What follows belongs to an exercise in optimizing a design on an open flow for small area; a production flow would make more cautious choices.
Where RTL was checked, it was by simulation tests only, not by an equivalence proof against the original.
Not every run is shown, and edits may drop behaviour that the tests do not exercise.
Function not checked in runs 1 to 3: the RTL went through the layout flow alone.
Treat power and IR drop as tool artefacts here; the default activity estimate runs too high for this design.

--- flow/design.v ---
module fir (
    input  wire               clk,
    input  wire               rst_n,
    input  wire               valid_in,
    input  wire signed [31:0] x_in,
    output reg                valid_out,
    output wire signed [31:0] y_out
);
    reg  [2:0]  ph;             
    reg  [18:0] acc0;    
    wire [18:0] nxt0;
    reg  pl0, pm0;    
    reg  [18:0] acc1;    
    wire [18:0] nxt1;
    reg  pl1, pm1;    
    reg  [17:0] acc2;    
    wire [17:0] nxt2;
    reg  pl2, pm2;    
    reg  [13:0] acc3;    
    wire [13:0] nxt3;
    reg  pl3, pm3;    
    wire vin = valid_in;
    wire [15:0] xv = x_in[15:0] & {16{vin}};    
    wire [15:0] xn = ~xv;
    wire p0 = (ph == 3'd0);
    wire p1 = (ph == 3'd1);
    wire p2 = (ph == 3'd2);
    wire p3 = (ph == 3'd3);
    wire p4 = (ph == 3'd4);
    wire p5 = (ph == 3'd5);
    wire p6 = (ph == 3'd6);
    wire p7 = (ph == 3'd7);
    wire shift = vin & p0;
    wire n1 = (p3 | p4 | p7);
    wire n2 = (p0 | p2);
    wire n3 = (p1 | p6);
    wire n4 = (p0 | p1 | p2 | p6);
    wire n5 = ~((n1 & xv[0]) | (n2 & xn[0]) | n3);
    wire n6;
    wire n7;
    wire n8;
    wire n9;
    wire n10;
    wire n11;
    wire n12;
    wire n13;
    wire n14;
    wire n15;
    wire n16;
    wire n17;
    wire n18;
    wire n19;
    wire n20;
    wire n21;
    wire n22 = (n1 & xv[15]) | (n2 & xn[15]) | (n3 & xn[15]);
    wire n23 = ~n4;
    wire n24 = (p0 | p1 | p3 | p5);
    wire n25 = (p4 | p6 | p7);
    wire n26 = (p4 | p6 | p7);
    wire n27 = ~((n24 & xv[0]) | (n25 & xn[0]));
    wire n28 = ~((n24 & xv[1]) | (n25 & xn[1]));
    wire n29 = ~((n24 & xv[2]) | (n25 & xn[2]));
    wire n30 = ~((n24 & xv[3]) | (n25 & xn[3]));
    wire n31 = ~((n24 & xv[4]) | (n25 & xn[4]));
    wire n32 = ~((n24 & xv[5]) | (n25 & xn[5]));
    wire n33 = ~((n24 & xv[6]) | (n25 & xn[6]));
    wire n34 = ~((n24 & xv[7]) | (n25 & xn[7]));
    wire n35 = ~((n24 & xv[8]) | (n25 & xn[8]));
    wire n36 = ~((n24 & xv[9]) | (n25 & xn[9]));
    wire n37 = ~((n24 & xv[10]) | (n25 & xn[10]));
    wire n38 = ~((n24 & xv[11]) | (n25 & xn[11]));
    wire n39 = ~((n24 & xv[12]) | (n25 & xn[12]));
    wire n40 = ~((n24 & xv[13]) | (n25 & xn[13]));
    wire n41 = ~((n24 & xv[14]) | (n25 & xn[14]));
    wire n42 = ~((n24 & xv[15]) | (n25 & xn[15]));
    wire n43 = ~((n24 & xv[15]) | (n25 & xn[15]));
    wire n44 = (n24 & xv[15]) | (n25 & xn[15]);
    wire n45 = ~n26;
    wire n46 = (p0 | p4 | p5);
    wire n47 = (p1 | p2 | p3);
    wire n48 = (p0 | p1 | p2 | p3 | p4 | p5);
    wire n49 = ~((n46 & xn[0]) | n47);
    wire n50 = ~((n46 & xn[1]) | (n47 & xn[0]));
    wire n51 = ~((n46 & xn[2]) | (n47 & xn[1]));
    wire n52 = ~((n46 & xn[3]) | (n47 & xn[2]));
    wire n53 = ~((n46 & xn[4]) | (n47 & xn[3]));
    wire n54 = ~((n46 & xn[5]) | (n47 & xn[4]));
    wire n55 = ~((n46 & xn[6]) | (n47 & xn[5]));
    wire n56 = ~((n46 & xn[7]) | (n47 & xn[6]));
    wire n57 = ~((n46 & xn[8]) | (n47 & xn[7]));
    wire n58 = ~((n46 & xn[9]) | (n47 & xn[8]));
    wire n59 = ~((n46 & xn[10]) | (n47 & xn[9]));
    wire n60 = ~((n46 & xn[11]) | (n47 & xn[10]));
    wire n61 = ~((n46 & xn[12]) | (n47 & xn[11]));
    wire n62 = ~((n46 & xn[13]) | (n47 & xn[12]));
    wire n63 = ~((n46 & xn[14]) | (n47 & xn[13]));
    wire n64 = ~((n46 & xn[15]) | (n47 & xn[14]));
    wire n65 = ~((n46 & xn[15]) | (n47 & xn[15]));
    wire n66 = (n46 & xn[15]) | (n47 & xn[15]);
    wire n67 = ~n48;
    wire s0_sbn = xv[15];
    wire n68 = (shift ? acc1[0] : acc0[0]);
    wire n69 = (shift ? acc1[1] : acc0[1]);
    wire n70 = (shift ? acc1[2] : acc0[2]);
    wire n71 = (shift ? acc1[3] : acc0[3]);
    wire n72 = (shift ? acc1[4] : acc0[4]);
    wire n73 = (shift ? acc1[5] : acc0[5]);
    wire n74 = (shift ? acc1[6] : acc0[6]);
    wire n75 = (shift ? acc1[7] : acc0[7]);
    wire n76 = (shift ? acc1[8] : acc0[8]);
    wire n77 = (shift ? acc1[9] : acc0[9]);
    wire n78 = (shift ? acc1[10] : acc0[10]);
    wire n79 = (shift ? acc1[11] : acc0[11]);
    wire n80 = (shift ? acc1[12] : acc0[12]);
    wire n81 = (shift ? acc1[13] : acc0[13]);
    wire n82 = (shift ? acc1[14] : acc0[14]);
    wire n83 = (shift ? acc1[15] : acc0[15]);
    wire n84 = (shift ? acc1[16] : acc0[16]);
    wire n85 = (shift ? acc1[17] : acc0[17]);
    wire n86 = ~(shift ? acc1[18] : acc0[18]);
    wire n87 = (shift ? pl1 : pl0);
    wire n88 = (shift ? pm1 : pm0);
    wire n89 = ~n22;
    wire n90 = ~n43;
    wire n91 = ~n65;
    wire n92 = ~n80;
    wire n93 = ~n81;
    wire n94 = ~n82;
    wire n95 = ~n83;
    wire n96 = ~n84;
    wire n97 = ~n85;
    wire n98 = (n23 & s0_sbn) | (n23 & n5) | (s0_sbn & n5);
    wire n99 = (s0_sbn & n6) | (s0_sbn & n98) | (n6 & n98);
    wire n100, n101;
    wire n102 = (n27 & n100) | (n27 & n99) | (n100 & n99);
    wire n103, n104;
    wire n105 = (n101 & n103) | (n101 & n102) | (n103 & n102);
    wire n106, n107;
    wire n108, n109;
    wire n110 = (n106 & n108) | (n106 & n105) | (n108 & n105);
    wire n111, n112;
    wire n113, n114;
    wire n115 = (n109 & n113) | (n109 & n110) | (n113 & n110);
    wire n116, n117;
    wire n118, n119;
    wire n120 = (n114 & n118) | (n114 & n115) | (n118 & n115);
    wire n121, n122;
    wire n123, n124;
    wire n125 = (n119 & n123) | (n119 & n120) | (n123 & n120);
    wire n126, n127;
    wire n128, n129;
    wire n130 = (n124 & n128) | (n124 & n125) | (n128 & n125);
    wire n131, n132;
    wire n133, n134;
    wire n135 = (n129 & n133) | (n129 & n130) | (n133 & n130);
    wire n136, n137;
    wire n138, n139;
    wire n140, n141;
    wire n142, n143;
    wire n144, n145;
    wire n146, n147;
    wire n148, n149;
    wire n150, n151;
    wire n152, n153;
    wire n154, n155;
    wire n156, n157;
    wire n158, n159;
    wire n160, n161;
    wire n162, n163;
    wire n164, n165;
    wire n166, n167;
    wire n168, n169;
    wire n170, n171;
    wire n172, n173;
    wire n174, n175;
    wire n176, n177;
    wire n178, n179;
    wire n180, n181;
    wire n182, n183;
    wire n184, n185;
    wire n186, n187;
    wire n188, n189;
    wire n190, n191;
    wire n192, n193;
    wire n194, n195;
    wire n196, n197;
    wire n198, n199;
    wire n200, n201;
    wire n202, n203;
    wire n204, n205;
    wire n206, n207;
    wire n208, n209;
    wire n210, n211;
    wire n212, n213;
    wire n214, n215;
    wire n216 = n86 ^ n85 ^ n215;
    wire n217 = (p3 | p4 | p7);
    wire n218 = (p0 | p5);
    wire n219 = (p1 | p2 | p6);
    wire n220 = (p0 | p5);
    wire n221 = ~((n217 & xv[0]) | (n218 & xn[0]));
    wire n222;
    wire n223;
    wire n224;
    wire n225;
    wire n226;
    wire n227;
    wire n228;
    wire n229;
    wire n230;
    wire n231;
    wire n232;
    wire n233;
    wire n234;
    wire n235;
    wire n236;
    wire n237 = (n217 & xv[15]) | (n218 & xn[15]) | (n219 & xv[15]);
    wire n238 = ~n220;
    wire n239 = (p0 | p7);
    wire n240 = (p1 | p2 | p3 | p5 | p6);
    wire n241 = (p4);
    wire n242 = (p1 | p2 | p3 | p5 | p6);
    wire n243 = ~((n239 & xv[0]) | (n240 & xn[0]));
    wire n244;
    wire n245;
    wire n246;
    wire n247;
    wire n248;
    wire n249;
    wire n250;
    wire n251;
    wire n252;
    wire n253;
    wire n254;
    wire n255;
    wire n256;
    wire n257;
    wire n258;
    wire n259 = (n239 & xv[15]) | (n240 & xn[15]) | (n241 & xv[15]);
    wire n260 = ~n242;
    wire n261 = (p1 | p6 | p7);
    wire n262 = (p4);
    wire n263 = (p3 | p5);
    wire n264 = (p4);
    wire n265 = ~((n261 & xv[0]) | (n262 & xn[0]));
    wire n266;
    wire n267;
    wire n268;
    wire n269;
    wire n270;
    wire n271;
    wire n272;
    wire n273;
    wire n274;
    wire n275;
    wire n276;
    wire n277;
    wire n278;
    wire n279;
    wire n280;
    wire n281 = (n261 & xv[15]) | (n262 & xn[15]) | (n263 & xv[15]);
    wire n282 = ~n264;
    wire n283 = (p0 | p3 | p6);
    wire n284 = (p2);
    wire n285 = (p5);
    wire n286 = (p2);
    wire n287 = ~((n283 & xv[0]) | (n284 & xn[0]));
    wire n288;
    wire n289;
    wire n290;
    wire n291;
    wire n292;
    wire n293;
    wire n294;
    wire n295;
    wire n296;
    wire n297;
    wire n298;
    wire n299;
    wire n300;
    wire n301;
    wire n302;
    wire n303 = (n283 & xv[15]) | (n284 & xn[15]) | (n285 & xv[15]);
    wire n304 = ~n286;
    wire n305 = (p3 | p4);
    wire n306 = (p0 | p1 | p2);
    wire n307 = ~((n305 & xv[0]));
    wire n308 = ~((n305 & xv[1]) | (n306 & xv[0]));
    wire n309 = ~((n305 & xv[2]) | (n306 & xv[1]));
    wire n310 = ~((n305 & xv[3]) | (n306 & xv[2]));
    wire n311 = ~((n305 & xv[4]) | (n306 & xv[3]));
    wire n312 = ~((n305 & xv[5]) | (n306 & xv[4]));
    wire n313 = ~((n305 & xv[6]) | (n306 & xv[5]));
    wire n314 = ~((n305 & xv[7]) | (n306 & xv[6]));
    wire n315 = ~((n305 & xv[8]) | (n306 & xv[7]));
    wire n316 = ~((n305 & xv[9]) | (n306 & xv[8]));
    wire n317 = ~((n305 & xv[10]) | (n306 & xv[9]));
    wire n318 = ~((n305 & xv[11]) | (n306 & xv[10]));
    wire n319 = ~((n305 & xv[12]) | (n306 & xv[11]));
    wire n320 = ~((n305 & xv[13]) | (n306 & xv[12]));
    wire n321 = ~((n305 & xv[14]) | (n306 & xv[13]));
    wire n322 = ~((n305 & xv[15]) | (n306 & xv[14]));
    wire n323 = (n305 & xv[15]) | (n306 & xv[15]);
    wire s1_sbn = xn[15];
    wire n324 = (shift ? acc2[0] : acc1[0]);
    wire n325 = (shift ? acc2[1] : acc1[1]);
    wire n326 = (shift ? acc2[2] : acc1[2]);
    wire n327 = (shift ? acc2[3] : acc1[3]);
    wire n328 = (shift ? acc2[4] : acc1[4]);
    wire n329 = (shift ? acc2[5] : acc1[5]);
    wire n330 = (shift ? acc2[6] : acc1[6]);
    wire n331 = (shift ? acc2[7] : acc1[7]);
    wire n332 = (shift ? acc2[8] : acc1[8]);
    wire n333 = (shift ? acc2[9] : acc1[9]);
    wire n334 = (shift ? acc2[10] : acc1[10]);
    wire n335 = (shift ? acc2[11] : acc1[11]);
    wire n336 = (shift ? acc2[12] : acc1[12]);
    wire n337 = (shift ? acc2[13] : acc1[13]);
    wire n338 = (shift ? acc2[14] : acc1[14]);
    wire n339 = (shift ? acc2[15] : acc1[15]);
    wire n340 = (shift ? acc2[16] : acc1[16]);
    wire n341 = (shift ? acc2[17] : acc1[17]);
    wire n342 = ~(shift ? acc2[17] : acc1[18]);
    wire n343 = (shift ? pl2 : pl1);
    wire n344 = (shift ? pm2 : pm1);
    wire n345 = ~n237;
    wire n346 = ~n258;
    wire n347 = ~n280;
    wire n348 = ~n302;
    wire n349 = ~n322;
    wire n350 = ~n339;
    wire n351 = ~n340;
    wire n352 = ~n341;
    wire n353 = (n238 & s1_sbn) | (n238 & n221) | (s1_sbn & n221);
    wire n354 = (s1_sbn & n222) | (s1_sbn & n353) | (n222 & n353);
    wire n355, n356;
    wire n357 = (n243 & n355) | (n243 & n354) | (n355 & n354);
    wire n358, n359;
    wire n360 = (n356 & n358) | (n356 & n357) | (n358 & n357);
    wire n361, n362;
    wire n363, n364;
    wire n365 = (n361 & n363) | (n361 & n360) | (n363 & n360);
    wire n366, n367;
    wire n368, n369;
    wire n370 = (n364 & n368) | (n364 & n365) | (n368 & n365);
    wire n371, n372;
    wire n373, n374;
    wire n375, n376;
    wire n377 = (n369 & n375) | (n369 & n370) | (n375 & n370);
    wire n378, n379;
    wire n380, n381;
    wire n382, n383;
    wire n384 = (n380 & n382) | (n380 & n377) | (n382 & n377);
    wire n385, n386;
    wire n387, n388;
    wire n389, n390;
    wire n391, n392;
    wire n393 = n391 | n384;
    wire n394, n395;
    wire n396, n397;
    wire n398, n399;
    wire n400, n401;
    wire n402 = (n400 & n392) | (n400 & n393) | (n392 & n393);
    wire n403, n404;
    wire n405, n406;
    wire n407, n408;
    wire n409, n410;
    wire n411, n412;
    wire n413, n414;
    wire n415, n416;
    wire n417, n418;
    wire n419, n420;
    wire n421, n422;
    wire n423, n424;
    wire n425, n426;
    wire n427, n428;
    wire n429, n430;
    wire n431, n432;
    wire n433, n434;
    wire n435, n436;
    wire n437, n438;
    wire n439, n440;
    wire n441, n442;
    wire n443, n444;
    wire n445, n446;
    wire n447, n448;
    wire n449, n450;
    wire n451, n452;
    wire n453, n454;
    wire n455, n456;
    wire n457, n458;
    wire n459, n460;
    wire n461, n462;
    wire n463, n464;
    wire n465, n466;
    wire n467, n468;
    wire n469, n470;
    wire n471, n472;
    wire n473, n474;
    wire n475, n476;
    wire n477, n478;
    wire n479, n480;
    wire n481, n482;
    wire n483, n484;
    wire n485, n486;
    wire n487, n488;
    wire n489, n490;
    wire n491, n492;
    wire n493, n494;
    wire n495, n496;
    wire n497, n498;
    wire n499, n500;
    wire n501, n502;
    wire n503, n504;
    wire n505, n506;
    wire n507, n508;
    wire n509, n510;
    wire n511, n512;
    wire n513, n514;
    wire n515, n516;
    wire n517, n518;
    wire n519, n520;
    wire n521, n522;
    wire n523, n524;
    wire n525, n526;
    wire n527, n528;
    wire n529, n530;
    wire n531, n532;
    wire n533, n534;
    wire n535 = n342 ^ n341 ^ n534;
    wire n536 = (p0 | p3 | p4);
    wire n537 = (p2 | p7);
    wire n538 = (p1 | p5 | p6);
    wire n539 = (p2 | p7);
    wire n540 = ~((n536 & xv[0]) | (n537 & xn[0]));
    wire n541;
    wire n542;
    wire n543;
    wire n544;
    wire n545;
    wire n546;
    wire n547;
    wire n548;
    wire n549;
    wire n550;
    wire n551;
    wire n552;
    wire n553;
    wire n554;
    wire n555;
    wire n556 = (n536 & xv[15]) | (n537 & xn[15]) | (n538 & xv[15]);
    wire n557 = ~n539;
    wire n558 = (p0 | p7);
    wire n559 = (p1 | p2 | p4 | p5 | p6);
    wire n560 = (p3);
    wire n561 = (p1 | p2 | p4 | p5 | p6);
    wire n562 = ~((n558 & xv[0]) | (n559 & xn[0]));
    wire n563;
    wire n564;
    wire n565;
    wire n566;
    wire n567;
    wire n568;
    wire n569;
    wire n570;
    wire n571;
    wire n572;
    wire n573;
    wire n574;
    wire n575;
    wire n576;
    wire n577;
    wire n578 = (n558 & xv[15]) | (n559 & xn[15]) | (n560 & xv[15]);
    wire n579 = ~n561;
    wire n580 = (p0 | p1 | p6);
    wire n581 = (p3);
    wire n582 = (p2 | p4);
    wire n583 = (p3);
    wire n584 = ~((n580 & xv[0]) | (n581 & xn[0]));
    wire n585;
    wire n586;
    wire n587;
    wire n588;
    wire n589;
    wire n590;
    wire n591;
    wire n592;
    wire n593;
    wire n594;
    wire n595;
    wire n596;
    wire n597;
    wire n598;
    wire n599;
    wire n600 = (n580 & xv[15]) | (n581 & xn[15]) | (n582 & xv[15]);
    wire n601 = ~n583;
    wire n602 = (p1 | p4 | p7);
    wire n603 = (p5);
    wire n604 = (p2);
    wire n605 = (p5);
    wire n606 = ~((n602 & xv[0]) | (n603 & xn[0]));
    wire n607;
    wire n608;
    wire n609;
    wire n610;
    wire n611;
    wire n612;
    wire n613;
    wire n614;
    wire n615;
    wire n616;
    wire n617;
    wire n618;
    wire n619;
    wire n620;
    wire n621;
    wire n622 = (n602 & xv[15]) | (n603 & xn[15]) | (n604 & xv[15]);
    wire n623 = ~n605;
    wire n624 = (p3 | p4);
    wire n625 = (p5 | p6 | p7);
    wire n626 = ~((n624 & xv[0]));
    wire n627 = ~((n624 & xv[1]) | (n625 & xv[0]));
    wire n628 = ~((n624 & xv[2]) | (n625 & xv[1]));
    wire n629 = ~((n624 & xv[3]) | (n625 & xv[2]));
    wire n630 = ~((n624 & xv[4]) | (n625 & xv[3]));
    wire n631 = ~((n624 & xv[5]) | (n625 & xv[4]));
    wire n632 = ~((n624 & xv[6]) | (n625 & xv[5]));
    wire n633 = ~((n624 & xv[7]) | (n625 & xv[6]));
    wire n634 = ~((n624 & xv[8]) | (n625 & xv[7]));
    wire n635 = ~((n624 & xv[9]) | (n625 & xv[8]));
    wire n636 = ~((n624 & xv[10]) | (n625 & xv[9]));
    wire n637 = ~((n624 & xv[11]) | (n625 & xv[10]));
    wire n638 = ~((n624 & xv[12]) | (n625 & xv[11]));
    wire n639 = ~((n624 & xv[13]) | (n625 & xv[12]));
    wire n640 = ~((n624 & xv[14]) | (n625 & xv[13]));
    wire n641 = ~((n624 & xv[15]) | (n625 & xv[14]));
    wire n642 = (n624 & xv[15]) | (n625 & xv[15]);
    wire s2_sbn = xn[15];
    wire n643 = (shift ? acc3[0] : acc2[0]);
    wire n644 = (shift ? acc3[1] : acc2[1]);
    wire n645 = (shift ? acc3[2] : acc2[2]);
    wire n646 = (shift ? acc3[3] : acc2[3]);
    wire n647 = (shift ? acc3[4] : acc2[4]);
    wire n648 = (shift ? acc3[5] : acc2[5]);
    wire n649 = (shift ? acc3[6] : acc2[6]);
    wire n650 = (shift ? acc3[7] : acc2[7]);
    wire n651 = (shift ? acc3[8] : acc2[8]);
    wire n652 = (shift ? acc3[9] : acc2[9]);
    wire n653 = (shift ? acc3[10] : acc2[10]);
    wire n654 = (shift ? acc3[11] : acc2[11]);
    wire n655 = (shift ? acc3[12] : acc2[12]);
    wire n656 = (shift ? acc3[13] : acc2[13]);
    wire n657 = (shift ? acc3[13] : acc2[14]);
    wire n658 = (shift ? acc3[13] : acc2[15]);
    wire n659 = (shift ? acc3[13] : acc2[16]);
    wire n660 = ~(shift ? acc3[13] : acc2[17]);
    wire n661 = (shift ? pl3 : pl2);
    wire n662 = (shift ? pm3 : pm2);
    wire n663 = ~n556;
    wire n664 = ~n577;
    wire n665 = ~n599;
    wire n666 = ~n621;
    wire n667 = ~n641;
    wire n668 = ~n658;
    wire n669 = ~n659;
    wire n670 = (n557 & s2_sbn) | (n557 & n540) | (s2_sbn & n540);
    wire n671 = (s2_sbn & n541) | (s2_sbn & n670) | (n541 & n670);
    wire n672, n673;
    wire n674 = (n562 & n672) | (n562 & n671) | (n672 & n671);
    wire n675, n676;
    wire n677 = (n673 & n675) | (n673 & n674) | (n675 & n674);
    wire n678, n679;
    wire n680, n681;
    wire n682 = (n678 & n680) | (n678 & n677) | (n680 & n677);
    wire n683, n684;
    wire n685, n686;
    wire n687 = (n681 & n685) | (n681 & n682) | (n685 & n682);
    wire n688, n689;
    wire n690, n691;
    wire n692, n693;
    wire n694 = (n686 & n692) | (n686 & n687) | (n692 & n687);
    wire n695, n696;
    wire n697, n698;
    wire n699, n700;
    wire n701 = (n697 & n699) | (n697 & n694) | (n699 & n694);
    wire n702, n703;
    wire n704, n705;
    wire n706, n707;
    wire n708, n709;
    wire n710 = n708 | n701;
    wire n711, n712;
    wire n713, n714;
    wire n715, n716;
    wire n717, n718;
    wire n719 = (n717 & n709) | (n717 & n710) | (n709 & n710);
    wire n720, n721;
    wire n722, n723;
    wire n724, n725;
    wire n726, n727;
    wire n728, n729;
    wire n730, n731;
    wire n732, n733;
    wire n734, n735;
    wire n736, n737;
    wire n738, n739;
    wire n740, n741;
    wire n742, n743;
    wire n744, n745;
    wire n746, n747;
    wire n748, n749;
    wire n750, n751;
    wire n752, n753;
    wire n754, n755;
    wire n756, n757;
    wire n758, n759;
    wire n760, n761;
    wire n762, n763;
    wire n764, n765;
    wire n766, n767;
    wire n768, n769;
    wire n770, n771;
    wire n772, n773;
    wire n774, n775;
    wire n776, n777;
    wire n778, n779;
    wire n780, n781;
    wire n782, n783;
    wire n784, n785;
    wire n786, n787;
    wire n788, n789;
    wire n790, n791;
    wire n792, n793;
    wire n794, n795;
    wire n796, n797;
    wire n798, n799;
    wire n800, n801;
    wire n802, n803;
    wire n804, n805;
    wire n806, n807;
    wire n808, n809;
    wire n810, n811;
    wire n812, n813;
    wire n814, n815;
    wire n816, n817;
    wire n818, n819;
    wire n820, n821;
    wire n822, n823;
    wire n824, n825;
    wire n826, n827;
    wire n828, n829;
    wire n830, n831;
    wire n832, n833;
    wire n834, n835;
    wire n836, n837;
    wire n838, n839;
    wire n840, n841;
    wire n842, n843;
    wire n844, n845;
    wire n846, n847;
    wire n848, n849;
    wire n850 = n660 ^ n659 ^ n849;
    wire n851 = (p0 | p3 | p4);
    wire n852 = (p5 | p7);
    wire n853 = (p1 | p6);
    wire n854 = (p1 | p5 | p6 | p7);
    wire n855 = ~((n851 & xv[0]) | (n852 & xn[0]) | n853);
    wire n856;
    wire n857;
    wire n858;
    wire n859;
    wire n860;
    wire n861;
    wire n862;
    wire n863;
    wire n864;
    wire n865;
    wire n866;
    wire n867;
    wire n868;
    wire n869;
    wire n870;
    wire n871;
    wire n872 = (n851 & xv[15]) | (n852 & xn[15]) | (n853 & xn[15]);
    wire n873 = ~n854;
    wire n874 = (p2 | p4 | p6 | p7);
    wire n875 = (p0 | p1 | p3);
    wire n876 = (p0 | p1 | p3);
    wire n877 = ~((n874 & xv[0]) | (n875 & xn[0]));
    wire n878 = ~((n874 & xv[1]) | (n875 & xn[1]));
    wire n879 = ~((n874 & xv[2]) | (n875 & xn[2]));
    wire n880 = ~((n874 & xv[3]) | (n875 & xn[3]));
    wire n881 = ~((n874 & xv[4]) | (n875 & xn[4]));
    wire n882 = ~((n874 & xv[5]) | (n875 & xn[5]));
    wire n883 = ~((n874 & xv[6]) | (n875 & xn[6]));
    wire n884 = ~((n874 & xv[7]) | (n875 & xn[7]));
    wire n885 = ~((n874 & xv[8]) | (n875 & xn[8]));
    wire n886 = ~((n874 & xv[9]) | (n875 & xn[9]));
    wire n887 = ~((n874 & xv[10]) | (n875 & xn[10]));
    wire n888 = ~((n874 & xv[11]) | (n875 & xn[11]));
    wire n889 = ~((n874 & xv[12]) | (n875 & xn[12]));
    wire n890 = ~((n874 & xv[13]) | (n875 & xn[13]));
    wire n891 = ~((n874 & xv[14]) | (n875 & xn[14]));
    wire n892 = ~((n874 & xv[15]) | (n875 & xn[15]));
    wire n893 = ~((n874 & xv[15]) | (n875 & xn[15]));
    wire n894 = (n874 & xv[15]) | (n875 & xn[15]);
    wire n895 = ~n876;
    wire n896 = (p2 | p3 | p7);
    wire n897 = (p4 | p5 | p6);
    wire n898 = (p2 | p3 | p4 | p5 | p6 | p7);
    wire n899 = ~((n896 & xn[0]) | n897);
    wire n900 = ~((n896 & xn[1]) | (n897 & xn[0]));
    wire n901 = ~((n896 & xn[2]) | (n897 & xn[1]));
    wire n902 = ~((n896 & xn[3]) | (n897 & xn[2]));
    wire n903 = ~((n896 & xn[4]) | (n897 & xn[3]));
    wire n904 = ~((n896 & xn[5]) | (n897 & xn[4]));
    wire n905 = ~((n896 & xn[6]) | (n897 & xn[5]));
    wire n906 = ~((n896 & xn[7]) | (n897 & xn[6]));
    wire n907 = ~((n896 & xn[8]) | (n897 & xn[7]));
    wire n908 = ~((n896 & xn[9]) | (n897 & xn[8]));
    wire n909 = ~((n896 & xn[10]) | (n897 & xn[9]));
    wire n910 = ~((n896 & xn[11]) | (n897 & xn[10]));
    wire n911 = ~((n896 & xn[12]) | (n897 & xn[11]));
    wire n912 = ~((n896 & xn[13]) | (n897 & xn[12]));
    wire n913 = ~((n896 & xn[14]) | (n897 & xn[13]));
    wire n914 = ~((n896 & xn[15]) | (n897 & xn[14]));
    wire n915 = ~((n896 & xn[15]) | (n897 & xn[15]));
    wire n916 = (n896 & xn[15]) | (n897 & xn[15]);
    wire n917 = ~n898;
    wire s3_sbn = xv[15];
    wire n918 = (shift | acc3[0]);
    wire n919 = (shift | acc3[1]);
    wire n920 = (shift | acc3[2]);
    wire n921 = (shift | acc3[3]);
    wire n922 = (shift | acc3[4]);
    wire n923 = (shift | acc3[5]);
    wire n924 = (shift | acc3[6]);
    wire n925 = (shift | acc3[7]);
    wire n926 = (shift | acc3[8]);
    wire n927 = (shift | acc3[9]);
    wire n928 = (shift | acc3[10]);
    wire n929 = (shift | acc3[11]);
    wire n930 = (shift | acc3[12]);
    wire n931 = ~(shift | acc3[13]);
    wire n932 = (shift | pl3);
    wire n933 = (shift | pm3);
    wire n934 = ~n872;
    wire n935 = ~n893;
    wire n936 = ~n915;
    wire n937 = ~n930;
    wire n938 = (n873 & s3_sbn) | (n873 & n855) | (s3_sbn & n855);
    wire n939 = (s3_sbn & n856) | (s3_sbn & n938) | (n856 & n938);
    wire n940, n941;
    wire n942 = (n877 & n940) | (n877 & n939) | (n940 & n939);
    wire n943, n944;
    wire n945 = (n941 & n943) | (n941 & n942) | (n943 & n942);
    wire n946, n947;
    wire n948, n949;
    wire n950 = (n946 & n948) | (n946 & n945) | (n948 & n945);
    wire n951, n952;
    wire n953, n954;
    wire n955 = (n949 & n953) | (n949 & n950) | (n953 & n950);
    wire n956, n957;
    wire n958, n959;
    wire n960 = (n954 & n958) | (n954 & n955) | (n958 & n955);
    wire n961, n962;
    wire n963, n964;
    wire n965 = (n959 & n963) | (n959 & n960) | (n963 & n960);
    wire n966, n967;
    wire n968, n969;
    wire n970 = (n964 & n968) | (n964 & n965) | (n968 & n965);
    wire n971, n972;
    wire n973, n974;
    wire n975 = (n969 & n973) | (n969 & n970) | (n973 & n970);
    wire n976, n977;
    wire n978, n979;
    wire n980, n981;
    wire n982, n983;
    wire n984, n985;
    wire n986, n987;
    wire n988, n989;
    wire n990, n991;
    wire n992, n993;
    wire n994, n995;
    wire n996, n997;
    wire n998, n999;
    wire n1000, n1001;
    wire n1002, n1003;
    wire n1004, n1005;
    wire n1006, n1007;
    wire n1008, n1009;
    wire n1010, n1011;
    wire n1012, n1013;
    wire n1014, n1015;
    wire n1016, n1017;
    wire n1018, n1019;
    wire n1020, n1021;
    wire n1022, n1023;
    wire n1024, n1025;
    wire n1026, n1027;
    wire n1028, n1029;
    wire n1030, n1031;
    wire n1032, n1033;
    wire n1034, n1035;
    wire n1036, n1037;
    wire n1038, n1039;
    wire n1040, n1041;
    wire n1042, n1043;
    wire n1044, n1045;
    wire n1046 = n931 ^ n930 ^ n1045;
    wire n1047 = acc0[0] ^ pl0;
    wire n1048 = acc0[0] | pl0;
    wire n1049 = acc0[1] ^ n1048;
    wire n1050 = acc0[1] | n1048;
    wire n1051 = acc0[2] ^ n1050;
    wire n1052 = acc0[2] | n1050;
    wire n1053 = acc0[3] ^ n1052;
    wire n1054 = acc0[3] | n1052;
    wire n1055 = acc0[4] ^ n1054;
    wire n1056 = acc0[4] | n1054;
    wire n1057 = acc0[5] ^ n1056;
    wire n1058 = acc0[5] | n1056;
    wire n1059 = acc0[6] ^ n1058;
    wire n1060 = acc0[6] | n1058;
    wire n1061 = acc0[7] ^ n1060;
    wire n1062 = acc0[7] | n1060;
    wire n1063 = acc0[8] ^ n1062;
    wire n1064 = acc0[8] | n1062;
    wire n1065 = acc0[9] ^ n1064;
    wire n1066 = acc0[9] | n1064;
    wire n1067, n1068;
    wire n1069 = ~n1067;
    wire n1070 = acc0[11] ^ n1068;
    wire n1071 = acc0[11] | n1068;
    wire n1072 = acc0[12] ^ n1071;
    wire n1073 = acc0[12] | n1071;
    wire n1074 = acc0[13] ^ n1073;
    wire n1075 = acc0[13] | n1073;
    wire n1076 = acc0[14] ^ n1075;
    wire n1077 = acc0[14] | n1075;
    wire n1078 = acc0[15] ^ n1077;
    wire n1079 = acc0[15] | n1077;
    wire n1080 = acc0[16] ^ n1079;
    wire n1081 = acc0[16] | n1079;
    wire n1082 = acc0[17] ^ n1081;
    wire n1083 = acc0[17] | n1081;
    wire n1084 = acc0[18] ^ n1083;
    aoi222 u_bn6 (.a1(n1), .a2(xv[1]), .b1(n2), .b2(xn[1]), .c1(n3), .c2(xn[0]), .y(n6));
    aoi222 u_bn7 (.a1(n1), .a2(xv[2]), .b1(n2), .b2(xn[2]), .c1(n3), .c2(xn[1]), .y(n7));
    aoi222 u_bn8 (.a1(n1), .a2(xv[3]), .b1(n2), .b2(xn[3]), .c1(n3), .c2(xn[2]), .y(n8));
    aoi222 u_bn9 (.a1(n1), .a2(xv[4]), .b1(n2), .b2(xn[4]), .c1(n3), .c2(xn[3]), .y(n9));
    aoi222 u_bn10 (.a1(n1), .a2(xv[5]), .b1(n2), .b2(xn[5]), .c1(n3), .c2(xn[4]), .y(n10));
    aoi222 u_bn11 (.a1(n1), .a2(xv[6]), .b1(n2), .b2(xn[6]), .c1(n3), .c2(xn[5]), .y(n11));
    aoi222 u_bn12 (.a1(n1), .a2(xv[7]), .b1(n2), .b2(xn[7]), .c1(n3), .c2(xn[6]), .y(n12));
    aoi222 u_bn13 (.a1(n1), .a2(xv[8]), .b1(n2), .b2(xn[8]), .c1(n3), .c2(xn[7]), .y(n13));
    aoi222 u_bn14 (.a1(n1), .a2(xv[9]), .b1(n2), .b2(xn[9]), .c1(n3), .c2(xn[8]), .y(n14));
    aoi222 u_bn15 (.a1(n1), .a2(xv[10]), .b1(n2), .b2(xn[10]), .c1(n3), .c2(xn[9]), .y(n15));
    aoi222 u_bn16 (.a1(n1), .a2(xv[11]), .b1(n2), .b2(xn[11]), .c1(n3), .c2(xn[10]), .y(n16));
    aoi222 u_bn17 (.a1(n1), .a2(xv[12]), .b1(n2), .b2(xn[12]), .c1(n3), .c2(xn[11]), .y(n17));
    aoi222 u_bn18 (.a1(n1), .a2(xv[13]), .b1(n2), .b2(xn[13]), .c1(n3), .c2(xn[12]), .y(n18));
    aoi222 u_bn19 (.a1(n1), .a2(xv[14]), .b1(n2), .b2(xn[14]), .c1(n3), .c2(xn[13]), .y(n19));
    aoi222 u_bn20 (.a1(n1), .a2(xv[15]), .b1(n2), .b2(xn[15]), .c1(n3), .c2(xn[14]), .y(n20));
    aoi222 u_bn21 (.a1(n1), .a2(xv[15]), .b1(n2), .b2(xn[15]), .c1(n3), .c2(xn[15]), .y(n21));
    fa u_fa1 (.a(n45), .b(s0_sbn), .c(n7), .s(n100), .co(n101));
    fa u_fa2 (.a(s0_sbn), .b(n8), .c(n28), .s(n103), .co(n104));
    fa u_fa3 (.a(n67), .b(s0_sbn), .c(n9), .s(n106), .co(n107));
    fa u_fa4 (.a(n29), .b(n49), .c(n104), .s(n108), .co(n109));
    fa u_fa5 (.a(s0_sbn), .b(n10), .c(n30), .s(n111), .co(n112));
    fa u_fa6 (.a(n50), .b(n107), .c(n111), .s(n113), .co(n114));
    fa u_fa7 (.a(s0_sbn), .b(n11), .c(n31), .s(n116), .co(n117));
    fa u_fa8 (.a(n51), .b(n112), .c(n116), .s(n118), .co(n119));
    fa u_fa9 (.a(s0_sbn), .b(n12), .c(n32), .s(n121), .co(n122));
    fa u_fa10 (.a(n52), .b(n117), .c(n121), .s(n123), .co(n124));
    fa u_fa11 (.a(s0_sbn), .b(n13), .c(n33), .s(n126), .co(n127));
    fa u_fa12 (.a(n53), .b(n122), .c(n126), .s(n128), .co(n129));
    fa u_fa13 (.a(s0_sbn), .b(n14), .c(n34), .s(n131), .co(n132));
    fa u_fa14 (.a(n54), .b(n127), .c(n131), .s(n133), .co(n134));
    fa u_fa15 (.a(n15), .b(n35), .c(n55), .s(n136), .co(n137));
    fa u_fa16 (.a(n68), .b(n87), .c(n132), .s(n138), .co(n139));
    fa u_fa17 (.a(n136), .b(n134), .c(n138), .s(n140), .co(n141));
    fa u_fa18 (.a(n16), .b(n36), .c(n56), .s(n142), .co(n143));
    fa u_fa19 (.a(n69), .b(n137), .c(n142), .s(n144), .co(n145));
    fa u_fa20 (.a(n139), .b(n144), .c(n141), .s(n146), .co(n147));
    fa u_fa21 (.a(n17), .b(n37), .c(n57), .s(n148), .co(n149));
    fa u_fa22 (.a(n70), .b(n143), .c(n148), .s(n150), .co(n151));
    fa u_fa23 (.a(n145), .b(n150), .c(n147), .s(n152), .co(n153));
    fa u_fa24 (.a(n18), .b(n38), .c(n58), .s(n154), .co(n155));
    fa u_fa25 (.a(n71), .b(n149), .c(n154), .s(n156), .co(n157));
    fa u_fa26 (.a(n151), .b(n156), .c(n153), .s(n158), .co(n159));
    fa u_fa27 (.a(n19), .b(n39), .c(n59), .s(n160), .co(n161));
    fa u_fa28 (.a(n72), .b(n155), .c(n160), .s(n162), .co(n163));
    fa u_fa29 (.a(n157), .b(n162), .c(n159), .s(n164), .co(n165));
    fa u_fa30 (.a(n20), .b(n40), .c(n60), .s(n166), .co(n167));
    fa u_fa31 (.a(n73), .b(n161), .c(n166), .s(n168), .co(n169));
    fa u_fa32 (.a(n163), .b(n168), .c(n165), .s(n170), .co(n171));
    fa u_fa33 (.a(n21), .b(n41), .c(n61), .s(n172), .co(n173));
    fa u_fa34 (.a(n74), .b(n167), .c(n172), .s(n174), .co(n175));
    fa u_fa35 (.a(n169), .b(n174), .c(n171), .s(n176), .co(n177));
    fa u_fa36 (.a(n42), .b(n62), .c(n75), .s(n178), .co(n179));
    fa u_fa37 (.a(n89), .b(n173), .c(n178), .s(n180), .co(n181));
    fa u_fa38 (.a(n175), .b(n180), .c(n177), .s(n182), .co(n183));
    fa u_fa39 (.a(n63), .b(n76), .c(n22), .s(n184), .co(n185));
    fa u_fa40 (.a(n90), .b(n179), .c(n184), .s(n186), .co(n187));
    fa u_fa41 (.a(n181), .b(n186), .c(n183), .s(n188), .co(n189));
    fa u_fa42 (.a(n44), .b(n64), .c(n77), .s(n190), .co(n191));
    fa u_fa43 (.a(n43), .b(n185), .c(n190), .s(n192), .co(n193));
    fa u_fa44 (.a(n187), .b(n192), .c(n189), .s(n194), .co(n195));
    fa u_fa45 (.a(n78), .b(n88), .c(n91), .s(n196), .co(n197));
    fa u_fa46 (.a(n191), .b(n196), .c(n193), .s(n198), .co(n199));
    fa u_fa47 (.a(n66), .b(n79), .c(n65), .s(n200), .co(n201));
    fa u_fa48 (.a(n197), .b(n200), .c(n199), .s(n202), .co(n203));
    fa u_fa49 (.a(n92), .b(n201), .c(n203), .s(n204), .co(n205));
    fa u_fa50 (.a(n80), .b(n93), .c(n205), .s(n206), .co(n207));
    fa u_fa51 (.a(n81), .b(n94), .c(n207), .s(n208), .co(n209));
    fa u_fa52 (.a(n82), .b(n95), .c(n209), .s(n210), .co(n211));
    fa u_fa53 (.a(n83), .b(n96), .c(n211), .s(n212), .co(n213));
    fa u_fa54 (.a(n84), .b(n97), .c(n213), .s(n214), .co(n215));
    aoi222 u_bn222 (.a1(n217), .a2(xv[1]), .b1(n218), .b2(xn[1]), .c1(n219), .c2(xv[0]), .y(n222));
    aoi222 u_bn223 (.a1(n217), .a2(xv[2]), .b1(n218), .b2(xn[2]), .c1(n219), .c2(xv[1]), .y(n223));
    aoi222 u_bn224 (.a1(n217), .a2(xv[3]), .b1(n218), .b2(xn[3]), .c1(n219), .c2(xv[2]), .y(n224));
    aoi222 u_bn225 (.a1(n217), .a2(xv[4]), .b1(n218), .b2(xn[4]), .c1(n219), .c2(xv[3]), .y(n225));
    aoi222 u_bn226 (.a1(n217), .a2(xv[5]), .b1(n218), .b2(xn[5]), .c1(n219), .c2(xv[4]), .y(n226));
    aoi222 u_bn227 (.a1(n217), .a2(xv[6]), .b1(n218), .b2(xn[6]), .c1(n219), .c2(xv[5]), .y(n227));
    aoi222 u_bn228 (.a1(n217), .a2(xv[7]), .b1(n218), .b2(xn[7]), .c1(n219), .c2(xv[6]), .y(n228));
    aoi222 u_bn229 (.a1(n217), .a2(xv[8]), .b1(n218), .b2(xn[8]), .c1(n219), .c2(xv[7]), .y(n229));
    aoi222 u_bn230 (.a1(n217), .a2(xv[9]), .b1(n218), .b2(xn[9]), .c1(n219), .c2(xv[8]), .y(n230));
    aoi222 u_bn231 (.a1(n217), .a2(xv[10]), .b1(n218), .b2(xn[10]), .c1(n219), .c2(xv[9]), .y(n231));
    aoi222 u_bn232 (.a1(n217), .a2(xv[11]), .b1(n218), .b2(xn[11]), .c1(n219), .c2(xv[10]), .y(n232));
    aoi222 u_bn233 (.a1(n217), .a2(xv[12]), .b1(n218), .b2(xn[12]), .c1(n219), .c2(xv[11]), .y(n233));
    aoi222 u_bn234 (.a1(n217), .a2(xv[13]), .b1(n218), .b2(xn[13]), .c1(n219), .c2(xv[12]), .y(n234));
    aoi222 u_bn235 (.a1(n217), .a2(xv[14]), .b1(n218), .b2(xn[14]), .c1(n219), .c2(xv[13]), .y(n235));
    aoi222 u_bn236 (.a1(n217), .a2(xv[15]), .b1(n218), .b2(xn[15]), .c1(n219), .c2(xv[14]), .y(n236));
    aoi222 u_bn244 (.a1(n239), .a2(xv[1]), .b1(n240), .b2(xn[1]), .c1(n241), .c2(xv[0]), .y(n244));
    aoi222 u_bn245 (.a1(n239), .a2(xv[2]), .b1(n240), .b2(xn[2]), .c1(n241), .c2(xv[1]), .y(n245));
    aoi222 u_bn246 (.a1(n239), .a2(xv[3]), .b1(n240), .b2(xn[3]), .c1(n241), .c2(xv[2]), .y(n246));
    aoi222 u_bn247 (.a1(n239), .a2(xv[4]), .b1(n240), .b2(xn[4]), .c1(n241), .c2(xv[3]), .y(n247));
    aoi222 u_bn248 (.a1(n239), .a2(xv[5]), .b1(n240), .b2(xn[5]), .c1(n241), .c2(xv[4]), .y(n248));
    aoi222 u_bn249 (.a1(n239), .a2(xv[6]), .b1(n240), .b2(xn[6]), .c1(n241), .c2(xv[5]), .y(n249));
    aoi222 u_bn250 (.a1(n239), .a2(xv[7]), .b1(n240), .b2(xn[7]), .c1(n241), .c2(xv[6]), .y(n250));
    aoi222 u_bn251 (.a1(n239), .a2(xv[8]), .b1(n240), .b2(xn[8]), .c1(n241), .c2(xv[7]), .y(n251));
    aoi222 u_bn252 (.a1(n239), .a2(xv[9]), .b1(n240), .b2(xn[9]), .c1(n241), .c2(xv[8]), .y(n252));
    aoi222 u_bn253 (.a1(n239), .a2(xv[10]), .b1(n240), .b2(xn[10]), .c1(n241), .c2(xv[9]), .y(n253));
    aoi222 u_bn254 (.a1(n239), .a2(xv[11]), .b1(n240), .b2(xn[11]), .c1(n241), .c2(xv[10]), .y(n254));
    aoi222 u_bn255 (.a1(n239), .a2(xv[12]), .b1(n240), .b2(xn[12]), .c1(n241), .c2(xv[11]), .y(n255));
    aoi222 u_bn256 (.a1(n239), .a2(xv[13]), .b1(n240), .b2(xn[13]), .c1(n241), .c2(xv[12]), .y(n256));
    aoi222 u_bn257 (.a1(n239), .a2(xv[14]), .b1(n240), .b2(xn[14]), .c1(n241), .c2(xv[13]), .y(n257));
    aoi222 u_bn258 (.a1(n239), .a2(xv[15]), .b1(n240), .b2(xn[15]), .c1(n241), .c2(xv[14]), .y(n258));
    aoi222 u_bn266 (.a1(n261), .a2(xv[1]), .b1(n262), .b2(xn[1]), .c1(n263), .c2(xv[0]), .y(n266));
    aoi222 u_bn267 (.a1(n261), .a2(xv[2]), .b1(n262), .b2(xn[2]), .c1(n263), .c2(xv[1]), .y(n267));
    aoi222 u_bn268 (.a1(n261), .a2(xv[3]), .b1(n262), .b2(xn[3]), .c1(n263), .c2(xv[2]), .y(n268));
    aoi222 u_bn269 (.a1(n261), .a2(xv[4]), .b1(n262), .b2(xn[4]), .c1(n263), .c2(xv[3]), .y(n269));
    aoi222 u_bn270 (.a1(n261), .a2(xv[5]), .b1(n262), .b2(xn[5]), .c1(n263), .c2(xv[4]), .y(n270));
    aoi222 u_bn271 (.a1(n261), .a2(xv[6]), .b1(n262), .b2(xn[6]), .c1(n263), .c2(xv[5]), .y(n271));
    aoi222 u_bn272 (.a1(n261), .a2(xv[7]), .b1(n262), .b2(xn[7]), .c1(n263), .c2(xv[6]), .y(n272));
    aoi222 u_bn273 (.a1(n261), .a2(xv[8]), .b1(n262), .b2(xn[8]), .c1(n263), .c2(xv[7]), .y(n273));
    aoi222 u_bn274 (.a1(n261), .a2(xv[9]), .b1(n262), .b2(xn[9]), .c1(n263), .c2(xv[8]), .y(n274));
    aoi222 u_bn275 (.a1(n261), .a2(xv[10]), .b1(n262), .b2(xn[10]), .c1(n263), .c2(xv[9]), .y(n275));
    aoi222 u_bn276 (.a1(n261), .a2(xv[11]), .b1(n262), .b2(xn[11]), .c1(n263), .c2(xv[10]), .y(n276));
    aoi222 u_bn277 (.a1(n261), .a2(xv[12]), .b1(n262), .b2(xn[12]), .c1(n263), .c2(xv[11]), .y(n277));
    aoi222 u_bn278 (.a1(n261), .a2(xv[13]), .b1(n262), .b2(xn[13]), .c1(n263), .c2(xv[12]), .y(n278));
    aoi222 u_bn279 (.a1(n261), .a2(xv[14]), .b1(n262), .b2(xn[14]), .c1(n263), .c2(xv[13]), .y(n279));
    aoi222 u_bn280 (.a1(n261), .a2(xv[15]), .b1(n262), .b2(xn[15]), .c1(n263), .c2(xv[14]), .y(n280));
    aoi222 u_bn288 (.a1(n283), .a2(xv[1]), .b1(n284), .b2(xn[1]), .c1(n285), .c2(xv[0]), .y(n288));
    aoi222 u_bn289 (.a1(n283), .a2(xv[2]), .b1(n284), .b2(xn[2]), .c1(n285), .c2(xv[1]), .y(n289));
    aoi222 u_bn290 (.a1(n283), .a2(xv[3]), .b1(n284), .b2(xn[3]), .c1(n285), .c2(xv[2]), .y(n290));
    aoi222 u_bn291 (.a1(n283), .a2(xv[4]), .b1(n284), .b2(xn[4]), .c1(n285), .c2(xv[3]), .y(n291));
    aoi222 u_bn292 (.a1(n283), .a2(xv[5]), .b1(n284), .b2(xn[5]), .c1(n285), .c2(xv[4]), .y(n292));
    aoi222 u_bn293 (.a1(n283), .a2(xv[6]), .b1(n284), .b2(xn[6]), .c1(n285), .c2(xv[5]), .y(n293));
    aoi222 u_bn294 (.a1(n283), .a2(xv[7]), .b1(n284), .b2(xn[7]), .c1(n285), .c2(xv[6]), .y(n294));
    aoi222 u_bn295 (.a1(n283), .a2(xv[8]), .b1(n284), .b2(xn[8]), .c1(n285), .c2(xv[7]), .y(n295));
    aoi222 u_bn296 (.a1(n283), .a2(xv[9]), .b1(n284), .b2(xn[9]), .c1(n285), .c2(xv[8]), .y(n296));
    aoi222 u_bn297 (.a1(n283), .a2(xv[10]), .b1(n284), .b2(xn[10]), .c1(n285), .c2(xv[9]), .y(n297));
    aoi222 u_bn298 (.a1(n283), .a2(xv[11]), .b1(n284), .b2(xn[11]), .c1(n285), .c2(xv[10]), .y(n298));
    aoi222 u_bn299 (.a1(n283), .a2(xv[12]), .b1(n284), .b2(xn[12]), .c1(n285), .c2(xv[11]), .y(n299));
    aoi222 u_bn300 (.a1(n283), .a2(xv[13]), .b1(n284), .b2(xn[13]), .c1(n285), .c2(xv[12]), .y(n300));
    aoi222 u_bn301 (.a1(n283), .a2(xv[14]), .b1(n284), .b2(xn[14]), .c1(n285), .c2(xv[13]), .y(n301));
    aoi222 u_bn302 (.a1(n283), .a2(xv[15]), .b1(n284), .b2(xn[15]), .c1(n285), .c2(xv[14]), .y(n302));
    fa u_fa55 (.a(n260), .b(s1_sbn), .c(n223), .s(n355), .co(n356));
    fa u_fa56 (.a(s1_sbn), .b(n224), .c(n244), .s(n358), .co(n359));
    fa u_fa57 (.a(n282), .b(s1_sbn), .c(n225), .s(n361), .co(n362));
    fa u_fa58 (.a(n245), .b(n265), .c(n359), .s(n363), .co(n364));
    fa u_fa59 (.a(s1_sbn), .b(n226), .c(n246), .s(n366), .co(n367));
    fa u_fa60 (.a(n266), .b(n362), .c(n366), .s(n368), .co(n369));
    fa u_fa61 (.a(n304), .b(s1_sbn), .c(n227), .s(n371), .co(n372));
    fa u_fa62 (.a(n247), .b(n267), .c(n287), .s(n373), .co(n374));
    fa u_fa63 (.a(n367), .b(n371), .c(n373), .s(n375), .co(n376));
    fa u_fa64 (.a(s1_sbn), .b(n228), .c(n248), .s(n378), .co(n379));
    fa u_fa65 (.a(n268), .b(n288), .c(n372), .s(n380), .co(n381));
    fa u_fa66 (.a(n374), .b(n378), .c(n376), .s(n382), .co(n383));
    fa u_fa67 (.a(s1_sbn), .b(n229), .c(n249), .s(n385), .co(n386));
    fa u_fa68 (.a(n269), .b(n289), .c(n307), .s(n387), .co(n388));
    fa u_fa69 (.a(n379), .b(n385), .c(n387), .s(n389), .co(n390));
    fa u_fa70 (.a(n381), .b(n389), .c(n383), .s(n391), .co(n392));
    fa u_fa71 (.a(s1_sbn), .b(n230), .c(n250), .s(n394), .co(n395));
    fa u_fa72 (.a(n270), .b(n290), .c(n308), .s(n396), .co(n397));
    fa u_fa73 (.a(n386), .b(n388), .c(n394), .s(n398), .co(n399));
    fa u_fa74 (.a(n396), .b(n390), .c(n398), .s(n400), .co(n401));
    fa u_fa75 (.a(n231), .b(n251), .c(n271), .s(n403), .co(n404));
    fa u_fa76 (.a(n291), .b(n309), .c(n324), .s(n405), .co(n406));
    fa u_fa77 (.a(n343), .b(n395), .c(n397), .s(n407), .co(n408));
    fa u_fa78 (.a(n403), .b(n405), .c(n399), .s(n409), .co(n410));
    fa u_fa79 (.a(n407), .b(n401), .c(n409), .s(n411), .co(n412));
    fa u_fa80 (.a(n232), .b(n252), .c(n272), .s(n413), .co(n414));
    fa u_fa81 (.a(n292), .b(n310), .c(n325), .s(n415), .co(n416));
    fa u_fa82 (.a(n404), .b(n406), .c(n413), .s(n417), .co(n418));
    fa u_fa83 (.a(n415), .b(n408), .c(n417), .s(n419), .co(n420));
    fa u_fa84 (.a(n410), .b(n419), .c(n412), .s(n421), .co(n422));
    fa u_fa85 (.a(n233), .b(n253), .c(n273), .s(n423), .co(n424));
    fa u_fa86 (.a(n293), .b(n311), .c(n326), .s(n425), .co(n426));
    fa u_fa87 (.a(n414), .b(n416), .c(n423), .s(n427), .co(n428));
    fa u_fa88 (.a(n425), .b(n418), .c(n427), .s(n429), .co(n430));
    fa u_fa89 (.a(n420), .b(n429), .c(n422), .s(n431), .co(n432));
    fa u_fa90 (.a(n234), .b(n254), .c(n274), .s(n433), .co(n434));
    fa u_fa91 (.a(n294), .b(n312), .c(n327), .s(n435), .co(n436));
    fa u_fa92 (.a(n424), .b(n426), .c(n433), .s(n437), .co(n438));
    fa u_fa93 (.a(n435), .b(n428), .c(n437), .s(n439), .co(n440));
    fa u_fa94 (.a(n430), .b(n439), .c(n432), .s(n441), .co(n442));
    fa u_fa95 (.a(n235), .b(n255), .c(n275), .s(n443), .co(n444));
    fa u_fa96 (.a(n295), .b(n313), .c(n328), .s(n445), .co(n446));
    fa u_fa97 (.a(n434), .b(n436), .c(n443), .s(n447), .co(n448));
    fa u_fa98 (.a(n445), .b(n438), .c(n447), .s(n449), .co(n450));
    fa u_fa99 (.a(n440), .b(n449), .c(n442), .s(n451), .co(n452));
    fa u_fa100 (.a(n236), .b(n256), .c(n276), .s(n453), .co(n454));
    fa u_fa101 (.a(n296), .b(n314), .c(n329), .s(n455), .co(n456));
    fa u_fa102 (.a(n444), .b(n446), .c(n453), .s(n457), .co(n458));
    fa u_fa103 (.a(n455), .b(n448), .c(n457), .s(n459), .co(n460));
    fa u_fa104 (.a(n450), .b(n459), .c(n452), .s(n461), .co(n462));
    fa u_fa105 (.a(n257), .b(n277), .c(n297), .s(n463), .co(n464));
    fa u_fa106 (.a(n315), .b(n330), .c(n345), .s(n465), .co(n466));
    fa u_fa107 (.a(n454), .b(n456), .c(n463), .s(n467), .co(n468));
    fa u_fa108 (.a(n465), .b(n458), .c(n467), .s(n469), .co(n470));
    fa u_fa109 (.a(n460), .b(n469), .c(n462), .s(n471), .co(n472));
    fa u_fa110 (.a(n278), .b(n298), .c(n316), .s(n473), .co(n474));
    fa u_fa111 (.a(n331), .b(n237), .c(n346), .s(n475), .co(n476));
    fa u_fa112 (.a(n464), .b(n466), .c(n473), .s(n477), .co(n478));
    fa u_fa113 (.a(n475), .b(n468), .c(n477), .s(n479), .co(n480));
    fa u_fa114 (.a(n470), .b(n479), .c(n472), .s(n481), .co(n482));
    fa u_fa115 (.a(n259), .b(n279), .c(n299), .s(n483), .co(n484));
    fa u_fa116 (.a(n317), .b(n332), .c(n258), .s(n485), .co(n486));
    fa u_fa117 (.a(n474), .b(n476), .c(n483), .s(n487), .co(n488));
    fa u_fa118 (.a(n485), .b(n478), .c(n487), .s(n489), .co(n490));
    fa u_fa119 (.a(n480), .b(n489), .c(n482), .s(n491), .co(n492));
    fa u_fa120 (.a(n300), .b(n318), .c(n333), .s(n493), .co(n494));
    fa u_fa121 (.a(n347), .b(n484), .c(n486), .s(n495), .co(n496));
    fa u_fa122 (.a(n493), .b(n488), .c(n495), .s(n497), .co(n498));
    fa u_fa123 (.a(n490), .b(n497), .c(n492), .s(n499), .co(n500));
    fa u_fa124 (.a(n281), .b(n301), .c(n319), .s(n501), .co(n502));
    fa u_fa125 (.a(n334), .b(n344), .c(n280), .s(n503), .co(n504));
    fa u_fa126 (.a(n494), .b(n501), .c(n503), .s(n505), .co(n506));
    fa u_fa127 (.a(n496), .b(n505), .c(n498), .s(n507), .co(n508));
    fa u_fa128 (.a(n320), .b(n335), .c(n348), .s(n509), .co(n510));
    fa u_fa129 (.a(n502), .b(n504), .c(n509), .s(n511), .co(n512));
    fa u_fa130 (.a(n506), .b(n511), .c(n508), .s(n513), .co(n514));
    fa u_fa131 (.a(n303), .b(n321), .c(n336), .s(n515), .co(n516));
    fa u_fa132 (.a(n302), .b(n510), .c(n515), .s(n517), .co(n518));
    fa u_fa133 (.a(n512), .b(n517), .c(n514), .s(n519), .co(n520));
    fa u_fa134 (.a(n337), .b(n349), .c(n516), .s(n521), .co(n522));
    fa u_fa135 (.a(n518), .b(n521), .c(n520), .s(n523), .co(n524));
    fa u_fa136 (.a(n323), .b(n338), .c(n322), .s(n525), .co(n526));
    fa u_fa137 (.a(n525), .b(n522), .c(n524), .s(n527), .co(n528));
    fa u_fa138 (.a(n350), .b(n526), .c(n528), .s(n529), .co(n530));
    fa u_fa139 (.a(n339), .b(n351), .c(n530), .s(n531), .co(n532));
    fa u_fa140 (.a(n340), .b(n352), .c(n532), .s(n533), .co(n534));
    aoi222 u_bn541 (.a1(n536), .a2(xv[1]), .b1(n537), .b2(xn[1]), .c1(n538), .c2(xv[0]), .y(n541));
    aoi222 u_bn542 (.a1(n536), .a2(xv[2]), .b1(n537), .b2(xn[2]), .c1(n538), .c2(xv[1]), .y(n542));
    aoi222 u_bn543 (.a1(n536), .a2(xv[3]), .b1(n537), .b2(xn[3]), .c1(n538), .c2(xv[2]), .y(n543));
    aoi222 u_bn544 (.a1(n536), .a2(xv[4]), .b1(n537), .b2(xn[4]), .c1(n538), .c2(xv[3]), .y(n544));
    aoi222 u_bn545 (.a1(n536), .a2(xv[5]), .b1(n537), .b2(xn[5]), .c1(n538), .c2(xv[4]), .y(n545));
    aoi222 u_bn546 (.a1(n536), .a2(xv[6]), .b1(n537), .b2(xn[6]), .c1(n538), .c2(xv[5]), .y(n546));
    aoi222 u_bn547 (.a1(n536), .a2(xv[7]), .b1(n537), .b2(xn[7]), .c1(n538), .c2(xv[6]), .y(n547));
    aoi222 u_bn548 (.a1(n536), .a2(xv[8]), .b1(n537), .b2(xn[8]), .c1(n538), .c2(xv[7]), .y(n548));
    aoi222 u_bn549 (.a1(n536), .a2(xv[9]), .b1(n537), .b2(xn[9]), .c1(n538), .c2(xv[8]), .y(n549));
    aoi222 u_bn550 (.a1(n536), .a2(xv[10]), .b1(n537), .b2(xn[10]), .c1(n538), .c2(xv[9]), .y(n550));
    aoi222 u_bn551 (.a1(n536), .a2(xv[11]), .b1(n537), .b2(xn[11]), .c1(n538), .c2(xv[10]), .y(n551));
    aoi222 u_bn552 (.a1(n536), .a2(xv[12]), .b1(n537), .b2(xn[12]), .c1(n538), .c2(xv[11]), .y(n552));
    aoi222 u_bn553 (.a1(n536), .a2(xv[13]), .b1(n537), .b2(xn[13]), .c1(n538), .c2(xv[12]), .y(n553));
    aoi222 u_bn554 (.a1(n536), .a2(xv[14]), .b1(n537), .b2(xn[14]), .c1(n538), .c2(xv[13]), .y(n554));
    aoi222 u_bn555 (.a1(n536), .a2(xv[15]), .b1(n537), .b2(xn[15]), .c1(n538), .c2(xv[14]), .y(n555));
    aoi222 u_bn563 (.a1(n558), .a2(xv[1]), .b1(n559), .b2(xn[1]), .c1(n560), .c2(xv[0]), .y(n563));
    aoi222 u_bn564 (.a1(n558), .a2(xv[2]), .b1(n559), .b2(xn[2]), .c1(n560), .c2(xv[1]), .y(n564));
    aoi222 u_bn565 (.a1(n558), .a2(xv[3]), .b1(n559), .b2(xn[3]), .c1(n560), .c2(xv[2]), .y(n565));
    aoi222 u_bn566 (.a1(n558), .a2(xv[4]), .b1(n559), .b2(xn[4]), .c1(n560), .c2(xv[3]), .y(n566));
    aoi222 u_bn567 (.a1(n558), .a2(xv[5]), .b1(n559), .b2(xn[5]), .c1(n560), .c2(xv[4]), .y(n567));
    aoi222 u_bn568 (.a1(n558), .a2(xv[6]), .b1(n559), .b2(xn[6]), .c1(n560), .c2(xv[5]), .y(n568));
    aoi222 u_bn569 (.a1(n558), .a2(xv[7]), .b1(n559), .b2(xn[7]), .c1(n560), .c2(xv[6]), .y(n569));
    aoi222 u_bn570 (.a1(n558), .a2(xv[8]), .b1(n559), .b2(xn[8]), .c1(n560), .c2(xv[7]), .y(n570));
    aoi222 u_bn571 (.a1(n558), .a2(xv[9]), .b1(n559), .b2(xn[9]), .c1(n560), .c2(xv[8]), .y(n571));
    aoi222 u_bn572 (.a1(n558), .a2(xv[10]), .b1(n559), .b2(xn[10]), .c1(n560), .c2(xv[9]), .y(n572));
    aoi222 u_bn573 (.a1(n558), .a2(xv[11]), .b1(n559), .b2(xn[11]), .c1(n560), .c2(xv[10]), .y(n573));
    aoi222 u_bn574 (.a1(n558), .a2(xv[12]), .b1(n559), .b2(xn[12]), .c1(n560), .c2(xv[11]), .y(n574));
    aoi222 u_bn575 (.a1(n558), .a2(xv[13]), .b1(n559), .b2(xn[13]), .c1(n560), .c2(xv[12]), .y(n575));
    aoi222 u_bn576 (.a1(n558), .a2(xv[14]), .b1(n559), .b2(xn[14]), .c1(n560), .c2(xv[13]), .y(n576));
    aoi222 u_bn577 (.a1(n558), .a2(xv[15]), .b1(n559), .b2(xn[15]), .c1(n560), .c2(xv[14]), .y(n577));
    aoi222 u_bn585 (.a1(n580), .a2(xv[1]), .b1(n581), .b2(xn[1]), .c1(n582), .c2(xv[0]), .y(n585));
    aoi222 u_bn586 (.a1(n580), .a2(xv[2]), .b1(n581), .b2(xn[2]), .c1(n582), .c2(xv[1]), .y(n586));
    aoi222 u_bn587 (.a1(n580), .a2(xv[3]), .b1(n581), .b2(xn[3]), .c1(n582), .c2(xv[2]), .y(n587));
    aoi222 u_bn588 (.a1(n580), .a2(xv[4]), .b1(n581), .b2(xn[4]), .c1(n582), .c2(xv[3]), .y(n588));
    aoi222 u_bn589 (.a1(n580), .a2(xv[5]), .b1(n581), .b2(xn[5]), .c1(n582), .c2(xv[4]), .y(n589));
    aoi222 u_bn590 (.a1(n580), .a2(xv[6]), .b1(n581), .b2(xn[6]), .c1(n582), .c2(xv[5]), .y(n590));
    aoi222 u_bn591 (.a1(n580), .a2(xv[7]), .b1(n581), .b2(xn[7]), .c1(n582), .c2(xv[6]), .y(n591));
    aoi222 u_bn592 (.a1(n580), .a2(xv[8]), .b1(n581), .b2(xn[8]), .c1(n582), .c2(xv[7]), .y(n592));
    aoi222 u_bn593 (.a1(n580), .a2(xv[9]), .b1(n581), .b2(xn[9]), .c1(n582), .c2(xv[8]), .y(n593));
    aoi222 u_bn594 (.a1(n580), .a2(xv[10]), .b1(n581), .b2(xn[10]), .c1(n582), .c2(xv[9]), .y(n594));
    aoi222 u_bn595 (.a1(n580), .a2(xv[11]), .b1(n581), .b2(xn[11]), .c1(n582), .c2(xv[10]), .y(n595));
    aoi222 u_bn596 (.a1(n580), .a2(xv[12]), .b1(n581), .b2(xn[12]), .c1(n582), .c2(xv[11]), .y(n596));
    aoi222 u_bn597 (.a1(n580), .a2(xv[13]), .b1(n581), .b2(xn[13]), .c1(n582), .c2(xv[12]), .y(n597));
    aoi222 u_bn598 (.a1(n580), .a2(xv[14]), .b1(n581), .b2(xn[14]), .c1(n582), .c2(xv[13]), .y(n598));
    aoi222 u_bn599 (.a1(n580), .a2(xv[15]), .b1(n581), .b2(xn[15]), .c1(n582), .c2(xv[14]), .y(n599));
    aoi222 u_bn607 (.a1(n602), .a2(xv[1]), .b1(n603), .b2(xn[1]), .c1(n604), .c2(xv[0]), .y(n607));
    aoi222 u_bn608 (.a1(n602), .a2(xv[2]), .b1(n603), .b2(xn[2]), .c1(n604), .c2(xv[1]), .y(n608));
    aoi222 u_bn609 (.a1(n602), .a2(xv[3]), .b1(n603), .b2(xn[3]), .c1(n604), .c2(xv[2]), .y(n609));
    aoi222 u_bn610 (.a1(n602), .a2(xv[4]), .b1(n603), .b2(xn[4]), .c1(n604), .c2(xv[3]), .y(n610));
    aoi222 u_bn611 (.a1(n602), .a2(xv[5]), .b1(n603), .b2(xn[5]), .c1(n604), .c2(xv[4]), .y(n611));
    aoi222 u_bn612 (.a1(n602), .a2(xv[6]), .b1(n603), .b2(xn[6]), .c1(n604), .c2(xv[5]), .y(n612));
    aoi222 u_bn613 (.a1(n602), .a2(xv[7]), .b1(n603), .b2(xn[7]), .c1(n604), .c2(xv[6]), .y(n613));
    aoi222 u_bn614 (.a1(n602), .a2(xv[8]), .b1(n603), .b2(xn[8]), .c1(n604), .c2(xv[7]), .y(n614));
    aoi222 u_bn615 (.a1(n602), .a2(xv[9]), .b1(n603), .b2(xn[9]), .c1(n604), .c2(xv[8]), .y(n615));
    aoi222 u_bn616 (.a1(n602), .a2(xv[10]), .b1(n603), .b2(xn[10]), .c1(n604), .c2(xv[9]), .y(n616));
    aoi222 u_bn617 (.a1(n602), .a2(xv[11]), .b1(n603), .b2(xn[11]), .c1(n604), .c2(xv[10]), .y(n617));
    aoi222 u_bn618 (.a1(n602), .a2(xv[12]), .b1(n603), .b2(xn[12]), .c1(n604), .c2(xv[11]), .y(n618));
    aoi222 u_bn619 (.a1(n602), .a2(xv[13]), .b1(n603), .b2(xn[13]), .c1(n604), .c2(xv[12]), .y(n619));
    aoi222 u_bn620 (.a1(n602), .a2(xv[14]), .b1(n603), .b2(xn[14]), .c1(n604), .c2(xv[13]), .y(n620));
    aoi222 u_bn621 (.a1(n602), .a2(xv[15]), .b1(n603), .b2(xn[15]), .c1(n604), .c2(xv[14]), .y(n621));
    fa u_fa141 (.a(n579), .b(s2_sbn), .c(n542), .s(n672), .co(n673));
    fa u_fa142 (.a(s2_sbn), .b(n543), .c(n563), .s(n675), .co(n676));
    fa u_fa143 (.a(n601), .b(s2_sbn), .c(n544), .s(n678), .co(n679));
    fa u_fa144 (.a(n564), .b(n584), .c(n676), .s(n680), .co(n681));
    fa u_fa145 (.a(s2_sbn), .b(n545), .c(n565), .s(n683), .co(n684));
    fa u_fa146 (.a(n585), .b(n679), .c(n683), .s(n685), .co(n686));
    fa u_fa147 (.a(n623), .b(s2_sbn), .c(n546), .s(n688), .co(n689));
    fa u_fa148 (.a(n566), .b(n586), .c(n606), .s(n690), .co(n691));
    fa u_fa149 (.a(n684), .b(n688), .c(n690), .s(n692), .co(n693));
    fa u_fa150 (.a(s2_sbn), .b(n547), .c(n567), .s(n695), .co(n696));
    fa u_fa151 (.a(n587), .b(n607), .c(n689), .s(n697), .co(n698));
    fa u_fa152 (.a(n691), .b(n695), .c(n693), .s(n699), .co(n700));
    fa u_fa153 (.a(s2_sbn), .b(n548), .c(n568), .s(n702), .co(n703));
    fa u_fa154 (.a(n588), .b(n608), .c(n626), .s(n704), .co(n705));
    fa u_fa155 (.a(n696), .b(n702), .c(n704), .s(n706), .co(n707));
    fa u_fa156 (.a(n698), .b(n706), .c(n700), .s(n708), .co(n709));
    fa u_fa157 (.a(s2_sbn), .b(n549), .c(n569), .s(n711), .co(n712));
    fa u_fa158 (.a(n589), .b(n609), .c(n627), .s(n713), .co(n714));
    fa u_fa159 (.a(n703), .b(n705), .c(n711), .s(n715), .co(n716));
    fa u_fa160 (.a(n713), .b(n707), .c(n715), .s(n717), .co(n718));
    fa u_fa161 (.a(n550), .b(n570), .c(n590), .s(n720), .co(n721));
    fa u_fa162 (.a(n610), .b(n628), .c(n643), .s(n722), .co(n723));
    fa u_fa163 (.a(n661), .b(n712), .c(n714), .s(n724), .co(n725));
    fa u_fa164 (.a(n720), .b(n722), .c(n716), .s(n726), .co(n727));
    fa u_fa165 (.a(n724), .b(n718), .c(n726), .s(n728), .co(n729));
    fa u_fa166 (.a(n551), .b(n571), .c(n591), .s(n730), .co(n731));
    fa u_fa167 (.a(n611), .b(n629), .c(n644), .s(n732), .co(n733));
    fa u_fa168 (.a(n721), .b(n723), .c(n730), .s(n734), .co(n735));
    fa u_fa169 (.a(n732), .b(n725), .c(n734), .s(n736), .co(n737));
    fa u_fa170 (.a(n727), .b(n736), .c(n729), .s(n738), .co(n739));
    fa u_fa171 (.a(n552), .b(n572), .c(n592), .s(n740), .co(n741));
    fa u_fa172 (.a(n612), .b(n630), .c(n645), .s(n742), .co(n743));
    fa u_fa173 (.a(n731), .b(n733), .c(n740), .s(n744), .co(n745));
    fa u_fa174 (.a(n742), .b(n735), .c(n744), .s(n746), .co(n747));
    fa u_fa175 (.a(n737), .b(n746), .c(n739), .s(n748), .co(n749));
    fa u_fa176 (.a(n553), .b(n573), .c(n593), .s(n750), .co(n751));
    fa u_fa177 (.a(n613), .b(n631), .c(n646), .s(n752), .co(n753));
    fa u_fa178 (.a(n741), .b(n743), .c(n750), .s(n754), .co(n755));
    fa u_fa179 (.a(n752), .b(n745), .c(n754), .s(n756), .co(n757));
    fa u_fa180 (.a(n747), .b(n756), .c(n749), .s(n758), .co(n759));
    fa u_fa181 (.a(n554), .b(n574), .c(n594), .s(n760), .co(n761));
    fa u_fa182 (.a(n614), .b(n632), .c(n647), .s(n762), .co(n763));
    fa u_fa183 (.a(n751), .b(n753), .c(n760), .s(n764), .co(n765));
    fa u_fa184 (.a(n762), .b(n755), .c(n764), .s(n766), .co(n767));
    fa u_fa185 (.a(n757), .b(n766), .c(n759), .s(n768), .co(n769));
    fa u_fa186 (.a(n555), .b(n575), .c(n595), .s(n770), .co(n771));
    fa u_fa187 (.a(n615), .b(n633), .c(n648), .s(n772), .co(n773));
    fa u_fa188 (.a(n761), .b(n763), .c(n770), .s(n774), .co(n775));
    fa u_fa189 (.a(n772), .b(n765), .c(n774), .s(n776), .co(n777));
    fa u_fa190 (.a(n767), .b(n776), .c(n769), .s(n778), .co(n779));
    fa u_fa191 (.a(n576), .b(n596), .c(n616), .s(n780), .co(n781));
    fa u_fa192 (.a(n634), .b(n649), .c(n663), .s(n782), .co(n783));
    fa u_fa193 (.a(n771), .b(n773), .c(n780), .s(n784), .co(n785));
    fa u_fa194 (.a(n782), .b(n775), .c(n784), .s(n786), .co(n787));
    fa u_fa195 (.a(n777), .b(n786), .c(n779), .s(n788), .co(n789));
    fa u_fa196 (.a(n597), .b(n617), .c(n635), .s(n790), .co(n791));
    fa u_fa197 (.a(n650), .b(n556), .c(n664), .s(n792), .co(n793));
    fa u_fa198 (.a(n781), .b(n783), .c(n790), .s(n794), .co(n795));
    fa u_fa199 (.a(n792), .b(n785), .c(n794), .s(n796), .co(n797));
    fa u_fa200 (.a(n787), .b(n796), .c(n789), .s(n798), .co(n799));
    fa u_fa201 (.a(n578), .b(n598), .c(n618), .s(n800), .co(n801));
    fa u_fa202 (.a(n636), .b(n651), .c(n577), .s(n802), .co(n803));
    fa u_fa203 (.a(n791), .b(n793), .c(n800), .s(n804), .co(n805));
    fa u_fa204 (.a(n802), .b(n795), .c(n804), .s(n806), .co(n807));
    fa u_fa205 (.a(n797), .b(n806), .c(n799), .s(n808), .co(n809));
    fa u_fa206 (.a(n619), .b(n637), .c(n652), .s(n810), .co(n811));
    fa u_fa207 (.a(n665), .b(n801), .c(n803), .s(n812), .co(n813));
    fa u_fa208 (.a(n810), .b(n805), .c(n812), .s(n814), .co(n815));
    fa u_fa209 (.a(n807), .b(n814), .c(n809), .s(n816), .co(n817));
    fa u_fa210 (.a(n600), .b(n620), .c(n638), .s(n818), .co(n819));
    fa u_fa211 (.a(n653), .b(n662), .c(n599), .s(n820), .co(n821));
    fa u_fa212 (.a(n811), .b(n818), .c(n820), .s(n822), .co(n823));
    fa u_fa213 (.a(n813), .b(n822), .c(n815), .s(n824), .co(n825));
    fa u_fa214 (.a(n639), .b(n654), .c(n666), .s(n826), .co(n827));
    fa u_fa215 (.a(n819), .b(n821), .c(n826), .s(n828), .co(n829));
    fa u_fa216 (.a(n823), .b(n828), .c(n825), .s(n830), .co(n831));
    fa u_fa217 (.a(n622), .b(n640), .c(n655), .s(n832), .co(n833));
    fa u_fa218 (.a(n621), .b(n827), .c(n832), .s(n834), .co(n835));
    fa u_fa219 (.a(n829), .b(n834), .c(n831), .s(n836), .co(n837));
    fa u_fa220 (.a(n656), .b(n667), .c(n833), .s(n838), .co(n839));
    fa u_fa221 (.a(n835), .b(n838), .c(n837), .s(n840), .co(n841));
    fa u_fa222 (.a(n642), .b(n657), .c(n641), .s(n842), .co(n843));
    fa u_fa223 (.a(n842), .b(n839), .c(n841), .s(n844), .co(n845));
    fa u_fa224 (.a(n668), .b(n843), .c(n845), .s(n846), .co(n847));
    fa u_fa225 (.a(n658), .b(n669), .c(n847), .s(n848), .co(n849));
    aoi222 u_bn856 (.a1(n851), .a2(xv[1]), .b1(n852), .b2(xn[1]), .c1(n853), .c2(xn[0]), .y(n856));
    aoi222 u_bn857 (.a1(n851), .a2(xv[2]), .b1(n852), .b2(xn[2]), .c1(n853), .c2(xn[1]), .y(n857));
    aoi222 u_bn858 (.a1(n851), .a2(xv[3]), .b1(n852), .b2(xn[3]), .c1(n853), .c2(xn[2]), .y(n858));
    aoi222 u_bn859 (.a1(n851), .a2(xv[4]), .b1(n852), .b2(xn[4]), .c1(n853), .c2(xn[3]), .y(n859));
    aoi222 u_bn860 (.a1(n851), .a2(xv[5]), .b1(n852), .b2(xn[5]), .c1(n853), .c2(xn[4]), .y(n860));
    aoi222 u_bn861 (.a1(n851), .a2(xv[6]), .b1(n852), .b2(xn[6]), .c1(n853), .c2(xn[5]), .y(n861));
    aoi222 u_bn862 (.a1(n851), .a2(xv[7]), .b1(n852), .b2(xn[7]), .c1(n853), .c2(xn[6]), .y(n862));
    aoi222 u_bn863 (.a1(n851), .a2(xv[8]), .b1(n852), .b2(xn[8]), .c1(n853), .c2(xn[7]), .y(n863));
    aoi222 u_bn864 (.a1(n851), .a2(xv[9]), .b1(n852), .b2(xn[9]), .c1(n853), .c2(xn[8]), .y(n864));
    aoi222 u_bn865 (.a1(n851), .a2(xv[10]), .b1(n852), .b2(xn[10]), .c1(n853), .c2(xn[9]), .y(n865));
    aoi222 u_bn866 (.a1(n851), .a2(xv[11]), .b1(n852), .b2(xn[11]), .c1(n853), .c2(xn[10]), .y(n866));
    aoi222 u_bn867 (.a1(n851), .a2(xv[12]), .b1(n852), .b2(xn[12]), .c1(n853), .c2(xn[11]), .y(n867));
    aoi222 u_bn868 (.a1(n851), .a2(xv[13]), .b1(n852), .b2(xn[13]), .c1(n853), .c2(xn[12]), .y(n868));
    aoi222 u_bn869 (.a1(n851), .a2(xv[14]), .b1(n852), .b2(xn[14]), .c1(n853), .c2(xn[13]), .y(n869));
    aoi222 u_bn870 (.a1(n851), .a2(xv[15]), .b1(n852), .b2(xn[15]), .c1(n853), .c2(xn[14]), .y(n870));
    aoi222 u_bn871 (.a1(n851), .a2(xv[15]), .b1(n852), .b2(xn[15]), .c1(n853), .c2(xn[15]), .y(n871));
    fa u_fa226 (.a(n895), .b(s3_sbn), .c(n857), .s(n940), .co(n941));
    fa u_fa227 (.a(s3_sbn), .b(n858), .c(n878), .s(n943), .co(n944));
    fa u_fa228 (.a(n917), .b(s3_sbn), .c(n859), .s(n946), .co(n947));
    fa u_fa229 (.a(n879), .b(n899), .c(n944), .s(n948), .co(n949));
    fa u_fa230 (.a(s3_sbn), .b(n860), .c(n880), .s(n951), .co(n952));
    fa u_fa231 (.a(n900), .b(n947), .c(n951), .s(n953), .co(n954));
    fa u_fa232 (.a(s3_sbn), .b(n861), .c(n881), .s(n956), .co(n957));
    fa u_fa233 (.a(n901), .b(n952), .c(n956), .s(n958), .co(n959));
    fa u_fa234 (.a(s3_sbn), .b(n862), .c(n882), .s(n961), .co(n962));
    fa u_fa235 (.a(n902), .b(n957), .c(n961), .s(n963), .co(n964));
    fa u_fa236 (.a(s3_sbn), .b(n863), .c(n883), .s(n966), .co(n967));
    fa u_fa237 (.a(n903), .b(n962), .c(n966), .s(n968), .co(n969));
    fa u_fa238 (.a(s3_sbn), .b(n864), .c(n884), .s(n971), .co(n972));
    fa u_fa239 (.a(n904), .b(n967), .c(n971), .s(n973), .co(n974));
    fa u_fa240 (.a(n865), .b(n885), .c(n905), .s(n976), .co(n977));
    fa u_fa241 (.a(n918), .b(n932), .c(n972), .s(n978), .co(n979));
    fa u_fa242 (.a(n976), .b(n974), .c(n978), .s(n980), .co(n981));
    fa u_fa243 (.a(n866), .b(n886), .c(n906), .s(n982), .co(n983));
    fa u_fa244 (.a(n919), .b(n977), .c(n982), .s(n984), .co(n985));
    fa u_fa245 (.a(n979), .b(n984), .c(n981), .s(n986), .co(n987));
    fa u_fa246 (.a(n867), .b(n887), .c(n907), .s(n988), .co(n989));
    fa u_fa247 (.a(n920), .b(n983), .c(n988), .s(n990), .co(n991));
    fa u_fa248 (.a(n985), .b(n990), .c(n987), .s(n992), .co(n993));
    fa u_fa249 (.a(n868), .b(n888), .c(n908), .s(n994), .co(n995));
    fa u_fa250 (.a(n921), .b(n989), .c(n994), .s(n996), .co(n997));
    fa u_fa251 (.a(n991), .b(n996), .c(n993), .s(n998), .co(n999));
    fa u_fa252 (.a(n869), .b(n889), .c(n909), .s(n1000), .co(n1001));
    fa u_fa253 (.a(n922), .b(n995), .c(n1000), .s(n1002), .co(n1003));
    fa u_fa254 (.a(n997), .b(n1002), .c(n999), .s(n1004), .co(n1005));
    fa u_fa255 (.a(n870), .b(n890), .c(n910), .s(n1006), .co(n1007));
    fa u_fa256 (.a(n923), .b(n1001), .c(n1006), .s(n1008), .co(n1009));
    fa u_fa257 (.a(n1003), .b(n1008), .c(n1005), .s(n1010), .co(n1011));
    fa u_fa258 (.a(n871), .b(n891), .c(n911), .s(n1012), .co(n1013));
    fa u_fa259 (.a(n924), .b(n1007), .c(n1012), .s(n1014), .co(n1015));
    fa u_fa260 (.a(n1009), .b(n1014), .c(n1011), .s(n1016), .co(n1017));
    fa u_fa261 (.a(n892), .b(n912), .c(n925), .s(n1018), .co(n1019));
    fa u_fa262 (.a(n934), .b(n1013), .c(n1018), .s(n1020), .co(n1021));
    fa u_fa263 (.a(n1015), .b(n1020), .c(n1017), .s(n1022), .co(n1023));
    fa u_fa264 (.a(n913), .b(n926), .c(n872), .s(n1024), .co(n1025));
    fa u_fa265 (.a(n935), .b(n1019), .c(n1024), .s(n1026), .co(n1027));
    fa u_fa266 (.a(n1021), .b(n1026), .c(n1023), .s(n1028), .co(n1029));
    fa u_fa267 (.a(n894), .b(n914), .c(n927), .s(n1030), .co(n1031));
    fa u_fa268 (.a(n893), .b(n1025), .c(n1030), .s(n1032), .co(n1033));
    fa u_fa269 (.a(n1027), .b(n1032), .c(n1029), .s(n1034), .co(n1035));
    fa u_fa270 (.a(n928), .b(n933), .c(n936), .s(n1036), .co(n1037));
    fa u_fa271 (.a(n1031), .b(n1036), .c(n1033), .s(n1038), .co(n1039));
    fa u_fa272 (.a(n916), .b(n929), .c(n915), .s(n1040), .co(n1041));
    fa u_fa273 (.a(n1037), .b(n1040), .c(n1039), .s(n1042), .co(n1043));
    fa u_fa274 (.a(n937), .b(n1041), .c(n1043), .s(n1044), .co(n1045));
    fa u_fa275 (.a(acc0[10]), .b(n1066), .c(pm0), .s(n1067), .co(n1068));
    assign nxt0 = {n216, n214, n212, n210, n208, n206, n204, n202, n198, n194, n188, n182, n176, n170, n164, n158, n152, n146, n140};
    assign nxt1 = {n535, n533, n531, n529, n527, n523, n519, n513, n507, n499, n491, n481, n471, n461, n451, n441, n431, n421, n411};
    assign nxt2 = {n850, n848, n846, n844, n840, n836, n830, n824, n816, n808, n798, n788, n778, n768, n758, n748, n738, n728};
    assign nxt3 = {n1046, n1044, n1042, n1038, n1034, n1028, n1022, n1016, n1010, n1004, n998, n992, n986, n980};
    always @(posedge clk) begin
        acc0 <= nxt0;
        pl0  <= n135;
        pm0  <= n195;
    end
    always @(posedge clk or negedge rst_n) begin
        if (!rst_n) begin
            ph        <= 3'd0;
            acc1 <= {19{1'b1}};
            pl1 <= 1'b1;
            pm1 <= 1'b1;
            acc2 <= {18{1'b1}};
            pl2 <= 1'b1;
            pm2 <= 1'b1;
            acc3 <= {14{1'b1}};
            pl3 <= 1'b1;
            pm3 <= 1'b1;
            valid_out <= 1'b0;
        end else begin
            if (vin) ph <= ph + 3'd1;
            acc1 <= nxt1;
            pl1 <= n402;
            pm1 <= n500;
            acc2 <= nxt2;
            pl2 <= n719;
            pm2 <= n817;
            acc3 <= nxt3;
            pl3 <= n975;
            pm3 <= n1035;
            valid_out <= vin & p7;
        end
    end
    wire [18:0] y = {n1084, n1082, n1080, n1078, n1076, n1074, n1072, n1070, n1069, n1065, n1063, n1061, n1059, n1057, n1055, n1053, n1051, n1049, n1047};
    assign y_out = {{13{y[18]}}, y};
endmodule
module aoi222 (input wire a1, input wire a2, input wire b1, input wire b2,
               input wire c1, input wire c2, output wire y);
    assign y = ~((a1 & a2) | (b1 & b2) | (c1 & c2));
endmodule
module aoi22 (input wire a1, input wire a2, input wire b1, input wire b2, output wire y);
    assign y = ~((a1 & a2) | (b1 & b2));
endmodule
module fa (input wire a, input wire b, input wire c, output wire s, output wire co);
    assign s  = a ^ b ^ c;
    assign co = (a & b) | (a & c) | (b & c);
endmodule
module audio_lpf (
    input  wire               clk,
    input  wire               rst_n,
    input  wire               valid_in,
    input  wire signed [31:0] x_in,
    output wire               valid_out,
    output wire signed [31:0] y_out
);
    fir u_fir_lpr (
        .clk(clk), .rst_n(rst_n), .valid_in(valid_in), .x_in(x_in),
        .valid_out(valid_out), .y_out(y_out));
endmodule
--- flow/run.sh ---
#!/bin/bash
# synth_recipe.tcl (not shown) runs the flow's synth.tcl, then flattens the netlist and writes it again
# the make line also repeats each setting of config.mk as NAME=value (left out here)
make -C /OpenROAD-flow-scripts/flow DESIGN_CONFIG=/design/flow/config.mk WORK_HOME=/design/flow/orfs CLKGATE_MAP_FILE= SYNTH_SCRIPT=/design/flow/synth_recipe.tcl finish
--- flow/config.mk ---
export PLATFORM = sky130hd
export DESIGN_NAME = audio_lpf
export DESIGN_NICKNAME = audio_lpf
export VERILOG_FILES = /design/flow/design.v
export SDC_FILE = /design/flow/constraint.sdc
export NUM_CORES = 4
export LEC_CHECK = 0
export CAP_MARGIN = 20
export CORE_MARGIN = 2
export CORE_UTILIZATION = 40
export SLEW_MARGIN = 20
export SYNTH_HIERARCHICAL = 1
--- flow/constraint.sdc ---
create_clock -name core_clock -period 10.0 [get_ports {clk}]
set_input_delay 2.0000 -clock core_clock [delete_from_list [all_inputs] [get_ports {clk}]]
set_output_delay 2.0000 -clock core_clock [all_outputs]
set_load 0.01 [all_outputs]
### Power grid, run 1

Scale bar: 50 um. Pins as bars on the die edge.
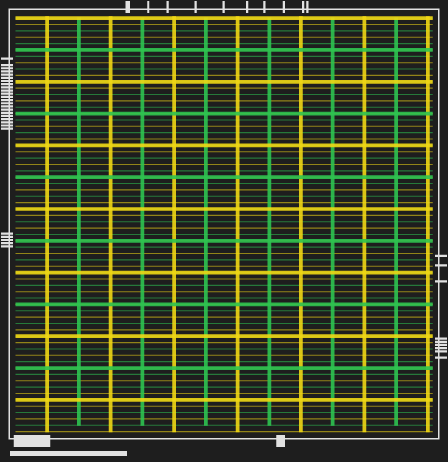
Key: VDD = green; VSS = yellow
13 straps on met5. The core has 65 rows. 13 straps on met4. 66 met1 rails follow the rows. 68 signal pins sit on the boundary.
die width: 183 um
core area: 31600 um^2
height of the chip: 183 um

### Static IR drop, run 1

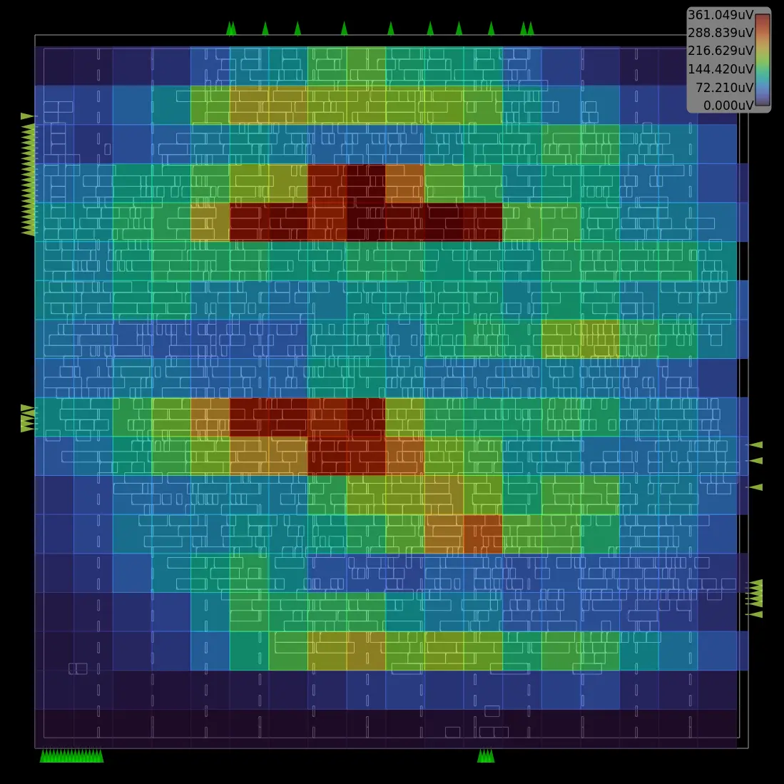

### Clock wires, drivers and flops, run 1

Scale bar: 50 um.
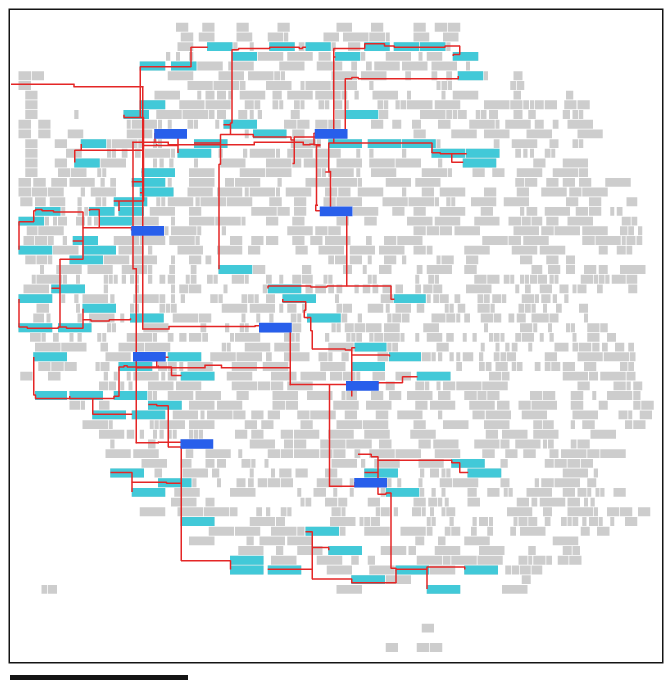
Key: clock wires = red [length 1520 um]; flip-flops = cyan [count 82]; cells driving clock nets = blue [count 9]
There are 10 routed clock nets.

### Metal layers overlaid, run 1

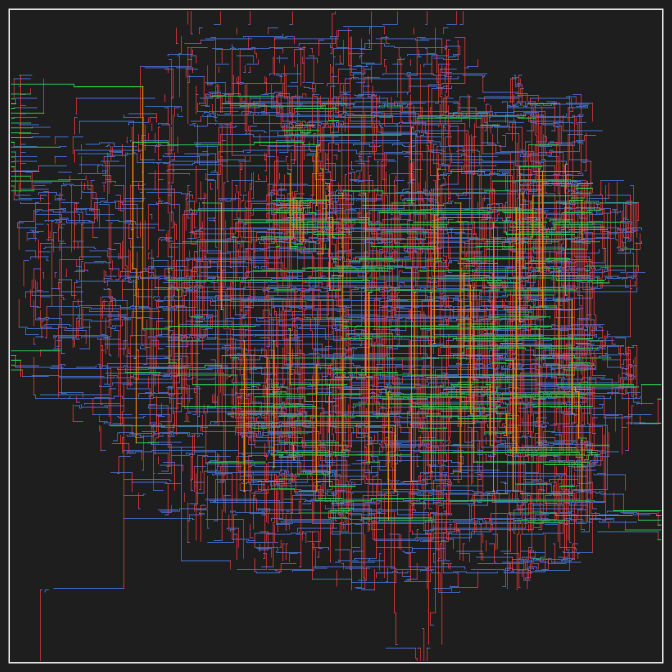
Key: met3 = green [wire length 4390 um]; met2 = red [wire length 18600 um]; met4 = orange [wire length 1700 um]; met1 = blue [wire length 15900 um]

==> results.json, run 1 <==
{
  "final_common_cell": "fa_1",
  "slowest_stage": "clkdlybuf4s50_1",
  "finalSetupTns_ns": 0,
  "reg2reg_depth": 17,
  "met3_usage": 0.0465,
  "endpoint_kind": "register",
  "layout-drive-gt1-share": 0.111,
  "portBuffers": 51,
  "overflow": 0,
  "place_ws_ns": 0.476,
  "tapCellCount": 402,
  "clock-sinks": 82,
  "grt_pass1_wl_um": 65600,
  "start_util": 0.406,
  "drtPass1Iterations": 14,
  "met2_usage": 0.392,
  "grt_max_degree": 62,
  "finalWorstSetupSlack_ns": 0.796,
  "dp_hpwl_um": 28700,
  "grt_pass1_vias": 11700,
  "max_freq_mhz": 109,
  "worstPathArrival_ns": 9.50,
  "async_flop_share": 0.744,
  "largestClassByArea": "multi-input combinational cells",
  "syn_nets": 1550,
  "status": "finished clean",
  "htree_levels": 3,
  "worstHoldEndpoint": "u_fir_lpr.ph[0]",
  "timing.rr.end": "u_fir_lpr.acc2[9]",
  "final_core_util": 0.444,
  "wl_per_cell_um": 24.7,
  "clock_path_buffers": 2,
  "numCtsBuffers": 9,
  "grtUsageMet1": 0.344,
  "whs_path_depth": 1,
  "stdcell_area_um2": 14000,
  "buffer_area_frac": 0.0645,
  "maxSlewViolCount": 0,
  "gr-max-usage-layer": "met2",
  "hold_path.class": "register to register",
  "vias_per_cell": 6.69,
  "synthTopCellsByArea": "fa_1 43%, a222oi_1 12%, dfstp_2 12%",
  "setup_viol": 0,
  "rsz0062_at_grt": "no"
}
==> run 1 -> run 2 <==
--- a/flow/design.v
+++ b/flow/design.v
@@ -32,4 +32,8 @@
     wire p7 = (ph == 3'd7);
     wire shift = vin & p0;
+    reg  first;                 
+    wire hold  = ~shift;
+    wire take  = shift & ~first;
+    wire clear = shift & first;
     wire n1 = (p3 | p4 | p7);
     wire n2 = (p0 | p2);
@@ -100,25 +104,25 @@
     wire n67 = ~n48;
     wire s0_sbn = xv[15];
-    wire n68 = (shift ? acc1[0] : acc0[0]);
-    wire n69 = (shift ? acc1[1] : acc0[1]);
-    wire n70 = (shift ? acc1[2] : acc0[2]);
-    wire n71 = (shift ? acc1[3] : acc0[3]);
-    wire n72 = (shift ? acc1[4] : acc0[4]);
-    wire n73 = (shift ? acc1[5] : acc0[5]);
-    wire n74 = (shift ? acc1[6] : acc0[6]);
-    wire n75 = (shift ? acc1[7] : acc0[7]);
-    wire n76 = (shift ? acc1[8] : acc0[8]);
-    wire n77 = (shift ? acc1[9] : acc0[9]);
-    wire n78 = (shift ? acc1[10] : acc0[10]);
-    wire n79 = (shift ? acc1[11] : acc0[11]);
-    wire n80 = (shift ? acc1[12] : acc0[12]);
-    wire n81 = (shift ? acc1[13] : acc0[13]);
-    wire n82 = (shift ? acc1[14] : acc0[14]);
-    wire n83 = (shift ? acc1[15] : acc0[15]);
-    wire n84 = (shift ? acc1[16] : acc0[16]);
-    wire n85 = (shift ? acc1[17] : acc0[17]);
-    wire n86 = ~(shift ? acc1[18] : acc0[18]);
-    wire n87 = (shift ? pl1 : pl0);
-    wire n88 = (shift ? pm1 : pm0);
+    wire n68 = ((hold & acc0[0]) | (take & acc1[0]) | clear);
+    wire n69 = ((hold & acc0[1]) | (take & acc1[1]) | clear);
+    wire n70 = ((hold & acc0[2]) | (take & acc1[2]) | clear);
+    wire n71 = ((hold & acc0[3]) | (take & acc1[3]) | clear);
+    wire n72 = ((hold & acc0[4]) | (take & acc1[4]) | clear);
+    wire n73 = ((hold & acc0[5]) | (take & acc1[5]) | clear);
+    wire n74 = ((hold & acc0[6]) | (take & acc1[6]) | clear);
+    wire n75 = ((hold & acc0[7]) | (take & acc1[7]) | clear);
+    wire n76 = ((hold & acc0[8]) | (take & acc1[8]) | clear);
+    wire n77 = ((hold & acc0[9]) | (take & acc1[9]) | clear);
+    wire n78 = ((hold & acc0[10]) | (take & acc1[10]) | clear);
+    wire n79 = ((hold & acc0[11]) | (take & acc1[11]) | clear);
+    wire n80 = ((hold & acc0[12]) | (take & acc1[12]) | clear);
+    wire n81 = ((hold & acc0[13]) | (take & acc1[13]) | clear);
+    wire n82 = ((hold & acc0[14]) | (take & acc1[14]) | clear);
+    wire n83 = ((hold & acc0[15]) | (take & acc1[15]) | clear);
+    wire n84 = ((hold & acc0[16]) | (take & acc1[16]) | clear);
+    wire n85 = ((hold & acc0[17]) | (take & acc1[17]) | clear);
+    wire n86 = ~((hold & acc0[18]) | (take & acc1[18]) | clear);
+    wire n87 = ((hold & pl0) | (take & pl1) | clear);
+    wire n88 = ((hold & pm0) | (take & pm1) | clear);
     wire n89 = ~n22;
     wire n90 = ~n43;
@@ -303,25 +307,25 @@
     wire n323 = (n305 & xv[15]) | (n306 & xv[15]);
     wire s1_sbn = xn[15];
-    wire n324 = (shift ? acc2[0] : acc1[0]);
-    wire n325 = (shift ? acc2[1] : acc1[1]);
-    wire n326 = (shift ? acc2[2] : acc1[2]);
-    wire n327 = (shift ? acc2[3] : acc1[3]);
-    wire n328 = (shift ? acc2[4] : acc1[4]);
-    wire n329 = (shift ? acc2[5] : acc1[5]);
-    wire n330 = (shift ? acc2[6] : acc1[6]);
-    wire n331 = (shift ? acc2[7] : acc1[7]);
-    wire n332 = (shift ? acc2[8] : acc1[8]);
-    wire n333 = (shift ? acc2[9] : acc1[9]);
-    wire n334 = (shift ? acc2[10] : acc1[10]);
-    wire n335 = (shift ? acc2[11] : acc1[11]);
-    wire n336 = (shift ? acc2[12] : acc1[12]);
-    wire n337 = (shift ? acc2[13] : acc1[13]);
-    wire n338 = (shift ? acc2[14] : acc1[14]);
-    wire n339 = (shift ? acc2[15] : acc1[15]);
-    wire n340 = (shift ? acc2[16] : acc1[16]);
-    wire n341 = (shift ? acc2[17] : acc1[17]);
-    wire n342 = ~(shift ? acc2[17] : acc1[18]);
-    wire n343 = (shift ? pl2 : pl1);
-    wire n344 = (shift ? pm2 : pm1);
+    wire n324 = ((hold & acc1[0]) | (take & acc2[0]) | clear);
+    wire n325 = ((hold & acc1[1]) | (take & acc2[1]) | clear);
+    wire n326 = ((hold & acc1[2]) | (take & acc2[2]) | clear);
+    wire n327 = ((hold & acc1[3]) | (take & acc2[3]) | clear);
+    wire n328 = ((hold & acc1[4]) | (take & acc2[4]) | clear);
+    wire n329 = ((hold & acc1[5]) | (take & acc2[5]) | clear);
+    wire n330 = ((hold & acc1[6]) | (take & acc2[6]) | clear);
+    wire n331 = ((hold & acc1[7]) | (take & acc2[7]) | clear);
+    wire n332 = ((hold & acc1[8]) | (take & acc2[8]) | clear);
+    wire n333 = ((hold & acc1[9]) | (take & acc2[9]) | clear);
+    wire n334 = ((hold & acc1[10]) | (take & acc2[10]) | clear);
+    wire n335 = ((hold & acc1[11]) | (take & acc2[11]) | clear);
+    wire n336 = ((hold & acc1[12]) | (take & acc2[12]) | clear);
+    wire n337 = ((hold & acc1[13]) | (take & acc2[13]) | clear);
+    wire n338 = ((hold & acc1[14]) | (take & acc2[14]) | clear);
+    wire n339 = ((hold & acc1[15]) | (take & acc2[15]) | clear);
+    wire n340 = ((hold & acc1[16]) | (take & acc2[16]) | clear);
+    wire n341 = ((hold & acc1[17]) | (take & acc2[17]) | clear);
+    wire n342 = ~((hold & acc1[18]) | (take & acc2[17]) | clear);
+    wire n343 = ((hold & pl1) | (take & pl2) | clear);
+    wire n344 = ((hold & pm1) | (take & pm2) | clear);
     wire n345 = ~n237;
     wire n346 = ~n258;
@@ -537,24 +541,24 @@
     wire n642 = (n624 & xv[15]) | (n625 & xv[15]);
     wire s2_sbn = xn[15];
-    wire n643 = (shift ? acc3[0] : acc2[0]);
-    wire n644 = (shift ? acc3[1] : acc2[1]);
-    wire n645 = (shift ? acc3[2] : acc2[2]);
-    wire n646 = (shift ? acc3[3] : acc2[3]);
-    wire n647 = (shift ? acc3[4] : acc2[4]);
-    wire n648 = (shift ? acc3[5] : acc2[5]);
-    wire n649 = (shift ? acc3[6] : acc2[6]);
-    wire n650 = (shift ? acc3[7] : acc2[7]);
-    wire n651 = (shift ? acc3[8] : acc2[8]);
-    wire n652 = (shift ? acc3[9] : acc2[9]);
-    wire n653 = (shift ? acc3[10] : acc2[10]);
-    wire n654 = (shift ? acc3[11] : acc2[11]);
-    wire n655 = (shift ? acc3[12] : acc2[12]);
-    wire n656 = (shift ? acc3[13] : acc2[13]);
-    wire n657 = (shift ? acc3[13] : acc2[14]);
-    wire n658 = (shift ? acc3[13] : acc2[15]);
-    wire n659 = (shift ? acc3[13] : acc2[16]);
-    wire n660 = ~(shift ? acc3[13] : acc2[17]);
-    wire n661 = (shift ? pl3 : pl2);
-    wire n662 = (shift ? pm3 : pm2);
+    wire n643 = ((hold & acc2[0]) | (take & acc3[0]) | clear);
+    wire n644 = ((hold & acc2[1]) | (take & acc3[1]) | clear);
+    wire n645 = ((hold & acc2[2]) | (take & acc3[2]) | clear);
+    wire n646 = ((hold & acc2[3]) | (take & acc3[3]) | clear);
+    wire n647 = ((hold & acc2[4]) | (take & acc3[4]) | clear);
+    wire n648 = ((hold & acc2[5]) | (take & acc3[5]) | clear);
+    wire n649 = ((hold & acc2[6]) | (take & acc3[6]) | clear);
+    wire n650 = ((hold & acc2[7]) | (take & acc3[7]) | clear);
+    wire n651 = ((hold & acc2[8]) | (take & acc3[8]) | clear);
+    wire n652 = ((hold & acc2[9]) | (take & acc3[9]) | clear);
+    wire n653 = ((hold & acc2[10]) | (take & acc3[10]) | clear);
+    wire n654 = ((hold & acc2[11]) | (take & acc3[11]) | clear);
+    wire n655 = ((hold & acc2[12]) | (take & acc3[12]) | clear);
+    wire n656 = ((hold & acc2[13]) | (take & acc3[13]) | clear);
+    wire n657 = ((hold & acc2[14]) | (take & acc3[13]) | clear);
+    wire n658 = ((hold & acc2[15]) | (take & acc3[13]) | clear);
+    wire n659 = ((hold & acc2[16]) | (take & acc3[13]) | clear);
+    wire n660 = ~((hold & acc2[17]) | (take & acc3[13]) | clear);
+    wire n661 = ((hold & pl2) | (take & pl3) | clear);
+    wire n662 = ((hold & pm2) | (take & pm3) | clear);
     wire n663 = ~n556;
     wire n664 = ~n577;
@@ -1280,29 +1284,22 @@
         pl0  <= n135;
         pm0  <= n195;
+        acc1 <= nxt1;
+        pl1  <= n402;
+        pm1  <= n500;
+        acc2 <= nxt2;
+        pl2  <= n719;
+        pm2  <= n817;
+        acc3 <= nxt3;
+        pl3  <= n975;
+        pm3  <= n1035;
     end
     always @(posedge clk or negedge rst_n) begin
         if (!rst_n) begin
             ph        <= 3'd0;
-            acc1 <= {19{1'b1}};
-            pl1 <= 1'b1;
-            pm1 <= 1'b1;
-            acc2 <= {18{1'b1}};
-            pl2 <= 1'b1;
-            pm2 <= 1'b1;
-            acc3 <= {14{1'b1}};
-            pl3 <= 1'b1;
-            pm3 <= 1'b1;
+            first <= 1'b1;
             valid_out <= 1'b0;
         end else begin
             if (vin) ph <= ph + 3'd1;
-            acc1 <= nxt1;
-            pl1 <= n402;
-            pm1 <= n500;
-            acc2 <= nxt2;
-            pl2 <= n719;
-            pm2 <= n817;
-            acc3 <= nxt3;
-            pl3 <= n975;
-            pm3 <= n1035;
+            if (vin) first <= 1'b0;
             valid_out <= vin & p7;
         end
### Clock wires, drivers and flops, run 2

Scale bar: 50 um.
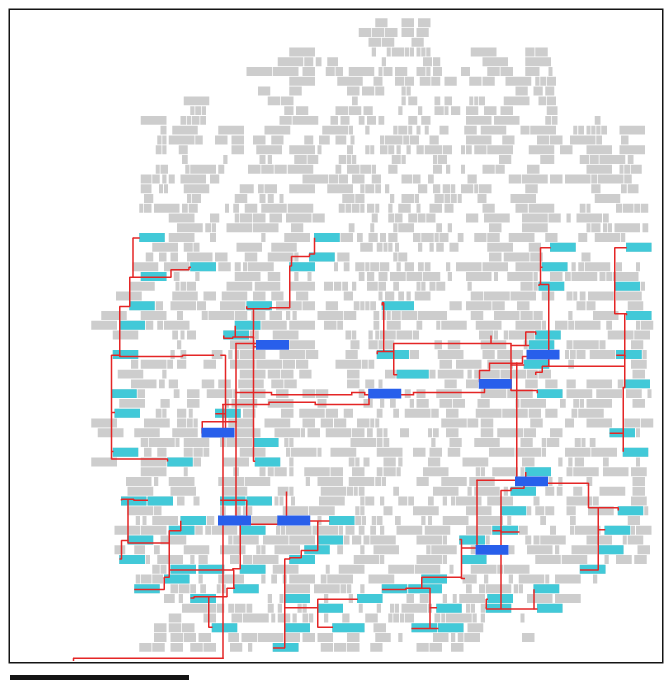
Key: flip-flops = cyan [count 83]; cells driving clock nets = blue [count 9]; clock wires = red [length 1350 um]
There are 10 routed clock nets.

==> results.json, run 2 <==
{
  "final_common_cell": "fa_1",
  "grt_pass1_wl_um": 65200,
  "max_freq_mhz": 110,
  "start_kind": "input port",
  "grt_max_degree": 45,
  "numCtsBuffers": 9,
  "grtUsageMet1": 0.348,
  "tapCellCount": 402,
  "dp_hpwl_um": 29200,
  "dieWidth_um": 182,
  "wl_met2_um": 18600,
  "reg2reg_depth": 18,
  "status": "finished clean",
  "setup_viol": 0,
  "rsz0062_at_grt": "no",
  "met2_usage": 0.386,
  "slowest_stage": "clkdlybuf4s50_1",
  "met3_usage": 0.0491,
  "overflow": 0,
  "synthTopCellsByArea": "fa_1 44%, dfxtp_1 12%, a222oi_1 12%",
  "core-area_um2": 31300,
  "drtPass1Iterations": 13,
  "async_flop_share": 0.0602,
  "grt_pass1_vias": 11300,
  "clock-sinks": 83,
  "finalWorstSetupSlack_ns": 0.884,
  "worstHoldEndpoint": "u_fir_lpr.acc2[17]",
  "path_cells": "clkdlybuf4s50_1 -> nand2_1 -> inv_1 -> a222oi_1 -> fa_1 -> fa_1 -> fa_1 -> fa_1 -> fa_1 -> fa_1 -> fa_1 -> fa_1 -> fa_1 -> fa_1 -> fa_1 -> fa_1 -> fa_1",
  "clock_path_buffers": 2,
  "synth_xor_area_frac": 0.00763,
  "place_ws_ns": 0.608,
  "die_h_um": 182,
  "final_core_util": 0.443,
  "layout-drive-gt1-share": 0.0765,
  "timing.rr.end": "u_fir_lpr.acc1[9]",
  "worstPathArrival_ns": 9.35,
  "endpoint_kind": "register",
  "start_util": 0.404,
  "wl_per_cell_um": 24.5,
  "crit_required_ns": 10.24,
  "vias_per_cell": 6.60,
  "maxSlewViolCount": 0,
  "nClkBuffers": 9,
  "gr-max-usage-layer": "met2",
  "finalSetupTns_ns": 0,
  "buffer_area_frac": 0.0698,
  "whs_path_depth": 3,
  "largestClassByArea": "multi-input combinational cells",
  "syn_nets": 1571,
  "stdcell_area_um2": 13900,
  "htree_levels": 3
}
### Static IR drop, run 2

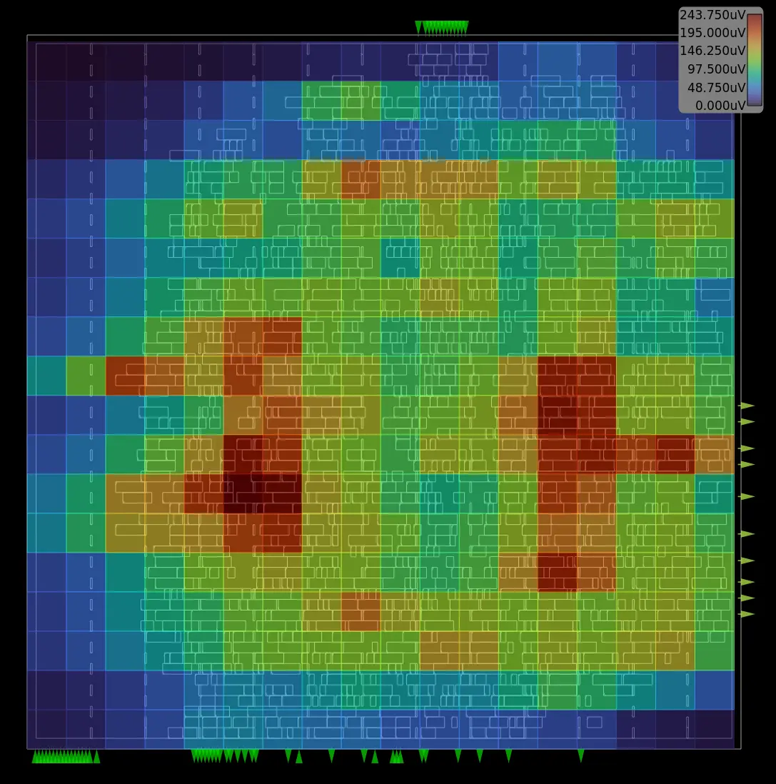

==> run 2 -> run 3 <==
==> flow/flow/run.sh (new file) <==
#!/bin/bash
# Own flow: the standard layout (standard.sh, unchanged synthesis and steps),
# with the I/O port buffers that global placement inserts made from the
# smallest buffer cell, sky130_fd_sc_hd__buf_1, instead of the default choice.
# Each ORFS step keeps its full log under orfs/logs/; this script's own output
# goes to flow_run.log in the work folder.
set -euo pipefail
exec > >(tee -a flow_run.log) 2>&1
echo "run.sh: $(date -u) in $(pwd)"
bash standard.sh "BUFFER_PORTS_ARGS=-buffer_cell sky130_fd_sc_hd__buf_1" finish
echo "run.sh: done $(date -u)"
==> flow/standard.sh (new file) <==
#!/bin/bash
# synth_recipe.tcl (not shown) runs the flow's synth.tcl, then flattens the netlist and writes it again
# the make line also repeats each setting of config.mk as NAME=value (left out here)
make -C /OpenROAD-flow-scripts/flow DESIGN_CONFIG=/design/flow/config.mk WORK_HOME=/design/flow/orfs CLKGATE_MAP_FILE= SYNTH_SCRIPT=/design/flow/synth_recipe.tcl "${@:-finish}"
removed: flow/run.sh
### Clock wires, drivers and flops, run 3

Scale bar: 50 um.
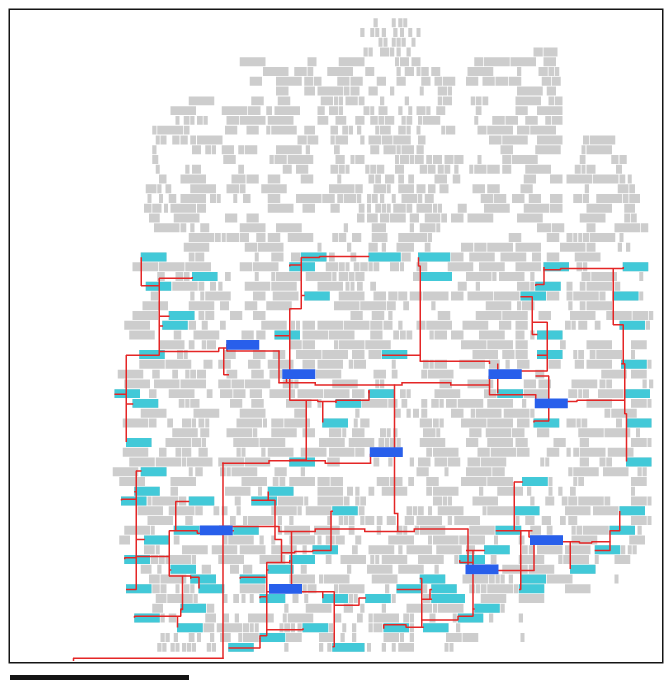
Key: cells driving clock nets = blue [count 9]; flip-flops = cyan [count 83]; clock wires = red [length 1410 um]
There are 10 routed clock nets.
Clock Latency Late Sink: 0.36 ns
final worst clock skew: 0.00959 ns

==> results.json, run 3 <==
{
  "status": "finished clean",
  "syn_nets": 1571,
  "clock_path_buffers": 2,
  "final_core_util": 0.431,
  "core-area_um2": 31300,
  "stdcell_area_um2": 13500,
  "portBuffers": 51,
  "htree_levels": 3,
  "whs_path_depth": 3,
  "crit_required_ns": 10.24,
  "overflow": 0,
  "met3_usage": 0.0638,
  "dp_hpwl_um": 28800,
  "wl_per_cell_um": 24.2,
  "grt_max_degree": 45,
  "multi_input_area_share": 0.749,
  "buffer_area_frac": 0.0453,
  "start_util": 0.404,
  "worstPathArrival_ns": 9.04,
  "nets": 1592,
  "async_flop_share": 0.0602,
  "synthTopCellsByArea": "fa_1 44%, dfxtp_1 12%, a222oi_1 12%",
  "final_common_cell": "fa_1",
  "synth_xor_area_frac": 0.00763,
  "finalWorstSetupSlack_ns": 1.20,
  "finalSetupTns_ns": 0,
  "wl_met2_um": 18600,
  "num-fill-cells": 2958,
  "numCtsBuffers": 9,
  "vias_per_cell": 6.56,
  "fin_cells": 1666,
  "grt_pass1_vias": 11300,
  "endpoint_kind": "register",
  "nClkBuffers": 10,
  "rsz0062_at_grt": "no",
  "path_cells": "buf_1 -> nand2_1 -> inv_1 -> a222oi_1 -> fa_1 -> fa_1 -> fa_1 -> fa_1 -> fa_1 -> fa_1 -> fa_1 -> fa_1 -> fa_1 -> fa_1 -> fa_1 -> fa_1 -> fa_1",
  "gr-max-usage-layer": "met2",
  "slowest_stage": "fa_1",
  "dieWidth_um": 182,
  "die_h_um": 182,
  "clock-sinks": 83,
  "met2_usage": 0.385,
  "grt_pass1_wl_um": 64200,
  "vias": 10900,
  "start_kind": "input port",
  "wl_met3_um": 4430,
  "post-route-period-util": 0.880,
  "worstHoldEndpoint": "u_fir_lpr.acc2[17]",
  "place_ws_ns": 0.902,
  "tapCellCount": 402,
  "drtPass1Iterations": 12,
  "layout-drive-gt1-share": 0.0721,
  "max_freq_mhz": 114,
  "largestClassByArea": "multi-input combinational cells",
  "setup_viol": 0,
  "grtUsageMet1": 0.328,
  "timing.rr.end": "u_fir_lpr.acc2[9]",
  "maxSlewViolCount": 0
}
### Static IR drop, run 3

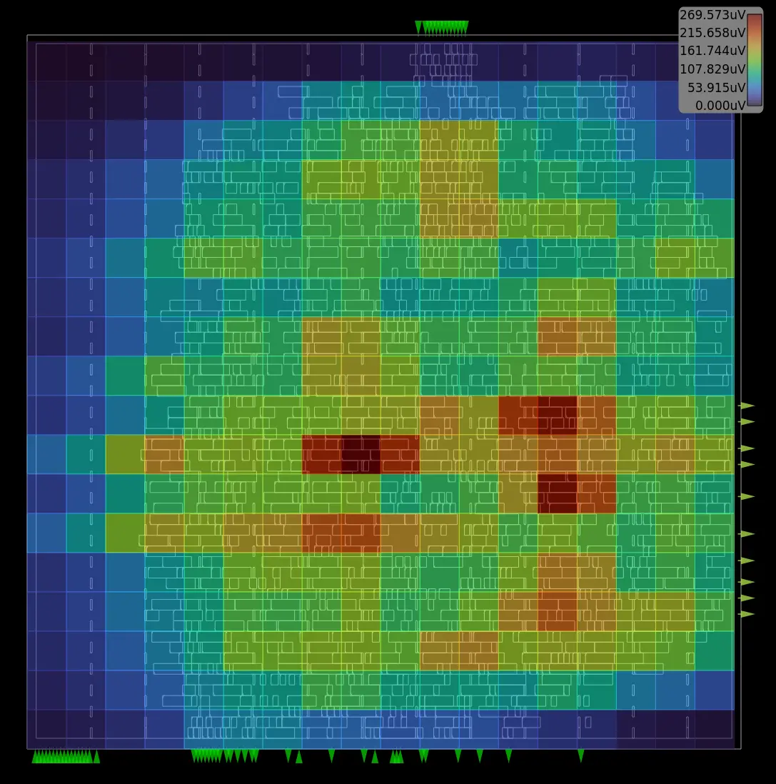

==> run 3 -> run 4 <==
--- a/flow/design.v
+++ b/flow/design.v
@@ -812,39 +812,39 @@
     wire n1044, n1045;
     wire n1046 = n931 ^ n930 ^ n1045;
-    wire n1047 = acc0[0] ^ pl0;
+    wire n1047;
     wire n1048 = acc0[0] | pl0;
-    wire n1049 = acc0[1] ^ n1048;
+    wire n1049;
     wire n1050 = acc0[1] | n1048;
-    wire n1051 = acc0[2] ^ n1050;
+    wire n1051;
     wire n1052 = acc0[2] | n1050;
-    wire n1053 = acc0[3] ^ n1052;
+    wire n1053;
     wire n1054 = acc0[3] | n1052;
-    wire n1055 = acc0[4] ^ n1054;
+    wire n1055;
     wire n1056 = acc0[4] | n1054;
-    wire n1057 = acc0[5] ^ n1056;
+    wire n1057;
     wire n1058 = acc0[5] | n1056;
-    wire n1059 = acc0[6] ^ n1058;
+    wire n1059;
     wire n1060 = acc0[6] | n1058;
-    wire n1061 = acc0[7] ^ n1060;
+    wire n1061;
     wire n1062 = acc0[7] | n1060;
-    wire n1063 = acc0[8] ^ n1062;
+    wire n1063;
     wire n1064 = acc0[8] | n1062;
-    wire n1065 = acc0[9] ^ n1064;
+    wire n1065;
     wire n1066 = acc0[9] | n1064;
     wire n1067, n1068;
     wire n1069 = ~n1067;
-    wire n1070 = acc0[11] ^ n1068;
+    wire n1070;
     wire n1071 = acc0[11] | n1068;
-    wire n1072 = acc0[12] ^ n1071;
+    wire n1072;
     wire n1073 = acc0[12] | n1071;
-    wire n1074 = acc0[13] ^ n1073;
+    wire n1074;
     wire n1075 = acc0[13] | n1073;
-    wire n1076 = acc0[14] ^ n1075;
+    wire n1076;
     wire n1077 = acc0[14] | n1075;
-    wire n1078 = acc0[15] ^ n1077;
+    wire n1078;
     wire n1079 = acc0[15] | n1077;
-    wire n1080 = acc0[16] ^ n1079;
+    wire n1080;
     wire n1081 = acc0[16] | n1079;
-    wire n1082 = acc0[17] ^ n1081;
+    wire n1082;
     wire n1083 = acc0[17] | n1081;
     wire n1084 = acc0[18] ^ n1083;
@@ -1275,5 +1275,22 @@
     fa u_fa273 (.a(n1037), .b(n1040), .c(n1039), .s(n1042), .co(n1043));
     fa u_fa274 (.a(n937), .b(n1041), .c(n1043), .s(n1044), .co(n1045));
+    xor2c u_xo1 (.a(acc0[0]), .b(pl0), .y(n1047));
+    xor2c u_xo2 (.a(acc0[1]), .b(n1048), .y(n1049));
+    xor2c u_xo3 (.a(acc0[2]), .b(n1050), .y(n1051));
+    xor2c u_xo4 (.a(acc0[3]), .b(n1052), .y(n1053));
+    xor2c u_xo5 (.a(acc0[4]), .b(n1054), .y(n1055));
+    xor2c u_xo6 (.a(acc0[5]), .b(n1056), .y(n1057));
+    xor2c u_xo7 (.a(acc0[6]), .b(n1058), .y(n1059));
+    xor2c u_xo8 (.a(acc0[7]), .b(n1060), .y(n1061));
+    xor2c u_xo9 (.a(acc0[8]), .b(n1062), .y(n1063));
+    xor2c u_xo10 (.a(acc0[9]), .b(n1064), .y(n1065));
     fa u_fa275 (.a(acc0[10]), .b(n1066), .c(pm0), .s(n1067), .co(n1068));
+    xor2c u_xo11 (.a(acc0[11]), .b(n1068), .y(n1070));
+    xor2c u_xo12 (.a(acc0[12]), .b(n1071), .y(n1072));
+    xor2c u_xo13 (.a(acc0[13]), .b(n1073), .y(n1074));
+    xor2c u_xo14 (.a(acc0[14]), .b(n1075), .y(n1076));
+    xor2c u_xo15 (.a(acc0[15]), .b(n1077), .y(n1078));
+    xor2c u_xo16 (.a(acc0[16]), .b(n1079), .y(n1080));
+    xor2c u_xo17 (.a(acc0[17]), .b(n1081), .y(n1082));
     assign nxt0 = {n216, n214, n212, n210, n208, n206, n204, n202, n198, n194, n188, n182, n176, n170, n164, n158, n152, n146, n140};
     assign nxt1 = {n535, n533, n531, n529, n527, n523, n519, n513, n507, n499, n491, n481, n471, n461, n451, n441, n431, n421, n411};
@@ -1315,4 +1332,10 @@
     assign y = ~((a1 & a2) | (b1 & b2));
 endmodule
+module xnor2c (input wire a, input wire b, output wire y);
+    assign y = ~(a ^ b);
+endmodule
+module xor2c (input wire a, input wire b, output wire y);
+    assign y = a ^ b;
+endmodule
 module fa (input wire a, input wire b, input wire c, output wire s, output wire co);
     assign s  = a ^ b ^ c;
--- a/flow/config.mk
+++ b/flow/config.mk
@@ -6,7 +6,10 @@
 export NUM_CORES = 4
 export LEC_CHECK = 0
-export CAP_MARGIN = 20
+export CAP_MARGIN = 0
+export CELL_PAD_IN_SITES_DETAIL_PLACEMENT = 1
+export CELL_PAD_IN_SITES_GLOBAL_PLACEMENT = 1
 export CORE_MARGIN = 2
 export CORE_UTILIZATION = 40
-export SLEW_MARGIN = 20
+export CTS_BUF_LIST = sky130_fd_sc_hd__clkbuf_8
+export SLEW_MARGIN = 0
 export SYNTH_HIERARCHICAL = 1
### Static IR drop, run 4

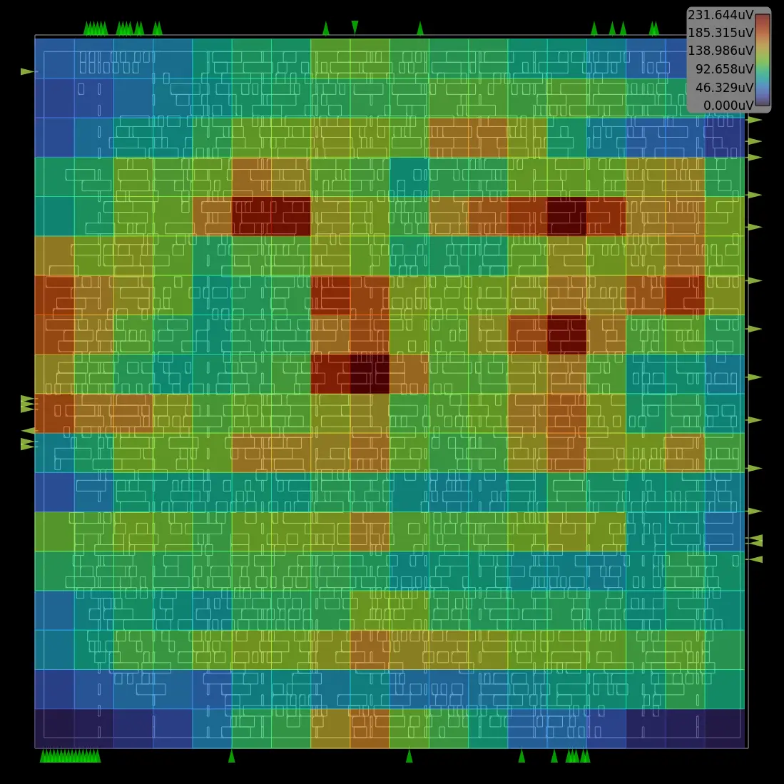

==> results.json, run 4 <==
{
  "largestClassByArea": "multi-input combinational cells",
  "nets": 1580,
  "r2r_start": "u_fir_lpr.ph[2]",
  "start_kind": "input port",
  "wl_per_cell_um": 26.6,
  "yosys.area.top_type": "fa_1",
  "min_period_ns": 9.18,
  "vias_per_cell": 6.49,
  "multi_input_area_share": 0.756,
  "gr-max-usage-layer": "met2",
  "post-route-period-util": 0.918,
  "crit_path_end": "u_fir_lpr.acc1[9]",
  "synth_xor_area_frac": 0.0189,
  "finalSetupTns_ns": 0,
  "finalClockSkew_ns": 0.0157,
  "grt_pass1_vias": 11900,
  "portBuffers": 51,
  "place_area_um2": 13200,
  "gp_congestion": 0.873,
  "rsz0062_at_grt": "no",
  "synthTopCellsByArea": "fa_1 44%, dfxtp_1 12%, a222oi_1 12%",
  "place_ws_ns": 0.558,
  "cts_tree": "built",
  "cts-root-buf": "clkbuf_8",
  "overflow": 0,
  "crit_required_ns": 10.28,
  "max_freq_mhz": 109,
  "start_util": 0.408,
  "tapCellCount": 396,
  "worst_path_largest_cell_delay_ns": 0.70,
  "wl_met3_um": 3810,
  "buffer_area_frac": 0.0501,
  "grtUsageMet1": 0.387,
  "clockNetworkAreaShare": 0.0139,
  "multi_input_cells": 994,
  "final_common_cell": "fa_1",
  "setup_viol": 0,
  "final_core_util": 0.436,
  "reg2reg_depth": 19,
  "num-nonclk-buffers": 115,
  "syn_nets": 1551,
  "met2_usage": 0.445,
  "drtPass1Iterations": 14,
  "worstHoldStart": "u_fir_lpr.acc2[17]",
  "synth_flop_cell": "dfxtp_1",
  "dieWidth_um": 181,
  "hold_path.class": "register to register",
  "vias": 10800,
  "async_flop_share": 0.0602,
  "synth-adder-area-share": 0.450,
  "finalWorstSetupSlack_ns": 0.822,
  "grt_max_degree": 40,
  "path_cells": "buf_1 -> nand2_1 -> inv_1 -> a222oi_1 -> fa_1 -> fa_1 -> fa_1 -> fa_1 -> fa_1 -> fa_1 -> fa_1 -> fa_1 -> fa_1 -> fa_1 -> fa_1 -> fa_1 -> fa_1",
  "maxSlewViolCount": 0,
  "synth_compound_area_frac": 0.237,
  "clk_latency_ns": 0.40,
  "dp_hpwl_um": 32600,
  "clock_path_buffers": 2,
  "endpoint_kind": "register",
  "slowest_stage": "buf_1",
  "stdcell_area_um2": 13400,
  "postCtsHoldBufs": 0,
  "nClkBuffers": 11,
  "whs_path_depth": 3,
  "htree_levels": 3,
  "top_layer_used": "met4",
  "layout-drive-gt1-share": 0.0797,
  "clock-sinks": 83,
  "seq_cells": 83,
  "timing.rr.end": "u_fir_lpr.acc1[9]",
  "wl_met2_um": 20200,
  "ys_seq_area_frac": 0.135,
  "timing.critical_path.from": "valid_in",
  "met3_usage": 0.0526,
  "crit_cells": 17,
  "seq_area_frac": 0.126,
  "numCtsBuffers": 9,
  "final-seq-area_um2": 1690,
  "final_cell_mix": "275 x fa_1, 163 x nand2_1, 155 x a222oi_1, 103 x o21ai_0, 78 x dfxtp_1",
  "core-area_um2": 30700,
  "met1_length_um": 19300,
  "fin_cells": 1664,
  "grt_pass1_wl_um": 70300,
  "status": "finished clean",
  "worstHoldEndpoint": "u_fir_lpr.acc2[17]",
  "worstPathArrival_ns": 9.45,
  "num-fill-cells": 3484,
  "die_h_um": 181
}
### Metal layers overlaid, run 4

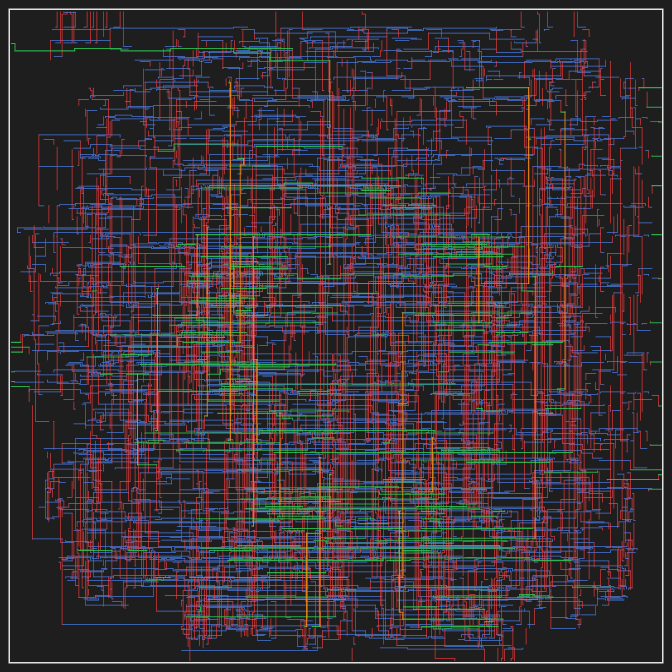
Key: met3 = green [wire length 3810 um]; met2 = red [wire length 20.2 mm]; met4 = orange [wire length 925 um]; met1 = blue [wire length 19300 um]

==> run 4 -> run 5 <==
--- a/flow/config.mk
+++ b/flow/config.mk
@@ -6,5 +6,5 @@
 export NUM_CORES = 4
 export LEC_CHECK = 0
-export CAP_MARGIN = 0
+export CAP_MARGIN = 20
 export CELL_PAD_IN_SITES_DETAIL_PLACEMENT = 1
 export CELL_PAD_IN_SITES_GLOBAL_PLACEMENT = 1
@@ -12,4 +12,5 @@
 export CORE_UTILIZATION = 40
 export CTS_BUF_LIST = sky130_fd_sc_hd__clkbuf_8
-export SLEW_MARGIN = 0
+export GPL_TIMING_DRIVEN = 0
+export SLEW_MARGIN = 20
 export SYNTH_HIERARCHICAL = 1
### Ports around the boundary, run 5

Pins as bars across the die edge, other pins in gray.
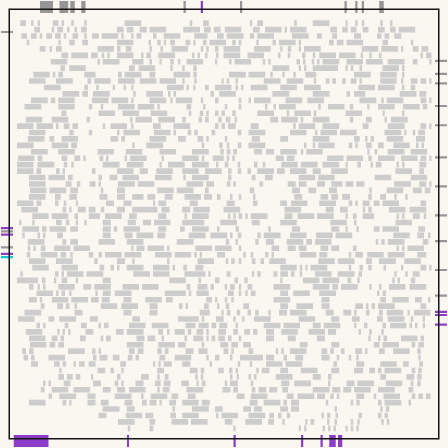
Key: x_in = purple [pins 32, direction input, edge 25 bottom, 3 right, 3 left, 1 top]; valid_in = cyan [pins 1, direction input, edge left]
height of the chip: 181 um
die width: 181 um
IO Port Bufs: 50

==> results.json, run 5 <==
{
  "dp_hpwl_um": 34500,
  "place_area_um2": 13300,
  "timing.rr.end": "u_fir_lpr.acc2[9]",
  "ys_seq_area_frac": 0.135,
  "finalSetupTns_ns": 0,
  "status": "finished clean",
  "rsz0062_at_grt": "no",
  "final_core_util": 0.441,
  "final-seq-area_um2": 1690,
  "met3_usage": 0.0627,
  "place_ws_ns": 0.479,
  "postCtsHoldBufs": 0,
  "grt_pass1_wl_um": 73700,
  "top_layer_used": "met4",
  "synth-adder-area-share": 0.450,
  "num-nonclk-buffers": 152,
  "wl_met3_um": 4400,
  "clock-sinks": 83,
  "wl_met2_um": 20800,
  "drtPass1Iterations": 14,
  "overflow": 0,
  "clk_latency_ns": 0.40,
  "syn_nets": 1551,
  "htree_levels": 3,
  "nClkBuffers": 9,
  "cts_tree": "built",
  "grt_max_degree": 39,
  "hold_path.class": "register to register",
  "clock_path_buffers": 2,
  "seq_cells": 83,
  "timing.critical_path.from": "valid_in",
  "multi_input_area_share": 0.748,
  "slowest_stage": "inv_1",
  "grtUsageMet1": 0.414,
  "setup_viol": 0,
  "start_kind": "input port",
  "worstPathArrival_ns": 9.51,
  "worstHoldStart": "u_fir_lpr.acc2[17]",
  "fin_cells": 1701,
  "cts-root-buf": "clkbuf_8",
  "worst_path_largest_cell_delay_ns": 0.71,
  "synth_xor_area_frac": 0.0189,
  "clockNetworkAreaShare": 0.0166,
  "yosys.area.top_type": "fa_1",
  "stdcell_area_um2": 13600,
  "layout-drive-gt1-share": 0.0736,
  "crit_cells": 18,
  "numCtsBuffers": 9,
  "met1_length_um": 20000,
  "start_util": 0.408,
  "finalWorstSetupSlack_ns": 0.773,
  "finalClockSkew_ns": 0.0143,
  "seq_area_frac": 0.124,
  "largestClassByArea": "multi-input combinational cells"
}
### Metal layers overlaid, run 5

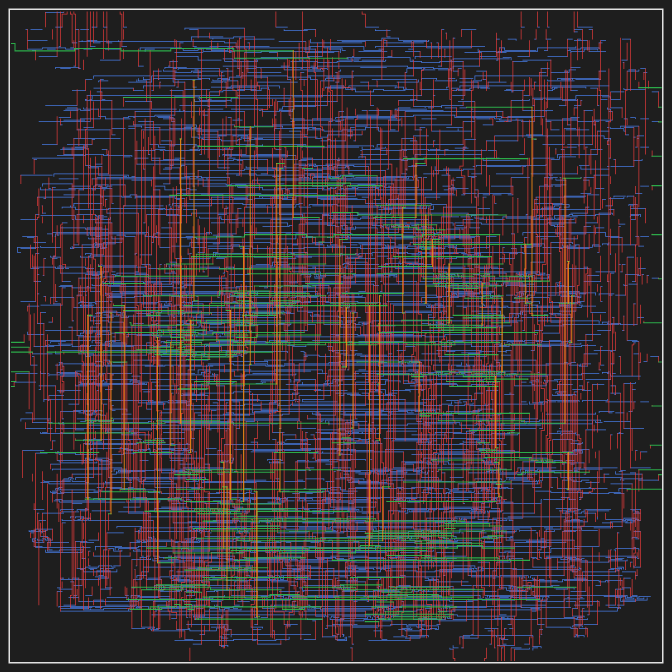
Key: met1 = blue [wire length 20.0 mm]; met4 = orange [wire length 1520 um]; met2 = red [wire length 20.8 mm]; met3 = green [wire length 4400 um]
DR vias: 11000
gr usage total: 0.296

==> run 5 -> run 6 <==
--- a/flow/config.mk
+++ b/flow/config.mk
@@ -12,5 +12,4 @@
 export CORE_UTILIZATION = 40
 export CTS_BUF_LIST = sky130_fd_sc_hd__clkbuf_8
-export GPL_TIMING_DRIVEN = 0
 export SLEW_MARGIN = 20
 export SYNTH_HIERARCHICAL = 1
### Ports around the boundary, run 6

Pins as bars across the die edge, other pins in gray.
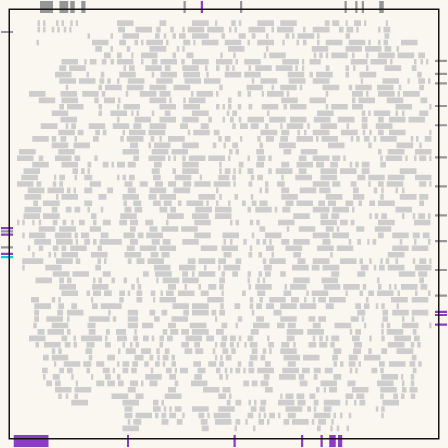
Key: x_in = purple [pins 32, direction input, edge 25 bottom, 3 right, 3 left, 1 top]; valid_in = cyan [pins 1, direction input, edge left]

==> results.json, run 6 <==
{
  "status": "finished clean",
  "final_common_cell": "fa_1",
  "cts-root-buf": "clkbuf_8",
  "timing.critical_path.from": "valid_in",
  "rsz0062_at_grt": "no",
  "clock-sinks": 83,
  "gr-max-usage-layer": "met2",
  "seq_cells": 83,
  "nets": 1580,
  "num-nonclk-buffers": 115,
  "yosys.area.top_type": "fa_1",
  "crit_cells": 17,
  "place_ws_ns": 0.558,
  "grtUsageMet1": 0.387,
  "vias_per_cell": 6.49,
  "whs_path_depth": 3,
  "grt_pass1_vias": 11900,
  "vias": 10800,
  "clockNetworkAreaShare": 0.0139,
  "dp_hpwl_um": 32600,
  "wl_met3_um": 3810,
  "gp_congestion": 0.873,
  "synth_xor_area_frac": 0.0189,
  "start_util": 0.408,
  "final_cell_mix": "275 x fa_1, 163 x nand2_1, 155 x a222oi_1, 103 x o21ai_0, 78 x dfxtp_1",
  "setup_viol": 0,
  "core-area_um2": 30700,
  "grt.total_usage": 0.277,
  "async_flop_share": 0.0602,
  "dieWidth_um": 181,
  "synth_flop_cell": "dfxtp_1",
  "largestClassByArea": "multi-input combinational cells",
  "top_layer_used": "met4",
  "worst_path_largest_cell_delay_ns": 0.70,
  "die_h_um": 181,
  "multi_input_area_share": 0.756,
  "maxSlewViolCount": 0,
  "num-fill-cells": 3484,
  "synth_compound_area_frac": 0.237,
  "final-seq-area_um2": 1690,
  "post-route-period-util": 0.918,
  "place_area_um2": 13200,
  "grt_max_degree": 40,
  "finalClockSkew_ns": 0.0157,
  "crit_required_ns": 10.28,
  "min_period_ns": 9.18,
  "grt_pass1_wl_um": 70300,
  "numCtsBuffers": 9,
  "path_cells": "buf_1 -> nand2_1 -> inv_1 -> a222oi_1 -> fa_1 -> fa_1 -> fa_1 -> fa_1 -> fa_1 -> fa_1 -> fa_1 -> fa_1 -> fa_1 -> fa_1 -> fa_1 -> fa_1 -> fa_1",
  "overflow": 0,
  "cts_tree": "built",
  "met1_length_um": 19300,
  "clock_path_buffers": 2,
  "postCtsHoldBufs": 0,
  "timing.rr.end": "u_fir_lpr.acc1[9]",
  "reg2reg_depth": 19,
  "drtPass1Iterations": 14,
  "ys_seq_area_frac": 0.135,
  "stdcell_area_um2": 13400,
  "met2_usage": 0.445,
  "tapCellCount": 396,
  "r2r_start": "u_fir_lpr.ph[2]",
  "slowest_stage": "buf_1",
  "nClkBuffers": 11,
  "wl_per_cell_um": 26.6,
  "worstHoldEndpoint": "u_fir_lpr.acc2[17]",
  "finalSetupTns_ns": 0,
  "multi_input_cells": 994,
  "worstPathArrival_ns": 9.45
}
### Clock wires, drivers and flops, run 6

Scale bar: 50 um.
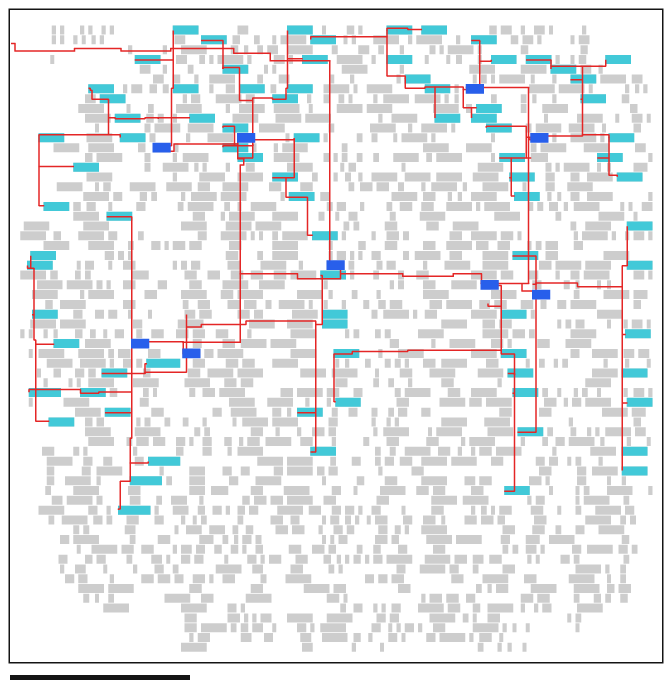
Key: flip-flops = cyan [count 83]; cells driving clock nets = blue [count 9]; clock wires = red [length 1610 um]
There are 10 routed clock nets.
Clock Latency Late Sink: 0.40 ns

==> run 6 -> run 7 <==
--- a/flow/config.mk
+++ b/flow/config.mk
@@ -12,4 +12,5 @@
 export CORE_UTILIZATION = 40
 export CTS_BUF_LIST = sky130_fd_sc_hd__clkbuf_8
+export PLACE_DENSITY = 0.75
 export SLEW_MARGIN = 20
 export SYNTH_HIERARCHICAL = 1
### Ports around the boundary, run 7

Pins as bars across the die edge, other pins in gray.
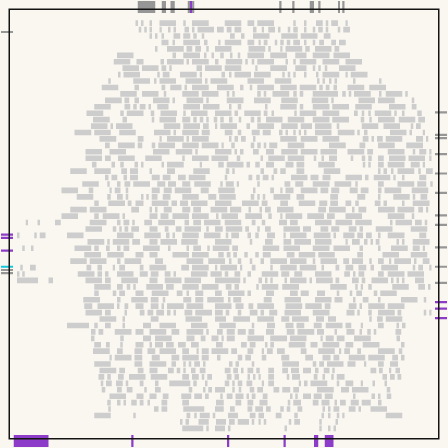
Key: x_in = purple [pins 32, direction input, edge 25 bottom, 3 right, 3 left, 1 top]; valid_in = cyan [pins 1, direction input, edge left]
All pins by edge: 25 bottom, 22 top, 14 right, 7 left.
IO Port Bufs: 51

==> results.json, run 7 <==
{
  "syn_nets": 1551,
  "worst_path_largest_cell_delay_ns": 0.60,
  "buffer_area_frac": 0.0462,
  "met1_length_um": 16500,
  "final_core_util": 0.436,
  "crit_required_ns": 10.28,
  "yosys.area.top_type": "fa_1",
  "gp_congestion": 0.898,
  "ys_seq_area_frac": 0.135,
  "clock-sinks": 83,
  "vias_per_cell": 6.67,
  "numCtsBuffers": 9,
  "gr-max-usage-layer": "met2",
  "stdcell_area_um2": 13400,
  "clk_latency_ns": 0.40,
  "core-area_um2": 30700,
  "async_flop_share": 0.0602,
  "wl_met3_um": 4430,
  "cts_tree": "built",
  "final_common_cell": "fa_1",
  "top_layer_used": "met4",
  "worstPathArrival_ns": 9.14,
  "fin_cells": 1657,
  "multi_input_cells": 994,
  "overflow": 0,
  "num-fill-cells": 3443,
  "hold_path.class": "register to register",
  "synthTopCellsByArea": "fa_1 44%, dfxtp_1 12%, a222oi_1 12%",
  "postCtsHoldBufs": 0,
  "grtUsageMet1": 0.349,
  "largestClassByArea": "multi-input combinational cells",
  "drtPass1Iterations": 13,
  "worstHoldStart": "u_fir_lpr.acc2[17]",
  "whs_path_depth": 3,
  "r2r_start": "u_fir_lpr.ph[1]",
  "grt_max_degree": 40,
  "cts-root-buf": "clkbuf_8",
  "finalSetupTns_ns": 0,
  "nClkBuffers": 10,
  "vias": 11100,
  "min_period_ns": 8.86,
  "endpoint_kind": "register",
  "met2_usage": 0.417,
  "synth_compound_area_frac": 0.237,
  "synth_xor_area_frac": 0.0189,
  "multi_input_area_share": 0.757,
  "slowest_stage": "fa_1",
  "place_area_um2": 13200,
  "path_cells": "buf_1 -> buf_4 -> nand2_1 -> inv_1 -> a222oi_1 -> fa_1 -> fa_1 -> fa_1 -> fa_1 -> fa_1 -> fa_1 -> fa_1 -> fa_1 -> fa_1 -> fa_1 -> fa_1 -> fa_1 -> fa_1",
  "layout-drive-gt1-share": 0.0738,
  "nets": 1573,
  "finalWorstSetupSlack_ns": 1.14,
  "dieWidth_um": 181,
  "final-seq-area_um2": 1690,
  "grt.total_usage": 0.262,
  "seq_cells": 83,
  "dp_hpwl_um": 30500,
  "wl_per_cell_um": 25.5,
  "start_kind": "input port",
  "timing.critical_path.from": "valid_in",
  "timing.rr.end": "u_fir_lpr.acc2[9]",
  "worstHoldEndpoint": "u_fir_lpr.acc2[17]",
  "num-nonclk-buffers": 108,
  "met3_usage": 0.0564,
  "status": "finished clean",
  "grt_pass1_vias": 12000,
  "clockNetworkAreaShare": 0.0169,
  "htree_levels": 3,
  "finalClockSkew_ns": 0.0207,
  "clock_path_buffers": 2,
  "crit_cells": 18,
  "final_cell_mix": "275 x fa_1, 163 x nand2_1, 155 x a222oi_1, 103 x o21ai_0, 78 x dfxtp_1",
  "grt_pass1_wl_um": 68100,
  "maxSlewViolCount": 0,
  "synth_flop_cell": "dfxtp_1",
  "max_freq_mhz": 113,
  "seq_area_frac": 0.126,
  "wl_met2_um": 19600,
  "reg2reg_depth": 18
}
### Metal layers overlaid, run 7

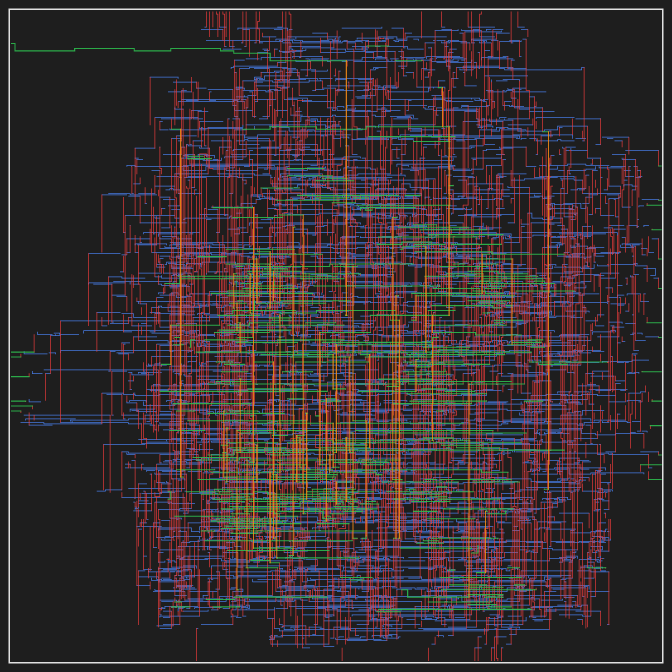
Key: met2 = red [wire length 19600 um]; met3 = green [wire length 4430 um]; met1 = blue [wire length 16500 um]; met4 = orange [wire length 1710 um]

==> run 7 -> run 8 <==
--- a/flow/config.mk
+++ b/flow/config.mk
@@ -11,6 +11,5 @@
 export CORE_MARGIN = 2
 export CORE_UTILIZATION = 40
-export CTS_BUF_LIST = sky130_fd_sc_hd__clkbuf_8
-export PLACE_DENSITY = 0.75
+export CTS_BUF_LIST = sky130_fd_sc_hd__clkbuf_4 sky130_fd_sc_hd__clkbuf_16
 export SLEW_MARGIN = 20
 export SYNTH_HIERARCHICAL = 1
### Clock wires, drivers and flops, run 8

Scale bar: 50 um.
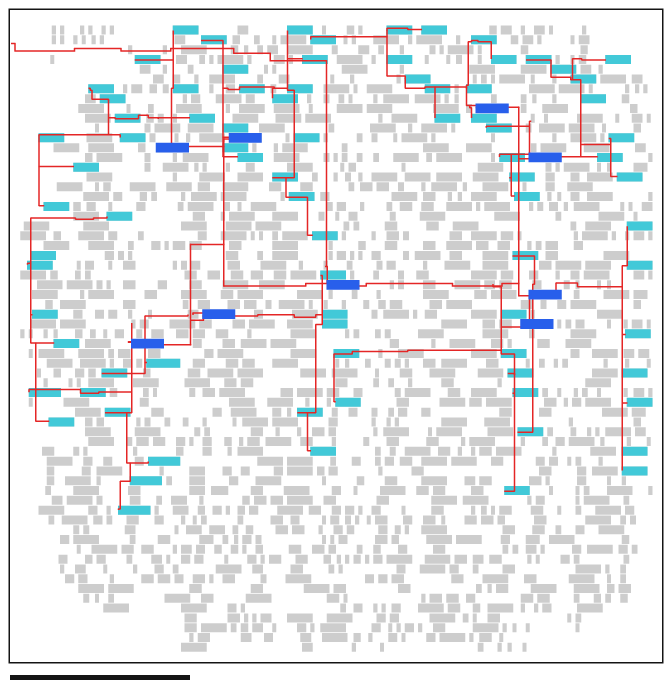
Key: flip-flops = cyan [count 83]; clock wires = red [length 1630 um]; cells driving clock nets = blue [count 9]
There are 10 routed clock nets.
final worst clock skew: 0.00788 ns
Clock Latency Late Sink: 0.36 ns

==> results.json, run 8 <==
{
  "dieArea_um2": 32800,
  "finalWorstSetupSlack_ns": 0.818,
  "synthTopCellsByArea": "fa_1 44%, dfxtp_1 12%, a222oi_1 12%",
  "wl_met3_um": 4180,
  "numCtsBuffers": 9,
  "multi_input_area_um2": 10100,
  "worstPathArrival_ns": 9.42,
  "setup_viol": 0,
  "start_kind": "input port",
  "fin_cells": 1664,
  "largestClassByArea": "multi-input combinational cells",
  "grtUsageMet1": 0.388,
  "core-area_um2": 30700,
  "drtPass1Iterations": 12,
  "met2_usage": 0.444,
  "htree_levels": 3,
  "hold_path.class": "register to register",
  "grt.total_usage": 0.277,
  "timing.rr.end": "u_fir_lpr.acc1[9]",
  "synth-adder-area-share": 0.450,
  "postCtsHoldBufs": 0,
  "post-route-period-util": 0.918,
  "maxSlewViolCount": 0,
  "met3_usage": 0.0512,
  "yosys.area.top_type": "fa_1",
  "grt_max_degree": 40,
  "syn_nets": 1551,
  "r2r_start": "u_fir_lpr.ph[2]",
  "synth_flop_cell": "dfxtp_1",
  "cts-root-buf": "clkbuf_16",
  "place_area_um2": 13200,
  "multi_input_cells": 994,
  "nets": 1580,
  "top_layer_used": "met4",
  "vias": 10800,
  "whs_path_depth": 3,
  "async_flop_share": 0.0602,
  "slowest_stage": "buf_1",
  "final_core_util": 0.439,
  "path_cells": "buf_1 -> nand2_1 -> inv_1 -> a222oi_1 -> fa_1 -> fa_1 -> fa_1 -> fa_1 -> fa_1 -> fa_1 -> fa_1 -> fa_1 -> fa_1 -> fa_1 -> fa_1 -> fa_1 -> fa_1",
  "seq_area_frac": 0.125,
  "crit_cells": 17,
  "place_ws_ns": 0.558,
  "nClkBuffers": 9,
  "met1_length_um": 18800,
  "grt_pass1_vias": 11900,
  "endpoint_kind": "register",
  "num-fill-cells": 3481,
  "worstHoldEndpoint": "u_fir_lpr.acc2[17]",
  "max_freq_mhz": 109,
  "timing.critical_path.from": "valid_in",
  "final_cell_mix": "275 x fa_1, 163 x nand2_1, 155 x a222oi_1, 103 x o21ai_0, 78 x dfxtp_1",
  "wl_met2_um": 20200,
  "ys_seq_area_frac": 0.135,
  "buffer_area_frac": 0.0498,
  "multi_input_area_share": 0.752,
  "tapCellCount": 396,
  "final-seq-area_um2": 1690,
  "crit_path_end": "u_fir_lpr.acc1[9]",
  "min_period_ns": 9.18,
  "clock_path_buffers": 2,
  "overflow": 0,
  "start_util": 0.408,
  "reg2reg_depth": 19,
  "clockNetworkAreaShare": 0.0198,
  "grt_pass1_wl_um": 70400,
  "dp_hpwl_um": 32600,
  "worst_path_largest_cell_delay_ns": 0.67,
  "final_common_cell": "fa_1",
  "layout-drive-gt1-share": 0.0781,
  "synth_xor_area_frac": 0.0189,
  "seq_cells": 83,
  "stdcell_area_um2": 13500,
  "cts_tree": "built",
  "status": "finished clean",
  "gp_congestion": 0.873,
  "gr-max-usage-layer": "met2",
  "clock-sinks": 83,
  "synth_compound_area_frac": 0.237,
  "num-nonclk-buffers": 115,
  "portBuffers": 51,
  "crit_required_ns": 10.24,
  "rsz0062_at_grt": "no",
  "vias_per_cell": 6.46,
  "die_h_um": 181,
  "worstHoldStart": "u_fir_lpr.acc2[17]",
  "finalSetupTns_ns": 0,
  "postCtsResizedCells": 0
}
### Static IR drop, run 8

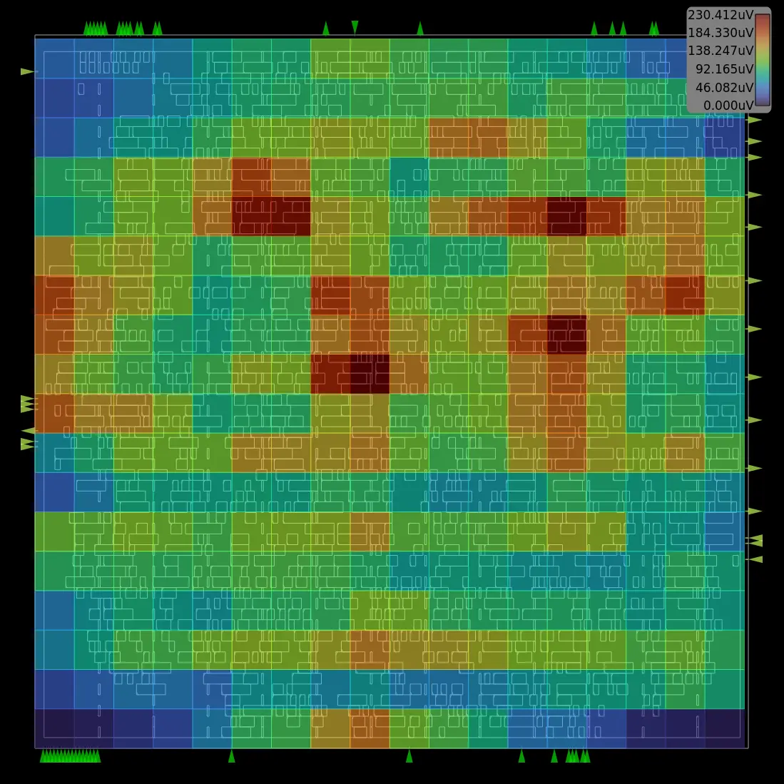

==> run 8 -> run 9 <==
==> flow/run.sh (new file) <==
#!/bin/bash
# synth_recipe.tcl (not shown) runs the flow's synth.tcl, then flattens the netlist and writes it again
# the make line also repeats each setting of config.mk as NAME=value (left out here)
make -C /OpenROAD-flow-scripts/flow DESIGN_CONFIG=/design/flow/config.mk WORK_HOME=/design/flow/orfs CLKGATE_MAP_FILE= SYNTH_SCRIPT=/design/flow/synth_recipe.tcl finish
--- a/flow/config.mk
+++ b/flow/config.mk
@@ -11,5 +11,4 @@
 export CORE_MARGIN = 2
 export CORE_UTILIZATION = 40
-export CTS_BUF_LIST = sky130_fd_sc_hd__clkbuf_4 sky130_fd_sc_hd__clkbuf_16
 export SLEW_MARGIN = 20
 export SYNTH_HIERARCHICAL = 1
removed: flow/flow/run.sh
removed: flow/standard.sh
### Metal layers overlaid, run 9

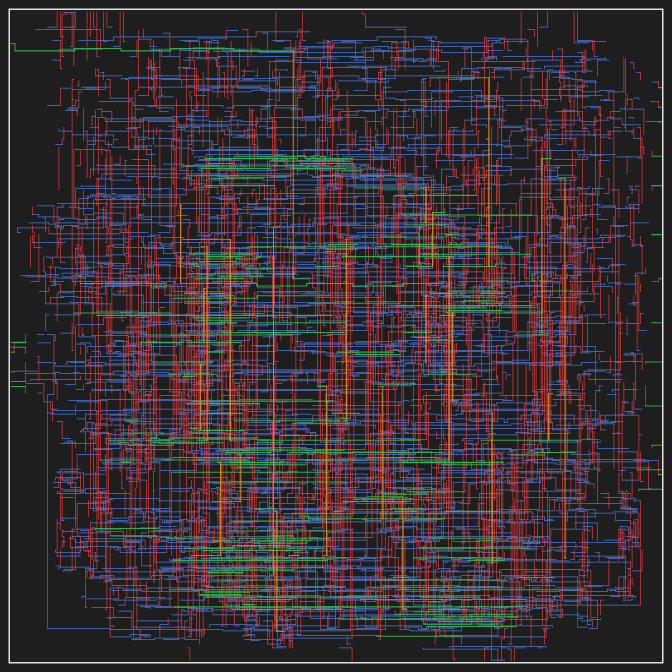
Key: met3 = green [wire length 3800 um]; met4 = orange [wire length 955 um]; met1 = blue [wire length 19100 um]; met2 = red [wire length 20.4 mm]
DRT Wirelength: 44200 um
DR vias: 10700
gr usage total: 0.278
drt wl/cell: 26.7 um

==> results.json, run 9 <==
{
  "status": "finished clean",
  "clock_path_buffers": 2,
  "slowest_stage": "fa_1",
  "place_area_um2": 13500,
  "syn_nets": 1551,
  "multi_input_cells": 994,
  "reg2reg_depth": 20,
  "synthTopCellsByArea": "fa_1 44%, dfxtp_1 12%, a222oi_1 12%",
  "met1_length_um": 19100,
  "place_ws_ns": 0.531,
  "vias_per_cell": 6.44,
  "yosys.area.top_type": "fa_1",
  "numCtsBuffers": 9,
  "finalWorstSetupSlack_ns": 0.842,
  "grt_pass1_wl_um": 70600,
  "clockNetworkAreaShare": 0.0195,
  "gp_congestion": 0.875,
  "grtUsageMet1": 0.390,
  "drtPass1Iterations": 11,
  "rsz0062_at_grt": "no",
  "final_cell_mix": "275 x fa_1, 163 x nand2_1, 155 x a222oi_1, 103 x o21ai_0, 78 x dfxtp_1",
  "maxSlewViolCount": 0,
  "seq_cells": 83,
  "finalSetupTns_ns": 0,
  "clk_latency_ns": 0.35,
  "wl_met3_um": 3800,
  "worstHoldStart": "u_fir_lpr.acc2[17]",
  "async_flop_share": 0.0602,
  "largestClassByArea": "multi-input combinational cells",
  "setup_viol": 0,
  "timing.critical_path.from": "valid_in",
  "synth_xor_area_frac": 0.0189,
  "dp_hpwl_um": 32200,
  "postCtsResizedCells": 0,
  "met3_usage": 0.0488,
  "layout-drive-gt1-share": 0.0760,
  "met2_usage": 0.448,
  "fin_cells": 1659,
  "final_core_util": 0.448,
  "cts_tree": "built",
  "finalClockSkew_ns": 0.0123,
  "gr-max-usage-layer": "met2",
  "tapCellCount": 396,
  "grt_max_degree": 40,
  "synth_compound_area_frac": 0.237,
  "stdcell_area_um2": 13800,
  "timing.rr.end": "u_fir_lpr.acc1[9]",
  "max_freq_mhz": 109,
  "min_period_ns": 9.16,
  "r2r_start": "u_fir_lpr.ph[2]",
  "hold_path.class": "register to register",
  "multi_input_area_share": 0.736,
  "whs_path_depth": 3,
  "endpoint_kind": "register",
  "start_util": 0.408,
  "cts-root-buf": "clkbuf_16",
  "num-nonclk-buffers": 111,
  "grt_pass1_vias": 11900,
  "seq_area_frac": 0.122,
  "nClkBuffers": 11,
  "overflow": 0,
  "wl_met2_um": 20400,
  "buffer_area_frac": 0.0697,
  "worstPathArrival_ns": 9.38,
  "dieWidth_um": 181,
  "worstHoldEndpoint": "u_fir_lpr.acc2[17]",
  "postCtsHoldBufs": 0,
  "crit_path_end": "u_fir_lpr.acc1[9]",
  "synth_flop_cell": "dfxtp_1",
  "htree_levels": 3,
  "crit_cells": 18,
  "final-seq-area_um2": 1690,
  "ys_seq_area_frac": 0.135,
  "top_layer_used": "met4",
  "post-route-period-util": 0.916,
  "num-fill-cells": 3408,
  "portBuffers": 51,
  "worst_path_largest_cell_delay_ns": 0.50,
  "synth-adder-area-share": 0.450,
  "nets": 1576
}
### Clock wires, drivers and flops, run 9

Scale bar: 50 um.
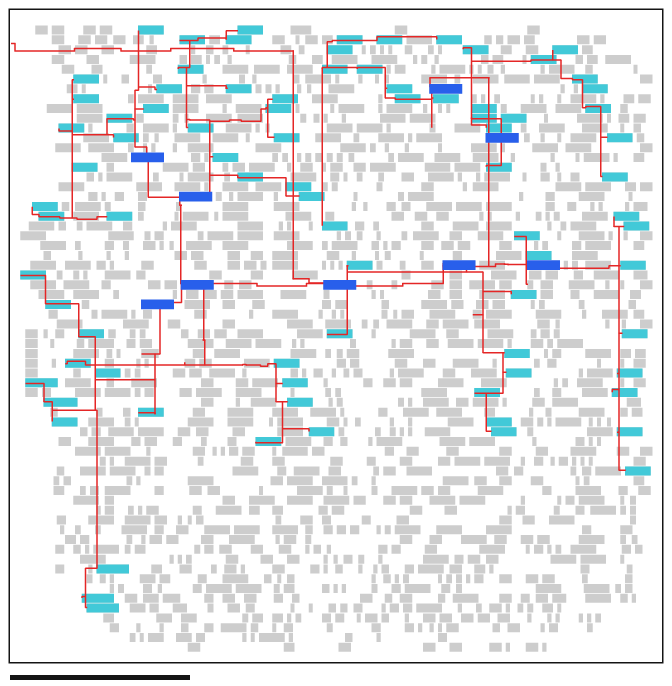
Key: clock wires = red [length 1560 um]; cells driving clock nets = blue [count 9]; flip-flops = cyan [count 83]
There are 10 routed clock nets.

==> run 9 -> run 10 <==
--- a/flow/design.v
+++ b/flow/design.v
@@ -104,25 +104,25 @@
     wire n67 = ~n48;
     wire s0_sbn = xv[15];
-    wire n68 = ((hold & acc0[0]) | (take & acc1[0]) | clear);
-    wire n69 = ((hold & acc0[1]) | (take & acc1[1]) | clear);
-    wire n70 = ((hold & acc0[2]) | (take & acc1[2]) | clear);
-    wire n71 = ((hold & acc0[3]) | (take & acc1[3]) | clear);
-    wire n72 = ((hold & acc0[4]) | (take & acc1[4]) | clear);
-    wire n73 = ((hold & acc0[5]) | (take & acc1[5]) | clear);
-    wire n74 = ((hold & acc0[6]) | (take & acc1[6]) | clear);
-    wire n75 = ((hold & acc0[7]) | (take & acc1[7]) | clear);
-    wire n76 = ((hold & acc0[8]) | (take & acc1[8]) | clear);
-    wire n77 = ((hold & acc0[9]) | (take & acc1[9]) | clear);
-    wire n78 = ((hold & acc0[10]) | (take & acc1[10]) | clear);
-    wire n79 = ((hold & acc0[11]) | (take & acc1[11]) | clear);
-    wire n80 = ((hold & acc0[12]) | (take & acc1[12]) | clear);
-    wire n81 = ((hold & acc0[13]) | (take & acc1[13]) | clear);
-    wire n82 = ((hold & acc0[14]) | (take & acc1[14]) | clear);
-    wire n83 = ((hold & acc0[15]) | (take & acc1[15]) | clear);
-    wire n84 = ((hold & acc0[16]) | (take & acc1[16]) | clear);
-    wire n85 = ((hold & acc0[17]) | (take & acc1[17]) | clear);
+    wire n68;
+    wire n69;
+    wire n70;
+    wire n71;
+    wire n72;
+    wire n73;
+    wire n74;
+    wire n75;
+    wire n76;
+    wire n77;
+    wire n78;
+    wire n79;
+    wire n80;
+    wire n81;
+    wire n82;
+    wire n83;
+    wire n84;
+    wire n85;
     wire n86 = ~((hold & acc0[18]) | (take & acc1[18]) | clear);
-    wire n87 = ((hold & pl0) | (take & pl1) | clear);
-    wire n88 = ((hold & pm0) | (take & pm1) | clear);
+    wire n87;
+    wire n88;
     wire n89 = ~n22;
     wire n90 = ~n43;
@@ -307,25 +307,25 @@
     wire n323 = (n305 & xv[15]) | (n306 & xv[15]);
     wire s1_sbn = xn[15];
-    wire n324 = ((hold & acc1[0]) | (take & acc2[0]) | clear);
-    wire n325 = ((hold & acc1[1]) | (take & acc2[1]) | clear);
-    wire n326 = ((hold & acc1[2]) | (take & acc2[2]) | clear);
-    wire n327 = ((hold & acc1[3]) | (take & acc2[3]) | clear);
-    wire n328 = ((hold & acc1[4]) | (take & acc2[4]) | clear);
-    wire n329 = ((hold & acc1[5]) | (take & acc2[5]) | clear);
-    wire n330 = ((hold & acc1[6]) | (take & acc2[6]) | clear);
-    wire n331 = ((hold & acc1[7]) | (take & acc2[7]) | clear);
-    wire n332 = ((hold & acc1[8]) | (take & acc2[8]) | clear);
-    wire n333 = ((hold & acc1[9]) | (take & acc2[9]) | clear);
-    wire n334 = ((hold & acc1[10]) | (take & acc2[10]) | clear);
-    wire n335 = ((hold & acc1[11]) | (take & acc2[11]) | clear);
-    wire n336 = ((hold & acc1[12]) | (take & acc2[12]) | clear);
-    wire n337 = ((hold & acc1[13]) | (take & acc2[13]) | clear);
-    wire n338 = ((hold & acc1[14]) | (take & acc2[14]) | clear);
-    wire n339 = ((hold & acc1[15]) | (take & acc2[15]) | clear);
-    wire n340 = ((hold & acc1[16]) | (take & acc2[16]) | clear);
-    wire n341 = ((hold & acc1[17]) | (take & acc2[17]) | clear);
+    wire n324;
+    wire n325;
+    wire n326;
+    wire n327;
+    wire n328;
+    wire n329;
+    wire n330;
+    wire n331;
+    wire n332;
+    wire n333;
+    wire n334;
+    wire n335;
+    wire n336;
+    wire n337;
+    wire n338;
+    wire n339;
+    wire n340;
+    wire n341;
     wire n342 = ~((hold & acc1[18]) | (take & acc2[17]) | clear);
-    wire n343 = ((hold & pl1) | (take & pl2) | clear);
-    wire n344 = ((hold & pm1) | (take & pm2) | clear);
+    wire n343;
+    wire n344;
     wire n345 = ~n237;
     wire n346 = ~n258;
@@ -541,24 +541,24 @@
     wire n642 = (n624 & xv[15]) | (n625 & xv[15]);
     wire s2_sbn = xn[15];
-    wire n643 = ((hold & acc2[0]) | (take & acc3[0]) | clear);
-    wire n644 = ((hold & acc2[1]) | (take & acc3[1]) | clear);
-    wire n645 = ((hold & acc2[2]) | (take & acc3[2]) | clear);
-    wire n646 = ((hold & acc2[3]) | (take & acc3[3]) | clear);
-    wire n647 = ((hold & acc2[4]) | (take & acc3[4]) | clear);
-    wire n648 = ((hold & acc2[5]) | (take & acc3[5]) | clear);
-    wire n649 = ((hold & acc2[6]) | (take & acc3[6]) | clear);
-    wire n650 = ((hold & acc2[7]) | (take & acc3[7]) | clear);
-    wire n651 = ((hold & acc2[8]) | (take & acc3[8]) | clear);
-    wire n652 = ((hold & acc2[9]) | (take & acc3[9]) | clear);
-    wire n653 = ((hold & acc2[10]) | (take & acc3[10]) | clear);
-    wire n654 = ((hold & acc2[11]) | (take & acc3[11]) | clear);
-    wire n655 = ((hold & acc2[12]) | (take & acc3[12]) | clear);
-    wire n656 = ((hold & acc2[13]) | (take & acc3[13]) | clear);
-    wire n657 = ((hold & acc2[14]) | (take & acc3[13]) | clear);
-    wire n658 = ((hold & acc2[15]) | (take & acc3[13]) | clear);
-    wire n659 = ((hold & acc2[16]) | (take & acc3[13]) | clear);
+    wire n643;
+    wire n644;
+    wire n645;
+    wire n646;
+    wire n647;
+    wire n648;
+    wire n649;
+    wire n650;
+    wire n651;
+    wire n652;
+    wire n653;
+    wire n654;
+    wire n655;
+    wire n656;
+    wire n657;
+    wire n658;
+    wire n659;
     wire n660 = ~((hold & acc2[17]) | (take & acc3[13]) | clear);
-    wire n661 = ((hold & pl2) | (take & pl3) | clear);
-    wire n662 = ((hold & pm2) | (take & pm3) | clear);
+    wire n661;
+    wire n662;
     wire n663 = ~n556;
     wire n664 = ~n577;
@@ -865,4 +865,24 @@
     aoi222 u_bn20 (.a1(n1), .a2(xv[15]), .b1(n2), .b2(xn[15]), .c1(n3), .c2(xn[14]), .y(n20));
     aoi222 u_bn21 (.a1(n1), .a2(xv[15]), .b1(n2), .b2(xn[15]), .c1(n3), .c2(xn[15]), .y(n21));
+    opsel u_op1 (.h(hold), .a(acc0[0]), .t(take), .b(acc1[0]), .c(clear), .y(n68));
+    opsel u_op2 (.h(hold), .a(acc0[1]), .t(take), .b(acc1[1]), .c(clear), .y(n69));
+    opsel u_op3 (.h(hold), .a(acc0[2]), .t(take), .b(acc1[2]), .c(clear), .y(n70));
+    opsel u_op4 (.h(hold), .a(acc0[3]), .t(take), .b(acc1[3]), .c(clear), .y(n71));
+    opsel u_op5 (.h(hold), .a(acc0[4]), .t(take), .b(acc1[4]), .c(clear), .y(n72));
+    opsel u_op6 (.h(hold), .a(acc0[5]), .t(take), .b(acc1[5]), .c(clear), .y(n73));
+    opsel u_op7 (.h(hold), .a(acc0[6]), .t(take), .b(acc1[6]), .c(clear), .y(n74));
+    opsel u_op8 (.h(hold), .a(acc0[7]), .t(take), .b(acc1[7]), .c(clear), .y(n75));
+    opsel u_op9 (.h(hold), .a(acc0[8]), .t(take), .b(acc1[8]), .c(clear), .y(n76));
+    opsel u_op10 (.h(hold), .a(acc0[9]), .t(take), .b(acc1[9]), .c(clear), .y(n77));
+    opsel u_op11 (.h(hold), .a(acc0[10]), .t(take), .b(acc1[10]), .c(clear), .y(n78));
+    opsel u_op12 (.h(hold), .a(acc0[11]), .t(take), .b(acc1[11]), .c(clear), .y(n79));
+    opsel u_op13 (.h(hold), .a(acc0[12]), .t(take), .b(acc1[12]), .c(clear), .y(n80));
+    opsel u_op14 (.h(hold), .a(acc0[13]), .t(take), .b(acc1[13]), .c(clear), .y(n81));
+    opsel u_op15 (.h(hold), .a(acc0[14]), .t(take), .b(acc1[14]), .c(clear), .y(n82));
+    opsel u_op16 (.h(hold), .a(acc0[15]), .t(take), .b(acc1[15]), .c(clear), .y(n83));
+    opsel u_op17 (.h(hold), .a(acc0[16]), .t(take), .b(acc1[16]), .c(clear), .y(n84));
+    opsel u_op18 (.h(hold), .a(acc0[17]), .t(take), .b(acc1[17]), .c(clear), .y(n85));
+    opsel u_op19 (.h(hold), .a(pl0), .t(take), .b(pl1), .c(clear), .y(n87));
+    opsel u_op20 (.h(hold), .a(pm0), .t(take), .b(pm1), .c(clear), .y(n88));
     fa u_fa1 (.a(n45), .b(s0_sbn), .c(n7), .s(n100), .co(n101));
     fa u_fa2 (.a(s0_sbn), .b(n8), .c(n28), .s(n103), .co(n104));
@@ -979,4 +999,24 @@
     aoi222 u_bn301 (.a1(n283), .a2(xv[14]), .b1(n284), .b2(xn[14]), .c1(n285), .c2(xv[13]), .y(n301));
     aoi222 u_bn302 (.a1(n283), .a2(xv[15]), .b1(n284), .b2(xn[15]), .c1(n285), .c2(xv[14]), .y(n302));
+    opsel u_op21 (.h(hold), .a(acc1[0]), .t(take), .b(acc2[0]), .c(clear), .y(n324));
+    opsel u_op22 (.h(hold), .a(acc1[1]), .t(take), .b(acc2[1]), .c(clear), .y(n325));
+    opsel u_op23 (.h(hold), .a(acc1[2]), .t(take), .b(acc2[2]), .c(clear), .y(n326));
+    opsel u_op24 (.h(hold), .a(acc1[3]), .t(take), .b(acc2[3]), .c(clear), .y(n327));
+    opsel u_op25 (.h(hold), .a(acc1[4]), .t(take), .b(acc2[4]), .c(clear), .y(n328));
+    opsel u_op26 (.h(hold), .a(acc1[5]), .t(take), .b(acc2[5]), .c(clear), .y(n329));
+    opsel u_op27 (.h(hold), .a(acc1[6]), .t(take), .b(acc2[6]), .c(clear), .y(n330));
+    opsel u_op28 (.h(hold), .a(acc1[7]), .t(take), .b(acc2[7]), .c(clear), .y(n331));
+    opsel u_op29 (.h(hold), .a(acc1[8]), .t(take), .b(acc2[8]), .c(clear), .y(n332));
+    opsel u_op30 (.h(hold), .a(acc1[9]), .t(take), .b(acc2[9]), .c(clear), .y(n333));
+    opsel u_op31 (.h(hold), .a(acc1[10]), .t(take), .b(acc2[10]), .c(clear), .y(n334));
+    opsel u_op32 (.h(hold), .a(acc1[11]), .t(take), .b(acc2[11]), .c(clear), .y(n335));
+    opsel u_op33 (.h(hold), .a(acc1[12]), .t(take), .b(acc2[12]), .c(clear), .y(n336));
+    opsel u_op34 (.h(hold), .a(acc1[13]), .t(take), .b(acc2[13]), .c(clear), .y(n337));
+    opsel u_op35 (.h(hold), .a(acc1[14]), .t(take), .b(acc2[14]), .c(clear), .y(n338));
+    opsel u_op36 (.h(hold), .a(acc1[15]), .t(take), .b(acc2[15]), .c(clear), .y(n339));
+    opsel u_op37 (.h(hold), .a(acc1[16]), .t(take), .b(acc2[16]), .c(clear), .y(n340));
+    opsel u_op38 (.h(hold), .a(acc1[17]), .t(take), .b(acc2[17]), .c(clear), .y(n341));
+    opsel u_op39 (.h(hold), .a(pl1), .t(take), .b(pl2), .c(clear), .y(n343));
+    opsel u_op40 (.h(hold), .a(pm1), .t(take), .b(pm2), .c(clear), .y(n344));
     fa u_fa55 (.a(n260), .b(s1_sbn), .c(n223), .s(n355), .co(n356));
     fa u_fa56 (.a(s1_sbn), .b(n224), .c(n244), .s(n358), .co(n359));
@@ -1125,4 +1165,23 @@
     aoi222 u_bn620 (.a1(n602), .a2(xv[14]), .b1(n603), .b2(xn[14]), .c1(n604), .c2(xv[13]), .y(n620));
     aoi222 u_bn621 (.a1(n602), .a2(xv[15]), .b1(n603), .b2(xn[15]), .c1(n604), .c2(xv[14]), .y(n621));
+    opsel u_op41 (.h(hold), .a(acc2[0]), .t(take), .b(acc3[0]), .c(clear), .y(n643));
+    opsel u_op42 (.h(hold), .a(acc2[1]), .t(take), .b(acc3[1]), .c(clear), .y(n644));
+    opsel u_op43 (.h(hold), .a(acc2[2]), .t(take), .b(acc3[2]), .c(clear), .y(n645));
+    opsel u_op44 (.h(hold), .a(acc2[3]), .t(take), .b(acc3[3]), .c(clear), .y(n646));
+    opsel u_op45 (.h(hold), .a(acc2[4]), .t(take), .b(acc3[4]), .c(clear), .y(n647));
+    opsel u_op46 (.h(hold), .a(acc2[5]), .t(take), .b(acc3[5]), .c(clear), .y(n648));
+    opsel u_op47 (.h(hold), .a(acc2[6]), .t(take), .b(acc3[6]), .c(clear), .y(n649));
+    opsel u_op48 (.h(hold), .a(acc2[7]), .t(take), .b(acc3[7]), .c(clear), .y(n650));
+    opsel u_op49 (.h(hold), .a(acc2[8]), .t(take), .b(acc3[8]), .c(clear), .y(n651));
+    opsel u_op50 (.h(hold), .a(acc2[9]), .t(take), .b(acc3[9]), .c(clear), .y(n652));
+    opsel u_op51 (.h(hold), .a(acc2[10]), .t(take), .b(acc3[10]), .c(clear), .y(n653));
+    opsel u_op52 (.h(hold), .a(acc2[11]), .t(take), .b(acc3[11]), .c(clear), .y(n654));
+    opsel u_op53 (.h(hold), .a(acc2[12]), .t(take), .b(acc3[12]), .c(clear), .y(n655));
+    opsel u_op54 (.h(hold), .a(acc2[13]), .t(take), .b(acc3[13]), .c(clear), .y(n656));
+    opsel u_op55 (.h(hold), .a(acc2[14]), .t(take), .b(acc3[13]), .c(clear), .y(n657));
+    opsel u_op56 (.h(hold), .a(acc2[15]), .t(take), .b(acc3[13]), .c(clear), .y(n658));
+    opsel u_op57 (.h(hold), .a(acc2[16]), .t(take), .b(acc3[13]), .c(clear), .y(n659));
+    opsel u_op58 (.h(hold), .a(pl2), .t(take), .b(pl3), .c(clear), .y(n661));
+    opsel u_op59 (.h(hold), .a(pm2), .t(take), .b(pm3), .c(clear), .y(n662));
     fa u_fa141 (.a(n579), .b(s2_sbn), .c(n542), .s(n672), .co(n673));
     fa u_fa142 (.a(s2_sbn), .b(n543), .c(n563), .s(n675), .co(n676));
@@ -1332,4 +1391,7 @@
     assign y = ~((a1 & a2) | (b1 & b2));
 endmodule
+module opsel (input wire h, input wire a, input wire t, input wire b, input wire c, output wire y);
+    assign y = (h & a) | (t & b) | c;
+endmodule
 module xnor2c (input wire a, input wire b, output wire y);
     assign y = ~(a ^ b);
==> flow/flow/run.sh (new file) <==
#!/bin/bash
# Own flow: the standard layout (standard.sh, unchanged synthesis and steps),
# with the I/O port buffers that global placement inserts made from the
# smallest buffer cell, sky130_fd_sc_hd__buf_1, instead of the default choice.
# Each ORFS step keeps its full log under orfs/logs/; this script's own output
# goes to flow_run.log in the work folder.
set -euo pipefail
exec > >(tee -a flow_run.log) 2>&1
echo "run.sh: $(date -u) in $(pwd)"
bash standard.sh "BUFFER_PORTS_ARGS=-buffer_cell sky130_fd_sc_hd__buf_1" finish
echo "run.sh: done $(date -u)"
==> flow/standard.sh (new file) <==
#!/bin/bash
# synth_recipe.tcl (not shown) runs the flow's synth.tcl, then flattens the netlist and writes it again
# the make line also repeats each setting of config.mk as NAME=value (left out here)
make -C /OpenROAD-flow-scripts/flow DESIGN_CONFIG=/design/flow/config.mk WORK_HOME=/design/flow/orfs CLKGATE_MAP_FILE= SYNTH_SCRIPT=/design/flow/synth_recipe.tcl "${@:-finish}"
--- a/flow/config.mk
+++ b/flow/config.mk
@@ -11,4 +11,5 @@
 export CORE_MARGIN = 2
 export CORE_UTILIZATION = 40
+export CTS_BUF_LIST = sky130_fd_sc_hd__clkbuf_8
 export SLEW_MARGIN = 20
 export SYNTH_HIERARCHICAL = 1
removed: flow/run.sh
### Clock wires, drivers and flops, run 10

Scale bar: 50 um.
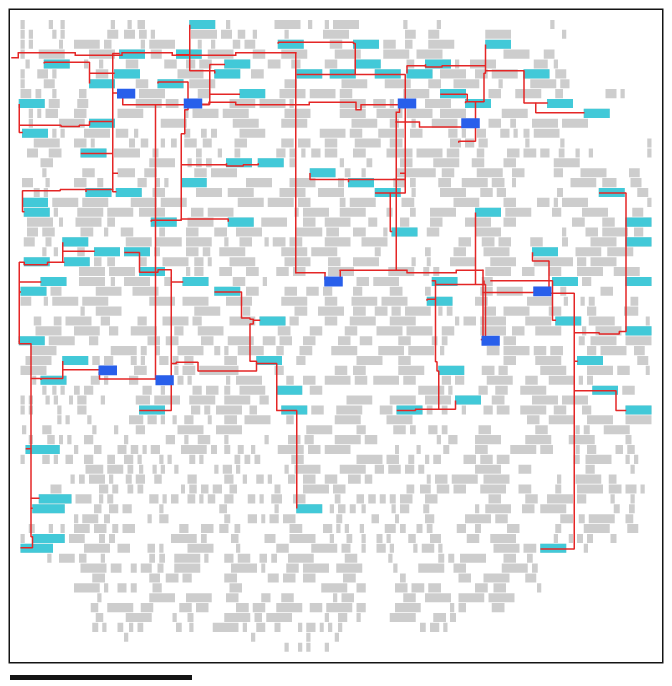
Key: clock wires = red [length 1690 um]; flip-flops = cyan [count 83]; cells driving clock nets = blue [count 9]
There are 10 routed clock nets.

==> results.json, run 10 <==
{
  "reg2reg_depth": 18,
  "dp_hpwl_um": 32800,
  "whs_path_depth": 2,
  "crit_path_end": "u_fir_lpr.acc1[9]",
  "grt_pass1_wl_um": 71800,
  "place_area_um2": 13100,
  "final_common_cell": "fa_1",
  "nets": 1490,
  "wl_met3_um": 4090,
  "synth_flop_cell": "dfxtp_1",
  "gr-max-usage-layer": "met2",
  "synth_compound_area_frac": 0.256,
  "met1_length_um": 19400,
  "nClkBuffers": 10,
  "dieWidth_um": 179,
  "wl_met2_um": 21500,
  "finalClockSkew_ns": 0.0186,
  "status": "finished clean",
  "stdcell_area_um2": 13400,
  "wl_per_cell_um": 29.3,
  "tapCellCount": 396,
  "cts_tree": "built",
  "postCtsResizedCells": 0,
  "path_cells": "buf_1 -> nand2_1 -> inv_1 -> a222oi_1 -> fa_1 -> fa_1 -> fa_1 -> fa_1 -> fa_1 -> fa_1 -> fa_1 -> fa_1 -> fa_1 -> fa_1 -> fa_1 -> fa_1 -> fa_1",
  "place_ws_ns": 0.421,
  "timing.critical_path.from": "valid_in",
  "largestClassByArea": "multi-input combinational cells",
  "htree_levels": 3,
  "num-nonclk-buffers": 116,
  "portBuffers": 51,
  "wl_um": 46100,
  "drtPass1Iterations": 13,
  "multi_input_area_um2": 10000,
  "worstHoldEndpoint": "u_fir_lpr.acc1[18]",
  "max_freq_mhz": 108,
  "worst_path_largest_cell_delay_ns": 0.71,
  "met2_usage": 0.455,
  "finalWorstSetupSlack_ns": 0.743,
  "rsz0062_at_grt": "no",
  "hold_path.class": "register to register",
  "core-area_um2": 30400,
  "layout-drive-gt1-share": 0.0908,
  "worstHoldStart": "u_fir_lpr.acc1[18]",
  "overflow": 0,
  "syn_nets": 1432,
  "finalSetupTns_ns": 0,
  "met3_usage": 0.0590,
  "maxSlewViolCount": 0,
  "final_cell_mix": "275 x fa_1, 154 x a222oi_1, 78 x dfxtp_1, 64 x buf_4, 63 x nand2_1",
  "clock-sinks": 83,
  "fin_cells": 1574,
  "cts-root-buf": "clkbuf_8",
  "synth-adder-area-share": 0.458,
  "final_core_util": 0.440,
  "grt.total_usage": 0.289,
  "grtUsageMet1": 0.404,
  "top_layer_used": "met5",
  "dieArea_um2": 32200,
  "buffer_area_frac": 0.0517,
  "num-fill-cells": 3386,
  "post-route-period-util": 0.926,
  "ys_seq_area_frac": 0.137,
  "seq_cells": 83,
  "yosys.area.top_type": "fa_1",
  "postCtsHoldBufs": 0,
  "grt_max_degree": 63,
  "start_util": 0.404
}
### Static IR drop, run 10

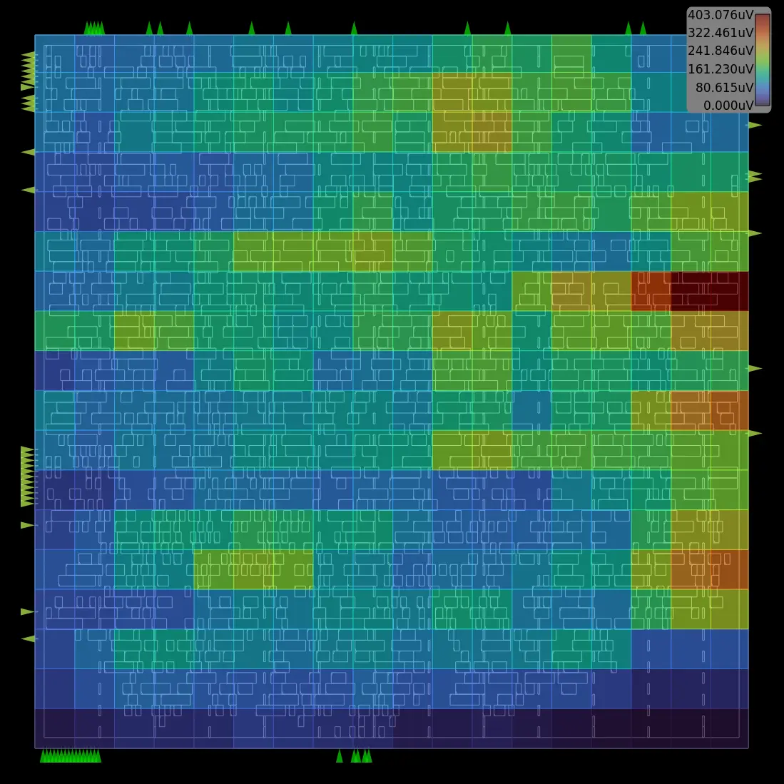

==> run 10 -> run 11 <==
--- a/flow/config.mk
+++ b/flow/config.mk
@@ -12,4 +12,5 @@
 export CORE_UTILIZATION = 40
 export CTS_BUF_LIST = sky130_fd_sc_hd__clkbuf_8
+export PLACE_DENSITY = 0.75
 export SLEW_MARGIN = 20
 export SYNTH_HIERARCHICAL = 1
### Clock wires, drivers and flops, run 11

Scale bar: 50 um.
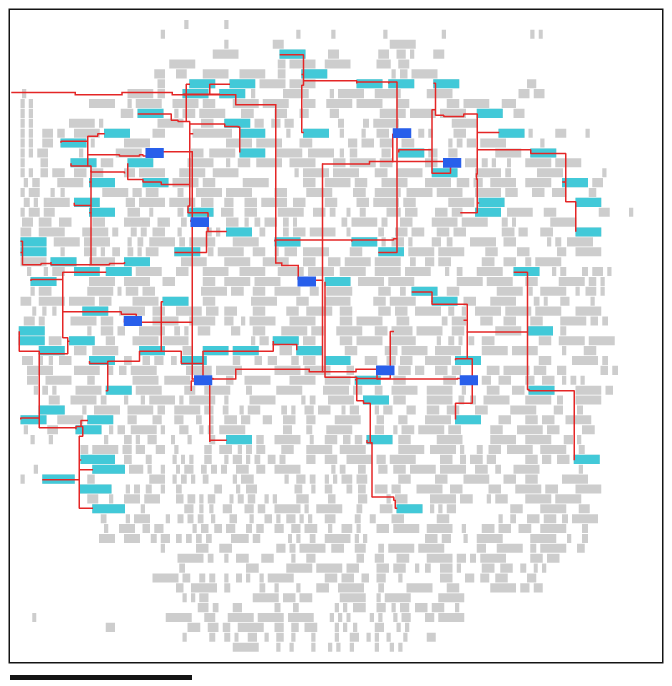
Key: cells driving clock nets = blue [count 9]; flip-flops = cyan [count 83]; clock wires = red [length 1540 um]
There are 10 routed clock nets.

==> results.json, run 11 <==
{
  "met1_length_um": 16900,
  "drtPass1Iterations": 14,
  "finalClockSkew_ns": 0.0111,
  "largestClassByArea": "multi-input combinational cells",
  "max_freq_mhz": 111,
  "top_layer_used": "met4",
  "worst_path_largest_cell_delay_ns": 0.55,
  "layout-drive-gt1-share": 0.0885,
  "status": "finished clean",
  "setup_viol": 0,
  "timing.rr.end": "u_fir_lpr.acc1[9]",
  "core-area_um2": 30400,
  "stdcell_area_um2": 13300,
  "seq_cells": 83,
  "seq_area_frac": 0.127,
  "timing.critical_path.from": "valid_in",
  "multi_input_area_share": 0.751,
  "met3_usage": 0.0583,
  "vias": 11200,
  "reg2reg_depth": 18,
  "portBuffers": 51,
  "maxSlewViolCount": 0,
  "synth_flop_cell": "dfxtp_1",
  "worstHoldEndpoint": "u_fir_lpr.first",
  "dieArea_um2": 32200,
  "worstPathArrival_ns": 9.27,
  "clockNetworkAreaShare": 0.0164,
  "wl_um": 45800,
  "maxSlewHeadroom": 0.315,
  "whs_path_depth": 1,
  "postCtsResizedCells": 0,
  "gr-max-usage-layer": "met2",
  "grt_pass1_vias": 12400,
  "crit_cells": 17,
  "gp_congestion": 0.894,
  "fin_cells": 1571,
  "synth_compound_area_frac": 0.256,
  "num-nonclk-buffers": 113,
  "nets": 1487,
  "finalSetupTns_ns": 0,
  "grt.total_usage": 0.286,
  "wl_met3_um": 5310,
  "worstHoldStart": "u_fir_lpr.first",
  "clk_latency_ns": 0.41,
  "place_area_um2": 13100,
  "place_ws_ns": 0.744,
  "grtUsageMet1": 0.369,
  "final_cell_mix": "275 x fa_1, 154 x a222oi_1, 78 x dfxtp_1, 63 x nand2_1, 62 x inv_1",
  "cts-root-buf": "clkbuf_8",
  "min_period_ns": 8.98,
  "grt_pass1_wl_um": 72200,
  "overflow": 0,
  "final_common_cell": "fa_1",
  "final-seq-area_um2": 1690,
  "hold_path.class": "register to register",
  "nClkBuffers": 9,
  "wl_per_cell_um": 29.2,
  "synthTopCellsByArea": "fa_1 45%, dfxtp_1 13%, a222oi_1 13%",
  "ys_seq_area_frac": 0.137,
  "buffer_area_frac": 0.0511,
  "cts_tree": "built",
  "clock_path_buffers": 2,
  "r2r_start": "u_fir_lpr.ph[2]",
  "dp_hpwl_um": 32400,
  "start_kind": "input port",
  "tapCellCount": 396,
  "crit_path_end": "u_fir_lpr.acc1[9]",
  "synth_xor_area_frac": 0.0192,
  "async_flop_share": 0.0602,
  "wl_met2_um": 21700,
  "postCtsHoldBufs": 0,
  "synthToLayoutAreaGrowth_pct": 8.39,
  "path_cells": "buf_1 -> nand2_1 -> inv_1 -> a222oi_1 -> fa_1 -> fa_1 -> fa_1 -> fa_1 -> fa_1 -> fa_1 -> fa_1 -> fa_1 -> fa_1 -> fa_1 -> fa_1 -> fa_1 -> fa_1",
  "num-fill-cells": 3362,
  "antenna_found_initial": 0,
  "grt_max_degree": 58,
  "rsz0062_at_grt": "no",
  "synth-adder-area-share": 0.458,
  "vias_per_cell": 7.12,
  "final_core_util": 0.438,
  "syn_nets": 1432,
  "ys_ff_latch": 83,
  "crit_required_ns": 10.29,
  "met2_usage": 0.464,
  "finalWorstSetupSlack_ns": 1.02,
  "endpoint_kind": "register",
  "multi_input_cells": 900,
  "clock-sinks": 83,
  "post-route-period-util": 0.898,
  "numCtsBuffers": 9,
  "htree_levels": 3,
  "start_util": 0.404,
  "slowest_stage": "fa_1",
  "yosys.area.top_type": "fa_1",
  "multi_input_area_um2": 10000
}
### Ports around the boundary, run 11

Pins as bars across the die edge, other pins in gray.
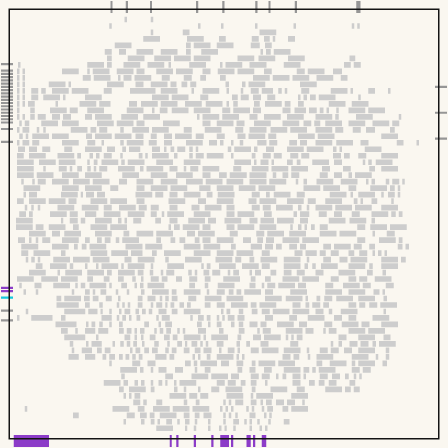
Key: x_in = purple [pins 32, direction input, edge 30 bottom, 2 left]; valid_in = cyan [pins 1, direction input, edge left]
die width: 179 um
height of the chip: 179 um

==> run 11 -> run 12 <==
--- a/flow/config.mk
+++ b/flow/config.mk
@@ -10,5 +10,5 @@
 export CELL_PAD_IN_SITES_GLOBAL_PLACEMENT = 1
 export CORE_MARGIN = 2
-export CORE_UTILIZATION = 40
+export CORE_UTILIZATION = 55
 export CTS_BUF_LIST = sky130_fd_sc_hd__clkbuf_8
 export PLACE_DENSITY = 0.75
### The clock tree on the layout, run 12

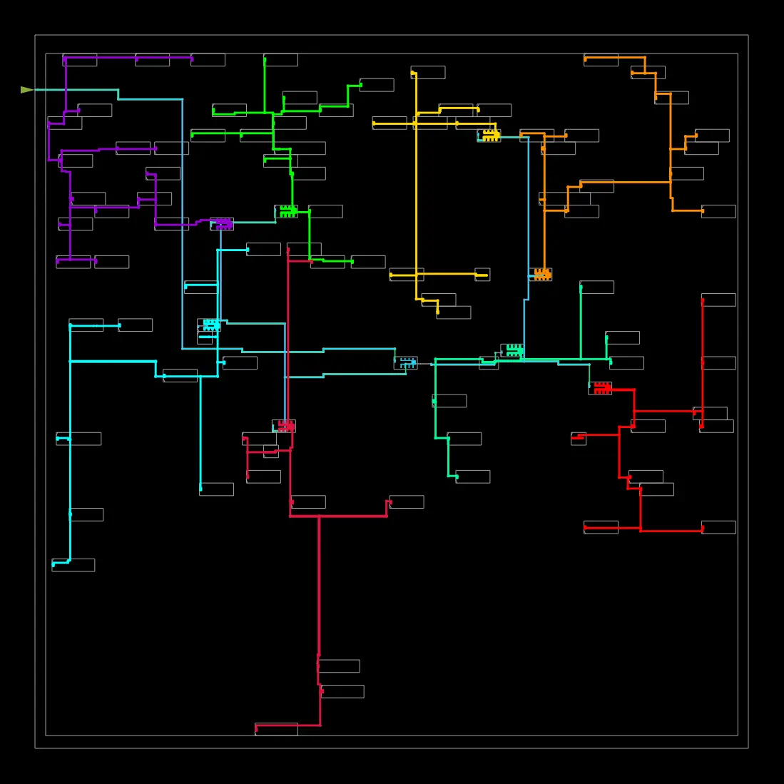
sequential cell count: 83
CTS Root Cell: clkbuf_8
CTS buffer count: 9

==> results.json, run 12 <==
{
  "path_cells": "buf_1 -> nand2_1 -> inv_1 -> a222oi_1 -> fa_1 -> fa_1 -> fa_1 -> fa_1 -> fa_1 -> fa_1 -> fa_1 -> fa_1 -> fa_1 -> fa_1 -> fa_1 -> fa_1",
  "min_period_ns": 9.09,
  "crit_required_ns": 10.27,
  "final_core_util": 0.603,
  "start_util": 0.562,
  "grt_pass1_vias": 12000,
  "met1_length_um": 16900,
  "worstHoldEndpoint": "u_fir_lpr.acc1[18]",
  "final-seq-area_um2": 1690,
  "synth_flop_cell": "dfxtp_1",
  "largestClassByArea": "multi-input combinational cells",
  "whs_path_depth": 2,
  "grtUsageMet1": 0.532,
  "buffer_area_frac": 0.0514,
  "overflow": 0,
  "wl_met3_um": 5260,
  "async_flop_share": 0.0602,
  "finalClockSkew_ns": 0.0197,
  "crit_path_end": "u_fir_lpr.acc1[9]",
  "ys_seq_area_frac": 0.137,
  "multi_input_area_share": 0.759,
  "r2r_start": "u_fir_lpr.ph[2]",
  "synthToLayoutAreaGrowth_pct": 7.29,
  "seq_area_frac": 0.128,
  "postCtsResizedCells": 0,
  "synth-adder-area-share": 0.458,
  "rsz0062_at_grt": "no",
  "num-nonclk-buffers": 116,
  "final_common_cell": "fa_1",
  "worstHoldStart": "u_fir_lpr.acc1[18]",
  "postCtsHoldBufs": 0,
  "reg2reg_depth": 18,
  "wl_um": 44200,
  "finalWorstSetupSlack_ns": 0.909,
  "dieArea_um2": 23600,
  "ys_ff_latch": 83,
  "wl_per_cell_um": 30.3,
  "num-fill-cells": 2369,
  "clk_latency_ns": 0.40,
  "yosys.area.top_type": "fa_1",
  "setup_viol": 0,
  "core-area_um2": 21900,
  "multi_input_cells": 900,
  "finalSetupTns_ns": 0,
  "grt_max_degree": 44,
  "stdcell_area_um2": 13200,
  "syn_nets": 1432,
  "status": "finished clean",
  "grt.total_usage": 0.380,
  "timing.critical_path.from": "valid_in",
  "synthTopCellsByArea": "fa_1 45%, dfxtp_1 13%, a222oi_1 13%",
  "clock-sinks": 83,
  "timing.rr.end": "u_fir_lpr.acc1[9]",
  "drtPass1Iterations": 14,
  "cts_tree": "built"
}
### Power grid, run 12

Scale bar: 50 um. Pins as bars on the die edge.
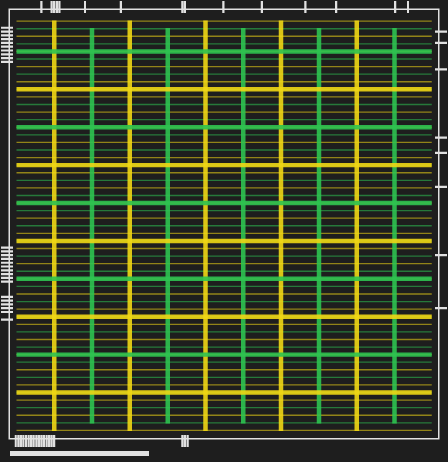
Key: VSS = yellow; VDD = green
68 signal pins sit on the boundary. 55 met1 rails follow the rows. 10 straps on met5.
height of the chip: 154 um
die width: 154 um

==> run 12 -> run 13 <==
--- a/flow/config.mk
+++ b/flow/config.mk
@@ -7,8 +7,6 @@
 export LEC_CHECK = 0
 export CAP_MARGIN = 20
-export CELL_PAD_IN_SITES_DETAIL_PLACEMENT = 1
-export CELL_PAD_IN_SITES_GLOBAL_PLACEMENT = 1
 export CORE_MARGIN = 2
-export CORE_UTILIZATION = 55
+export CORE_UTILIZATION = 40
 export CTS_BUF_LIST = sky130_fd_sc_hd__clkbuf_8
 export PLACE_DENSITY = 0.75
### Power grid, run 13

Scale bar: 50 um. Pins as bars on the die edge.
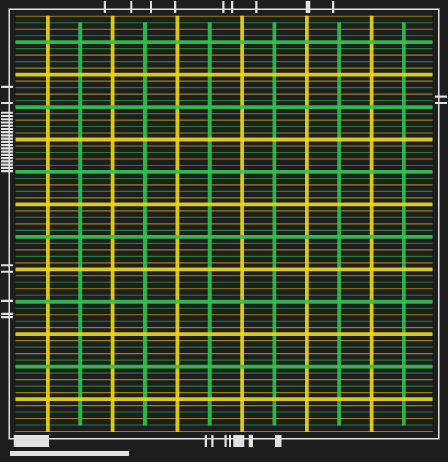
Key: VDD = green; VSS = yellow
65 met1 rails follow the rows. 12 straps on met4. 12 straps on met5. The core has 64 rows. 68 signal pins sit on the boundary.
core area: 30400 um^2
height of the chip: 179 um

==> results.json, run 13 <==
{
  "status": "finished clean",
  "grt_pass1_vias": 12100,
  "crit_path_end": "u_fir_lpr.acc1[9]",
  "ys_seq_area_frac": 0.137,
  "gr-max-usage-layer": "met2",
  "numCtsBuffers": 9,
  "clock_path_buffers": 2,
  "async_flop_share": 0.0602,
  "tapCellCount": 396,
  "worstHoldStart": "u_fir_lpr.acc1[18]",
  "cts_tree": "built",
  "endpoint_kind": "register",
  "buffer_area_frac": 0.0487,
  "met3_usage": 0.0660,
  "synthTopCellsByArea": "fa_1 45%, dfxtp_1 13%, a222oi_1 13%",
  "start_kind": "input port",
  "r2r_start": "u_fir_lpr.ph[2]",
  "maxSlewHeadroom": 0.289,
  "final_core_util": 0.437,
  "synthToLayoutAreaGrowth_pct": 7.92,
  "overflow": 0,
  "fin_cells": 1568,
  "crit_cells": 17,
  "wl_met3_um": 5700,
  "htree_levels": 3,
  "reg2reg_depth": 19,
  "place_ws_ns": 0.917,
  "synth_xor_area_frac": 0.0192,
  "largestClassByArea": "multi-input combinational cells",
  "post-route-period-util": 0.892,
  "portBuffers": 51,
  "dp_hpwl_um": 28400,
  "multi_input_area_um2": 10000,
  "layout-drive-gt1-share": 0.0845,
  "final-seq-area_um2": 1690,
  "worst_path_largest_cell_delay_ns": 0.58,
  "num-nonclk-buffers": 110,
  "worstHoldEndpoint": "u_fir_lpr.acc1[18]",
  "timing.critical_path.from": "valid_in",
  "slowest_stage": "fa_1",
  "ys_ff_latch": 83,
  "max_freq_mhz": 112,
  "seq_cells": 83,
  "finalSetupTns_ns": 0,
  "seq_area_frac": 0.127,
  "timing.rr.end": "u_fir_lpr.acc1[9]",
  "top_layer_used": "met4",
  "clock-sinks": 83,
  "wl_met2_um": 19200,
  "yosys.area.top_type": "fa_1",
  "grt_pass1_wl_um": 66700,
  "gp_congestion": 0.978,
  "final_cell_mix": "275 x fa_1, 154 x a222oi_1, 78 x dfxtp_1, 63 x inv_1, 63 x nand2_1",
  "final_common_cell": "fa_1",
  "synth_compound_area_frac": 0.256,
  "synth_flop_cell": "dfxtp_1",
  "clockNetworkAreaShare": 0.0151,
  "wl_um": 42200,
  "maxSlewViolCount": 0,
  "wl_per_cell_um": 26.9,
  "nets": 1484,
  "vias_per_cell": 7.23,
  "syn_nets": 1432,
  "grtUsageMet1": 0.328,
  "drtPass1Iterations": 20,
  "stdcell_area_um2": 13300,
  "postCtsHoldBufs": 0,
  "num-fill-cells": 2868,
  "worstPathArrival_ns": 9.18,
  "met2_usage": 0.405,
  "multi_input_area_share": 0.754,
  "start_util": 0.404
}
### Clock wires, drivers and flops, run 13

Scale bar: 50 um.
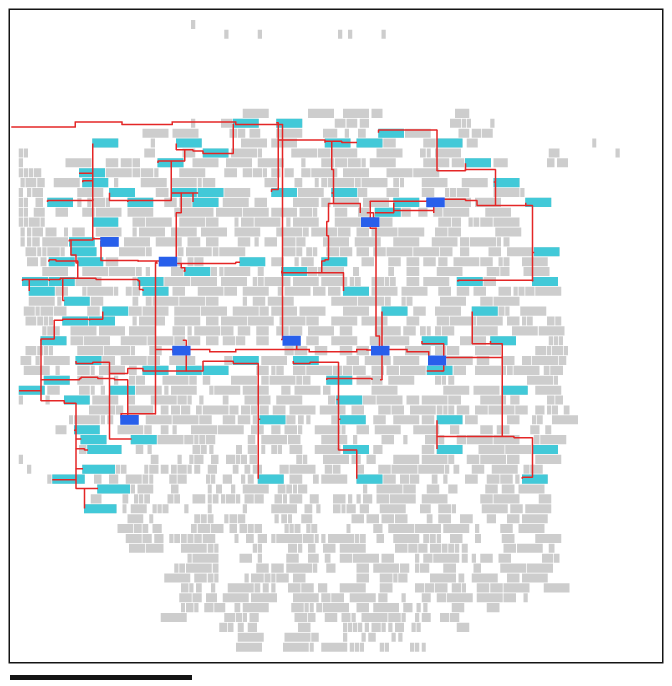
Key: cells driving clock nets = blue [count 9]; flip-flops = cyan [count 83]; clock wires = red [length 1360 um]
There are 10 routed clock nets.

-- what the ideal ports hide --
In the flow no input, the clock included, has a driving cell. The finished layouts below were timed again as built, in two steps.
Step 1 (the two cells are an assumption about what drives the block):
set clk [get_ports {clk}]
set_driving_cell -lib_cell sky130_fd_sc_hd__clkbuf_16 $clk
set_driving_cell -lib_cell sky130_fd_sc_hd__buf_2 [delete_from_list [all_inputs] $clk]
Step 2 times the ports against the registers' clock, not the clock port: input delays grow and output delays shrink by t, the midpoint of the rising clock arrivals with the driver on.
Slacks: ideal ports / drivers / drivers and shift; pairs: ideal ports / drivers.
run | shift t [ns] | setup WS [ns] | worst setup path at the end
run 1 | 0.404 | 0.796 / 0.815 / 0.411 | input to register
run 2 | 0.402 | 0.884 / 0.902 / 0.500 | input to register
run 3 | 0.401 | 1.204 / 1.088 / 0.687 | input to register
run 4 | 0.440 | 0.822 / 0.836 / 0.397 | input to register
run 5 | 0.440 | 0.773 / 0.792 / 0.353 | input to register
run 6 | 0.440 | 0.822 / 0.836 / 0.397 | input to register
run 7 | 0.438 | 1.138 / 1.162 / 0.724 | input to register
run 8 | 0.409 | 0.818 / 0.836 / 0.427 | input to register
run 9 | 0.397 | 0.842 / 0.866 / 0.469 | input to register
run 10 | 0.450 | 0.743 / 0.760 / 0.311 | input to register
run 11 | 0.442 | 1.024 / 1.013 / 0.571 | input to register
run 12 | 0.433 | 0.909 / 0.928 / 0.495 | input to register
run 13 | 0.417 | 1.080 / 1.096 / 0.679 | input to register
After both steps setup and hold are still met in every run listed. The setup slack of run 3, which loses most, moves by -0.116 ns with the drivers and by -0.517 ns with both steps.
